Background: an optimization exercise with open tools, aiming at small area. Do not read the settings as production practice.
Function was checked by simulation only, so behaviour that the tests miss may differ from the original.

M1 wires:
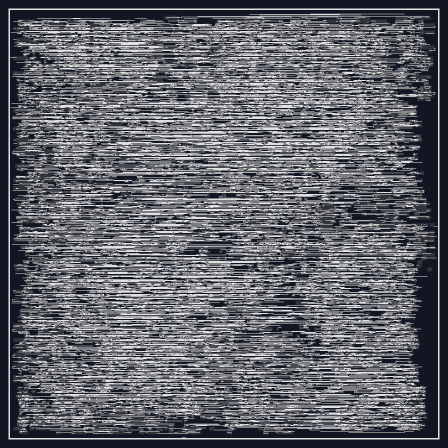
Met2 routing:
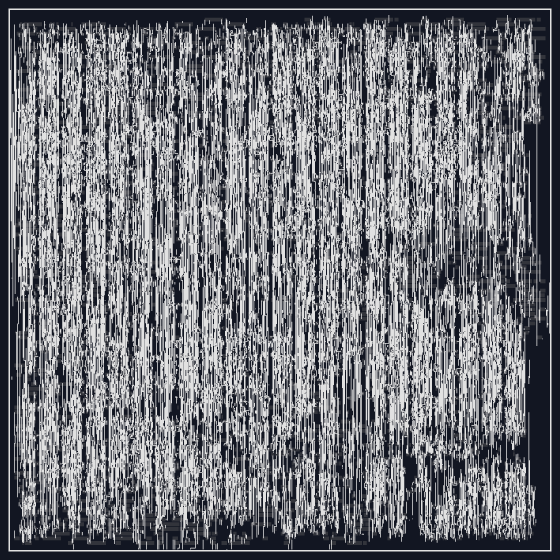
The metal 3 layer:
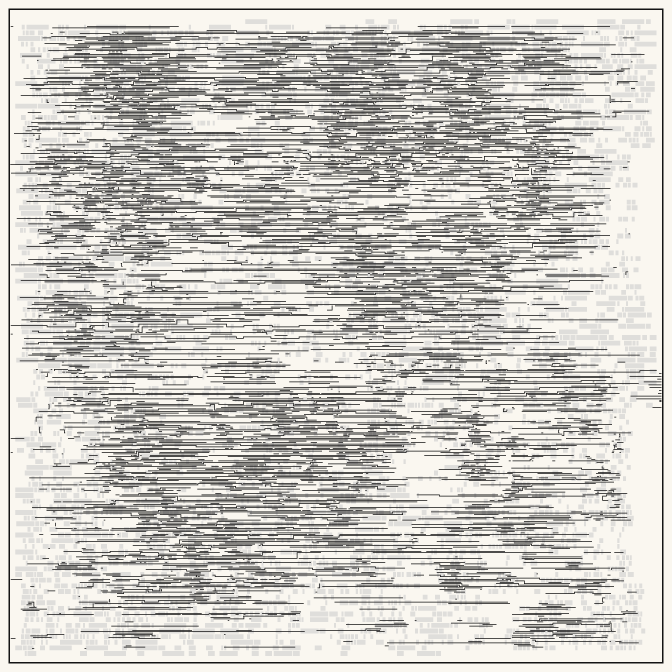
--- flow/design.v ---
module z80_core_top(  
                      wb_dat_o,      
                      wb_stb_o,      
                      wb_cyc_o,      
                      wb_we_o,       
                      wb_adr_o,      
                      wb_tga_o,
                      wb_ack_i,
                      wb_clk_i,
                      wb_dat_i,
                      wb_rst_i,
                      int_req_i 
);
output [7:0]    wb_dat_o;
output          wb_stb_o;
output          wb_cyc_o;
output          wb_we_o;
output [15:0]   wb_adr_o;
output [1:0]    wb_tga_o;
input           wb_ack_i;
input           wb_clk_i;
input  [7:0]    wb_dat_i;
input           wb_rst_i;
input           int_req_i;
wire   [15:0]    wb_adr_o; 
wire   [9:0]     ir1, ir2;
wire   [15:0]    nn;
wire   [15:0]    sp;
wire   [7:0]     ar, fr, br, cr, dr, er, hr, lr, intr;
wire   [15:0]    ixr, iyr;
wire   [7:0]     wb_dat_i, wb_dat_o, sdram_do, cfg_do, bist_do;
wire   [15:0]    add16;      
wire   [15:0]    adr_alu;    
wire   [7:0]     alu8_out, sh_alu, bit_alu;   
wire          sram_addr;
wire          ce_sram;  
wire    [7:0] wb_rd_dat;
wire          wb_ack; 
wire bist_io_ack = 1'b0; 
wire [7:0] bist_dat_o = 8'b0;
wire bist_int_req = 1'b0;    
z80_memstate2 i_z80_memstate2(
                .wb_adr_o(wb_adr_o), .wb_we_o(wb_we_o), .wb_cyc_o(wb_cyc_o), .wb_stb_o(wb_stb_o), .wb_tga_o(wb_tga_o), .wb_dat_o(wb_dat_o), 
                .exec_ir2(exec_ir2), 
                .exec_decbc(exec_decbc), .exec_decb(exec_decb), 
                .ir1(ir1), .ir2(ir2), .ir1dd(ir1dd), .ir1fd(ir1fd), .ir2dd(ir2dd), .ir2fd(ir2fd), .nn(nn), .sp(sp),
                .upd_ar(upd_ar), .upd_br(upd_br), .upd_cr(upd_cr), .upd_dr(upd_dr), .upd_er(upd_er), .upd_hr(upd_hr), .upd_lr(upd_lr),.upd_fr(upd_fr),
                .beq0(br_eq0), .ceq0(cr_eq0),
                .ar(ar), .fr(fr), .br(br), .cr(cr), .dr(dr), .er(er), .hr(hr), .lr(lr), 
                .ixr(ixr), .iyr(iyr), .intr(intr),
                .wb_dat_i(wb_rd_dat), .wb_ack_i(wb_ack), 
                .int_req_i(bist_int_req),
                .add16(add16),
                .alu8_out(alu8_out),
                .adr_alu(adr_alu),   
                .blk_mv_upd_hl(blk_mv_upd_hl),
                .blk_mv_upd_de(blk_mv_upd_de),
                .sh_alu(sh_alu),
                .bit_alu(bit_alu),
                .wb_clk_i(wb_clk_i),
                .rst_i(wb_rst_i)          
                 );
z80_inst_exec i_z80_inst_exec( 
                  .br_eq0(br_eq0),
                  .cr_eq0(cr_eq0),
                  .upd_ar(upd_ar), .upd_br(upd_br), .upd_cr(upd_cr), .upd_dr(upd_dr), .upd_er(upd_er), .upd_hr(upd_hr), .upd_lr(upd_lr),.upd_fr(upd_fr),
                  .ar(ar), .fr(fr), .br(br), .cr(cr), .dr(dr), .er(er), .hr(hr), .lr(lr), .intr(intr), 
                  .ixr(ixr), .iyr(iyr), .add16(add16), .alu8_out(alu8_out),
                  .adr_alu(adr_alu),   
                  .blk_mv_upd_hl(blk_mv_upd_hl),
                  .blk_mv_upd_de(blk_mv_upd_de),
                   .sh_alu(sh_alu),
                   .bit_alu(bit_alu),
                   .exec_ir2(exec_ir2),
                   .exec_decbc(exec_decbc), .exec_decb(exec_decb), 
                   .ir2(ir2),
                   .clk(wb_clk_i),
                   .rst(wb_rst_i),
                   .nn(nn), .sp(sp),
                   .ir2dd(ir2dd),
                   .ir2fd(ir2fd)
                   );
assign       sram_addr   = 1'b0;  
assign       ce_sram     = sram_addr & wb_cyc_o & wb_stb_o;
assign       wb_rd_dat   =  sram_addr   ? sdram_do :
                            bist_io_ack ? bist_dat_o :
                                          wb_dat_i;
assign       wb_ack = ce_sram | bist_io_ack | wb_ack_i;
endmodule
module z80_memstate2(wb_adr_o, wb_we_o, wb_cyc_o, wb_stb_o, wb_tga_o, wb_dat_o,
                exec_ir2, 
                exec_decbc, exec_decb,
                ir1, ir2, ir1dd, ir1fd, ir2dd, ir2fd, nn, sp,
                upd_ar, upd_br, upd_cr, upd_dr, upd_er, upd_hr, upd_lr,upd_fr,
                beq0, ceq0,
                ar, fr, br, cr, dr, er, hr, lr, intr, 
                ixr, iyr, 
                wb_dat_i, wb_ack_i, wb_clk_i, 
                int_req_i,
                add16,
                alu8_out,
                adr_alu,   
                blk_mv_upd_hl,
                blk_mv_upd_de,
                sh_alu,
                bit_alu,
                rst_i
);
output [15:0]  wb_adr_o; 
output         wb_we_o; 
output         wb_cyc_o; 
output         wb_stb_o; 
output [1:0]   wb_tga_o;
output [7:0]   wb_dat_o;    
output [15:0]  adr_alu;     
output         blk_mv_upd_hl;
output         blk_mv_upd_de;
output         exec_ir2;
output [9:0]   ir1, ir2;
output         ir1dd, ir2dd;
output          ir1fd, ir2fd;
output [15:0]   nn;
output [15:0]   sp;
output          exec_decbc, exec_decb; 
input           upd_ar, upd_br, upd_cr, upd_dr, upd_er, upd_hr, upd_lr,upd_fr;
input           beq0, ceq0;
input [7:0]     ar, fr, br, cr, dr, er, hr, lr, intr;
input [15:0]    ixr, iyr;
input [7:0]     wb_dat_i;
input           wb_ack_i, wb_clk_i, rst_i;
input           int_req_i;     
input [15:0]    add16;          
input [7:0]     alu8_out;
input [7:0]     sh_alu;         
input [7:0]     bit_alu;
parameter  NOP          = 10'h00, 
           LDsBC_NN     = 10'h01, 
           LDs6BC7_A    = 10'h02, 
           INCsBC       = 10'h03, 
           INCsB        = 10'h04, 
           DECsB        = 10'h05, 
           LDsB_N       = 10'h06, 
           RLCA         = 10'h07, 
           EXsAF_AFp    = 10'h08, 
           ADDsHL_BC    = 10'h09, 
           LDsA_6BC7    = 10'h0A, 
           DECsBC       = 10'h0B, 
           INCsC        = 10'h0C, 
           DECsC        = 10'h0D, 
           LDsC_N       = 10'h0E, 
           RRCA         = 10'h0F, 
           DJNZs_t2     = 10'h10, 
           LDsDE_NN     = 10'h11, 
           LDs6DE7_A    = 10'h12, 
           INCsDE       = 10'h13, 
           INCsD        = 10'h14, 
           DECsD        = 10'h15, 
           LDsD_N       = 10'h16, 
           RLA          = 10'h17, 
           JRs_t2       = 10'h18, 
           ADDsHL_DE    = 10'h19, 
           LDsA_6DE7    = 10'h1A, 
           DECsDE       = 10'h1B, 
           INCsE        = 10'h1C, 
           DECsE        = 10'h1D, 
           LDsE_N       = 10'h1E, 
           RRA          = 10'h1F, 
           JRsNZ__t2    = 10'h20, 
           LDsHL_NN     = 10'h21, 
           LDs6NN7_HL   = 10'h22, 
           INCsHL       = 10'h23, 
           INCsH        = 10'h24, 
           DECsH        = 10'h25, 
           LDsH_N       = 10'h26, 
           DAA          = 10'h27, 
           JRsZ__t2     = 10'h28, 
           ADDsHL_HL    = 10'h29, 
           LDsHL_6NN7   = 10'h2A, 
           DECsHL       = 10'h2B, 
           INCsL        = 10'h2C, 
           DECsL        = 10'h2D, 
           LDsL_N       = 10'h2E, 
           CPL          = 10'h2F, 
           JRsNC__t2    = 10'h30, 
           LDsSP_NN     = 10'h31, 
           LDs6NN7_A    = 10'h32, 
           INCsSP       = 10'h33, 
           INCs6HL7     = 10'h34, 
           DECs6HL7     = 10'h35, 
           LDs6HL7_N    = 10'h36, 
           SCF          = 10'h37, 
           JRsC__t2     = 10'h38, 
           ADDsHL_SP    = 10'h39, 
           LDsA_6NN7    = 10'h3A, 
           DECsSP       = 10'h3B, 
           INCsA        = 10'h3C, 
           DECsA        = 10'h3D, 
           LDsA_N       = 10'h3E, 
           CCF          = 10'h3F, 
           LDsB_B       = 10'h40, 
           LDsB_C       = 10'h41, 
           LDsB_D       = 10'h42, 
           LDsB_E       = 10'h43, 
           LDsB_H       = 10'h44, 
           LDsB_L       = 10'h45, 
           LDsB_6HL7    = 10'h46, 
           LDsB_A       = 10'h47, 
           LDsC_B       = 10'h48, 
           LDsC_C       = 10'h49, 
           LDsC_D       = 10'h4A, 
           LDsC_E       = 10'h4B, 
           LDsC_H       = 10'h4C, 
           LDsC_L       = 10'h4D, 
           LDsC_6HL7    = 10'h4E, 
           LDsC_A       = 10'h4F, 
           LDsD_B       = 10'h50, 
           LDsD_C       = 10'h51, 
           LDsD_D       = 10'h52, 
           LDsD_E       = 10'h53, 
           LDsD_H       = 10'h54, 
           LDsD_L       = 10'h55, 
           LDsD_6HL7    = 10'h56, 
           LDsD_A       = 10'h57, 
           LDsE_B       = 10'h58, 
           LDsE_C       = 10'h59, 
           LDsE_D       = 10'h5A, 
           LDsE_E       = 10'h5B, 
           LDsE_H       = 10'h5C, 
           LDsE_L       = 10'h5D, 
           LDsE_6HL7    = 10'h5E, 
           LDsE_A       = 10'h5F, 
           LDsH_B       = 10'h60, 
           LDsH_C       = 10'h61, 
           LDsH_D       = 10'h62, 
           LDsH_E       = 10'h63, 
           LDsH_H       = 10'h64, 
           LDsH_L       = 10'h65, 
           LDsH_6HL7    = 10'h66, 
           LDsH_A       = 10'h67, 
           LDsL_B       = 10'h68, 
           LDsL_C       = 10'h69, 
           LDsL_D       = 10'h6A, 
           LDsL_E       = 10'h6B, 
           LDsL_H       = 10'h6C, 
           LDsL_L       = 10'h6D, 
           LDsL_6HL7    = 10'h6E, 
           LDsL_A       = 10'h6F, 
           LDs6HL7_B    = 10'h70, 
           LDs6HL7_C    = 10'h71, 
           LDs6HL7_D    = 10'h72, 
           LDs6HL7_E    = 10'h73, 
           LDs6HL7_H    = 10'h74, 
           LDs6HL7_L    = 10'h75, 
           HALT         = 10'h76, 
           LDs6HL7_A    = 10'h77, 
           LDsA_B       = 10'h78, 
           LDsA_C       = 10'h79, 
           LDsA_D       = 10'h7A, 
           LDsA_E       = 10'h7B, 
           LDsA_H       = 10'h7C, 
           LDsA_L       = 10'h7D, 
           LDsA_6HL7    = 10'h7E, 
           LDsA_A       = 10'h7F, 
           ADDsA_B      = 10'h80, 
           ADDsA_C      = 10'h81, 
           ADDsA_D      = 10'h82, 
           ADDsA_E      = 10'h83, 
           ADDsA_H      = 10'h84, 
           ADDsA_L      = 10'h85, 
           ADDsA_6HL7   = 10'h86, 
           ADDsA_A      = 10'h87, 
           ADCsA_B      = 10'h88, 
           ADCsA_C      = 10'h89, 
           ADCsA_D      = 10'h8A, 
           ADCsA_E      = 10'h8B, 
           ADCsA_H      = 10'h8C, 
           ADCsA_L      = 10'h8D, 
           ADCsA_6HL7   = 10'h8E, 
           ADCsA_A      = 10'h8F, 
           SUBsB        = 10'h90, 
           SUBsC        = 10'h91, 
           SUBsD        = 10'h92, 
           SUBsE        = 10'h93, 
           SUBsH        = 10'h94, 
           SUBsL        = 10'h95, 
           SUBs6HL7     = 10'h96, 
           SUBsA        = 10'h97, 
           SBCsB        = 10'h98, 
           SBCsC        = 10'h99, 
           SBCsD        = 10'h9A, 
           SBCsE        = 10'h9B, 
           SBCsH        = 10'h9C, 
           SBCsL        = 10'h9D, 
           SBCs6HL7     = 10'h9E, 
           SBCsA        = 10'h9F, 
           ANDsB        = 10'hA0, 
           ANDsC        = 10'hA1, 
           ANDsD        = 10'hA2, 
           ANDsE        = 10'hA3, 
           ANDsH        = 10'hA4, 
           ANDsL        = 10'hA5, 
           ANDs6HL7     = 10'hA6, 
           ANDsA        = 10'hA7, 
           XORsB        = 10'hA8, 
           XORsC        = 10'hA9, 
           XORsD        = 10'hAA, 
           XORsE        = 10'hAB, 
           XORsH        = 10'hAC, 
           XORsL        = 10'hAD, 
           XORs6HL7     = 10'hAE, 
           XORsA        = 10'hAF, 
           ORsB         = 10'hB0, 
           ORsC         = 10'hB1, 
           ORsD         = 10'hB2, 
           ORsE         = 10'hB3, 
           ORsH         = 10'hB4, 
           ORsL         = 10'hB5, 
           ORs6HL7      = 10'hB6, 
           ORsA         = 10'hB7, 
           CPsB         = 10'hB8, 
           CPsC         = 10'hB9, 
           CPsD         = 10'hBA, 
           CPsE         = 10'hBB, 
           CPsH         = 10'hBC, 
           CPsL         = 10'hBD, 
           CPs6HL7      = 10'hBE, 
           CPsA         = 10'hBF, 
           RETsNZ       = 10'hC0, 
           POPsBC       = 10'hC1, 
           JPsNZ        = 10'hC2, 
           JP           = 10'hC3, 
           CALLsNZ_NN   = 10'hC4, 
           PUSHsBC      = 10'hC5, 
           ADDsA_N      = 10'hC6, 
           RSTs0        = 10'hC7, 
           RETsZ        = 10'hC8, 
           RET          = 10'hC9, 
           JPsZ         = 10'hCA, 
           CALLsZ_NN    = 10'hCC, 
           CBgrp        = 10'hCB, 
           CALLsNN      = 10'hCD, 
           ADCsA_N      = 10'hCE, 
           RSTs8H       = 10'hCF, 
           RETsNC       = 10'hD0, 
           POPsDE       = 10'hD1, 
           JPsNC        = 10'hD2, 
           OUTs6N7_A    = 10'hD3, 
           CALLsNC_NN   = 10'hD4, 
           PUSHsDE      = 10'hD5, 
           SUBsN        = 10'hD6, 
           RSTs10H      = 10'hD7, 
           RETsC        = 10'hD8, 
           EXX          = 10'hD9, 
           JPsC         = 10'hDA, 
           INsA_6N7     = 10'hDB, 
           CALLsC_NN    = 10'hDC, 
           DDgrp        = 10'hDD, 
           SBCsA_N      = 10'hDE, 
           RSTs18H      = 10'hDF, 
           RETsPO       = 10'hE0, 
           POPsHL       = 10'hE1, 
           JPsPO        = 10'hE2, 
           EXs6SP7_HL   = 10'hE3, 
           CALLsPO_NN   = 10'hE4, 
           PUSHsHL      = 10'hE5, 
           ANDsN        = 10'hE6, 
           RSTs20H      = 10'hE7, 
           RETsPE       = 10'hE8, 
           JPsHL        = 10'hE9, 
           JPsPE        = 10'hEA, 
           EXsDE_HL     = 10'hEB, 
           CALLsPE_NN   = 10'hEC, 
           EDgrp        = 10'hED, 
           XORsN        = 10'hEE, 
           RSTs28H      = 10'hEF, 
           RETsP        = 10'hF0, 
           POPsAF       = 10'hF1, 
           JPsP         = 10'hF2, 
           DI           = 10'hF3, 
           CALLsP_NN    = 10'hF4, 
           PUSHsAF      = 10'hF5, 
           ORsN         = 10'hF6, 
           RSTs30H      = 10'hF7, 
           RETsM        = 10'hF8, 
           LDsSP_HL     = 10'hF9, 
           JPsM         = 10'hFA, 
           EI           = 10'hFB, 
           CALLsM_NN    = 10'hFC, 
           FDgrp        = 10'hFD, 
           CPsN         = 10'hFE, 
           RSTs38H      = 10'hFF, 
           CB_RLC   = 7'b01_00_000,   
           CB_RRC   = 7'b01_00_001,   
           CB_RL    = 7'b01_00_010,   
           CB_RR    = 7'b01_00_011,   
           CB_SLA   = 7'b01_00_100,   
           CB_SRA   = 7'b01_00_101,   
           CB_SLL   = 7'b01_00_110,   
           CB_SRL   = 7'b01_00_111,   
           CB_BIT   = 4'b01_01,     
           CB_RES   = 4'b01_10,     
           CB_SET   = 4'b01_11,     
           CB_MEM   = 3'b110,    
           ED_IMs0      =  10'h246,   
           ED_LDsI_A    =  10'h247,   
           ED_IMs1      =  10'h256,   
           ED_LDsA_I    =  10'h257,   
           ED_IMs2      =  10'h25E,   
           ED_RRD       =  10'h267,   
           ED_RLD       =  10'h26F,   
           ED_LDI       =  10'h2A0,   
           ED_CPI       =  10'h2A1,   
           ED_INI       =  10'h2A2,   
           ED_OUTI      =  10'h2A3,   
           ED_LDD       =  10'h2A8,   
           ED_CPD       =  10'h2A9,   
           ED_IND       =  10'h2AA,   
           ED_OUTD      =  10'h2AB,   
           ED_LDIR      =  10'h2B0,   
           ED_CPIR      =  10'h2B1,   
           ED_INIR      =  10'h2B2,   
           ED_OTIR      =  10'h2B3,   
           ED_LDDR      =  10'h2B8,   
           ED_CPDR      =  10'h2B9,   
           ED_INDR      =  10'h2BA,   
           ED_OTDR      =  10'h2BB,   
        ED_INsREG_6C7  =    7'b1001___000,  
        ED_OUTs6C7_REG =    7'b1001___001,  
        ED_SBCsHL_REG  =    8'b1001__0010,  
        ED_ADCsHL_REG  =    8'b1001__1010,  
        ED_LDs6NN7_REG =    8'b1001__0011,  
        ED_LDsREG_6NN7 =    8'b1001__1011,  
        ED_NEG         =    7'b1001___100,  
        ED_RETN        =    7'b1001___101,  
        ED_RETI        =  10'h24D, 
        DBL_REG_BC   = 2'b00,   
        DBL_REG_DE   = 2'b01,   
        DBL_REG_HL   = 2'b10,   
        DBL_REG_SP   = 2'b11,   
        REG8_B = 3'b000,
        REG8_C = 3'b001,
        REG8_D = 3'b010,
        REG8_E = 3'b011,
        REG8_H = 3'b100,
        REG8_L = 3'b101,
        REG8_MEM = 3'b110,
        REG8_A = 3'b111;
parameter   TAG_IO    = 2'b01,    
            TAG_INT   = 2'b10;    
parameter   IPIPE_NOP       = 4'b0000,    
            IPIPE_A2        = 4'b0001,    
            IPIPE_ENN       = 4'b0010,    
            IPIPE_ENNA2     = 4'b0011,
            IPIPE_EN2       = 4'b0100,
            IPIPE_EN2A2     = 4'b0101,
            IPIPE_ENNEN2    = 4'b0110,
            IPIPE_ENNEN2A2  = 4'b0111,
            IPIPE_EN1       = 4'b1000,
            IPIPE_EN1A2     = 4'b1001,
            IPIPE_BOGUS     = 4'b1010,   
            IPIPE_BOUS2     = 4'b1011,
            IPIPE_EN12      = 4'b1100,
            IPIPE_EN12A2    = 4'b1101,
            IPIPE_BOGUS3    = 4'b1110,
            IPIPE_BOGUS4    = 4'b1111;
parameter       DEC_IDLE      = 6'h00,            
                DEC_HALT      = 6'h01,    
                DEC_IF1       = 6'h02,    
                DEC_IF2       = 6'h03,    
                DEC_IF2A      = 6'h04,    
                DEC_EXEC      = 6'h05,    
                DEC_CB        = 6'h06,    
                DEC_DDFD      = 6'h07,    
                DEC_ED        = 6'h08,    
                DEC_EDNN1     = 6'h09,    
                DEC_EDNN2     = 6'h0a,             
                DEC_EDRD1     = 6'h0b,              
                DEC_EDRD2     = 6'h0c,              
                DEC_EDWR      = 6'h0d,               
                DEC_EDBCP1    = 6'h0e,             
                DEC_EDBCP2    = 6'h0f,             
                DEC_EDBCP3    = 6'h10,             
                DEC_EDBIN1    = 6'h11, 
                DEC_EDBIN2    = 6'h12, 
                DEC_EDBIN3    = 6'h13, 
                DEC_EDBOUT1   = 6'h14,
                DEC_EDBOUT2   = 6'h15,
                DEC_EDBOUT3   = 6'h16,
                DEC_EDBMV1    = 6'h17, 
                DEC_EDBMV2    = 6'h18, 
                DEC_EDBMV3    = 6'h19, 
                DEC_N         = 6'h1a,   
                DEC_NIN       = 6'h1b,    
                DEC_NN        = 6'h1c,   
                DEC_NNCALL1   = 6'h1d,
                DEC_NNCALL2   = 6'h1e,
                DEC_NNOS1     = 6'h1f,  
                DEC_NNOS2     = 6'h20,  
                DEC_NNOS3     = 6'h21,  
                DEC_NNOF1     = 6'h22,  
                DEC_NNOF2     = 6'h23,  
                DEC_NNOF3     = 6'h24,  
                DEC_NNOF4     = 6'h25,  
                DEC_DDOS      = 6'h26,   
                DEC_DDOF      = 6'h27,   
                DEC_OF        = 6'h28,   
                DEC_POP       = 6'h29,   
                DEC_PUSH      = 6'h2a,   
                DEC_RMW       = 6'h2b,   
                DEC_RMW2      = 6'h2c,   
                DEC_CBM       = 6'h2d,  
                DEC_PFxCB     = 6'h2e,  
                DEC_PFxCB2    = 6'h2f, 
                DEC_PFxCB3    = 6'h30, 
                DEC_PFxCB4    = 6'h31, 
                DEC_INT1      = 6'h32,   
                DEC_INT2      = 6'h33,   
                DEC_INT3      = 6'h34,   
                DEC_INT4      = 6'h35,   
                DEC_INT5      = 6'h36, 
                DEC_RET       = 6'h37,   
                DEC_NNJMP     = 6'h38,
                DEC_DDN       = 6'h39,
                DEC_RET2      = 6'h3a,
                DEC_EXSPHL    = 6'h3b,
                DEC_RMWDD1    = 6'h3c,
                DEC_RMWDD2    = 6'h3d, 
                DEC_INT6      = 6'h3e ;
parameter      I1_CB    = 4'h0,
               I1_DDFD  = 4'h1,
               I1_ED    = 4'h2,
               I1_JMP   = 4'h3,
               I1_N     = 4'h4,
               I1_NN    = 4'h5,
               I1_OF    = 4'h6,
               I1_OS    = 4'h7,
               I1_POP   = 4'h8,
               I1_PUSH  = 4'h9,
               I1_RET   = 4'ha,
               I1_RMW   = 4'hb,
               I1_RST   = 4'hc,
               I1_R2R   = 4'hd,
               I1_JMPR  = 4'he,
               I1_HALT  = 4'hf;
parameter       MEM_NOP      = 5'h00,                                         
                MEM_IFPP1    = 5'h01,
                MEM_OS1      = 5'h02,       
                MEM_OF1      = 5'h03,      
                MEM_OFSP     = 5'h04,      
                MEM_OSSP     = 5'h05,      
                MEM_OFIXpD   = 5'h06,      
                MEM_OSIXpD   = 5'h07,      
                MEM_OSADR    = 5'h08,      
                MEM_CALL     = 5'h09,      
                MEM_OSNN     = 5'h0a,      
                MEM_OFNN     = 5'h0b,      
                MEM_OFADRP1  = 5'h0c,      
                MEM_OSADRP1  = 5'h0d,      
                MEM_RST     = 5'h0e,     
                MEM_REL2PC  = 5'h0f,      
                MEM_JMPHL    = 5'h10,      
                MEM_IFNN     = 5'h11,         
                MEM_OFHL_PM  = 5'h12,              
                MEM_OSHL_PM  = 5'h13,              
                MEM_OSDE_PM  = 5'h14,              
                MEM_IOF_C    = 5'h15,              
                MEM_IOS_C    = 5'h16,              
                MEM_IOF_N    = 5'h17,
                MEM_IOS_N    = 5'h18,
                MEM_OS_HL_N  = 5'h19,
                MEM_OSSP_PCM2 = 5'h1a,               
                MEM_INTA     = 5'h1c,
                MEM_IFINT    = 5'h1d,
                MEM_DECPC    = 5'h1e ;             
wire        cb_mem;
wire        wb_rdy_nhz;        
wire        dec_blk_inc;        
wire        we_next;
wire        hazard;
wire        wb_int;
wire [15:0] hl, de, bc;
wire [3:0]  mem_exec_dec;
wire  [5:0]        next_dec_state;
wire  [4:0]        next_mem_state;
wire  [3:0]        next_pipe_state;             
wire               ed_dbl_rd;  
wire  [15:0]       hl_or_ixiy;
wire ed_blk_mv;
wire ed_blk_in;
wire ed_blk_out;
wire  [15:0] mux21;
reg [15:0]   pc;
reg [15:0]   sp;
reg [15:0]   wb_adr_o;
reg          wb_we_o; 
reg          wb_cyc_o; 
reg          wb_stb_o; 
reg [1:0]    wb_tga_o;
reg          blk_inc_flg;
reg [9:0]    ir1, ir2;
reg          ir1dd, ir2dd;
reg          ir1fd, ir2fd;
reg [15:0]   nn;
reg   [14:0]       next_state;       
reg   [5:0]  dec_state;     
reg          inst_haz;
reg          exec_ir2; 
reg          blk_rpt_flg;
reg          blk_io_flg;
reg          flag_os1;
reg          int_en, en_int_next;
reg          wb_irq_sync;
reg          ex_tos_hl;     
assign  blk_mv_upd_hl = next_mem_state == MEM_OFHL_PM & wb_rdy_nhz|
                        next_mem_state == MEM_OSHL_PM & wb_rdy_nhz ;
assign  blk_mv_upd_de = next_mem_state == MEM_OSDE_PM & wb_rdy_nhz;
assign  exec_decbc =  (dec_state == DEC_ED) & (  ed_blk_mv) & wb_rdy_nhz |
                      (dec_state == DEC_EDBMV3)   & wb_rdy_nhz           ;
assign  exec_decb = (dec_state == DEC_ED) & ( ed_blk_in | ed_blk_out) & wb_rdy_nhz|
                    (dec_state == DEC_EDBIN3)    & wb_rdy_nhz                     |
                    (dec_state == DEC_EDBOUT3)   & wb_rdy_nhz                      ;
assign wb_dat_o = nn[15:8];
wire   sf, zf, f5f, hf, f3f, pvf, nf, cf;
assign { sf, zf, f5f, hf, f3f, pvf, nf, cf} = fr;   
assign hl = {hr, lr};
assign de = {dr, er}; 
assign bc = {br, cr};
assign hl_or_ixiy = ir1dd ? ixr :
                    ir1fd ? iyr :
                            hl   ;
parameter  I1DCNT = 4;   
assign mem_exec_dec =
    {I1DCNT {CBgrp        == ir1}} & I1_CB  | 
    {I1DCNT {DDgrp        == ir1}} & I1_DDFD| 
    {I1DCNT {FDgrp        == ir1}} & I1_DDFD| 
    {I1DCNT {EDgrp        == ir1}} & I1_ED  | 
    {I1DCNT {JPsHL        == ir1}} & I1_JMP | 
    {I1DCNT {ADCsA_N      == ir1}} & I1_N   | 
    {I1DCNT {ADDsA_N      == ir1}} & I1_N   | 
    {I1DCNT {ANDsN        == ir1}} & I1_N   | 
    {I1DCNT {CPsN         == ir1}} & I1_N   | 
    {I1DCNT {INsA_6N7     == ir1}} & I1_N   | 
    {I1DCNT {JRs_t2       == ir1}} & I1_JMPR| 
    {I1DCNT {JRsC__t2     == ir1}} & I1_JMPR| 
    {I1DCNT {JRsNC__t2    == ir1}} & I1_JMPR| 
    {I1DCNT {JRsZ__t2     == ir1}} & I1_JMPR| 
    {I1DCNT {JRsNZ__t2    == ir1}} & I1_JMPR| 
    {I1DCNT {LDs6HL7_N    == ir1}} & I1_N   | 
    {I1DCNT {LDsA_N       == ir1}} & I1_N   | 
    {I1DCNT {LDsB_N       == ir1}} & I1_N   | 
    {I1DCNT {LDsC_N       == ir1}} & I1_N   | 
    {I1DCNT {LDsD_N       == ir1}} & I1_N   | 
    {I1DCNT {LDsE_N       == ir1}} & I1_N   | 
    {I1DCNT {LDsH_N       == ir1}} & I1_N   | 
    {I1DCNT {LDsL_N       == ir1}} & I1_N   | 
    {I1DCNT {ORsN         == ir1}} & I1_N   | 
    {I1DCNT {OUTs6N7_A    == ir1}} & I1_N   | 
    {I1DCNT {SBCsA_N      == ir1}} & I1_N   | 
    {I1DCNT {SUBsN        == ir1}} & I1_N   | 
    {I1DCNT {XORsN        == ir1}} & I1_N   | 
    {I1DCNT {CALLsC_NN    == ir1}} & I1_NN  | 
    {I1DCNT {CALLsNC_NN   == ir1}} & I1_NN  | 
    {I1DCNT {CALLsNN      == ir1}} & I1_NN  | 
    {I1DCNT {CALLsNZ_NN   == ir1}} & I1_NN  | 
    {I1DCNT {CALLsPE_NN   == ir1}} & I1_NN  | 
    {I1DCNT {CALLsPO_NN   == ir1}} & I1_NN  | 
    {I1DCNT {CALLsP_NN    == ir1}} & I1_NN  | 
    {I1DCNT {CALLsZ_NN    == ir1}} & I1_NN  | 
    {I1DCNT {CALLsM_NN    == ir1}} & I1_NN  | 
    {I1DCNT {JP           == ir1}} & I1_NN  | 
    {I1DCNT {JPsC         == ir1}} & I1_NN  | 
    {I1DCNT {JPsM         == ir1}} & I1_NN  | 
    {I1DCNT {JPsNC        == ir1}} & I1_NN  | 
    {I1DCNT {JPsNZ        == ir1}} & I1_NN  | 
    {I1DCNT {JPsP         == ir1}} & I1_NN  | 
    {I1DCNT {JPsPE        == ir1}} & I1_NN  | 
    {I1DCNT {JPsPO        == ir1}} & I1_NN  | 
    {I1DCNT {JPsZ         == ir1}} & I1_NN  | 
    {I1DCNT {LDs6NN7_A    == ir1}} & I1_NN  | 
    {I1DCNT {LDs6NN7_HL   == ir1}} & I1_NN  | 
    {I1DCNT {LDsA_6NN7    == ir1}} & I1_NN  | 
    {I1DCNT {LDsBC_NN     == ir1}} & I1_NN  | 
    {I1DCNT {LDsDE_NN     == ir1}} & I1_NN  | 
    {I1DCNT {LDsHL_6NN7   == ir1}} & I1_NN  | 
    {I1DCNT {LDsHL_NN     == ir1}} & I1_NN  | 
    {I1DCNT {LDsSP_NN     == ir1}} & I1_NN  | 
    {I1DCNT {ADCsA_6HL7   == ir1}} & I1_OF  | 
    {I1DCNT {ADDsA_6HL7   == ir1}} & I1_OF  | 
    {I1DCNT {ANDs6HL7     == ir1}} & I1_OF  | 
    {I1DCNT {CPs6HL7      == ir1}} & I1_OF  | 
    {I1DCNT {LDsA_6BC7    == ir1}} & I1_OF  | 
    {I1DCNT {LDsA_6DE7    == ir1}} & I1_OF  | 
    {I1DCNT {LDsA_6HL7    == ir1}} & I1_OF  | 
    {I1DCNT {LDsB_6HL7    == ir1}} & I1_OF  | 
    {I1DCNT {LDsC_6HL7    == ir1}} & I1_OF  | 
    {I1DCNT {LDsD_6HL7    == ir1}} & I1_OF  | 
    {I1DCNT {LDsE_6HL7    == ir1}} & I1_OF  | 
    {I1DCNT {LDsH_6HL7    == ir1}} & I1_OF  | 
    {I1DCNT {LDsL_6HL7    == ir1}} & I1_OF  | 
    {I1DCNT {ORs6HL7      == ir1}} & I1_OF  | 
    {I1DCNT {SBCs6HL7     == ir1}} & I1_OF  | 
    {I1DCNT {SUBs6HL7     == ir1}} & I1_OF  | 
    {I1DCNT {XORs6HL7     == ir1}} & I1_OF  | 
    {I1DCNT {LDs6BC7_A    == ir1}} & I1_OS  | 
    {I1DCNT {LDs6DE7_A    == ir1}} & I1_OS  | 
    {I1DCNT {LDs6HL7_A    == ir1}} & I1_OS  | 
    {I1DCNT {LDs6HL7_B    == ir1}} & I1_OS  | 
    {I1DCNT {LDs6HL7_C    == ir1}} & I1_OS  | 
    {I1DCNT {LDs6HL7_D    == ir1}} & I1_OS  | 
    {I1DCNT {LDs6HL7_E    == ir1}} & I1_OS  | 
    {I1DCNT {LDs6HL7_H    == ir1}} & I1_OS  | 
    {I1DCNT {LDs6HL7_L    == ir1}} & I1_OS  | 
    {I1DCNT {POPsAF       == ir1}} & I1_POP | 
    {I1DCNT {POPsBC       == ir1}} & I1_POP | 
    {I1DCNT {POPsDE       == ir1}} & I1_POP | 
    {I1DCNT {POPsHL       == ir1}} & I1_POP | 
    {I1DCNT {PUSHsAF      == ir1}} & I1_PUSH| 
    {I1DCNT {PUSHsBC      == ir1}} & I1_PUSH| 
    {I1DCNT {PUSHsDE      == ir1}} & I1_PUSH| 
    {I1DCNT {PUSHsHL      == ir1}} & I1_PUSH| 
    {I1DCNT {ADCsA_A      == ir1}} & I1_R2R | 
    {I1DCNT {ADCsA_B      == ir1}} & I1_R2R | 
    {I1DCNT {ADCsA_C      == ir1}} & I1_R2R | 
    {I1DCNT {ADCsA_D      == ir1}} & I1_R2R | 
    {I1DCNT {ADCsA_E      == ir1}} & I1_R2R | 
    {I1DCNT {ADCsA_H      == ir1}} & I1_R2R | 
    {I1DCNT {ADCsA_L      == ir1}} & I1_R2R | 
    {I1DCNT {ADDsA_A      == ir1}} & I1_R2R | 
    {I1DCNT {ADDsA_B      == ir1}} & I1_R2R | 
    {I1DCNT {ADDsA_C      == ir1}} & I1_R2R | 
    {I1DCNT {ADDsA_D      == ir1}} & I1_R2R | 
    {I1DCNT {ADDsA_E      == ir1}} & I1_R2R | 
    {I1DCNT {ADDsA_H      == ir1}} & I1_R2R | 
    {I1DCNT {ADDsA_L      == ir1}} & I1_R2R | 
    {I1DCNT {ADDsHL_BC    == ir1}} & I1_R2R | 
    {I1DCNT {ADDsHL_DE    == ir1}} & I1_R2R | 
    {I1DCNT {ADDsHL_HL    == ir1}} & I1_R2R | 
    {I1DCNT {ADDsHL_SP    == ir1}} & I1_R2R | 
    {I1DCNT {ANDsA        == ir1}} & I1_R2R | 
    {I1DCNT {ANDsB        == ir1}} & I1_R2R | 
    {I1DCNT {ANDsC        == ir1}} & I1_R2R | 
    {I1DCNT {ANDsD        == ir1}} & I1_R2R | 
    {I1DCNT {ANDsE        == ir1}} & I1_R2R | 
    {I1DCNT {ANDsH        == ir1}} & I1_R2R | 
    {I1DCNT {ANDsL        == ir1}} & I1_R2R | 
    {I1DCNT {CCF          == ir1}} & I1_R2R | 
    {I1DCNT {CPL          == ir1}} & I1_R2R | 
    {I1DCNT {CPsA         == ir1}} & I1_R2R | 
    {I1DCNT {CPsB         == ir1}} & I1_R2R | 
    {I1DCNT {CPsC         == ir1}} & I1_R2R | 
    {I1DCNT {CPsD         == ir1}} & I1_R2R | 
    {I1DCNT {CPsE         == ir1}} & I1_R2R | 
    {I1DCNT {CPsH         == ir1}} & I1_R2R | 
    {I1DCNT {CPsL         == ir1}} & I1_R2R | 
    {I1DCNT {DAA          == ir1}} & I1_R2R | 
    {I1DCNT {DECsA        == ir1}} & I1_R2R | 
    {I1DCNT {DECsB        == ir1}} & I1_R2R | 
    {I1DCNT {DECsBC       == ir1}} & I1_R2R | 
    {I1DCNT {DECsC        == ir1}} & I1_R2R | 
    {I1DCNT {DECsD        == ir1}} & I1_R2R | 
    {I1DCNT {DECsDE       == ir1}} & I1_R2R | 
    {I1DCNT {DECsE        == ir1}} & I1_R2R | 
    {I1DCNT {DECsH        == ir1}} & I1_R2R | 
    {I1DCNT {DECsHL       == ir1}} & I1_R2R | 
    {I1DCNT {DECsL        == ir1}} & I1_R2R | 
    {I1DCNT {DECsSP       == ir1}} & I1_R2R | 
    {I1DCNT {DI           == ir1}} & I1_R2R | 
    {I1DCNT {DJNZs_t2     == ir1}} & I1_JMPR| 
    {I1DCNT {EI           == ir1}} & I1_R2R | 
    {I1DCNT {EXX          == ir1}} & I1_R2R | 
    {I1DCNT {EXsAF_AFp    == ir1}} & I1_R2R | 
    {I1DCNT {EXsDE_HL     == ir1}} & I1_R2R | 
    {I1DCNT {HALT         == ir1}} & I1_HALT | 
    {I1DCNT {INCsA        == ir1}} & I1_R2R | 
    {I1DCNT {INCsB        == ir1}} & I1_R2R | 
    {I1DCNT {INCsBC       == ir1}} & I1_R2R | 
    {I1DCNT {INCsC        == ir1}} & I1_R2R | 
    {I1DCNT {INCsD        == ir1}} & I1_R2R | 
    {I1DCNT {INCsDE       == ir1}} & I1_R2R | 
    {I1DCNT {INCsE        == ir1}} & I1_R2R | 
    {I1DCNT {INCsH        == ir1}} & I1_R2R | 
    {I1DCNT {INCsHL       == ir1}} & I1_R2R | 
    {I1DCNT {INCsL        == ir1}} & I1_R2R | 
    {I1DCNT {INCsSP       == ir1}} & I1_R2R | 
    {I1DCNT {LDsA_A       == ir1}} & I1_R2R | 
    {I1DCNT {LDsA_B       == ir1}} & I1_R2R | 
    {I1DCNT {LDsA_C       == ir1}} & I1_R2R | 
    {I1DCNT {LDsA_D       == ir1}} & I1_R2R | 
    {I1DCNT {LDsA_E       == ir1}} & I1_R2R | 
    {I1DCNT {LDsA_H       == ir1}} & I1_R2R | 
    {I1DCNT {LDsA_L       == ir1}} & I1_R2R | 
    {I1DCNT {LDsB_A       == ir1}} & I1_R2R | 
    {I1DCNT {LDsB_B       == ir1}} & I1_R2R | 
    {I1DCNT {LDsB_C       == ir1}} & I1_R2R | 
    {I1DCNT {LDsB_D       == ir1}} & I1_R2R | 
    {I1DCNT {LDsB_E       == ir1}} & I1_R2R | 
    {I1DCNT {LDsB_H       == ir1}} & I1_R2R | 
    {I1DCNT {LDsB_L       == ir1}} & I1_R2R | 
    {I1DCNT {LDsC_A       == ir1}} & I1_R2R | 
    {I1DCNT {LDsC_B       == ir1}} & I1_R2R | 
    {I1DCNT {LDsC_C       == ir1}} & I1_R2R | 
    {I1DCNT {LDsC_D       == ir1}} & I1_R2R | 
    {I1DCNT {LDsC_E       == ir1}} & I1_R2R | 
    {I1DCNT {LDsC_H       == ir1}} & I1_R2R | 
    {I1DCNT {LDsC_L       == ir1}} & I1_R2R | 
    {I1DCNT {LDsD_A       == ir1}} & I1_R2R | 
    {I1DCNT {LDsD_B       == ir1}} & I1_R2R | 
    {I1DCNT {LDsD_C       == ir1}} & I1_R2R | 
    {I1DCNT {LDsD_D       == ir1}} & I1_R2R | 
    {I1DCNT {LDsD_E       == ir1}} & I1_R2R | 
    {I1DCNT {LDsD_H       == ir1}} & I1_R2R | 
    {I1DCNT {LDsD_L       == ir1}} & I1_R2R | 
    {I1DCNT {LDsE_A       == ir1}} & I1_R2R | 
    {I1DCNT {LDsE_B       == ir1}} & I1_R2R | 
    {I1DCNT {LDsE_C       == ir1}} & I1_R2R | 
    {I1DCNT {LDsE_D       == ir1}} & I1_R2R | 
    {I1DCNT {LDsE_E       == ir1}} & I1_R2R | 
    {I1DCNT {LDsE_H       == ir1}} & I1_R2R | 
    {I1DCNT {LDsE_L       == ir1}} & I1_R2R | 
    {I1DCNT {LDsH_A       == ir1}} & I1_R2R | 
    {I1DCNT {LDsH_B       == ir1}} & I1_R2R | 
    {I1DCNT {LDsH_C       == ir1}} & I1_R2R | 
    {I1DCNT {LDsH_D       == ir1}} & I1_R2R | 
    {I1DCNT {LDsH_E       == ir1}} & I1_R2R | 
    {I1DCNT {LDsH_H       == ir1}} & I1_R2R | 
    {I1DCNT {LDsH_L       == ir1}} & I1_R2R | 
    {I1DCNT {LDsL_A       == ir1}} & I1_R2R | 
    {I1DCNT {LDsL_B       == ir1}} & I1_R2R | 
    {I1DCNT {LDsL_C       == ir1}} & I1_R2R | 
    {I1DCNT {LDsL_D       == ir1}} & I1_R2R | 
    {I1DCNT {LDsL_E       == ir1}} & I1_R2R | 
    {I1DCNT {LDsL_H       == ir1}} & I1_R2R | 
    {I1DCNT {LDsL_L       == ir1}} & I1_R2R | 
    {I1DCNT {LDsSP_HL     == ir1}} & I1_R2R | 
    {I1DCNT {NOP          == ir1}} & I1_R2R | 
    {I1DCNT {ORsA         == ir1}} & I1_R2R | 
    {I1DCNT {ORsB         == ir1}} & I1_R2R | 
    {I1DCNT {ORsC         == ir1}} & I1_R2R | 
    {I1DCNT {ORsD         == ir1}} & I1_R2R | 
    {I1DCNT {ORsE         == ir1}} & I1_R2R | 
    {I1DCNT {ORsH         == ir1}} & I1_R2R | 
    {I1DCNT {ORsL         == ir1}} & I1_R2R | 
    {I1DCNT {RLA          == ir1}} & I1_R2R | 
    {I1DCNT {RLCA         == ir1}} & I1_R2R | 
    {I1DCNT {RRA          == ir1}} & I1_R2R | 
    {I1DCNT {RRCA         == ir1}} & I1_R2R | 
    {I1DCNT {SBCsA        == ir1}} & I1_R2R | 
    {I1DCNT {SBCsB        == ir1}} & I1_R2R | 
    {I1DCNT {SBCsC        == ir1}} & I1_R2R | 
    {I1DCNT {SBCsD        == ir1}} & I1_R2R | 
    {I1DCNT {SBCsE        == ir1}} & I1_R2R | 
    {I1DCNT {SBCsH        == ir1}} & I1_R2R | 
    {I1DCNT {SBCsL        == ir1}} & I1_R2R | 
    {I1DCNT {SCF          == ir1}} & I1_R2R | 
    {I1DCNT {SUBsA        == ir1}} & I1_R2R | 
    {I1DCNT {SUBsB        == ir1}} & I1_R2R | 
    {I1DCNT {SUBsC        == ir1}} & I1_R2R | 
    {I1DCNT {SUBsD        == ir1}} & I1_R2R | 
    {I1DCNT {SUBsE        == ir1}} & I1_R2R | 
    {I1DCNT {SUBsH        == ir1}} & I1_R2R | 
    {I1DCNT {SUBsL        == ir1}} & I1_R2R | 
    {I1DCNT {XORsA        == ir1}} & I1_R2R | 
    {I1DCNT {XORsB        == ir1}} & I1_R2R | 
    {I1DCNT {XORsC        == ir1}} & I1_R2R | 
    {I1DCNT {XORsD        == ir1}} & I1_R2R | 
    {I1DCNT {XORsE        == ir1}} & I1_R2R | 
    {I1DCNT {XORsH        == ir1}} & I1_R2R | 
    {I1DCNT {XORsL        == ir1}} & I1_R2R | 
    {I1DCNT {RET          == ir1}} & I1_RET | 
    {I1DCNT {RETsC == ir1 & cf  }} & I1_RET | 
    {I1DCNT {RETsM == ir1 & sf  }} & I1_RET | 
    {I1DCNT {RETsNC== ir1 & ~cf }} & I1_RET | 
    {I1DCNT {RETsP == ir1 & ~sf }} & I1_RET | 
    {I1DCNT {RETsPE== ir1 & pvf }} & I1_RET | 
    {I1DCNT {RETsPO== ir1 & ~pvf}} & I1_RET | 
    {I1DCNT {RETsNZ== ir1 & ~zf }} & I1_RET | 
    {I1DCNT {RETsZ == ir1 & zf  }} & I1_RET | 
    {I1DCNT {RETsC == ir1 & ~cf }} & I1_R2R | 
    {I1DCNT {RETsM == ir1 & ~sf }} & I1_R2R | 
    {I1DCNT {RETsNC== ir1 & cf  }} & I1_R2R | 
    {I1DCNT {RETsP == ir1 & sf  }} & I1_R2R | 
    {I1DCNT {RETsPE== ir1 & ~pvf}} & I1_R2R | 
    {I1DCNT {RETsPO== ir1 & pvf }} & I1_R2R | 
    {I1DCNT {RETsNZ== ir1 & zf  }} & I1_R2R | 
    {I1DCNT {RETsZ == ir1 & ~zf }} & I1_R2R | 
    {I1DCNT {EXs6SP7_HL   == ir1}} & I1_POP | 
    {I1DCNT {DECs6HL7     == ir1}} & I1_RMW | 
    {I1DCNT {INCs6HL7     == ir1}} & I1_RMW | 
    {I1DCNT {RSTs0        == ir1}} & I1_RST | 
    {I1DCNT {RSTs10H      == ir1}} & I1_RST | 
    {I1DCNT {RSTs18H      == ir1}} & I1_RST | 
    {I1DCNT {RSTs20H      == ir1}} & I1_RST | 
    {I1DCNT {RSTs28H      == ir1}} & I1_RST | 
    {I1DCNT {RSTs30H      == ir1}} & I1_RST | 
    {I1DCNT {RSTs38H      == ir1}} & I1_RST | 
    {I1DCNT {RSTs8H       == ir1}} & I1_RST ; 
assign cb_mem =  (CB_MEM  == ir1[2:0]);    
wire dec_blk_rpt =            
           ED_LDIR      == ir1 | 
           ED_CPIR      == ir1 | 
           ED_INIR      == ir1 | 
           ED_OTIR      == ir1 | 
           ED_LDDR      == ir1 | 
           ED_CPDR      == ir1 | 
           ED_INDR      == ir1 | 
           ED_OTDR      == ir1 ; 
assign ed_blk_mv =  ED_LDIR      == ir1 |  ED_LDI       == ir1 |
                  ED_LDDR      == ir1 |  ED_LDD       == ir1 ;
wire ed_blk_cp =  ED_CPIR      == ir1 |  ED_CPI       == ir1 |
                  ED_CPDR      == ir1 |  ED_CPD       == ir1 ;
assign ed_blk_in =  ED_INIR      == ir1 |  ED_INI      == ir1 |
                  ED_INDR      == ir1 |  ED_IND      == ir1 ;
assign ed_blk_out = ED_OTIR      == ir1 |  ED_OUTI      == ir1 |
                  ED_OTDR      == ir1 |  ED_OUTD      == ir1 ;
wire dec_blk_io = ed_blk_in | ed_blk_out;
wire blk_done =  ~blk_rpt_flg |  beq0 & ceq0 | blk_io_flg & beq0;
wire blk_cpi_done = ~blk_rpt_flg | ({br, cr} == 16'h1);
assign dec_blk_inc =  ED_LDIR      == ir1 |
                      ED_CPIR      == ir1 |
                      ED_INIR      == ir1 |
                      ED_OTIR      == ir1 |
                      ED_LDI       == ir1 |
                      ED_CPI       == ir1 |
                      ED_INI       == ir1 |
                      ED_OUTI      == ir1 ;
wire ed_in_reg  = ED_INsREG_6C7   ==  {ir1[9:6],ir1[2:0]}; 
wire ed_out_reg = ED_OUTs6C7_REG  ==  {ir1[9:6],ir1[2:0]}; 
wire ed_nn = ED_LDs6NN7_REG == {ir1[9:6],ir1[3:0]} |
             ED_LDsREG_6NN7 == {ir1[9:6],ir1[3:0]}  ;
wire ed_retn = ED_RETN == {ir1[9:6],ir1[2:0]};
wire ed_rmw = ED_RRD == ir1 |   
              ED_RLD == ir1  ;  
assign ed_dbl_rd =  ED_LDsREG_6NN7 == {ir1[9:6],ir1[3:0]};   
wire jmpr_true =               
    JRs_t2       == ir1           |    
    JRsC__t2     == ir1  & fr[0]  |            
    JRsNC__t2    == ir1  & ~fr[0] |            
    JRsZ__t2     == ir1  & fr[6]  |             
    JRsNZ__t2    == ir1  & ~fr[6] |
    DJNZs_t2     == ir1  & (br != 8'h1); 
wire jmpr =               
    JRs_t2       == ir1   |    
    JRsC__t2     == ir1   |            
    JRsNC__t2    == ir1   |            
    JRsZ__t2     == ir1   |             
    JRsNZ__t2    == ir1   |   
    DJNZs_t2     == ir1;     
wire callnn_true   =  CALLsC_NN    == ir1  & cf  |
                      CALLsNC_NN   == ir1  & ~cf |
                      CALLsNN      == ir1        |
                      CALLsNZ_NN   == ir1  & ~zf |
                      CALLsPE_NN   == ir1  & pvf | 
                      CALLsPO_NN   == ir1  & ~pvf|
                      CALLsP_NN    == ir1  & ~sf |
                      CALLsZ_NN    == ir1  &  zf |  
                      CALLsM_NN    == ir1  &  sf  ;
wire  jmpnn_true  =  JPsC         == ir1  & cf  |
                     JPsNC        == ir1  & ~cf |
                     JP           == ir1        |                   
                     JPsNZ        == ir1  & ~zf |
                     JPsPE        == ir1  & pvf | 
                     JPsPO        == ir1  & ~pvf|
                     JPsP         == ir1  & ~sf |
                     JPsZ         == ir1  &  zf | 
                     JPsM         == ir1  &  sf  ;
wire os_a  =  LDs6BC7_A    == ir1 |   
              LDs6DE7_A    == ir1 |   
              LDs6HL7_A    == ir1 |   
              LDs6NN7_A    == ir1 |   
              PUSHsAF      == ir1 |
              OUTs6N7_A    == ir1 |
              (ED_OUTs6C7_REG ==  {ir1[9:6],ir1[2:0]}) & REG8_A == ir1[5:3] ;
wire os_b = LDs6HL7_B      == ir1                                       |   
            ED_LDs6NN7_REG == {ir1[9:6],ir1[3:0]} & DBL_REG_BC == ir1[5:4] |
            PUSHsBC        == ir1                                       |   
            ED_OUTs6C7_REG ==  {ir1[9:6],ir1[2:0]} & REG8_B == ir1[5:3] ;   
wire os_c = LDs6HL7_C    == ir1                                         |   
            ED_OUTs6C7_REG ==  {ir1[9:6],ir1[2:0]} & REG8_C == ir1[5:3] ;
wire os_d = LDs6HL7_D    == ir1                                         |   
            PUSHsDE      == ir1                                         |   
            ED_LDs6NN7_REG == {ir1[9:6],ir1[3:0]} & DBL_REG_DE == ir1[5:4] |
            ED_OUTs6C7_REG ==  {ir1[9:6],ir1[2:0]} & REG8_D == ir1[5:3] ;
wire os_e = LDs6HL7_E    == ir1                                     |   
            ED_OUTs6C7_REG ==  {ir1[9:6],ir1[2:0]} & REG8_E == ir1[5:3] ;
wire os_h = LDs6HL7_H    == ir1                                         |   
            PUSHsHL      == ir1                                         |   
            ED_OUTs6C7_REG ==  {ir1[9:6],ir1[2:0]} & REG8_H == ir1[5:3] ;
wire os_l = LDs6HL7_L    == ir1                                     |   
            ED_OUTs6C7_REG ==  {ir1[9:6],ir1[2:0]} & REG8_L == ir1[5:3] ;
wire os_bc = ED_LDs6NN7_REG == {ir1[9:6],ir1[3:0]} & DBL_REG_BC == ir1[5:4];
wire os_de = ED_LDs6NN7_REG == {ir1[9:6],ir1[3:0]} & DBL_REG_DE == ir1[5:4];
wire os_sp = ED_LDs6NN7_REG == {ir1[9:6],ir1[3:0]} & DBL_REG_SP == ir1[5:4];
wire os_hl =   LDs6NN7_HL   == ir1 & ~(ir1dd | ir2dd)                        | 
               ED_LDs6NN7_REG == {ir1[9:6],ir1[3:0]} & DBL_REG_HL == ir1[5:4] ;
wire os_ixr =  LDs6NN7_HL   == ir1 & ir1dd;
wire os_iyr =  LDs6NN7_HL   == ir1 & ir1fd;
wire  use_hl_exec =  LDsSP_HL == ir1      |  INCs6HL7     == ir1  |
                     ADCsA_6HL7   == ir1  |  SBCs6HL7     == ir1  |
                     ADDsA_6HL7   == ir1  |  SUBs6HL7     == ir1  |
                     ANDs6HL7     == ir1  |  XORs6HL7     == ir1  |
                     CPs6HL7      == ir1  |  LDs6HL7_A    == ir1  |
                     LDsA_6HL7    == ir1  |  LDs6HL7_B    == ir1  |
                     LDsB_6HL7    == ir1  |  LDs6HL7_C    == ir1  |
                     LDsC_6HL7    == ir1  |  LDs6HL7_D    == ir1  |
                     LDsD_6HL7    == ir1  |  LDs6HL7_E    == ir1  |
                     LDsE_6HL7    == ir1  |  LDs6HL7_H    == ir1  |
                     LDsH_6HL7    == ir1  |  LDs6HL7_L    == ir1  |
                     LDsL_6HL7    == ir1  |  JPsHL        == ir1  |
                     ORs6HL7      == ir1  |  DECs6HL7     == ir1  |
                     PUSHsHL      == ir1;
wire  use_bc_exec =  LDsA_6BC7    == ir1 |
                     LDs6BC7_A    == ir1 |
                     PUSHsBC      == ir1  ;
wire  use_de_exec =  LDs6DE7_A    == ir1 |
                     LDsA_6DE7    == ir1 |
                     PUSHsDE      == ir1  ;
wire  use_sp_exec =  MEM_OFSP == next_mem_state |
                     MEM_OSSP == next_mem_state  ; 
wire  upd_sp_exec  = DECsSP == ir2 |
                     INCsSP == ir2   ;
wire use_fr_exec = ( RETsC        == ir1  |
                     RETsM        == ir1  |
                     RETsNC       == ir1  |
                     RETsP        == ir1  |
                     RETsPE       == ir1  |
                     RETsPO       == ir1  |
                     RETsNZ       == ir1  |
                     RETsZ        == ir1  |
                     PUSHsAF      == ir1   ) ;
assign hazard =  (dec_state == DEC_EXEC  & exec_ir2 ) & ( upd_fr & use_fr_exec      |
                                                          upd_ar & os_a             | 
                                                          upd_br & os_b             |
                                                          upd_br & use_bc_exec      |
                                                          upd_cr & os_c             |
                                                          upd_cr & use_bc_exec      |
                                                          upd_dr & os_d             |
                                                          upd_dr & use_de_exec      |
                                                          upd_er & os_e             |
                                                          upd_er & use_de_exec      |
                                                          upd_hr & os_h             | 
                                                          upd_lr & os_l             |
                                                          upd_hr & use_hl_exec      |
                                                          upd_lr & use_hl_exec      |
                                                          upd_sp_exec & use_sp_exec   );
always @(posedge wb_clk_i or posedge rst_i)
    if (rst_i) inst_haz <= 1'b0;
    else if  (we_next & (pc - 16'h1) == mux21)  inst_haz <= 1'b1;
    else if  (dec_state == DEC_EXEC)  inst_haz <= 1'b0;    
wire  opadr_bc  =  LDsA_6BC7  == ir1 | LDs6BC7_A == ir1;
wire  opadr_de  =  LDsA_6DE7  == ir1 | LDs6DE7_A == ir1;
wire  opadr_hl  =  LDsB_6HL7  == ir1 | ORs6HL7    == ir1 | LDs6HL7_B == ir1 |
                   LDsD_6HL7  == ir1 | LDsC_6HL7  == ir1 | LDs6HL7_C == ir1 |
                   LDsH_6HL7  == ir1 | LDsE_6HL7  == ir1 | LDs6HL7_D == ir1 |
                   ADDsA_6HL7 == ir1 | LDsL_6HL7  == ir1 | LDs6HL7_E == ir1 |
                   SUBs6HL7   == ir1 | LDsA_6HL7  == ir1 | LDs6HL7_H == ir1 |
                   ANDs6HL7   == ir1 | ADCsA_6HL7 == ir1 | LDs6HL7_L == ir1 |
                   XORs6HL7   == ir1 | SBCs6HL7   == ir1 | CPs6HL7   == ir1 ;
wire src_sp = next_mem_state == MEM_OFSP                     |
              next_mem_state == MEM_OSSP                     |
              next_mem_state == MEM_OSSP_PCM2                |
              next_mem_state == MEM_CALL                       ;
wire src_pc =  next_mem_state ==   MEM_IFPP1   |
               next_mem_state ==  MEM_REL2PC  ;
wire src_nn =  next_mem_state ==   MEM_IFNN | 
               next_mem_state ==   MEM_OSNN |
               next_mem_state ==   MEM_OFNN  ;
wire src_de  = dec_state == DEC_EXEC & LDsA_6DE7 == ir1  |       
               dec_state == DEC_EXEC & LDs6DE7_A == ir1  |      
               next_mem_state == MEM_OSDE_PM               ;
wire src_bc =  dec_state == DEC_EXEC & LDsA_6BC7 == ir1  |
               dec_state == DEC_EXEC & LDs6BC7_A == ir1  |
               next_mem_state ==MEM_IOF_C                |
               next_mem_state ==MEM_IOS_C                 ;
wire src_hl =   next_mem_state == MEM_OF1  & 
                                   !src_de & !src_bc & !src_sp  |
                next_mem_state == MEM_OS1  &                    
                                   !src_de & !src_bc         |                   
                next_mem_state == MEM_OFHL_PM                |
                next_mem_state == MEM_OSHL_PM                |
                next_mem_state == MEM_OS_HL_N                | 
                next_mem_state == MEM_JMPHL  & !( ir1dd | ir1fd);
wire src_ix =  next_mem_state == MEM_OFIXpD  &  ir1dd |
               next_mem_state == MEM_JMPHL   &  ir1dd |
               next_mem_state == MEM_OSIXpD  &  ir1dd  ;
wire src_iy =  next_mem_state == MEM_OFIXpD  &  ir1fd |
               next_mem_state == MEM_JMPHL   &  ir1fd |
               next_mem_state == MEM_OSIXpD  &  ir1fd  ;
wire src_adr = next_mem_state == MEM_OFADRP1  |
               next_mem_state == MEM_OSADRP1  |
               next_mem_state == MEM_NOP      |
               next_mem_state == MEM_OSADR     ;
wire src_io = next_mem_state == MEM_IOF_N  |
               next_mem_state == MEM_IOS_N   ;
wire src_int = next_mem_state == MEM_IFINT ;                                 
wire [15:0]  src_mux =   {16{ src_sp  }} & sp                 |
                         {16{ src_pc  }} & pc                 |
                         {16{ src_nn  }} & nn                 |
                         {16{ src_hl  }} & hl                 |
                         {16{ src_de  }} & de                 |
                         {16{ src_bc  }} & bc                 |
                         {16{ src_ix  }} & ixr                |
                         {16{ src_iy  }} & iyr                |
                         {16{ src_adr }} & wb_adr_o           |
                         {16{ src_int }} & {intr, nn[15:8] }  |
                         {16{ src_io }} & { br, nn[15:8] }  ;
wire block_mv_inc = (dec_state == DEC_ED) ? dec_blk_inc : blk_inc_flg;  
wire inc    =     next_mem_state ==MEM_OFADRP1                |
                  next_mem_state ==MEM_OSADRP1                |
                  next_mem_state ==MEM_OFHL_PM & block_mv_inc |
                  next_mem_state ==MEM_OSHL_PM & block_mv_inc |
                  next_mem_state ==MEM_OSDE_PM & block_mv_inc |
                  next_mem_state ==MEM_OFSP                   |
                  next_mem_state ==MEM_IFPP1                  |
                  next_mem_state ==MEM_JMPHL                  |
                  next_mem_state ==MEM_IFINT                  |
                  next_mem_state ==MEM_IFNN                   |
                  next_mem_state ==MEM_OFNN                   |
                  next_mem_state ==MEM_OSNN                   |
                  next_mem_state ==MEM_RST                     ;
wire dec    =     next_mem_state ==MEM_OFHL_PM & ~block_mv_inc |
                  next_mem_state ==MEM_OSHL_PM & ~block_mv_inc |
                  next_mem_state ==MEM_OSDE_PM & ~block_mv_inc |
                  next_mem_state ==MEM_OSSP_PCM2               |
                  next_mem_state ==MEM_CALL                    |
                  next_mem_state == MEM_OSSP                    ;
wire reln    =    next_mem_state ==  MEM_REL2PC   | 
                  next_mem_state ==  MEM_OFIXpD    |
                   next_mem_state ==  MEM_OSIXpD    ;
wire  [15:0] src2    = {16{ inc    }}  & 16'h0001               |
                       {16{ dec    }}  & 16'hffff               |                 
                       {16{ reln    }}  & {{8{nn[15]}},nn[15:8]}|
                       {16{~(reln | inc | dec)}} & 16'h0    ; 
wire [15:0]  adr_alu     = src2 + src_mux;                 
wire  pre_inc_dec =    next_mem_state ==  MEM_CALL      | 
                       next_mem_state ==  MEM_REL2PC    |
                       next_mem_state ==  MEM_OFIXpD    |
                       next_mem_state ==  MEM_OSIXpD    |
                       next_mem_state ==  MEM_OFADRP1   |
                       next_mem_state ==  MEM_OSADRP1   |
                       next_mem_state ==  MEM_OSSP_PCM2 |
                       next_mem_state ==  MEM_OSSP     ;
assign  mux21 =  pre_inc_dec ? adr_alu : src_mux; 
assign wb_rdy_nhz = (!wb_cyc_o | wb_ack_i ) & ~hazard;    
wire   wb_rdy     = !wb_cyc_o | wb_ack_i;
assign we_next = next_mem_state == MEM_OS1        |
                 next_mem_state == MEM_OSSP       |
                 next_mem_state == MEM_OSIXpD     |
                 next_mem_state == MEM_OSADR      |
                 next_mem_state == MEM_OSSP_PCM2  |
                 next_mem_state == MEM_CALL       |
                 next_mem_state == MEM_OSNN       |
                 next_mem_state == MEM_OSADRP1    |
                 next_mem_state == MEM_OSHL_PM    |
                 next_mem_state == MEM_OSDE_PM    |
                 next_mem_state == MEM_OS_HL_N    |
                 next_mem_state == MEM_IOS_C      |
                 next_mem_state == MEM_IOS_N       ;
assign {next_dec_state, next_mem_state, next_pipe_state} = next_state;
always @(ir1 or wb_int or inst_haz  or dec_state or mem_exec_dec or cb_mem or ed_nn or
         ed_blk_cp  or ed_blk_in or ed_blk_out or ed_retn or ed_blk_mv or ed_dbl_rd or blk_done or 
         fr or jmpr_true or callnn_true or jmpnn_true or 
         ed_rmw or ed_in_reg or blk_cpi_done or jmpr or ex_tos_hl or ed_out_reg)
begin
    case (dec_state)
        DEC_IDLE:       next_state = {DEC_IF1, MEM_NOP, IPIPE_NOP};
        DEC_HALT: 
            if (wb_int)      next_state = {DEC_INT1,MEM_NOP   ,IPIPE_NOP}; 
            else             next_state = {DEC_HALT,MEM_NOP   ,IPIPE_NOP};  
        DEC_IF1 :            next_state = {DEC_IF2 ,MEM_IFPP1 ,IPIPE_NOP};
        DEC_IF2 :            next_state = {DEC_EXEC,MEM_IFPP1 ,IPIPE_EN1};
        DEC_IF2A:            next_state = {DEC_EXEC,MEM_IFPP1 ,IPIPE_NOP};
        DEC_EXEC:
            if      (inst_haz)    next_state = {DEC_IF1, MEM_DECPC , IPIPE_NOP};
            else if (wb_int)      next_state = {DEC_INT1,MEM_NOP   ,IPIPE_NOP};
            else 
                case (mem_exec_dec)  
                I1_CB   : next_state = {DEC_CB,   MEM_IFPP1, IPIPE_EN1}; 
                I1_DDFD : next_state = {DEC_DDFD, MEM_IFPP1, IPIPE_EN1}; 
                I1_ED   : next_state = {DEC_ED,   MEM_IFPP1, IPIPE_EN1};
                I1_JMP  : next_state = {DEC_IF2,  MEM_JMPHL, IPIPE_NOP};   
                I1_N    : next_state = {DEC_N,    MEM_IFPP1, IPIPE_ENNEN2};
                I1_NN   : next_state = {DEC_NN,   MEM_IFPP1, IPIPE_ENN};
                I1_OF   : next_state = {DEC_OF,   MEM_OF1,   IPIPE_EN12}; 
                I1_OS   : next_state = {DEC_IF2A,  MEM_OS1,   IPIPE_EN1};  
                I1_POP  : next_state = {DEC_POP,  MEM_OFSP,  IPIPE_EN12};
                I1_PUSH : next_state = {DEC_PUSH, MEM_OSSP,  IPIPE_EN12};
                I1_RET  : next_state = {DEC_RET,  MEM_OFSP,  IPIPE_EN12};
                I1_RMW  : next_state = {DEC_RMW,  MEM_OF1,   IPIPE_EN12}; 
                I1_RST  : next_state = {DEC_NNCALL2,  MEM_OSSP_PCM2, IPIPE_NOP};
                I1_R2R  : next_state = {DEC_EXEC, MEM_IFPP1, IPIPE_EN12A2};
                I1_JMPR : next_state = {DEC_N,    MEM_NOP,   IPIPE_ENNEN2A2};
                I1_HALT : next_state = {DEC_HALT, MEM_NOP  , IPIPE_EN2};
                default : next_state = {DEC_EXEC, MEM_IFPP1, IPIPE_EN12A2};  
                endcase
        DEC_CB: if (cb_mem) next_state = {DEC_CBM, MEM_OF1, IPIPE_EN12};
                else        next_state = {DEC_EXEC, MEM_IFPP1, IPIPE_EN12A2};
        DEC_DDFD:    
            case (mem_exec_dec)
            I1_CB   : next_state = {DEC_PFxCB,MEM_IFPP1, IPIPE_ENN}; 
            I1_DDFD : next_state = {DEC_DDFD, MEM_IFPP1, IPIPE_EN1};     
            I1_ED   : next_state = {DEC_ED,   MEM_IFPP1, IPIPE_EN1}; 
            I1_JMP  : next_state = {DEC_IF2,  MEM_JMPHL, IPIPE_NOP};  
            I1_N    : next_state = {DEC_DDN,  MEM_IFPP1, IPIPE_ENN};
            I1_NN   : next_state = {DEC_NN,   MEM_IFPP1, IPIPE_ENN};
            I1_OF   : next_state = {DEC_DDOF, MEM_IFPP1, IPIPE_ENN};   
            I1_OS   : next_state = {DEC_DDOS, MEM_IFPP1, IPIPE_ENN};   
            I1_POP  : next_state = {DEC_POP,  MEM_OFSP,  IPIPE_EN12};
            I1_PUSH : next_state = {DEC_PUSH, MEM_OSSP,  IPIPE_EN12};
            I1_RET  : next_state = {DEC_RET,  MEM_OFSP,  IPIPE_EN12};
            I1_RMW  : next_state = {DEC_RMWDD1,  MEM_IFPP1,  IPIPE_ENNEN2};
            I1_RST  : next_state = {DEC_NNCALL2,  MEM_OSSP_PCM2, IPIPE_NOP};   
            I1_R2R  : next_state = {DEC_EXEC, MEM_IFPP1, IPIPE_EN12A2};  
            I1_JMPR : next_state = {DEC_N,    MEM_NOP,   IPIPE_ENNEN2A2};
            I1_HALT : next_state = {DEC_HALT, MEM_NOP  , IPIPE_EN2};
            default : next_state = {DEC_EXEC, MEM_IFPP1, IPIPE_EN12A2};  
            endcase
        DEC_ED: 
            if (ed_nn)            next_state = {DEC_EDNN1,  MEM_IFPP1,   IPIPE_ENNEN2};
            else if (ed_rmw )     next_state = {DEC_RMW,    MEM_OF1,     IPIPE_EN12};  
            else if (ed_blk_cp )  next_state = {DEC_EDBCP1, MEM_OFHL_PM, IPIPE_EN12}; 
            else if (ed_blk_in )  next_state = {DEC_EDBIN1, MEM_IOF_C,   IPIPE_EN12}; 
            else if (ed_blk_out)  next_state = {DEC_EDBOUT1,MEM_OFHL_PM, IPIPE_EN12};
            else if (ed_blk_mv )  next_state = {DEC_EDBMV1, MEM_OFHL_PM, IPIPE_EN12};
            else if (ed_retn   )  next_state = {DEC_RET,    MEM_OFSP,    IPIPE_EN12}; 
            else if (ed_in_reg )  next_state = {DEC_EDRD2,  MEM_IOF_C,   IPIPE_EN12};
            else if (ed_out_reg ) next_state = {DEC_IF2A,   MEM_IOS_C,   IPIPE_EN12};
            else                  next_state = {DEC_EXEC, MEM_IFPP1,    IPIPE_EN12A2};
        DEC_EDNN1:                next_state = {DEC_EDNN2, MEM_IFPP1,     IPIPE_ENN};  
        DEC_EDNN2: 
            if (ed_dbl_rd)      next_state = {DEC_EDRD1, MEM_OFNN,    IPIPE_EN12};    
            else                next_state = {DEC_EDWR,  MEM_OSNN,    IPIPE_EN12}; 
        DEC_EDRD1:              next_state = {DEC_EDRD2, MEM_OFADRP1,  IPIPE_ENN};   
        DEC_EDRD2:              next_state = {DEC_EXEC,   MEM_IFPP1,   IPIPE_ENNA2};  
        DEC_EDWR:               next_state = {DEC_IF2A,   MEM_OSADRP1,  IPIPE_NOP};
        DEC_EDBCP1: 
            if (blk_cpi_done) next_state = {DEC_EXEC, MEM_IFPP1,IPIPE_ENNA2};
            else if(wb_int)   next_state = {DEC_INT1, MEM_NOP, IPIPE_ENNA2};
            else              next_state = {DEC_EDBCP2, MEM_NOP,  IPIPE_ENNA2}; 
        DEC_EDBCP2:                 next_state = {DEC_EDBCP3, MEM_NOP,     IPIPE_NOP}; 
        DEC_EDBCP3: if (fr[6])      next_state = {DEC_EXEC  , MEM_IFPP1,   IPIPE_NOP};
                    else            next_state = {DEC_EDBCP1, MEM_OFHL_PM, IPIPE_NOP};
        DEC_EDBIN1:                  next_state = {DEC_EDBIN2, MEM_NOP,   IPIPE_ENN};
        DEC_EDBIN2: if (blk_done)    next_state = {DEC_IF2A,  MEM_OSHL_PM,IPIPE_NOP};  
                    else if (wb_int) next_state = {DEC_INT1,  MEM_OSHL_PM,IPIPE_NOP};
                    else             next_state = {DEC_EDBIN3,MEM_OSHL_PM,IPIPE_NOP}; 
        DEC_EDBIN3:                  next_state = {DEC_EDBIN1, MEM_IOF_C,   IPIPE_NOP};
        DEC_EDBOUT1:                 next_state = {DEC_EDBOUT2, MEM_NOP,   IPIPE_ENN};                    
        DEC_EDBOUT2:if (blk_done)    next_state = {DEC_IF2A,  MEM_IOS_C,IPIPE_NOP};                    
                    else if (wb_int) next_state = {DEC_INT1,  MEM_IOS_C,IPIPE_NOP};  
                    else             next_state = {DEC_EDBOUT3,MEM_IOS_C,IPIPE_NOP};        
        DEC_EDBOUT3:                 next_state = {DEC_EDBOUT1,MEM_OFHL_PM, IPIPE_NOP};
        DEC_EDBMV1:                  next_state = {DEC_EDBMV2, MEM_NOP,   IPIPE_ENN};                    
        DEC_EDBMV2: if (blk_done)    next_state = {DEC_IF2A,  MEM_OSDE_PM,IPIPE_NOP};                    
                    else if (wb_int) next_state = {DEC_INT1,  MEM_OSDE_PM,IPIPE_NOP};  
                    else             next_state = {DEC_EDBMV3,MEM_OSDE_PM,IPIPE_NOP};        
        DEC_EDBMV3:                  next_state = {DEC_EDBMV1,MEM_OFHL_PM, IPIPE_NOP};
        DEC_N:
            if (INsA_6N7== ir1)      next_state = {DEC_NIN,  MEM_IOF_N, IPIPE_EN12};
            else if (OUTs6N7_A==ir1) next_state = {DEC_IF2A,  MEM_IOS_N, IPIPE_EN1}; 
            else if (LDs6HL7_N==ir1) next_state = {DEC_IF2A,  MEM_OS_HL_N, IPIPE_EN12};
            else if (jmpr_true)      next_state = {DEC_IF1,  MEM_REL2PC, IPIPE_NOP}; 
            else if (jmpr)           next_state = {DEC_IF2,  MEM_IFPP1,  IPIPE_NOP};
            else                     next_state = {DEC_EXEC, MEM_IFPP1,  IPIPE_EN12A2}; 
        DEC_DDN:
            if (INsA_6N7== ir1)      next_state = {DEC_NIN,  MEM_IOF_N, IPIPE_EN12};
            else if (OUTs6N7_A==ir1) next_state = {DEC_IF2A,  MEM_IOS_N, IPIPE_EN1}; 
            else if (LDs6HL7_N==ir1) next_state = {DEC_IF1,  MEM_OSIXpD, IPIPE_ENN};
            else                     next_state = {DEC_EXEC, MEM_IFPP1,  IPIPE_EN12A2}; 
        DEC_NIN:                     next_state = {DEC_EXEC,  MEM_IFPP1,    IPIPE_ENNA2};
        DEC_NN:
            if      (callnn_true)     next_state = {DEC_NNCALL1, MEM_NOP, IPIPE_ENN}; 
            else if (jmpnn_true)      next_state = {DEC_NNJMP,  MEM_NOP,  IPIPE_ENN};     
            else if (LDs6NN7_A==ir1)  next_state = {DEC_NNOS3,   MEM_IFPP1,  IPIPE_ENN};
            else if (LDs6NN7_HL==ir1) next_state = {DEC_NNOS1,   MEM_IFPP1,  IPIPE_ENN};
            else if (LDsA_6NN7==ir1)  next_state = {DEC_NNOF3,    MEM_IFPP1,  IPIPE_ENN};
            else if (LDsHL_6NN7==ir1) next_state = {DEC_NNOF1,    MEM_IFPP1,  IPIPE_ENN};
            else                      next_state = { DEC_IF2, MEM_IFPP1, IPIPE_ENNEN2A2};
        DEC_NNCALL1:        next_state = {DEC_NNCALL2, MEM_CALL ,  IPIPE_NOP}; 
        DEC_NNCALL2:        next_state = {DEC_IF1,    MEM_OSSP,   IPIPE_NOP}; 
        DEC_NNJMP:        next_state = {DEC_IF2,     MEM_IFNN  , IPIPE_NOP};
        DEC_NNOS1:           next_state = {DEC_NNOS2,   MEM_OSNN,   IPIPE_EN1};
        DEC_NNOS2:           next_state = {DEC_IF2A,    MEM_OSADRP1,   IPIPE_NOP};
        DEC_NNOS3:           next_state = {DEC_IF2A,    MEM_OSNN,   IPIPE_EN1};
        DEC_NNOF1:           next_state = {DEC_NNOF2,  MEM_OFNN, IPIPE_EN12};
        DEC_NNOF2:           next_state = {DEC_NNOF4,  MEM_OFADRP1, IPIPE_ENN};
        DEC_NNOF3:           next_state = {DEC_NNOF4,  MEM_OFNN, IPIPE_EN12};
        DEC_NNOF4: if (ex_tos_hl) next_state = {DEC_EXSPHL,   MEM_NOP, IPIPE_ENNA2};          
                   else           next_state = {DEC_EXEC,   MEM_IFPP1, IPIPE_ENNA2};
        DEC_DDOS:            next_state = {DEC_IF2A, MEM_OSIXpD, IPIPE_EN12};
        DEC_DDOF:            next_state = {DEC_OF  , MEM_OFIXpD,  IPIPE_EN12};
        DEC_OF:              next_state = {DEC_EXEC,  MEM_IFPP1 , IPIPE_ENNA2};
        DEC_POP:             next_state = {DEC_NNOF4,  MEM_OFSP, IPIPE_ENN };
        DEC_PUSH:            next_state = {DEC_IF2A ,  MEM_OSSP, IPIPE_NOP };
        DEC_RET:             next_state = { DEC_RET2, MEM_OFSP, IPIPE_ENN };
        DEC_RET2:            next_state = { DEC_NNJMP, MEM_NOP, IPIPE_ENN };
        DEC_RMW:             next_state = {DEC_RMW2,  MEM_NOP,   IPIPE_ENNA2};  
        DEC_RMW2:            next_state = {DEC_IF2A ,  MEM_OSADR, IPIPE_NOP };  
        DEC_CBM: if (CB_BIT==ir1[9:6]) next_state = {DEC_IF2, MEM_IFPP1,   IPIPE_ENNA2};
                 else                 next_state = {DEC_RMW2 ,  MEM_NOP,  IPIPE_ENNA2};
        DEC_PFxCB:     next_state = { DEC_PFxCB2, MEM_IFPP1,  IPIPE_EN1};  
        DEC_PFxCB2:    next_state = { DEC_PFxCB3, MEM_OFIXpD, IPIPE_EN12};  
        DEC_PFxCB3:    next_state = { DEC_PFxCB4, MEM_NOP,    IPIPE_ENNA2}; 
        DEC_PFxCB4:    next_state = { DEC_IF2A,   MEM_OSADR,  IPIPE_NOP};   
        DEC_INT1:       next_state = {DEC_INT2, MEM_OSSP_PCM2, IPIPE_NOP};    
        DEC_INT2:       next_state = {DEC_INT3, MEM_OSSP,   IPIPE_NOP};       
        DEC_INT3:       next_state = {DEC_INT4, MEM_INTA,     IPIPE_NOP};
        DEC_INT4:       next_state = {DEC_INT5, MEM_NOP,      IPIPE_ENN};
        DEC_INT5:       next_state = {DEC_INT6,  MEM_IFINT,  IPIPE_NOP};  
        DEC_INT6:       next_state = {DEC_RET2, MEM_IFPP1,   IPIPE_ENN};
        DEC_EXSPHL:     next_state = {DEC_PUSH, MEM_OSSP,     IPIPE_NOP};
        DEC_RMWDD1:     next_state = {DEC_RMW,  MEM_OFIXpD,   IPIPE_EN1};
        default:        next_state = {DEC_IDLE, MEM_NOP,      IPIPE_NOP};
    endcase
end
always @(posedge wb_clk_i or posedge rst_i)
    if (rst_i) dec_state <= DEC_IDLE;
    else   if (wb_rdy_nhz )   dec_state <= next_dec_state;
wire update_prefix = dec_state == DEC_EXEC  | dec_state == DEC_DDFD | dec_state == DEC_PFxCB;
wire iext_ed =  update_prefix & (ir1[7:0]==8'hed);
wire iext_cb =  update_prefix & (ir1[7:0]==8'hcb);
always @(posedge wb_clk_i or posedge rst_i)
    if (rst_i) ir1 <=   NOP;
    else if (wb_rdy_nhz & next_pipe_state[3]) ir1 <=  {iext_ed, iext_cb, wb_dat_i} ;
always @(posedge wb_clk_i or posedge rst_i)
    if  (rst_i)                                   {ir1dd, ir1fd } <= 2'b0;
    else if  (wb_rdy_nhz & next_dec_state == DEC_EXEC) {ir1dd, ir1fd } <= 2'b0;
    else if ( wb_rdy_nhz & update_prefix )
        {ir1dd, ir1fd } <= {  (ir1[7:0]==8'hdd ) | ir1dd & (ir1[7:0]!=8'hed) & (ir1[7:0]!=8'hfd),
                              (ir1[7:0]==8'hfd ) | ir1fd & (ir1[7:0]!=8'hed) & (ir1[7:0]!=8'hdd) };                 
always @(posedge wb_clk_i or posedge rst_i)
    if (rst_i) ir2 <= 10'h0;
    else if (wb_rdy_nhz & next_pipe_state[2]) ir2 <= ir1;
wire kill_prefix = next_mem_state == MEM_OFIXpD;
always @(posedge wb_clk_i or posedge rst_i)
    if (rst_i)
    begin
        ir2dd <= 1'b0;
        ir2fd <= 1'b0;
    end
    else if (wb_rdy_nhz & next_pipe_state[2])
    begin
        ir2dd <= ir1dd & ~kill_prefix;
        ir2fd <= ir1fd & ~kill_prefix;
    end
always @(posedge wb_clk_i or posedge rst_i)
    if (rst_i)                           exec_ir2 <= 1'b0;
    else if (wb_rdy_nhz & next_pipe_state[0]) exec_ir2 <= 1'b1;
    else                                 exec_ir2 <= 1'b0;
always @(posedge wb_clk_i or posedge rst_i)
    if (rst_i)              ex_tos_hl <= 1'b0;
    else if ((dec_state == DEC_EXEC) | (dec_state == DEC_DDFD))   
                            ex_tos_hl <= (ir1 == EXs6SP7_HL);
always @(posedge wb_clk_i or posedge rst_i)
    if (rst_i)                         blk_inc_flg <= 1'b0;
    else if (dec_state == DEC_ED)      blk_inc_flg <= dec_blk_inc;
    else if (dec_state == DEC_EXEC)    blk_inc_flg <= 1'b0;
always @(posedge wb_clk_i or posedge rst_i)
    if (rst_i)                         blk_rpt_flg <= 1'b0;
    else if (dec_state == DEC_ED)      blk_rpt_flg <= dec_blk_rpt;
    else if (dec_state == DEC_EXEC)    blk_rpt_flg <= 1'b0;
    else if (dec_state == DEC_INT1)    blk_rpt_flg <= 1'b0;
always @(posedge wb_clk_i or posedge rst_i)
    if (rst_i)                         blk_io_flg <= 1'b0;
    else if (dec_state == DEC_ED)      blk_io_flg <= dec_blk_io;
    else if (dec_state == DEC_EXEC)    blk_io_flg <= 1'b0;
always @(posedge wb_clk_i) if (wb_rdy_nhz) wb_adr_o <= mux21;
always @(posedge wb_clk_i or posedge rst_i)
    if (rst_i)         wb_we_o <= 1'b0;
    else if (wb_rdy_nhz) wb_we_o <= we_next; 
wire no_mem_start =  (next_mem_state == MEM_NOP) | (next_mem_state == MEM_REL2PC);
always @(posedge wb_clk_i or posedge rst_i)
    if (rst_i)         wb_cyc_o <= 1'b0;
    else if (wb_rdy_nhz) wb_cyc_o <= ~no_mem_start;
always @(posedge wb_clk_i or posedge rst_i)
    if (rst_i)         wb_stb_o <= 1'b0;
    else if (wb_rdy_nhz) wb_stb_o <= ~no_mem_start  ;
always @(posedge wb_clk_i or posedge rst_i)
    if (rst_i)         wb_tga_o <= 2'b0;
    else if (wb_rdy_nhz)
    begin
        if (next_mem_state == MEM_IOF_C |   
            next_mem_state == MEM_IOS_C |
            next_mem_state == MEM_IOF_N |
            next_mem_state == MEM_IOS_N     ) wb_tga_o <= TAG_IO;
        else if (next_mem_state == MEM_INTA ) wb_tga_o <= TAG_INT;
        else                                  wb_tga_o <= 2'b0   ;
    end
always @(posedge wb_clk_i or posedge rst_i)
    if       (rst_i)                                 flag_os1 <= 1'b0;
    else if  ((DEC_EXEC == next_dec_state) & wb_rdy) flag_os1 <= 1'b0;
    else if  ( we_next & wb_rdy_nhz  )               flag_os1 <= 1'b1;
wire ir2_cb_shift =  (ir2[9:6] == 4'b01_00) ;  
wire ir2_cb_bit   =  (ir2[9:6] ==  CB_RES ) |
                     (ir2[9:6] ==  CB_SET )  ;
wire [15:0] dec_const  = (DEC_INT1 == dec_state) & blk_rpt_flg ? 16'h3 :
                         (DEC_INT1 == dec_state)               ? 16'h2 :
                                                                 16'h1  ;
wire [15:0] pc_123 = pc -  dec_const;
always @(posedge wb_clk_i or posedge rst_i)
    if (rst_i)  nn <= 6'h00;
    else if (wb_rdy_nhz)
    begin
        if ( we_next & flag_os1 & ~blk_rpt_flg)              nn <= { nn[7:0], nn[15:8] } ;
        else if( next_mem_state == MEM_CALL)                 nn <= {pc};
        else if( next_mem_state == MEM_OSSP_PCM2)            nn <= {pc_123};
        else if(EXs6SP7_HL== ir2 & ir2dd & exec_ir2)         nn <= ixr;
        else if(EXs6SP7_HL== ir2 & ir2fd & exec_ir2)         nn <= iyr;
        else if(EXs6SP7_HL== ir2         & exec_ir2)          nn <= hl;
        else if((INCs6HL7==ir2 | DECs6HL7==ir2) & exec_ir2)   nn[15:8] <= alu8_out;
        else if( ir2_cb_shift & MEM_OSADR == next_mem_state ) nn[15:8] <= sh_alu;
        else if( ir2_cb_bit   & MEM_OSADR == next_mem_state ) nn[15:8] <= bit_alu;
        else if( ED_RRD == ir2 & MEM_OSADR == next_mem_state) nn[15:8] <= {ar[3:0], nn[15:12]};
        else if( ED_RLD == ir2 & MEM_OSADR == next_mem_state) nn[15:8] <= {nn[11:8], ar[3:0] };
        else if (next_pipe_state[1])  nn  <= { wb_dat_i, nn[15:8] };    
        else if (we_next & ir1 == PUSHsHL)  nn   <= hl_or_ixiy;    
        else if(we_next & ( next_mem_state == MEM_OS1     |
                            next_mem_state == MEM_OSIXpD  |
                            next_mem_state == MEM_OSSP    |
                            next_mem_state == MEM_IOS_N   |
                            next_mem_state == MEM_IOS_C   |
                            next_mem_state == MEM_OSNN     ) )
            begin
                 if (os_a)     nn       <= {ar, fr };   
                 if (os_b)     nn       <= {br, cr };   
                 if (os_c)     nn[15:8] <= cr;  
                 if (os_d)     nn       <= {dr, er };   
                 if (os_e)     nn[15:8] <=  er;  
                 if (os_h)     nn       <= {hr, lr };  
                 if (os_l)     nn[15:8] <= lr;  
                 if (os_bc)    nn       <= {cr, br };  
                 if (os_de)    nn       <= {er, dr };
                 if (os_sp)    nn       <= {sp[7:0], sp[15:8] };
                 if (os_hl)    nn       <= {lr, hr };
                 if (os_ixr)   nn       <= {ixr[7:0], ixr[15:8] };
                 if (os_iyr)   nn       <= {iyr[7:0], iyr[15:8] };            
            end
    end
always @(posedge wb_clk_i or posedge rst_i)
    if (rst_i)   pc <= 16'h0;
    else if (wb_rdy_nhz)
    begin
        if (next_mem_state == MEM_DECPC) pc <= pc - 16'h1;   
        if (next_mem_state == MEM_IFPP1) pc <= adr_alu;
        if (next_mem_state == MEM_CALL ) pc <= nn;          
        if (next_mem_state == MEM_RST) pc <= adr_alu;
        if (next_mem_state == MEM_JMPHL) pc <= adr_alu;
        if (next_mem_state == MEM_OSSP_PCM2) pc <= { 10'h0, ir1[5:3], 3'h0} ;
        if (next_mem_state == MEM_IFNN ) pc <= adr_alu;     
        if (next_mem_state == MEM_REL2PC) pc <= adr_alu;
        if (next_mem_state == MEM_IFINT) pc <= adr_alu;   
    end
wire ed_ld_spreg = (ED_LDsREG_6NN7 == {ir2[9:6],ir2[3:0]}) & (ir2[5:4] == DBL_REG_SP);
always @(posedge wb_clk_i )
begin
    if (exec_ir2 )    
        begin  
            if (LDsSP_NN   == ir2)   sp <= nn;
            if (ed_ld_spreg)         sp <= nn;
            if (  DECsSP   == ir2 )  sp <= add16;
            if (  INCsSP   == ir2 )  sp <= add16;
        end
    if (wb_rdy_nhz)   
    begin
         if (  LDsSP_HL == ir1 & dec_state == DEC_EXEC)  sp <= hl_or_ixiy;
         if (  LDsSP_HL == ir1 & dec_state == DEC_DDFD)  sp <= hl_or_ixiy;
         if (next_mem_state == MEM_OFSP      ) sp <= adr_alu;
         if (next_mem_state == MEM_OSSP      ) sp <= adr_alu;
         if (next_mem_state == MEM_OSSP_PCM2 ) sp <= adr_alu;
         if (next_mem_state == MEM_CALL      ) sp <= adr_alu;
    end
end
always @(posedge wb_clk_i or posedge rst_i)
    if (rst_i)                   int_en <= 1'b0;
    else if (wb_rdy_nhz)
    begin
        if      ((dec_state == DEC_EXEC) & (DI== ir1))  int_en <= 1'b0;
        else if ((dec_state == DEC_EXEC) & en_int_next) int_en <= 1'b1; 
        if      (dec_state == DEC_INT1)                 int_en <= 1'b0;
    end
always @(posedge wb_clk_i or posedge rst_i)
    if (rst_i)                                      en_int_next <=1'b0;
    else if (wb_rdy_nhz)
    begin
        if ((dec_state == DEC_EXEC) & (EI== ir1))       en_int_next <=1'b1;
        else if ((dec_state == DEC_RET ) & (ED_RETI == ir2)) en_int_next <=1'b1;
        else if (dec_state == DEC_EXEC)                 en_int_next <=1'b0;
    end
always @(posedge wb_clk_i or posedge rst_i)  
    if (rst_i) wb_irq_sync <= 1'b0;
    else       wb_irq_sync <= int_req_i;
assign  wb_int = wb_irq_sync & int_en;
endmodule    
module z80_inst_exec( br_eq0,
                  cr_eq0,
                  upd_ar, upd_br, upd_cr, upd_dr, upd_er, upd_hr, upd_lr,upd_fr,
                  ar, fr, br, cr, dr, er, hr, lr, intr,  
                  ixr, iyr, add16, alu8_out,  sh_alu, bit_alu,
                   exec_ir2,
                   exec_decbc, exec_decb,
                   adr_alu,
                   blk_mv_upd_hl,
                   blk_mv_upd_de,
                   ir2,
                   clk,
                   rst,
                   nn, sp,
                   ir2dd,
                   ir2fd
                   );
output          br_eq0;
output          cr_eq0;
output          upd_ar, upd_br, upd_cr, upd_dr, upd_er, upd_hr, upd_lr,upd_fr;
output  [7:0]   ar, fr, br, cr, dr, er, hr, lr, intr; 
output  [15:0]  ixr, iyr;
output  [15:0]  add16;
output  [7:0]   alu8_out;    
output  [7:0]   sh_alu;
output  [7:0]   bit_alu;
input        exec_ir2;
input        exec_decbc;   
input        exec_decb;    
input [9:0]  ir2;
input        clk;
input        rst;
input [15:0] nn, sp;
input        ir2dd;        
input        ir2fd;
input [15:0] adr_alu;
input        blk_mv_upd_hl;
input        blk_mv_upd_de;
parameter  NOP          = 10'h00, 
           LDsBC_NN     = 10'h01, 
           LDs6BC7_A    = 10'h02, 
           INCsBC       = 10'h03, 
           INCsB        = 10'h04, 
           DECsB        = 10'h05, 
           LDsB_N       = 10'h06, 
           RLCA         = 10'h07, 
           EXsAF_AFp    = 10'h08, 
           ADDsHL_BC    = 10'h09, 
           LDsA_6BC7    = 10'h0A, 
           DECsBC       = 10'h0B, 
           INCsC        = 10'h0C, 
           DECsC        = 10'h0D, 
           LDsC_N       = 10'h0E, 
           RRCA         = 10'h0F, 
           DJNZs_t2     = 10'h10, 
           LDsDE_NN     = 10'h11, 
           LDs6DE7_A    = 10'h12, 
           INCsDE       = 10'h13, 
           INCsD        = 10'h14, 
           DECsD        = 10'h15, 
           LDsD_N       = 10'h16, 
           RLA          = 10'h17, 
           JRs_t2       = 10'h18, 
           ADDsHL_DE    = 10'h19, 
           LDsA_6DE7    = 10'h1A, 
           DECsDE       = 10'h1B, 
           INCsE        = 10'h1C, 
           DECsE        = 10'h1D, 
           LDsE_N       = 10'h1E, 
           RRA          = 10'h1F, 
           JRsNZ__t2    = 10'h20, 
           LDsHL_NN     = 10'h21, 
           LDs6NN7_HL   = 10'h22, 
           INCsHL       = 10'h23, 
           INCsH        = 10'h24, 
           DECsH        = 10'h25, 
           LDsH_N       = 10'h26, 
           DAA          = 10'h27, 
           JRsZ__t2     = 10'h28, 
           ADDsHL_HL    = 10'h29, 
           LDsHL_6NN7   = 10'h2A, 
           DECsHL       = 10'h2B, 
           INCsL        = 10'h2C, 
           DECsL        = 10'h2D, 
           LDsL_N       = 10'h2E, 
           CPL          = 10'h2F, 
           JRsNC__t2    = 10'h30, 
           LDsSP_NN     = 10'h31, 
           LDs6NN7_A    = 10'h32, 
           INCsSP       = 10'h33, 
           INCs6HL7     = 10'h34, 
           DECs6HL7     = 10'h35, 
           LDs6HL7_N    = 10'h36, 
           SCF          = 10'h37, 
           JRsC__t2     = 10'h38, 
           ADDsHL_SP    = 10'h39, 
           LDsA_6NN7    = 10'h3A, 
           DECsSP       = 10'h3B, 
           INCsA        = 10'h3C, 
           DECsA        = 10'h3D, 
           LDsA_N       = 10'h3E, 
           CCF          = 10'h3F, 
           LDsB_B       = 10'h40, 
           LDsB_C       = 10'h41, 
           LDsB_D       = 10'h42, 
           LDsB_E       = 10'h43, 
           LDsB_H       = 10'h44, 
           LDsB_L       = 10'h45, 
           LDsB_6HL7    = 10'h46, 
           LDsB_A       = 10'h47, 
           LDsC_B       = 10'h48, 
           LDsC_C       = 10'h49, 
           LDsC_D       = 10'h4A, 
           LDsC_E       = 10'h4B, 
           LDsC_H       = 10'h4C, 
           LDsC_L       = 10'h4D, 
           LDsC_6HL7    = 10'h4E, 
           LDsC_A       = 10'h4F, 
           LDsD_B       = 10'h50, 
           LDsD_C       = 10'h51, 
           LDsD_D       = 10'h52, 
           LDsD_E       = 10'h53, 
           LDsD_H       = 10'h54, 
           LDsD_L       = 10'h55, 
           LDsD_6HL7    = 10'h56, 
           LDsD_A       = 10'h57, 
           LDsE_B       = 10'h58, 
           LDsE_C       = 10'h59, 
           LDsE_D       = 10'h5A, 
           LDsE_E       = 10'h5B, 
           LDsE_H       = 10'h5C, 
           LDsE_L       = 10'h5D, 
           LDsE_6HL7    = 10'h5E, 
           LDsE_A       = 10'h5F, 
           LDsH_B       = 10'h60, 
           LDsH_C       = 10'h61, 
           LDsH_D       = 10'h62, 
           LDsH_E       = 10'h63, 
           LDsH_H       = 10'h64, 
           LDsH_L       = 10'h65, 
           LDsH_6HL7    = 10'h66, 
           LDsH_A       = 10'h67, 
           LDsL_B       = 10'h68, 
           LDsL_C       = 10'h69, 
           LDsL_D       = 10'h6A, 
           LDsL_E       = 10'h6B, 
           LDsL_H       = 10'h6C, 
           LDsL_L       = 10'h6D, 
           LDsL_6HL7    = 10'h6E, 
           LDsL_A       = 10'h6F, 
           LDs6HL7_B    = 10'h70, 
           LDs6HL7_C    = 10'h71, 
           LDs6HL7_D    = 10'h72, 
           LDs6HL7_E    = 10'h73, 
           LDs6HL7_H    = 10'h74, 
           LDs6HL7_L    = 10'h75, 
           HALT         = 10'h76, 
           LDs6HL7_A    = 10'h77, 
           LDsA_B       = 10'h78, 
           LDsA_C       = 10'h79, 
           LDsA_D       = 10'h7A, 
           LDsA_E       = 10'h7B, 
           LDsA_H       = 10'h7C, 
           LDsA_L       = 10'h7D, 
           LDsA_6HL7    = 10'h7E, 
           LDsA_A       = 10'h7F, 
           ADDsA_B      = 10'h80, 
           ADDsA_C      = 10'h81, 
           ADDsA_D      = 10'h82, 
           ADDsA_E      = 10'h83, 
           ADDsA_H      = 10'h84, 
           ADDsA_L      = 10'h85, 
           ADDsA_6HL7   = 10'h86, 
           ADDsA_A      = 10'h87, 
           ADCsA_B      = 10'h88, 
           ADCsA_C      = 10'h89, 
           ADCsA_D      = 10'h8A, 
           ADCsA_E      = 10'h8B, 
           ADCsA_H      = 10'h8C, 
           ADCsA_L      = 10'h8D, 
           ADCsA_6HL7   = 10'h8E, 
           ADCsA_A      = 10'h8F, 
           SUBsB        = 10'h90, 
           SUBsC        = 10'h91, 
           SUBsD        = 10'h92, 
           SUBsE        = 10'h93, 
           SUBsH        = 10'h94, 
           SUBsL        = 10'h95, 
           SUBs6HL7     = 10'h96, 
           SUBsA        = 10'h97, 
           SBCsB        = 10'h98, 
           SBCsC        = 10'h99, 
           SBCsD        = 10'h9A, 
           SBCsE        = 10'h9B, 
           SBCsH        = 10'h9C, 
           SBCsL        = 10'h9D, 
           SBCs6HL7     = 10'h9E, 
           SBCsA        = 10'h9F, 
           ANDsB        = 10'hA0, 
           ANDsC        = 10'hA1, 
           ANDsD        = 10'hA2, 
           ANDsE        = 10'hA3, 
           ANDsH        = 10'hA4, 
           ANDsL        = 10'hA5, 
           ANDs6HL7     = 10'hA6, 
           ANDsA        = 10'hA7, 
           XORsB        = 10'hA8, 
           XORsC        = 10'hA9, 
           XORsD        = 10'hAA, 
           XORsE        = 10'hAB, 
           XORsH        = 10'hAC, 
           XORsL        = 10'hAD, 
           XORs6HL7     = 10'hAE, 
           XORsA        = 10'hAF, 
           ORsB         = 10'hB0, 
           ORsC         = 10'hB1, 
           ORsD         = 10'hB2, 
           ORsE         = 10'hB3, 
           ORsH         = 10'hB4, 
           ORsL         = 10'hB5, 
           ORs6HL7      = 10'hB6, 
           ORsA         = 10'hB7, 
           CPsB         = 10'hB8, 
           CPsC         = 10'hB9, 
           CPsD         = 10'hBA, 
           CPsE         = 10'hBB, 
           CPsH         = 10'hBC, 
           CPsL         = 10'hBD, 
           CPs6HL7      = 10'hBE, 
           CPsA         = 10'hBF, 
           RETsNZ       = 10'hC0, 
           POPsBC       = 10'hC1, 
           JPsNZ        = 10'hC2, 
           JP           = 10'hC3, 
           CALLsNZ_NN   = 10'hC4, 
           PUSHsBC      = 10'hC5, 
           ADDsA_N      = 10'hC6, 
           RSTs0        = 10'hC7, 
           RETsZ        = 10'hC8, 
           RET          = 10'hC9, 
           JPsZ         = 10'hCA, 
           CALLsZ_NN    = 10'hCC, 
           CBgrp        = 10'hCB, 
           CALLsNN      = 10'hCD, 
           ADCsA_N      = 10'hCE, 
           RSTs8H       = 10'hCF, 
           RETsNC       = 10'hD0, 
           POPsDE       = 10'hD1, 
           JPsNC        = 10'hD2, 
           OUTs6N7_A    = 10'hD3, 
           CALLsNC_NN   = 10'hD4, 
           PUSHsDE      = 10'hD5, 
           SUBsN        = 10'hD6, 
           RSTs10H      = 10'hD7, 
           RETsC        = 10'hD8, 
           EXX          = 10'hD9, 
           JPsC         = 10'hDA, 
           INsA_6N7     = 10'hDB, 
           CALLsC_NN    = 10'hDC, 
           DDgrp        = 10'hDD, 
           SBCsA_N      = 10'hDE, 
           RSTs18H      = 10'hDF, 
           RETsPO       = 10'hE0, 
           POPsHL       = 10'hE1, 
           JPsPO        = 10'hE2, 
           EXs6SP7_HL   = 10'hE3, 
           CALLsPO_NN   = 10'hE4, 
           PUSHsHL      = 10'hE5, 
           ANDsN        = 10'hE6, 
           RSTs20H      = 10'hE7, 
           RETsPE       = 10'hE8, 
           JPsHL        = 10'hE9, 
           JPsPE        = 10'hEA, 
           EXsDE_HL     = 10'hEB, 
           CALLsPE_NN   = 10'hEC, 
           EDgrp        = 10'hED, 
           XORsN        = 10'hEE, 
           RSTs28H      = 10'hEF, 
           RETsP        = 10'hF0, 
           POPsAF       = 10'hF1, 
           JPsP         = 10'hF2, 
           DI           = 10'hF3, 
           CALLsP_NN    = 10'hF4, 
           PUSHsAF      = 10'hF5, 
           ORsN         = 10'hF6, 
           RSTs30H      = 10'hF7, 
           RETsM        = 10'hF8, 
           LDsSP_HL     = 10'hF9, 
           JPsM         = 10'hFA, 
           EI           = 10'hFB, 
           CALLsM_NN    = 10'hFC, 
           FDgrp        = 10'hFD, 
           CPsN         = 10'hFE, 
           RSTs38H      = 10'hFF, 
           CB_RLC   = 7'b01_00_000,   
           CB_RRC   = 7'b01_00_001,   
           CB_RL    = 7'b01_00_010,   
           CB_RR    = 7'b01_00_011,   
           CB_SLA   = 7'b01_00_100,   
           CB_SRA   = 7'b01_00_101,   
           CB_SLL   = 7'b01_00_110,   
           CB_SRL   = 7'b01_00_111,   
           CB_BIT   = 4'b01_01,     
           CB_RES   = 4'b01_10,     
           CB_SET   = 4'b01_11,     
           CB_MEM   = 3'b110,    
           ED_IMs0      =  10'h246,   
           ED_LDsI_A    =  10'h247,   
           ED_IMs1      =  10'h256,   
           ED_LDsA_I    =  10'h257,   
           ED_IMs2      =  10'h25E,   
           ED_RRD       =  10'h267,   
           ED_RLD       =  10'h26F,   
           ED_LDI       =  10'h2A0,   
           ED_CPI       =  10'h2A1,   
           ED_INI       =  10'h2A2,   
           ED_OUTI      =  10'h2A3,   
           ED_LDD       =  10'h2A8,   
           ED_CPD       =  10'h2A9,   
           ED_IND       =  10'h2AA,   
           ED_OUTD      =  10'h2AB,   
           ED_LDIR      =  10'h2B0,   
           ED_CPIR      =  10'h2B1,   
           ED_INIR      =  10'h2B2,   
           ED_OTIR      =  10'h2B3,   
           ED_LDDR      =  10'h2B8,   
           ED_CPDR      =  10'h2B9,   
           ED_INDR      =  10'h2BA,   
           ED_OTDR      =  10'h2BB,   
        ED_INsREG_6C7  =    7'b1001___000,  
        ED_OUTs6C7_REG =    7'b1001___001,  
        ED_SBCsHL_REG  =    8'b1001__0010,  
        ED_ADCsHL_REG  =    8'b1001__1010,  
        ED_LDs6NN7_REG =    8'b1001__0011,  
        ED_LDsREG_6NN7 =    8'b1001__1011,  
        ED_NEG         =    7'b1001___100,  
        ED_RETN        =    7'b1001___101,  
        ED_RETI        =  10'h24D, 
        DBL_REG_BC   = 2'b00,   
        DBL_REG_DE   = 2'b01,   
        DBL_REG_HL   = 2'b10,   
        DBL_REG_SP   = 2'b11,   
        REG8_B = 3'b000,
        REG8_C = 3'b001,
        REG8_D = 3'b010,
        REG8_E = 3'b011,
        REG8_H = 3'b100,
        REG8_L = 3'b101,
        REG8_MEM = 3'b110,
        REG8_A = 3'b111;
wire [7:0]   src_hr ;
wire [7:0]   src_lr ;
wire   [15:0]   src_a, src_b;
wire   [15:0]   add16;
wire            sf, zf, f5f, hf, f3f, pvf, nf, cf; 
wire   [7:0]    daa_alu;  
wire            daa_cry;
wire            upd_ar, upd_br, upd_cr, upd_dr, upd_er, upd_fr, upd_hr, upd_lr;
wire        c_8out3;
wire [7:0]  add_8bit;
wire  [15:0]  src_dblhr       ;
wire  [7:0]  src_pqr20       ;
wire  [7:0]   src_pqr53       ;
wire  [15:0]  src_dbl         ;
wire  [7:0]   alu8_fr         ;
wire          alu8_nf         ;
wire          c_8out7         ;
wire          alu8_cry        ;
wire          alu8_pvf        ;
wire          alu8_hcry       ;
wire  [7:0]   alu8_out        ;
wire          add16_ofl       ;
wire          c_16out7        ;
wire          c_16out11       ;
wire          c_16out15       ;
wire          c_16in0         ;
wire          sh_cry          ;
wire  [7:0]   sh_alu          ;
wire          sh_alu_act      ;
wire          bit_alu_act     ;
wire  [7:0]   bit_alu         ;
wire  [7:0]   decc_alu        ;
wire  [7:0]   decb_alu        ;
wire          upd_a_alu8      ;
wire          up_a_sh_alu     ;
wire          up_a_src_pqr    ;
wire          up_a_n          ;
wire          upd_b_alu8      ;
wire          up_b_src_pqr    ;
wire          up_b_add16      ;
wire [7:0]    sh_src          ;    
wire          up_c_add16       ;
wire          upd_c_alu8       ;
wire          up_c_src_pqr     ;
wire          up_d_add16       ;
wire          upd_d_alu8       ;
wire          up_d_src_pqr     ;
wire          up_e_add16       ;
wire          upd_e_alu8       ;
wire          up_e_src_pqr     ;
wire          up_h_add16       ;
wire          upd_h_alu8       ;
wire          upd_h_src_pqr    ;
wire          up_l_add16       ;
wire          upd_l_alu8       ;
wire          upd_l_src_pqr    ;
wire          upd_bc_cpi       ;                      
wire          upd_fr_alu8      ;
wire          upd_fr_add16     ;
wire          upd_fr_edadd16   ;
wire          upd_fr_sh        ;
wire          upd_fr_cbsh      ;
wire          ed_blk_cp        ;  
wire          c_8in0           ;
reg [7:0] ar, fr, br, cr, dr, er, hr, lr, intr;
reg [7:0] ap, fp, bp, cp, dp, ep, hp, lp; 
reg [15:0] ixr, iyr;
assign  src_hr = ir2dd ? ixr[15:8] : 
                 ir2fd ? iyr[15:8] :
                 hr                   ;
assign  src_lr = ir2dd ? ixr[7:0] : 
                 ir2fd ? iyr[7:0] :
                 lr                 ;
assign src_dblhr = ir2dd ? ixr :     
                   ir2fd ? iyr :     
                   {hr, lr}      ;
assign  br_eq0 = ~|br;  
assign  cr_eq0 = ~|cr;  
assign  src_pqr20 = {8{ir2[2:0]==REG8_B   }} & br     |
                    {8{ir2[2:0]==REG8_C   }} & cr     |
                    {8{ir2[2:0]==REG8_D   }} & dr     |
                    {8{ir2[2:0]==REG8_E   }} & er     |
                    {8{ir2[2:0]==REG8_H   }} & src_hr |
                    {8{ir2[2:0]==REG8_L   }} & src_lr |
                    {8{ir2[2:0]==REG8_MEM}} & nn[15:8] |
                    {8{ir2[2:0]==REG8_A   }} & ar      ;
assign src_pqr53 =  {8{ir2[5:3]==REG8_B   }} & br     |
                    {8{ir2[5:3]==REG8_C   }} & cr     |
                    {8{ir2[5:3]==REG8_D   }} & dr     |
                    {8{ir2[5:3]==REG8_E   }} & er     |
                    {8{ir2[5:3]==REG8_H   }} & src_hr |
                    {8{ir2[5:3]==REG8_L   }} & src_lr |
                    {8{ir2[5:3]==REG8_MEM}} & nn[15:8] |
                    {8{ir2[5:3]==REG8_A   }} & ar      ;
assign src_dbl =   {16{ir2[5:4]==2'b00}} & {br, cr}  |
                   {16{ir2[5:4]==2'b01}} & {dr, er}  |
                   {16{ir2[5:4]==2'b10}} & src_dblhr |    
                   {16{ir2[5:4]==2'b11}} & sp         ;
assign sh_src =   ir2[8] & ir2dd ?  nn[15:8]   :
                  ir2[8] & ir2fd ?  nn[15:8]   :
                  ir2[8]          ?  src_pqr20  :
                                     ar          ;
wire [7:0]  src_pqri;   
wire [7:0]  src_aor_cnst = ed_blk_cp ?  ar    :   
                              ir2[9] ?  8'h0  :   
                              ir2[7] ?  ar    :
                              ir2[0] ?  8'hff :
                                        8'h00  ;
assign alu8_fr ={alu8_out[7], ~|alu8_out, alu8_out[5], alu8_hcry,
                 alu8_out[3], alu8_pvf, alu8_nf,  alu8_cry };
assign alu8_pvf = ir2[7] & (ir2[5:3]==7'b100 | ir2[5:3]==7'b101 | ir2[5:3]==7'b110) ?
                                                                    ~^alu8_out   :  
                (src_aor_cnst[7]==src_pqri[7]) & (src_aor_cnst[7]!=alu8_out[7])  ;  
assign alu8_nf = (ir2[7:3]==5'b10010)       | 
                 (ir2[7:3]==5'b10011)       | 
                 (ir2[7:6]==2'b00) & ir2[0] | 
                 ir2[9]                      ;
assign {c_8out3, add_8bit[3:0]} = {1'b0, src_aor_cnst[3:0]} + {1'b0, src_pqri[3:0]}   + {4'b0, c_8in0};
assign {c_8out7, add_8bit[7:4]} = {1'b0, src_aor_cnst[7:4]} + {1'b0, src_pqri[7:4]}   + {4'b0, c_8out3};
assign {alu8_cry, alu8_hcry, alu8_out,  src_pqri, c_8in0 }=
   ed_blk_cp ?                         {c_8out7,c_8out3,  add_8bit,   ~nn[15:8], 1'h1} :    
   {19{ir2[7] & ir2[5:3]==3'b000}} & ({c_8out7,c_8out3,  add_8bit,    src_pqr20, 1'b0} )  | 
   {19{ir2[7] & ir2[5:3]==5'b001}} & ({c_8out7,c_8out3,  add_8bit,    src_pqr20,   cf} )  | 
   {19{ir2[7] & ir2[5:3]==5'b010}} & ({~c_8out7,c_8out3,  add_8bit,   ~src_pqr20, 1'h1} )  | 
   {19{ir2[7] & ir2[5:3]==5'b011}} & ({~c_8out7,c_8out3,  add_8bit,   ~src_pqr20, ~cf } )  | 
   {19{ir2[7] & ir2[5:3]==5'b100}} & ({1'b0   ,1'b1   , ar & src_pqr20, src_pqr20, 1'b0} )| 
   {19{ir2[7] & ir2[5:3]==5'b101}} & ({1'b0   ,1'b0   , ar ^ src_pqr20, src_pqr20, 1'b0} )| 
   {19{ir2[7] & ir2[5:3]==5'b110}} & ({1'b0   ,1'b0   , ar | src_pqr20, src_pqr20, 1'b0} )| 
   {19{ir2[7] & ir2[5:3]==5'b111}} & ({~c_8out7,c_8out3,  add_8bit,   ~src_pqr20,  1'h1})  | 
   {19{(ir2[7:6]==2'b00)& ~ir2[0] }}& ({     cf,c_8out3,  add_8bit,    src_pqr53,  1'h1}) | 
   {19{(ir2[7:6]==2'b00)&  ir2[0] }}& ({     cf,c_8out3,  add_8bit,    src_pqr53,  1'h0}) | 
   {19{(ir2[7:6]==2'b01)          }}& ({~c_8out7,c_8out3,  add_8bit,          ~ar,  1'h1})  ; 
assign add16_ofl = (src_a[15] == src_b[15]) & (src_a[15] != add16[15]);
assign {c_16out7,  add16[7:0]}  = {1'b0, src_a[7:0]}   + {1'b0, src_b[7:0]   } + {8'b0, c_16in0};
assign {c_16out11, add16[11:8]} = {1'b0, src_a[11:8]}  + {1'b0, src_b[11:8]  } + {4'b0, c_16out7};
assign {c_16out15, add16[15:12]} = {1'b0, src_a[15:12]} + {1'b0, src_b[15:12]} + {4'b0, c_16out11};
assign  { src_a,     src_b, c_16in0} =          
   {33{ir2[3:0] == 4'h9}} & {src_dblhr, src_dbl  ,1'b0 }   |   
   {33{ir2[3:0] == 4'hb}} & {16'hffff , src_dbl  ,1'b0 }   |   
   {33{ir2[3:0] == 4'h3}} & {16'h0001 , src_dbl  ,1'b0 }   |   
   {33{ir2[3:0] == 4'h2}} & {src_dblhr, ~src_dbl , ~cf }   |   
   {33{ir2[3:0] == 4'ha}} & {src_dblhr, src_dbl  , cf  }    ;  
assign {sh_cry, sh_alu} =  {9{ir2[5:3]==3'b000}} & {sh_src, sh_src[7] }                 |  
                           {9{ir2[5:3]==3'b001}} & {sh_src[0], sh_src[0], sh_src[7:1]}  |  
                           {9{ir2[5:3]==3'b010}} & {sh_src, cf  }                       |  
                           {9{ir2[5:3]==3'b011}} & {sh_src[0], cf, sh_src[7:1] }        |  
                           {9{ir2[5:3]==3'b100}} & {sh_src, 1'b0}                       |   
                           {9{ir2[5:3]==3'b101}} & {sh_src[0], sh_src[7], sh_src[7:1]}  |   
                           {9{ir2[5:3]==3'b110}} & {sh_src, 1'b1}                       |   
                           {9{ir2[5:3]==3'b111}} & {sh_src[0], 1'b0, sh_src[7:1]}      ;    
 assign sh_alu_act = ir2[9:6] == 4'b0100;
assign bit_alu_act = ir2[9:6] == CB_RES |
                     ir2[9:6] == CB_SET ;
wire [7:0] bit_decode = {8{ir2[5:3] == 3'h0}} & 8'h01 |
                        {8{ir2[5:3] == 3'h1}} & 8'h02 |
                        {8{ir2[5:3] == 3'h2}} & 8'h04 |
                        {8{ir2[5:3] == 3'h3}} & 8'h08 |
                        {8{ir2[5:3] == 3'h4}} & 8'h10 |
                        {8{ir2[5:3] == 3'h5}} & 8'h20 |
                        {8{ir2[5:3] == 3'h6}} & 8'h40 |
                        {8{ir2[5:3] == 3'h7}} & 8'h80 ;
assign bit_alu = {8{ir2[9:6] == CB_BIT}} & ( sh_src & bit_decode)  |
                 {8{ir2[9:6] == CB_RES}} & ( sh_src & ~bit_decode) |
                 {8{ir2[9:6] == CB_SET}} & ( sh_src | bit_decode)   ;
assign decc_alu  =  cr + 8'hff ;
assign decb_alu  =  br + ( exec_decb ? 8'hff :     
                              cr_eq0 ? 8'hff :     
                                      8'h00 );    
wire [3:0] ls_nbl   =  (!nf & hf)                 ?  4'h6:
                       (!nf & (ar[3:0] > 4'h9))   ?  4'h6:
                       (nf  & hf )                ?  4'ha:                              
                                                     4'h0;
wire [4:0] ms_nbl   =  (!nf & cf)                 ?  5'h16:     
                       (!nf & (ar[3:0]  > 4'h9))  ?  5'h16:
                       (!nf & (ar[3:0] == 4'h9) & 
                               (ar[3:0] > 4'h9))  ?  5'h16:
                       (nf  & !cf  &  hf )        ?  5'h0f:        
                       (nf  &  cf  & !hf )        ?  5'h1a:
                       (nf  &  cf  &  hf )        ?  5'h19:
                                                     5'h00;
assign {daa_cry, daa_alu} = { ms_nbl[4], {ar + { ms_nbl[3:0], ls_nbl}}  } ; 
assign upd_a_alu8 =
    ADDsA_B      == ir2 | SUBsB      == ir2 |  ANDsB      == ir2 | ORsB         == ir2   |
    ADDsA_C      == ir2 | SUBsC      == ir2 |  ANDsC      == ir2 | ORsC         == ir2   |
    ADDsA_D      == ir2 | SUBsD      == ir2 |  ANDsD      == ir2 | ORsD         == ir2   |
    ADDsA_E      == ir2 | SUBsE      == ir2 |  ANDsE      == ir2 | ORsE         == ir2   |
    ADDsA_H      == ir2 | SUBsH      == ir2 |  ANDsH      == ir2 | ORsH         == ir2   |
    ADDsA_L      == ir2 | SUBsL      == ir2 |  ANDsL      == ir2 | ORsL         == ir2   |
    ADDsA_6HL7   == ir2 | SUBs6HL7   == ir2 |  ANDs6HL7   == ir2 | ORs6HL7      == ir2   |
    ADDsA_A      == ir2 | SUBsA      == ir2 |  ANDsA      == ir2 | ORsA         == ir2   |
    ADCsA_B      == ir2 | SBCsB      == ir2 |  XORsB      == ir2 |
    ADCsA_C      == ir2 | SBCsC      == ir2 |  XORsC      == ir2 | INCsA        == ir2   |
    ADCsA_D      == ir2 | SBCsD      == ir2 |  XORsD      == ir2 | DECsA        == ir2   |
    ADCsA_E      == ir2 | SBCsE      == ir2 |  XORsE      == ir2 |
    ADCsA_H      == ir2 | SBCsH      == ir2 |  XORsH      == ir2 |
    ADCsA_L      == ir2 | SBCsL      == ir2 |  XORsL      == ir2 |
    ADCsA_6HL7   == ir2 | SBCs6HL7   == ir2 |  XORs6HL7   == ir2 |
    ADCsA_A      == ir2 | SBCsA      == ir2 |  XORsA      == ir2 |
    ADDsA_N      == ir2 |  
    ADCsA_N      == ir2 |  
    SUBsN        == ir2 |  
    SBCsA_N      == ir2 |  
    ANDsN        == ir2 |  
    XORsN        == ir2 |  
    ORsN         == ir2 ;  
assign up_a_sh_alu = 
    RLCA         == ir2   |  
    RRCA         == ir2   |  
    RRA          == ir2   |  
    RLA          == ir2   ;  
assign up_a_src_pqr = 
    LDsA_B       == ir2 |     
    LDsA_C       == ir2 |     
    LDsA_D       == ir2 |     
    LDsA_E       == ir2 |     
    LDsA_H       == ir2 |     
    LDsA_L       == ir2 |     
    LDsA_6HL7    == ir2 |     
    LDsA_A       == ir2 ;     
assign up_a_n =            
    LDsA_N       == ir2 |  
    LDsA_6BC7    == ir2 |  
    LDsA_6DE7    == ir2 |  
    LDsA_6NN7    == ir2 |  
    INsA_6N7     == ir2 |  
    (ED_INsREG_6C7 == {ir2[9:6],ir2[2:0]}) & (ir2[5:3] == REG8_A) ;
assign upd_ar = upd_a_alu8 | up_a_sh_alu | up_a_src_pqr | up_a_n |  ir2 == EXsAF_AFp |
                ir2 == EXX | ir2 == DAA  | ir2 == CPL   | ir2 == POPsAF | 
                ir2[2:0] == REG8_A & bit_alu_act | ir2[2:0] == REG8_A & sh_alu_act |
                ir2== ED_RRD | {ir2[9:6], ir2[2:0]} == ED_NEG | 
                ir2 == ED_LDsA_I ;
always @(posedge clk)
begin
    if (upd_a_alu8 & exec_ir2)       ar <= alu8_out;
    if (up_a_sh_alu & exec_ir2)      ar <= sh_alu; 
    if (up_a_src_pqr & exec_ir2)     ar <= src_pqr20;
    if (up_a_n  & exec_ir2)          ar <= nn[15:8];     
    if (ir2 == EXsAF_AFp & exec_ir2) ar <= ap; 
    if (ir2 == EXX & exec_ir2)       ar <= ap;
    if (ir2 == DAA & exec_ir2)       ar <= daa_alu;
    if (ir2 == CPL & exec_ir2)       ar <= ~ar;
    if (ir2 == POPsAF & exec_ir2)    ar <= nn[15:8];
    if (ir2[2:0] == REG8_A & 
             bit_alu_act & exec_ir2) ar <= bit_alu;
    if (ir2[2:0] == REG8_A & 
             sh_alu_act & exec_ir2)  ar <= sh_alu;
    if (ir2 == ED_RRD & exec_ir2) ar[3:0] <= nn[11:8];         
    if (ir2 == ED_RLD & exec_ir2) ar[3:0] <= nn[15:12];
    if ({ir2[9:6], ir2[2:0]} == ED_NEG & exec_ir2) ar <= alu8_out;   
    if (ir2 == ED_LDsA_I & exec_ir2) ar <= intr ;
end
assign upd_b_alu8 =
    INCsB         == ir2 | 
    DECsB         == ir2 ; 
assign up_b_src_pqr =
    LDsB_B       == ir2 | 
    LDsB_C       == ir2 | 
    LDsB_D       == ir2 | 
    LDsB_E       == ir2 | 
    LDsB_H       == ir2 | 
    LDsB_L       == ir2 | 
    LDsB_6HL7    == ir2 | 
    LDsB_A       == ir2 ; 
assign up_b_add16 = 
    INCsBC       == ir2 | 
    DECsBC       == ir2 ; 
assign upd_bc_cpi = ed_blk_cp & exec_ir2;
assign upd_br = upd_b_alu8 | up_b_src_pqr | up_b_add16 | LDsBC_NN  == ir2 | 
                POPsBC    == ir2 | EXX       == ir2 | LDsB_N    == ir2    | 
                ir2[2:0] == REG8_B & bit_alu_act | ir2[2:0] == REG8_B & sh_alu_act |
                DJNZs_t2  == ir2 | (ED_INsREG_6C7 == {ir2[9:6],ir2[2:0]}) & (ir2[5:3] == REG8_B) |
                (ED_LDsREG_6NN7 == {ir2[9:6],ir2[3:0]}) & (ir2[5:4] == DBL_REG_BC);
always @(posedge clk)
begin
    if ( upd_b_alu8 & exec_ir2)        br <= alu8_out;
    if ( up_b_src_pqr & exec_ir2)      br <= src_pqr20;
    if ( up_b_add16   & exec_ir2)      br <= add16[15:8];
    if ( LDsBC_NN  == ir2 & exec_ir2)  br <= nn[15:8];
    if ( POPsBC    == ir2 & exec_ir2)  br <= nn[15:8];
    if ( EXX       == ir2  & exec_ir2) br <= bp;
    if ( LDsB_N    == ir2  & exec_ir2) br <= nn[15:8];
    if (ir2[2:0] == REG8_B & 
             bit_alu_act & exec_ir2)   br <= bit_alu;
    if (ir2[2:0] == REG8_B & 
             sh_alu_act & exec_ir2)    br <= sh_alu;  
    if ( DJNZs_t2  == ir2  & exec_ir2) br <= br + 8'hff;  
    if (exec_decb | exec_decbc |upd_bc_cpi)        br <= decb_alu; 
    if ( (ED_INsREG_6C7 == {ir2[9:6],ir2[2:0]}) & (ir2[5:3] == REG8_B) & exec_ir2 ) br <= nn[15:8];
    if ( (ED_LDsREG_6NN7 == {ir2[9:6],ir2[3:0]}) & (ir2[5:4] == DBL_REG_BC) & exec_ir2 ) br <= nn[15:8];
end
assign up_c_add16 = 
    INCsBC       == ir2 | 
    DECsBC       == ir2 ; 
assign upd_c_alu8 =
    INCsC        == ir2 | 
    DECsC        == ir2 ; 
assign up_c_src_pqr =
    LDsC_B       == ir2 | 
    LDsC_C       == ir2 | 
    LDsC_D       == ir2 | 
    LDsC_E       == ir2 | 
    LDsC_H       == ir2 | 
    LDsC_L       == ir2 | 
    LDsC_6HL7    == ir2 | 
    LDsC_A       == ir2 ; 
assign upd_cr = upd_c_alu8 | up_c_src_pqr | up_c_add16 | LDsBC_NN  == ir2 | 
                POPsBC    == ir2 | EXX       == ir2 | LDsC_N    == ir2    | 
                ir2[2:0] == REG8_C & bit_alu_act | ir2[2:0] == REG8_C & sh_alu_act |
                (ED_INsREG_6C7 == {ir2[9:6],ir2[2:0]}) & (ir2[5:3] == REG8_C)      |
                (ED_LDsREG_6NN7 == {ir2[9:6],ir2[3:0]}) & (ir2[5:4] == DBL_REG_BC);
always @(posedge clk)
begin
    if ( upd_c_alu8 & exec_ir2)        cr <= alu8_out;
    if ( up_c_src_pqr & exec_ir2)      cr <= src_pqr20;
    if ( up_c_add16   & exec_ir2)      cr <= add16[7:0];
    if ( LDsBC_NN  == ir2 & exec_ir2)  cr <= nn[7:0];
    if ( POPsBC    == ir2 & exec_ir2)  cr <= nn[7:0];
    if ( EXX       == ir2  & exec_ir2) cr <= cp;
    if ( LDsC_N    == ir2  & exec_ir2) cr <= nn[15:8];
    if (ir2[2:0] == REG8_C & 
             bit_alu_act & exec_ir2)   cr <= bit_alu;
    if (ir2[2:0] == REG8_C & 
             sh_alu_act & exec_ir2)    cr <= sh_alu;  
    if ( exec_decbc |upd_bc_cpi)       cr <= decc_alu;
    if ((ED_INsREG_6C7 == {ir2[9:6],ir2[2:0]}) & (ir2[5:3] == REG8_C) & exec_ir2)    
                                           cr <= nn[15:8];    
    if ( (ED_LDsREG_6NN7 == {ir2[9:6],ir2[3:0]}) & (ir2[5:4] == DBL_REG_BC) & exec_ir2 ) cr <= nn[7:0];
end
assign up_d_add16 =
    INCsDE       == ir2 |   
    DECsDE       == ir2  ;  
assign upd_d_alu8 =
    INCsD        == ir2 |   
    DECsD        == ir2  ;  
assign up_d_src_pqr =
    LDsD_B       == ir2 |       
    LDsD_C       == ir2 |       
    LDsD_D       == ir2 |       
    LDsD_E       == ir2 |       
    LDsD_H       == ir2 |       
    LDsD_L       == ir2 |       
    LDsD_6HL7    == ir2 |       
    LDsD_A       == ir2 ;       
assign upd_dr = upd_d_alu8 | up_d_src_pqr | up_d_add16 | LDsDE_NN  == ir2 | 
                POPsDE    == ir2 | EXX       == ir2 | EXsDE_HL == ir2 | LDsD_N    == ir2 | 
                ir2[2:0] == REG8_D & bit_alu_act | ir2[2:0] == REG8_D & sh_alu_act |
                 (ED_INsREG_6C7 == {ir2[9:6],ir2[2:0]}) & (ir2[5:3] == REG8_D)     |
                 (ED_LDsREG_6NN7 == {ir2[9:6],ir2[3:0]}) & (ir2[5:4] == DBL_REG_DE);
wire ed_ld_dereg = (ED_LDsREG_6NN7 == {ir2[9:6],ir2[3:0]}) & (ir2[5:4] == DBL_REG_DE);
always @(posedge clk)
begin
    if ( upd_d_alu8 & exec_ir2)        dr <= alu8_out;
    if ( up_d_src_pqr & exec_ir2)      dr <= src_pqr20;
    if ( up_d_add16   & exec_ir2)      dr <= add16[15:8];
    if ( LDsDE_NN  == ir2 & exec_ir2)  dr <= nn[15:8];
    if ( POPsDE    == ir2 & exec_ir2)  dr <= nn[15:8];
    if ( EXX       == ir2  & exec_ir2) dr <= dp;
    if ( EXsDE_HL  == ir2  & exec_ir2) dr <= hr;
    if ( LDsD_N    == ir2  & exec_ir2) dr <= nn[15:8];
    if (ir2[2:0] == REG8_D & 
             bit_alu_act & exec_ir2)   dr <= bit_alu;
    if (ir2[2:0] == REG8_D & 
             sh_alu_act & exec_ir2)    dr <= sh_alu;  
    if ((ED_INsREG_6C7 == {ir2[9:6],ir2[2:0]}) 
         & (ir2[5:3] == REG8_D) & exec_ir2)             
                                        dr <= nn[15:8];
    if ( ed_ld_dereg & exec_ir2 ) 
                                        dr <= nn[15:8];
    if (blk_mv_upd_de)                  dr <= adr_alu[15:8];
end
assign up_e_add16 =
    INCsDE       == ir2 | 
    DECsDE       == ir2 ; 
assign upd_e_alu8 =
    INCsE        == ir2 | 
    DECsE        == ir2 ; 
assign up_e_src_pqr =
    LDsE_B       == ir2 | 
    LDsE_C       == ir2 | 
    LDsE_D       == ir2 | 
    LDsE_E       == ir2 | 
    LDsE_H       == ir2 | 
    LDsE_L       == ir2 | 
    LDsE_6HL7    == ir2 | 
    LDsE_A       == ir2 ; 
assign upd_er = upd_e_alu8 | up_e_src_pqr | up_e_add16 | LDsDE_NN  == ir2 | 
                POPsDE    == ir2 | EXX       == ir2 | EXsDE_HL == ir2 | LDsE_N    == ir2 | 
                ir2[2:0] == REG8_E & bit_alu_act | ir2[2:0] == REG8_E & sh_alu_act |
                 (ED_INsREG_6C7 == {ir2[9:6],ir2[2:0]}) & (ir2[5:3] == REG8_E)     |
                 (ED_LDsREG_6NN7 == {ir2[9:6],ir2[3:0]}) & (ir2[5:4] == DBL_REG_DE);
always @(posedge clk)
begin
    if ( upd_e_alu8 & exec_ir2)        er <= alu8_out;
    if ( up_e_src_pqr & exec_ir2)      er <= src_pqr20;
    if ( up_e_add16   & exec_ir2)      er <= add16[7:0];
    if ( LDsDE_NN  == ir2 & exec_ir2)  er <= nn[7:0];
    if ( POPsDE    == ir2 & exec_ir2)  er <= nn[7:0];
    if ( EXX       == ir2  & exec_ir2) er <= ep;
    if ( EXsDE_HL  == ir2  & exec_ir2) er <= lr;  
    if ( LDsE_N    == ir2  & exec_ir2) er <= nn[15:8];
    if (ir2[2:0] == REG8_E & 
             bit_alu_act & exec_ir2)   er <= bit_alu;
    if (ir2[2:0] == REG8_E & 
             sh_alu_act & exec_ir2)    er <= sh_alu;
    if ((ED_INsREG_6C7 == {ir2[9:6],ir2[2:0]}) & (ir2[5:3] == REG8_E) & exec_ir2)              
                                           er <= nn[15:8];             
    if ( ed_ld_dereg & exec_ir2 ) 
                                        er <= nn[7:0];
    if (blk_mv_upd_de)                  er <= adr_alu[7:0];
end
assign up_h_add16 =
    ADDsHL_BC    == ir2 |  
    ADDsHL_DE    == ir2 |  
    ADDsHL_HL    == ir2 |  
    ADDsHL_SP    == ir2 |  
    ED_SBCsHL_REG  == {ir2[9:6],ir2[3:0]}  |   
    ED_ADCsHL_REG  == {ir2[9:6],ir2[3:0]}  |   
    INCsHL       == ir2 |  
    DECsHL       == ir2 ;  
assign upd_h_alu8 =
    INCsH        == ir2 |  
    DECsH        == ir2 ;  
assign upd_h_src_pqr =
    LDsH_B       == ir2 |  
    LDsH_C       == ir2 |  
    LDsH_D       == ir2 |  
    LDsH_E       == ir2 |  
    LDsH_H       == ir2 |  
    LDsH_L       == ir2 |  
    LDsH_6HL7    == ir2 |  
    LDsH_A       == ir2 ;  
assign upd_hr = upd_h_alu8 | upd_h_src_pqr | up_h_add16 | LDsHL_NN  == ir2 | LDsHL_6NN7== ir2 |
                POPsHL    == ir2 | EXX       == ir2 | EXsDE_HL == ir2 | LDsH_N    == ir2 | 
                ir2[2:0] == REG8_H & bit_alu_act | ir2[2:0] == REG8_H & sh_alu_act |
                 (ED_INsREG_6C7 == {ir2[9:6],ir2[2:0]}) & (ir2[5:3] == REG8_H)     |
                 (ED_LDsREG_6NN7 == {ir2[9:6],ir2[3:0]}) & (ir2[5:4] == DBL_REG_HL);
wire exec_hlir2 = exec_ir2 & !(ir2dd | ir2fd);
always @(posedge clk)
begin
    if ( upd_h_alu8 & exec_hlir2)        hr <= alu8_out;
    if ( upd_h_src_pqr & exec_hlir2)      hr <= src_pqr20;
    if ( up_h_add16   & exec_hlir2)      hr <= add16[15:8];
    if ( LDsHL_NN  == ir2 & exec_hlir2)  hr <= nn[15:8];
    if ( LDsHL_6NN7== ir2 & exec_hlir2)  hr <= nn[15:8];
    if ( POPsHL    == ir2 & exec_hlir2)  hr <= nn[15:8];
    if ( EXs6SP7_HL== ir2 & exec_hlir2)  hr <= nn[15:8];
    if ( EXX       == ir2  & exec_ir2)   hr <= hp;
    if ( EXsDE_HL  == ir2  & exec_ir2)   hr <= dr;
    if ( LDsH_N    == ir2  & exec_hlir2) hr <= nn[15:8];
    if (ir2[2:0] == REG8_H & 
             bit_alu_act & exec_hlir2)   hr <= bit_alu;
    if (ir2[2:0] == REG8_H & 
             sh_alu_act & exec_hlir2)    hr <= sh_alu;  
    if ((ED_INsREG_6C7 == {ir2[9:6],ir2[2:0]}) & (ir2[5:3] == REG8_H) & exec_ir2)              
                                           hr <= nn[15:8];
    if ( (ED_LDsREG_6NN7 == {ir2[9:6],ir2[3:0]}) & (ir2[5:4] == DBL_REG_HL) & exec_ir2 ) 
                                         hr <= nn[15:8];
    if (blk_mv_upd_hl)                   hr <= adr_alu[15:8];
end
assign up_l_add16 =
    ADDsHL_BC    == ir2 | 
    ADDsHL_DE    == ir2 | 
    ADDsHL_HL    == ir2 | 
    ADDsHL_SP    == ir2 | 
    ED_SBCsHL_REG  == {ir2[9:6],ir2[3:0]}  |   
    ED_ADCsHL_REG  == {ir2[9:6],ir2[3:0]}  |   
    INCsHL       == ir2 | 
    DECsHL       == ir2 ; 
assign upd_l_alu8 =
    INCsL        == ir2 | 
    DECsL        == ir2 ; 
assign upd_l_src_pqr =
    LDsL_B       == ir2 | 
    LDsL_C       == ir2 | 
    LDsL_D       == ir2 | 
    LDsL_E       == ir2 | 
    LDsL_H       == ir2 | 
    LDsL_L       == ir2 | 
    LDsL_6HL7    == ir2 | 
    LDsL_A       == ir2 ; 
assign upd_lr = upd_l_alu8 | upd_l_src_pqr | up_l_add16 | LDsHL_NN  == ir2 | LDsHL_6NN7== ir2 |
                POPsHL    == ir2 | EXX       == ir2 | EXsDE_HL == ir2 | LDsL_N    == ir2 | 
                ir2[2:0] == REG8_L & bit_alu_act | ir2[2:0] == REG8_L & sh_alu_act |
                 (ED_INsREG_6C7 == {ir2[9:6],ir2[2:0]}) & (ir2[5:3] == REG8_L)     |
                 (ED_LDsREG_6NN7 == {ir2[9:6],ir2[3:0]}) & (ir2[5:4] == DBL_REG_HL);
always @(posedge clk)
begin
    if ( upd_l_alu8 & exec_hlir2)        lr <= alu8_out;
    if ( upd_l_src_pqr & exec_hlir2)      lr <= src_pqr20;
    if ( up_l_add16   & exec_hlir2)      lr <= add16[7:0];
    if ( LDsHL_NN  == ir2 & exec_hlir2)  lr <= nn[7:0];
    if ( LDsHL_6NN7== ir2 & exec_hlir2)  lr <= nn[7:0];
    if ( POPsHL    == ir2 & exec_hlir2)  lr <= nn[7:0];
    if ( EXs6SP7_HL== ir2 & exec_hlir2)  lr <= nn[7:0];
    if ( EXX       == ir2  & exec_ir2)   lr <= lp;
    if ( EXsDE_HL  == ir2  & exec_ir2)   lr <= er;
    if ( LDsL_N    == ir2  & exec_hlir2) lr <= nn[15:8];
    if (ir2[2:0] == REG8_L & 
             bit_alu_act & exec_hlir2)   lr <= bit_alu;
    if (ir2[2:0] == REG8_L & 
             sh_alu_act & exec_hlir2)    lr <= sh_alu;
    if ((ED_INsREG_6C7 == {ir2[9:6],ir2[2:0]}) & (ir2[5:3] == REG8_L) & exec_ir2)              
                                         lr <= nn[15:8];             
    if ( (ED_LDsREG_6NN7 == {ir2[9:6],ir2[3:0]}) & (ir2[5:4] == DBL_REG_HL) & exec_ir2 ) 
                                         lr <= nn[7:0];
    if (blk_mv_upd_hl)                   lr <= adr_alu[7:0];
end
wire exec_ixir2 = exec_ir2 & ir2dd;
always @(posedge clk)
begin
    if ( upd_l_alu8 & exec_ixir2)        ixr[7:0] <= alu8_out;
    if ( upd_l_src_pqr & exec_ixir2)      ixr[7:0] <= src_pqr20;
    if ( up_l_add16   & exec_ixir2)      ixr[7:0] <= add16[7:0];
    if ( LDsHL_NN  == ir2 & exec_ixir2)  ixr[7:0] <= nn[7:0];
    if ( LDsHL_6NN7== ir2 & exec_ixir2)  ixr[7:0] <= nn[7:0];
    if ( POPsHL    == ir2 & exec_ixir2)  ixr[7:0] <= nn[7:0];
    if ( EXs6SP7_HL== ir2 & exec_ixir2)  ixr[7:0] <= nn[7:0];
    if ( LDsL_N    == ir2  & exec_ixir2) ixr[7:0] <= nn[15:8];
    if (ir2[2:0] == REG8_L & 
             bit_alu_act & exec_ixir2)   ixr[7:0] <= bit_alu;
    if (ir2[2:0] == REG8_L & 
             sh_alu_act & exec_ixir2)    ixr[7:0] <= sh_alu;  
end
always @(posedge clk)
begin
    if ( upd_h_alu8 & exec_ixir2)        ixr[15:8] <= alu8_out;
    if ( upd_h_src_pqr & exec_ixir2)      ixr[15:8] <= src_pqr20;
    if ( up_h_add16   & exec_ixir2)      ixr[15:8] <= add16[15:8];
    if ( LDsHL_NN  == ir2 & exec_ixir2)  ixr[15:8] <= nn[15:8];
    if ( LDsHL_6NN7== ir2 & exec_ixir2)  ixr[15:8] <= nn[15:8];
    if ( POPsHL    == ir2 & exec_ixir2)  ixr[15:8] <= nn[15:8];
    if ( EXs6SP7_HL== ir2 & exec_ixir2)  ixr[15:8] <= nn[15:8];
    if ( LDsH_N    == ir2  & exec_ixir2) ixr[15:8] <= nn[15:8];
    if (ir2[2:0] == REG8_H & 
             bit_alu_act & exec_ixir2)   ixr[15:8] <= bit_alu;
    if (ir2[2:0] == REG8_H & 
             sh_alu_act & exec_ixir2)    ixr[15:8] <= sh_alu;  
end
wire exec_iyir2 = exec_ir2 & ir2fd;
always @(posedge clk)
begin
    if ( upd_l_alu8 & exec_iyir2)        iyr[7:0] <= alu8_out;
    if ( upd_l_src_pqr & exec_iyir2)      iyr[7:0] <= src_pqr20;
    if ( up_l_add16   & exec_iyir2)      iyr[7:0] <= add16[7:0];
    if ( LDsHL_NN  == ir2 & exec_iyir2)  iyr[7:0] <= nn[7:0];
    if ( LDsHL_6NN7== ir2 & exec_iyir2)  iyr[7:0] <= nn[7:0];
    if ( POPsHL    == ir2 & exec_iyir2)  iyr[7:0] <= nn[7:0];
    if ( EXs6SP7_HL== ir2 & exec_iyir2)  iyr[7:0] <= nn[7:0];
    if ( LDsL_N    == ir2  & exec_iyir2) iyr[7:0] <= nn[15:8];
    if (ir2[2:0] == REG8_L & 
             bit_alu_act & exec_iyir2)   iyr[7:0] <= bit_alu;
    if (ir2[2:0] == REG8_L & 
             sh_alu_act & exec_iyir2)    iyr[7:0] <= sh_alu;  
end
always @(posedge clk)
begin
    if ( upd_h_alu8 & exec_iyir2)        iyr[15:8] <= alu8_out;
    if ( upd_h_src_pqr & exec_iyir2)      iyr[15:8] <= src_pqr20;
    if ( up_h_add16   & exec_iyir2)      iyr[15:8] <= add16[15:8];
    if ( LDsHL_NN  == ir2 & exec_iyir2)  iyr[15:8] <= nn[15:8];
    if ( LDsHL_6NN7== ir2 & exec_iyir2)  iyr[15:8] <= nn[15:8];
    if ( POPsHL    == ir2 & exec_iyir2)  iyr[15:8] <= nn[15:8];
    if ( EXs6SP7_HL== ir2 & exec_iyir2)  iyr[15:8] <= nn[15:8];
    if ( LDsH_N    == ir2  & exec_iyir2) iyr[15:8] <= nn[15:8];
    if (ir2[2:0] == REG8_H & 
             bit_alu_act & exec_iyir2)   iyr[15:8] <= bit_alu;
    if (ir2[2:0] == REG8_H & 
             sh_alu_act & exec_iyir2)    iyr[15:8] <= sh_alu;  
end
always @(posedge clk)
begin
    if (ir2 == EXsAF_AFp & exec_ir2) 
    begin
        ap <= ar; 
        fp <= fr; 
    end
    if (ir2 == EXX & exec_ir2)       
    begin
        ap <= ar;
        fp <= fr;
        bp <= br;
        cp <= cr;
        dp <= dr;
        ep <= er;
        hp <= hr;
        lp <= lr;
    end
end
assign upd_fr_alu8 = 
    ADCsA_A  == ir2 |   ANDsA    == ir2 |  ORsA     == ir2 | SUBsA    == ir2 | DECsA       == ir2 |
    ADCsA_B  == ir2 |   ANDsB    == ir2 |  ORsB     == ir2 | SUBsB    == ir2 | DECsB       == ir2 |
    ADCsA_C  == ir2 |   ANDsC    == ir2 |  ORsC     == ir2 | SUBsC    == ir2 | DECsC       == ir2 |
    ADCsA_D  == ir2 |   ANDsD    == ir2 |  ORsD     == ir2 | SUBsD    == ir2 | DECsD       == ir2 |
    ADCsA_E  == ir2 |   ANDsE    == ir2 |  ORsE     == ir2 | SUBsE    == ir2 | DECsE       == ir2 |
    ADCsA_H  == ir2 |   ANDsH    == ir2 |  ORsH     == ir2 | SUBsH    == ir2 | DECsH       == ir2 |
    ADCsA_L  == ir2 |   ANDsL    == ir2 |  ORsL     == ir2 | SUBsL    == ir2 | DECsL       == ir2 |
    ADCsA_6HL7==ir2 |   ANDs6HL7  ==ir2 |  ORs6HL7  ==ir2  | SUBs6HL7  ==ir2 | INCsA       == ir2 |
    ADDsA_A  == ir2 |   CPsA     == ir2 |  SBCsA    == ir2 | XORsA    == ir2 | INCsB       == ir2 |
    ADDsA_B  == ir2 |   CPsB     == ir2 |  SBCs6HL7  ==ir2 | XORsB    == ir2 | INCsC       == ir2 |
    ADDsA_C  == ir2 |   CPsC     == ir2 |  SBCsB    == ir2 | XORsC    == ir2 | INCsD       == ir2 |
    ADDsA_D  == ir2 |   CPsD     == ir2 |  SBCsC    == ir2 | XORsD    == ir2 | INCsE       == ir2 |
    ADDsA_E  == ir2 |   CPsE     == ir2 |  SBCsD    == ir2 | XORsE    == ir2 | INCsH       == ir2 |
    ADDsA_H  == ir2 |   CPsH     == ir2 |  SBCsE    == ir2 | XORsH    == ir2 | INCsL       == ir2 |
    ADDsA_L  == ir2 |   CPsL     == ir2 |  SBCsH    == ir2 | XORsL    == ir2 | INCs6HL7    == ir2 |
    ADDsA_6HL7== ir2|   CPs6HL7  == ir2 |  SBCsL    == ir2 | XORs6HL7 == ir2 | DECs6HL7    == ir2 |
    ADDsA_N   == ir2|   SUBsN    == ir2 | ANDsN     == ir2 |  ORsN    == ir2 |
    ADCsA_N   ==ir2 |   SBCsA_N  ==ir2  | XORsN     ==ir2  |  CPsN    == ir2 |
    ED_NEG   ==  {ir2[9:6],ir2[2:0]} ;  
assign upd_fr_add16 = 
    ADDsHL_BC    == ir2 |       
    ADDsHL_DE    == ir2 |       
    ADDsHL_HL    == ir2 |       
    ADDsHL_SP    == ir2 ;       
assign upd_fr_edadd16 = 
    ED_SBCsHL_REG  == {ir2[9:6],ir2[3:0]} |  
    ED_ADCsHL_REG  == {ir2[9:6],ir2[3:0]} ;  
wire borrow = ED_SBCsHL_REG  == {ir2[9:6],ir2[3:0]};
assign upd_fr_sh =
    RLA          == ir2 | 
    RLCA         == ir2 | 
    RRA          == ir2 | 
    RRCA         == ir2 ; 
assign upd_fr_cbsh = 
    CB_RLC   == ir2[9:3] |   
    CB_RRC   == ir2[9:3] |   
    CB_RL    == ir2[9:3] |   
    CB_RR    == ir2[9:3] |   
    CB_SLA   == ir2[9:3] |   
    CB_SRA   == ir2[9:3] |   
    CB_SLL   == ir2[9:3] |   
    CB_SRL   == ir2[9:3] ;   
assign ed_blk_cp =
    ED_CPI       == ir2 |  
    ED_CPD       == ir2 |  
    ED_CPIR      == ir2 |  
    ED_CPDR      == ir2  ; 
assign { sf, zf, f5f, hf, f3f, pvf, nf,  cf} = fr;
assign upd_fr =  exec_ir2 & ( ( upd_fr_alu8 )                       |
                              ( upd_fr_add16)                       |
                              ( upd_fr_edadd16)                     |
                              ( upd_fr_sh )                         |
                              ( upd_fr_cbsh )                       |
                              (CB_BIT == ir2[9:6])                  |
                              ( ed_blk_cp )                         |
                              (ED_INsREG_6C7 == {ir2[9:6],ir2[2:0]})  |
                              (CCF == ir2 )                         |
                              (CPL == ir2 )                         |
                              (DAA == ir2 )                         |
                              (SCF == ir2 )                         |
                              (ED_RRD == ir2)                       |
                              (ED_RLD == ir2)                       |
                              (ED_LDsA_I == ir2)                    | 
                              (ir2 == EXsAF_AFp )                   |  
                              (ir2 == EXX )                         );
wire iff2 = 1'b0;  
wire upd_fr_ed_in =  ED_INsREG_6C7 == {ir2[9:6],ir2[2:0]} ;
wire bc_eq1 = {br,cr} == 16'h1;
always @(posedge clk)
begin
    if (exec_ir2)
    begin
        if ( upd_fr_alu8 )      fr <= alu8_fr;     
        if ( upd_fr_add16)      fr <= {sf, zf, add16[13], c_16out11, add16[11], pvf, 1'b0, c_16out15};
        if ( upd_fr_edadd16)    fr <= {add16[15],   ~|add16, add16[13], c_16out11, 
                                       add16[11], add16_ofl,   ~ir2[3], borrow ^ c_16out15};
        if ( upd_fr_sh )        fr <= {sf, zf, sh_alu[5], 1'b0, sh_alu[3], pvf, 1'b0, sh_cry};
        if ( upd_fr_cbsh )      fr <= {sh_alu[7], ~|sh_alu, sh_alu[5], 1'b0, 
                                       sh_alu[3], ~^sh_alu,      1'b0, sh_cry};
        if (CB_BIT == ir2[9:6]) fr <={bit_alu[7], ~|bit_alu, bit_alu[5], 1'b1,  
                                      bit_alu[3], ~|bit_alu, 1'b0      , cf  }; 
        if ( ed_blk_cp )        fr <= {alu8_out[7], ~|alu8_out, alu8_out[5], alu8_hcry, 
                                   alu8_out[3], ~bc_eq1,       1'b1,  cf };     
        if (upd_fr_ed_in)
                                fr <= {nn[15], ~|nn[15:8], nn[13], 1'b0, nn[11], ~^nn[15:8], 1'b0, cf};
        if (CCF == ir2 )        fr <= {sf, zf, f5f, cf, f3f, pvf, nf, ~cf};
        if (CPL == ir2 )        fr <= {sf, zf, ar[5], 1'b1, ar[3], pvf, 1'b1, cf};
        if (DAA == ir2 )        fr <= {daa_alu[7], ~|daa_alu, daa_alu[5], 1'b0,  
                                    daa_alu[3], ~^daa_alu,         nf, daa_cry };
        if (SCF == ir2 )        fr <= { sf, zf, ar[5], 1'b0, ar[3], pvf, 1'b0, 1'b1 };  
        if (ED_RRD == ir2)      fr <= {     ar[7], ~|{ar[7:4],nn[11:8]}, ar[5], 1'b0, 
                                     ar[3],  ~^{ar[7:4],nn[11:8]}, 1'b0 , cf    };
        if (ED_RLD == ir2)      fr <= {     ar[7], ~|{ar[7:4],nn[15:12]}, ar[5], 1'b0, 
                                     ar[3],  ~^{ar[7:4],nn[15:12]}, 1'b0 , cf    };
        if (ED_LDsA_I == ir2)   fr <= { intr[7], ~|intr, intr[5], 1'b0, intr[3], iff2, 1'b0, cf };  
        if (ir2 == EXsAF_AFp)   fr <= fp;
        if (ir2 == EXX  )       fr <= fp;
        if (ir2 == POPsAF)      fr <= nn[7:0];
    end
    if (exec_decb )          fr <=  {decb_alu[7], ~|decb_alu, decb_alu[5], hf,
                                     decb_alu[3],        pvf,        1'b0, cf };
    if (exec_decbc )         fr[5:1] <= { decb_alu[5], 1'b0, decb_alu[3],
                                           ((|decb_alu) | (|decc_alu)) , 1'b0 };
end    
always @(posedge clk or posedge rst)
    if (rst) intr <= 8'h0;
    else if (( ED_LDsI_A == ir2) & exec_ir2) intr <= ar;
endmodule
parameter  NOP          = 10'h00, 
           LDsBC_NN     = 10'h01, 
           LDs6BC7_A    = 10'h02, 
           INCsBC       = 10'h03, 
           INCsB        = 10'h04, 
           DECsB        = 10'h05, 
           LDsB_N       = 10'h06, 
           RLCA         = 10'h07, 
           EXsAF_AFp    = 10'h08, 
           ADDsHL_BC    = 10'h09, 
           LDsA_6BC7    = 10'h0A, 
           DECsBC       = 10'h0B, 
           INCsC        = 10'h0C, 
           DECsC        = 10'h0D, 
           LDsC_N       = 10'h0E, 
           RRCA         = 10'h0F, 
           DJNZs_t2     = 10'h10, 
           LDsDE_NN     = 10'h11, 
           LDs6DE7_A    = 10'h12, 
           INCsDE       = 10'h13, 
           INCsD        = 10'h14, 
           DECsD        = 10'h15, 
           LDsD_N       = 10'h16, 
           RLA          = 10'h17, 
           JRs_t2       = 10'h18, 
           ADDsHL_DE    = 10'h19, 
           LDsA_6DE7    = 10'h1A, 
           DECsDE       = 10'h1B, 
           INCsE        = 10'h1C, 
           DECsE        = 10'h1D, 
           LDsE_N       = 10'h1E, 
           RRA          = 10'h1F, 
           JRsNZ__t2    = 10'h20, 
           LDsHL_NN     = 10'h21, 
           LDs6NN7_HL   = 10'h22, 
           INCsHL       = 10'h23, 
           INCsH        = 10'h24, 
           DECsH        = 10'h25, 
           LDsH_N       = 10'h26, 
           DAA          = 10'h27, 
           JRsZ__t2     = 10'h28, 
           ADDsHL_HL    = 10'h29, 
           LDsHL_6NN7   = 10'h2A, 
           DECsHL       = 10'h2B, 
           INCsL        = 10'h2C, 
           DECsL        = 10'h2D, 
           LDsL_N       = 10'h2E, 
           CPL          = 10'h2F, 
           JRsNC__t2    = 10'h30, 
           LDsSP_NN     = 10'h31, 
           LDs6NN7_A    = 10'h32, 
           INCsSP       = 10'h33, 
           INCs6HL7     = 10'h34, 
           DECs6HL7     = 10'h35, 
           LDs6HL7_N    = 10'h36, 
           SCF          = 10'h37, 
           JRsC__t2     = 10'h38, 
           ADDsHL_SP    = 10'h39, 
           LDsA_6NN7    = 10'h3A, 
           DECsSP       = 10'h3B, 
           INCsA        = 10'h3C, 
           DECsA        = 10'h3D, 
           LDsA_N       = 10'h3E, 
           CCF          = 10'h3F, 
           LDsB_B       = 10'h40, 
           LDsB_C       = 10'h41, 
           LDsB_D       = 10'h42, 
           LDsB_E       = 10'h43, 
           LDsB_H       = 10'h44, 
           LDsB_L       = 10'h45, 
           LDsB_6HL7    = 10'h46, 
           LDsB_A       = 10'h47, 
           LDsC_B       = 10'h48, 
           LDsC_C       = 10'h49, 
           LDsC_D       = 10'h4A, 
           LDsC_E       = 10'h4B, 
           LDsC_H       = 10'h4C, 
           LDsC_L       = 10'h4D, 
           LDsC_6HL7    = 10'h4E, 
           LDsC_A       = 10'h4F, 
           LDsD_B       = 10'h50, 
           LDsD_C       = 10'h51, 
           LDsD_D       = 10'h52, 
           LDsD_E       = 10'h53, 
           LDsD_H       = 10'h54, 
           LDsD_L       = 10'h55, 
           LDsD_6HL7    = 10'h56, 
           LDsD_A       = 10'h57, 
           LDsE_B       = 10'h58, 
           LDsE_C       = 10'h59, 
           LDsE_D       = 10'h5A, 
           LDsE_E       = 10'h5B, 
           LDsE_H       = 10'h5C, 
           LDsE_L       = 10'h5D, 
           LDsE_6HL7    = 10'h5E, 
           LDsE_A       = 10'h5F, 
           LDsH_B       = 10'h60, 
           LDsH_C       = 10'h61, 
           LDsH_D       = 10'h62, 
           LDsH_E       = 10'h63, 
           LDsH_H       = 10'h64, 
           LDsH_L       = 10'h65, 
           LDsH_6HL7    = 10'h66, 
           LDsH_A       = 10'h67, 
           LDsL_B       = 10'h68, 
           LDsL_C       = 10'h69, 
           LDsL_D       = 10'h6A, 
           LDsL_E       = 10'h6B, 
           LDsL_H       = 10'h6C, 
           LDsL_L       = 10'h6D, 
           LDsL_6HL7    = 10'h6E, 
           LDsL_A       = 10'h6F, 
           LDs6HL7_B    = 10'h70, 
           LDs6HL7_C    = 10'h71, 
           LDs6HL7_D    = 10'h72, 
           LDs6HL7_E    = 10'h73, 
           LDs6HL7_H    = 10'h74, 
           LDs6HL7_L    = 10'h75, 
           HALT         = 10'h76, 
           LDs6HL7_A    = 10'h77, 
           LDsA_B       = 10'h78, 
           LDsA_C       = 10'h79, 
           LDsA_D       = 10'h7A, 
           LDsA_E       = 10'h7B, 
           LDsA_H       = 10'h7C, 
           LDsA_L       = 10'h7D, 
           LDsA_6HL7    = 10'h7E, 
           LDsA_A       = 10'h7F, 
           ADDsA_B      = 10'h80, 
           ADDsA_C      = 10'h81, 
           ADDsA_D      = 10'h82, 
           ADDsA_E      = 10'h83, 
           ADDsA_H      = 10'h84, 
           ADDsA_L      = 10'h85, 
           ADDsA_6HL7   = 10'h86, 
           ADDsA_A      = 10'h87, 
           ADCsA_B      = 10'h88, 
           ADCsA_C      = 10'h89, 
           ADCsA_D      = 10'h8A, 
           ADCsA_E      = 10'h8B, 
           ADCsA_H      = 10'h8C, 
           ADCsA_L      = 10'h8D, 
           ADCsA_6HL7   = 10'h8E, 
           ADCsA_A      = 10'h8F, 
           SUBsB        = 10'h90, 
           SUBsC        = 10'h91, 
           SUBsD        = 10'h92, 
           SUBsE        = 10'h93, 
           SUBsH        = 10'h94, 
           SUBsL        = 10'h95, 
           SUBs6HL7     = 10'h96, 
           SUBsA        = 10'h97, 
           SBCsB        = 10'h98, 
           SBCsC        = 10'h99, 
           SBCsD        = 10'h9A, 
           SBCsE        = 10'h9B, 
           SBCsH        = 10'h9C, 
           SBCsL        = 10'h9D, 
           SBCs6HL7     = 10'h9E, 
           SBCsA        = 10'h9F, 
           ANDsB        = 10'hA0, 
           ANDsC        = 10'hA1, 
           ANDsD        = 10'hA2, 
           ANDsE        = 10'hA3, 
           ANDsH        = 10'hA4, 
           ANDsL        = 10'hA5, 
           ANDs6HL7     = 10'hA6, 
           ANDsA        = 10'hA7, 
           XORsB        = 10'hA8, 
           XORsC        = 10'hA9, 
           XORsD        = 10'hAA, 
           XORsE        = 10'hAB, 
           XORsH        = 10'hAC, 
           XORsL        = 10'hAD, 
           XORs6HL7     = 10'hAE, 
           XORsA        = 10'hAF, 
           ORsB         = 10'hB0, 
           ORsC         = 10'hB1, 
           ORsD         = 10'hB2, 
           ORsE         = 10'hB3, 
           ORsH         = 10'hB4, 
           ORsL         = 10'hB5, 
           ORs6HL7      = 10'hB6, 
           ORsA         = 10'hB7, 
           CPsB         = 10'hB8, 
           CPsC         = 10'hB9, 
           CPsD         = 10'hBA, 
           CPsE         = 10'hBB, 
           CPsH         = 10'hBC, 
           CPsL         = 10'hBD, 
           CPs6HL7      = 10'hBE, 
           CPsA         = 10'hBF, 
           RETsNZ       = 10'hC0, 
           POPsBC       = 10'hC1, 
           JPsNZ        = 10'hC2, 
           JP           = 10'hC3, 
           CALLsNZ_NN   = 10'hC4, 
           PUSHsBC      = 10'hC5, 
           ADDsA_N      = 10'hC6, 
           RSTs0        = 10'hC7, 
           RETsZ        = 10'hC8, 
           RET          = 10'hC9, 
           JPsZ         = 10'hCA, 
           CALLsZ_NN    = 10'hCC, 
           CBgrp        = 10'hCB, 
           CALLsNN      = 10'hCD, 
           ADCsA_N      = 10'hCE, 
           RSTs8H       = 10'hCF, 
           RETsNC       = 10'hD0, 
           POPsDE       = 10'hD1, 
           JPsNC        = 10'hD2, 
           OUTs6N7_A    = 10'hD3, 
           CALLsNC_NN   = 10'hD4, 
           PUSHsDE      = 10'hD5, 
           SUBsN        = 10'hD6, 
           RSTs10H      = 10'hD7, 
           RETsC        = 10'hD8, 
           EXX          = 10'hD9, 
           JPsC         = 10'hDA, 
           INsA_6N7     = 10'hDB, 
           CALLsC_NN    = 10'hDC, 
           DDgrp        = 10'hDD, 
           SBCsA_N      = 10'hDE, 
           RSTs18H      = 10'hDF, 
           RETsPO       = 10'hE0, 
           POPsHL       = 10'hE1, 
           JPsPO        = 10'hE2, 
           EXs6SP7_HL   = 10'hE3, 
           CALLsPO_NN   = 10'hE4, 
           PUSHsHL      = 10'hE5, 
           ANDsN        = 10'hE6, 
           RSTs20H      = 10'hE7, 
           RETsPE       = 10'hE8, 
           JPsHL        = 10'hE9, 
           JPsPE        = 10'hEA, 
           EXsDE_HL     = 10'hEB, 
           CALLsPE_NN   = 10'hEC, 
           EDgrp        = 10'hED, 
           XORsN        = 10'hEE, 
           RSTs28H      = 10'hEF, 
           RETsP        = 10'hF0, 
           POPsAF       = 10'hF1, 
           JPsP         = 10'hF2, 
           DI           = 10'hF3, 
           CALLsP_NN    = 10'hF4, 
           PUSHsAF      = 10'hF5, 
           ORsN         = 10'hF6, 
           RSTs30H      = 10'hF7, 
           RETsM        = 10'hF8, 
           LDsSP_HL     = 10'hF9, 
           JPsM         = 10'hFA, 
           EI           = 10'hFB, 
           CALLsM_NN    = 10'hFC, 
           FDgrp        = 10'hFD, 
           CPsN         = 10'hFE, 
           RSTs38H      = 10'hFF, 
           CB_RLC   = 7'b01_00_000,   
           CB_RRC   = 7'b01_00_001,   
           CB_RL    = 7'b01_00_010,   
           CB_RR    = 7'b01_00_011,   
           CB_SLA   = 7'b01_00_100,   
           CB_SRA   = 7'b01_00_101,   
           CB_SLL   = 7'b01_00_110,   
           CB_SRL   = 7'b01_00_111,   
           CB_BIT   = 4'b01_01,     
           CB_RES   = 4'b01_10,     
           CB_SET   = 4'b01_11,     
           CB_MEM   = 3'b110,    
           ED_IMs0      =  10'h246,   
           ED_LDsI_A    =  10'h247,   
           ED_IMs1      =  10'h256,   
           ED_LDsA_I    =  10'h257,   
           ED_IMs2      =  10'h25E,   
           ED_RRD       =  10'h267,   
           ED_RLD       =  10'h26F,   
           ED_LDI       =  10'h2A0,   
           ED_CPI       =  10'h2A1,   
           ED_INI       =  10'h2A2,   
           ED_OUTI      =  10'h2A3,   
           ED_LDD       =  10'h2A8,   
           ED_CPD       =  10'h2A9,   
           ED_IND       =  10'h2AA,   
           ED_OUTD      =  10'h2AB,   
           ED_LDIR      =  10'h2B0,   
           ED_CPIR      =  10'h2B1,   
           ED_INIR      =  10'h2B2,   
           ED_OTIR      =  10'h2B3,   
           ED_LDDR      =  10'h2B8,   
           ED_CPDR      =  10'h2B9,   
           ED_INDR      =  10'h2BA,   
           ED_OTDR      =  10'h2BB,   
        ED_INsREG_6C7  =    7'b1001___000,  
        ED_OUTs6C7_REG =    7'b1001___001,  
        ED_SBCsHL_REG  =    8'b1001__0010,  
        ED_ADCsHL_REG  =    8'b1001__1010,  
        ED_LDs6NN7_REG =    8'b1001__0011,  
        ED_LDsREG_6NN7 =    8'b1001__1011,  
        ED_NEG         =    7'b1001___100,  
        ED_RETN        =    7'b1001___101,  
        ED_RETI        =  10'h24D, 
        DBL_REG_BC   = 2'b00,   
        DBL_REG_DE   = 2'b01,   
        DBL_REG_HL   = 2'b10,   
        DBL_REG_SP   = 2'b11,   
        REG8_B = 3'b000,
        REG8_C = 3'b001,
        REG8_D = 3'b010,
        REG8_E = 3'b011,
        REG8_H = 3'b100,
        REG8_L = 3'b101,
        REG8_MEM = 3'b110,
        REG8_A = 3'b111;
--- flow/run.sh ---
#!/bin/bash
# synth_recipe.tcl (not shown) runs the flow's synth.tcl, then flattens the netlist and writes it again
# the make line also repeats each setting of config.mk as NAME=value (left out here)
make -C /OpenROAD-flow-scripts/flow DESIGN_CONFIG=/design/flow/config.mk WORK_HOME=/design/flow/orfs CLKGATE_MAP_FILE= SYNTH_SCRIPT=/design/flow/synth_recipe.tcl finish
--- flow/config.mk ---
export PLATFORM = sky130hd
export DESIGN_NAME = z80_core_top
export DESIGN_NICKNAME = z80_core_top
export VERILOG_FILES = /design/flow/design.v
export SDC_FILE = /design/flow/constraint.sdc
export NUM_CORES = 8
export LEC_CHECK = 0
export CAP_MARGIN = 20
export CORE_MARGIN = 2
export CORE_UTILIZATION = 40
export PLACE_DENSITY = 0.6
export SLEW_MARGIN = 20
--- flow/constraint.sdc ---
create_clock -name core_clock -period 14.0 [get_ports {wb_clk_i}]
set_input_delay 2.8000 -clock core_clock [delete_from_list [all_inputs] [get_ports {wb_clk_i}]]
set_output_delay 2.8000 -clock core_clock [all_outputs]
set_load 0.01 [all_outputs]
==> impl_metrics.env <==
export IMPL_critPathSlowestCell="dfrtp_1"
export IMPL_cp_endpoint="i_z80_memstate2.inst_haz"
export IMPL_nFillCells=9949
export IMPL_boundaryPins=41
export IMPL_ctsHoldBuffers=0
export IMPL_ys_async_sr_fraction_pct=29.67
export IMPL_crit_path_end_kind="flop"
export IMPL_chipWidth_microns=314.3
export IMPL_rows=113
export IMPL_grt_pass1_wl_microns=386100
export IMPL_ant_nets=0
export IMPL_r2r_setup_slack_ps=2760
export IMPL_clk_path_buf_depth=3
export IMPL_cts_buffers=39
export IMPL_syn_num_nets=5664
export IMPL_seq_share_pct=18.06
export IMPL_crit_family="compound AO/OA/AOI/OAI gates"
export IMPL_grt_pass1_vias=46130
export IMPL_cp_data_required_time_ps=14560
export IMPL_seq_area_sq_um=7632
export IMPL_crit_start="i_z80_memstate2.ir1[6]"
export IMPL_status="finished clean"
export IMPL_drive_above_1_share_pct=9.797
export IMPL_dp_hpwl_microns=208600
export IMPL_avgSynthCellArea_sq_um=6.949
export IMPL_r2r_end="i_z80_memstate2.inst_haz"
export IMPL_start_util_pct=40.47
export IMPL_cts_tree="yes"
export IMPL_fin_crit_sh_pct=80.26
export IMPL_path_common_cell="o21ai_0"
export IMPL_fmax_mhz=89.00
export IMPL_nMultiInputCombCells=4626
export IMPL_fin_skew_ps=35.84
export IMPL_ys_types=119
export IMPL_drv_cap=0
Back to the opening pictures, 'M1 wires':
nets with wire on the layer: 5,220
share of all routed wire: 36%
wire length on this layer: 103 mm

Back to the opening pictures, 'met2 routing':
main direction: vertical
longest straight run: 139 microns
wire length on this layer: 104 mm
Detailed Route WL: 288,000 microns
Vias: 53,020

Back to the opening pictures, 'the metal 3 layer':
main direction: horizontal
share of all routed wire: 18%
longest straight run: 205 microns
nets with wire on the layer: 1,240
wire length on this layer: 51.0 mm
met3 usage: 30.04%

## logic make-up (layout without fill, tap and decap cells)
kind of cell	after synthesis	count (layout)	share of synthesized area [%]
compound gates	2114	2114	36.26
simple gates	2106	2106	25.65
buf+inv	643	531	6.829
flops	273	273	19.77
mux	175	175	4.896
xor+xnor	121	121	2.752
fa+ha+maj	110	110	3.847
other cells	0	51	0
## per-stage QoR
step | hold WS, ps | setup slack, ps | std cells | util [%]
finish | 480.7 | 2764 | 6746 | 44.40
global route | 516.3 | 2096 | 6701 | 44.28
CTS | 482.4 | 3228 | 6694 | 44.22
detailed placement | 469.2 | 3274 | 6622 | 42.83
global placement | 462.2 | 3289 | 6622 | 42.81
floorplan | 424.4 | 5304 | 5542 | -
## routing by layer
layer / global-route usage, % / vias up / wire [microns]
met5: 1.789 / - / 562
met4: 42.47 / 28 / 29220
met3: 30.04 / 1725 / 51000
met2: 71.37 / 5746 / 103900
met1: 69.06 / 24790 / 103300
li1: - / 20730 / -

## what the ideal ports hide
The flow's constraints put no driver on any port. The routed layout listed below was extracted and timed again, unchanged, in two steps. Step 1 (the two cells are an assumption about what drives the block):
set clk [get_ports {wb_clk_i}]
set_driving_cell -lib_cell sky130_fd_sc_hd__clkbuf_16 $clk
set_driving_cell -lib_cell sky130_fd_sc_hd__buf_2 [delete_from_list [all_inputs] $clk]
Step 2, shift: input delay + t, output delay - t, t = (earliest + latest rising clock arrival at the registers) / 2. This alone moves slack from input paths to output paths. a / b / c = no drivers / after step 1 / after step 2; a / b = the first two.
t, ns: 0.722
setup slack, ns: 2.764 / 2.764 / 2.764
worst register clock-pin slew, ns: 0.07 / 0.07
pins driven straight from the clock port: 1
After both steps setup and hold are still met in this run. For this run, drivers alone change the setup slack by 0.000 ns; drivers and shift together by 0.000 ns.
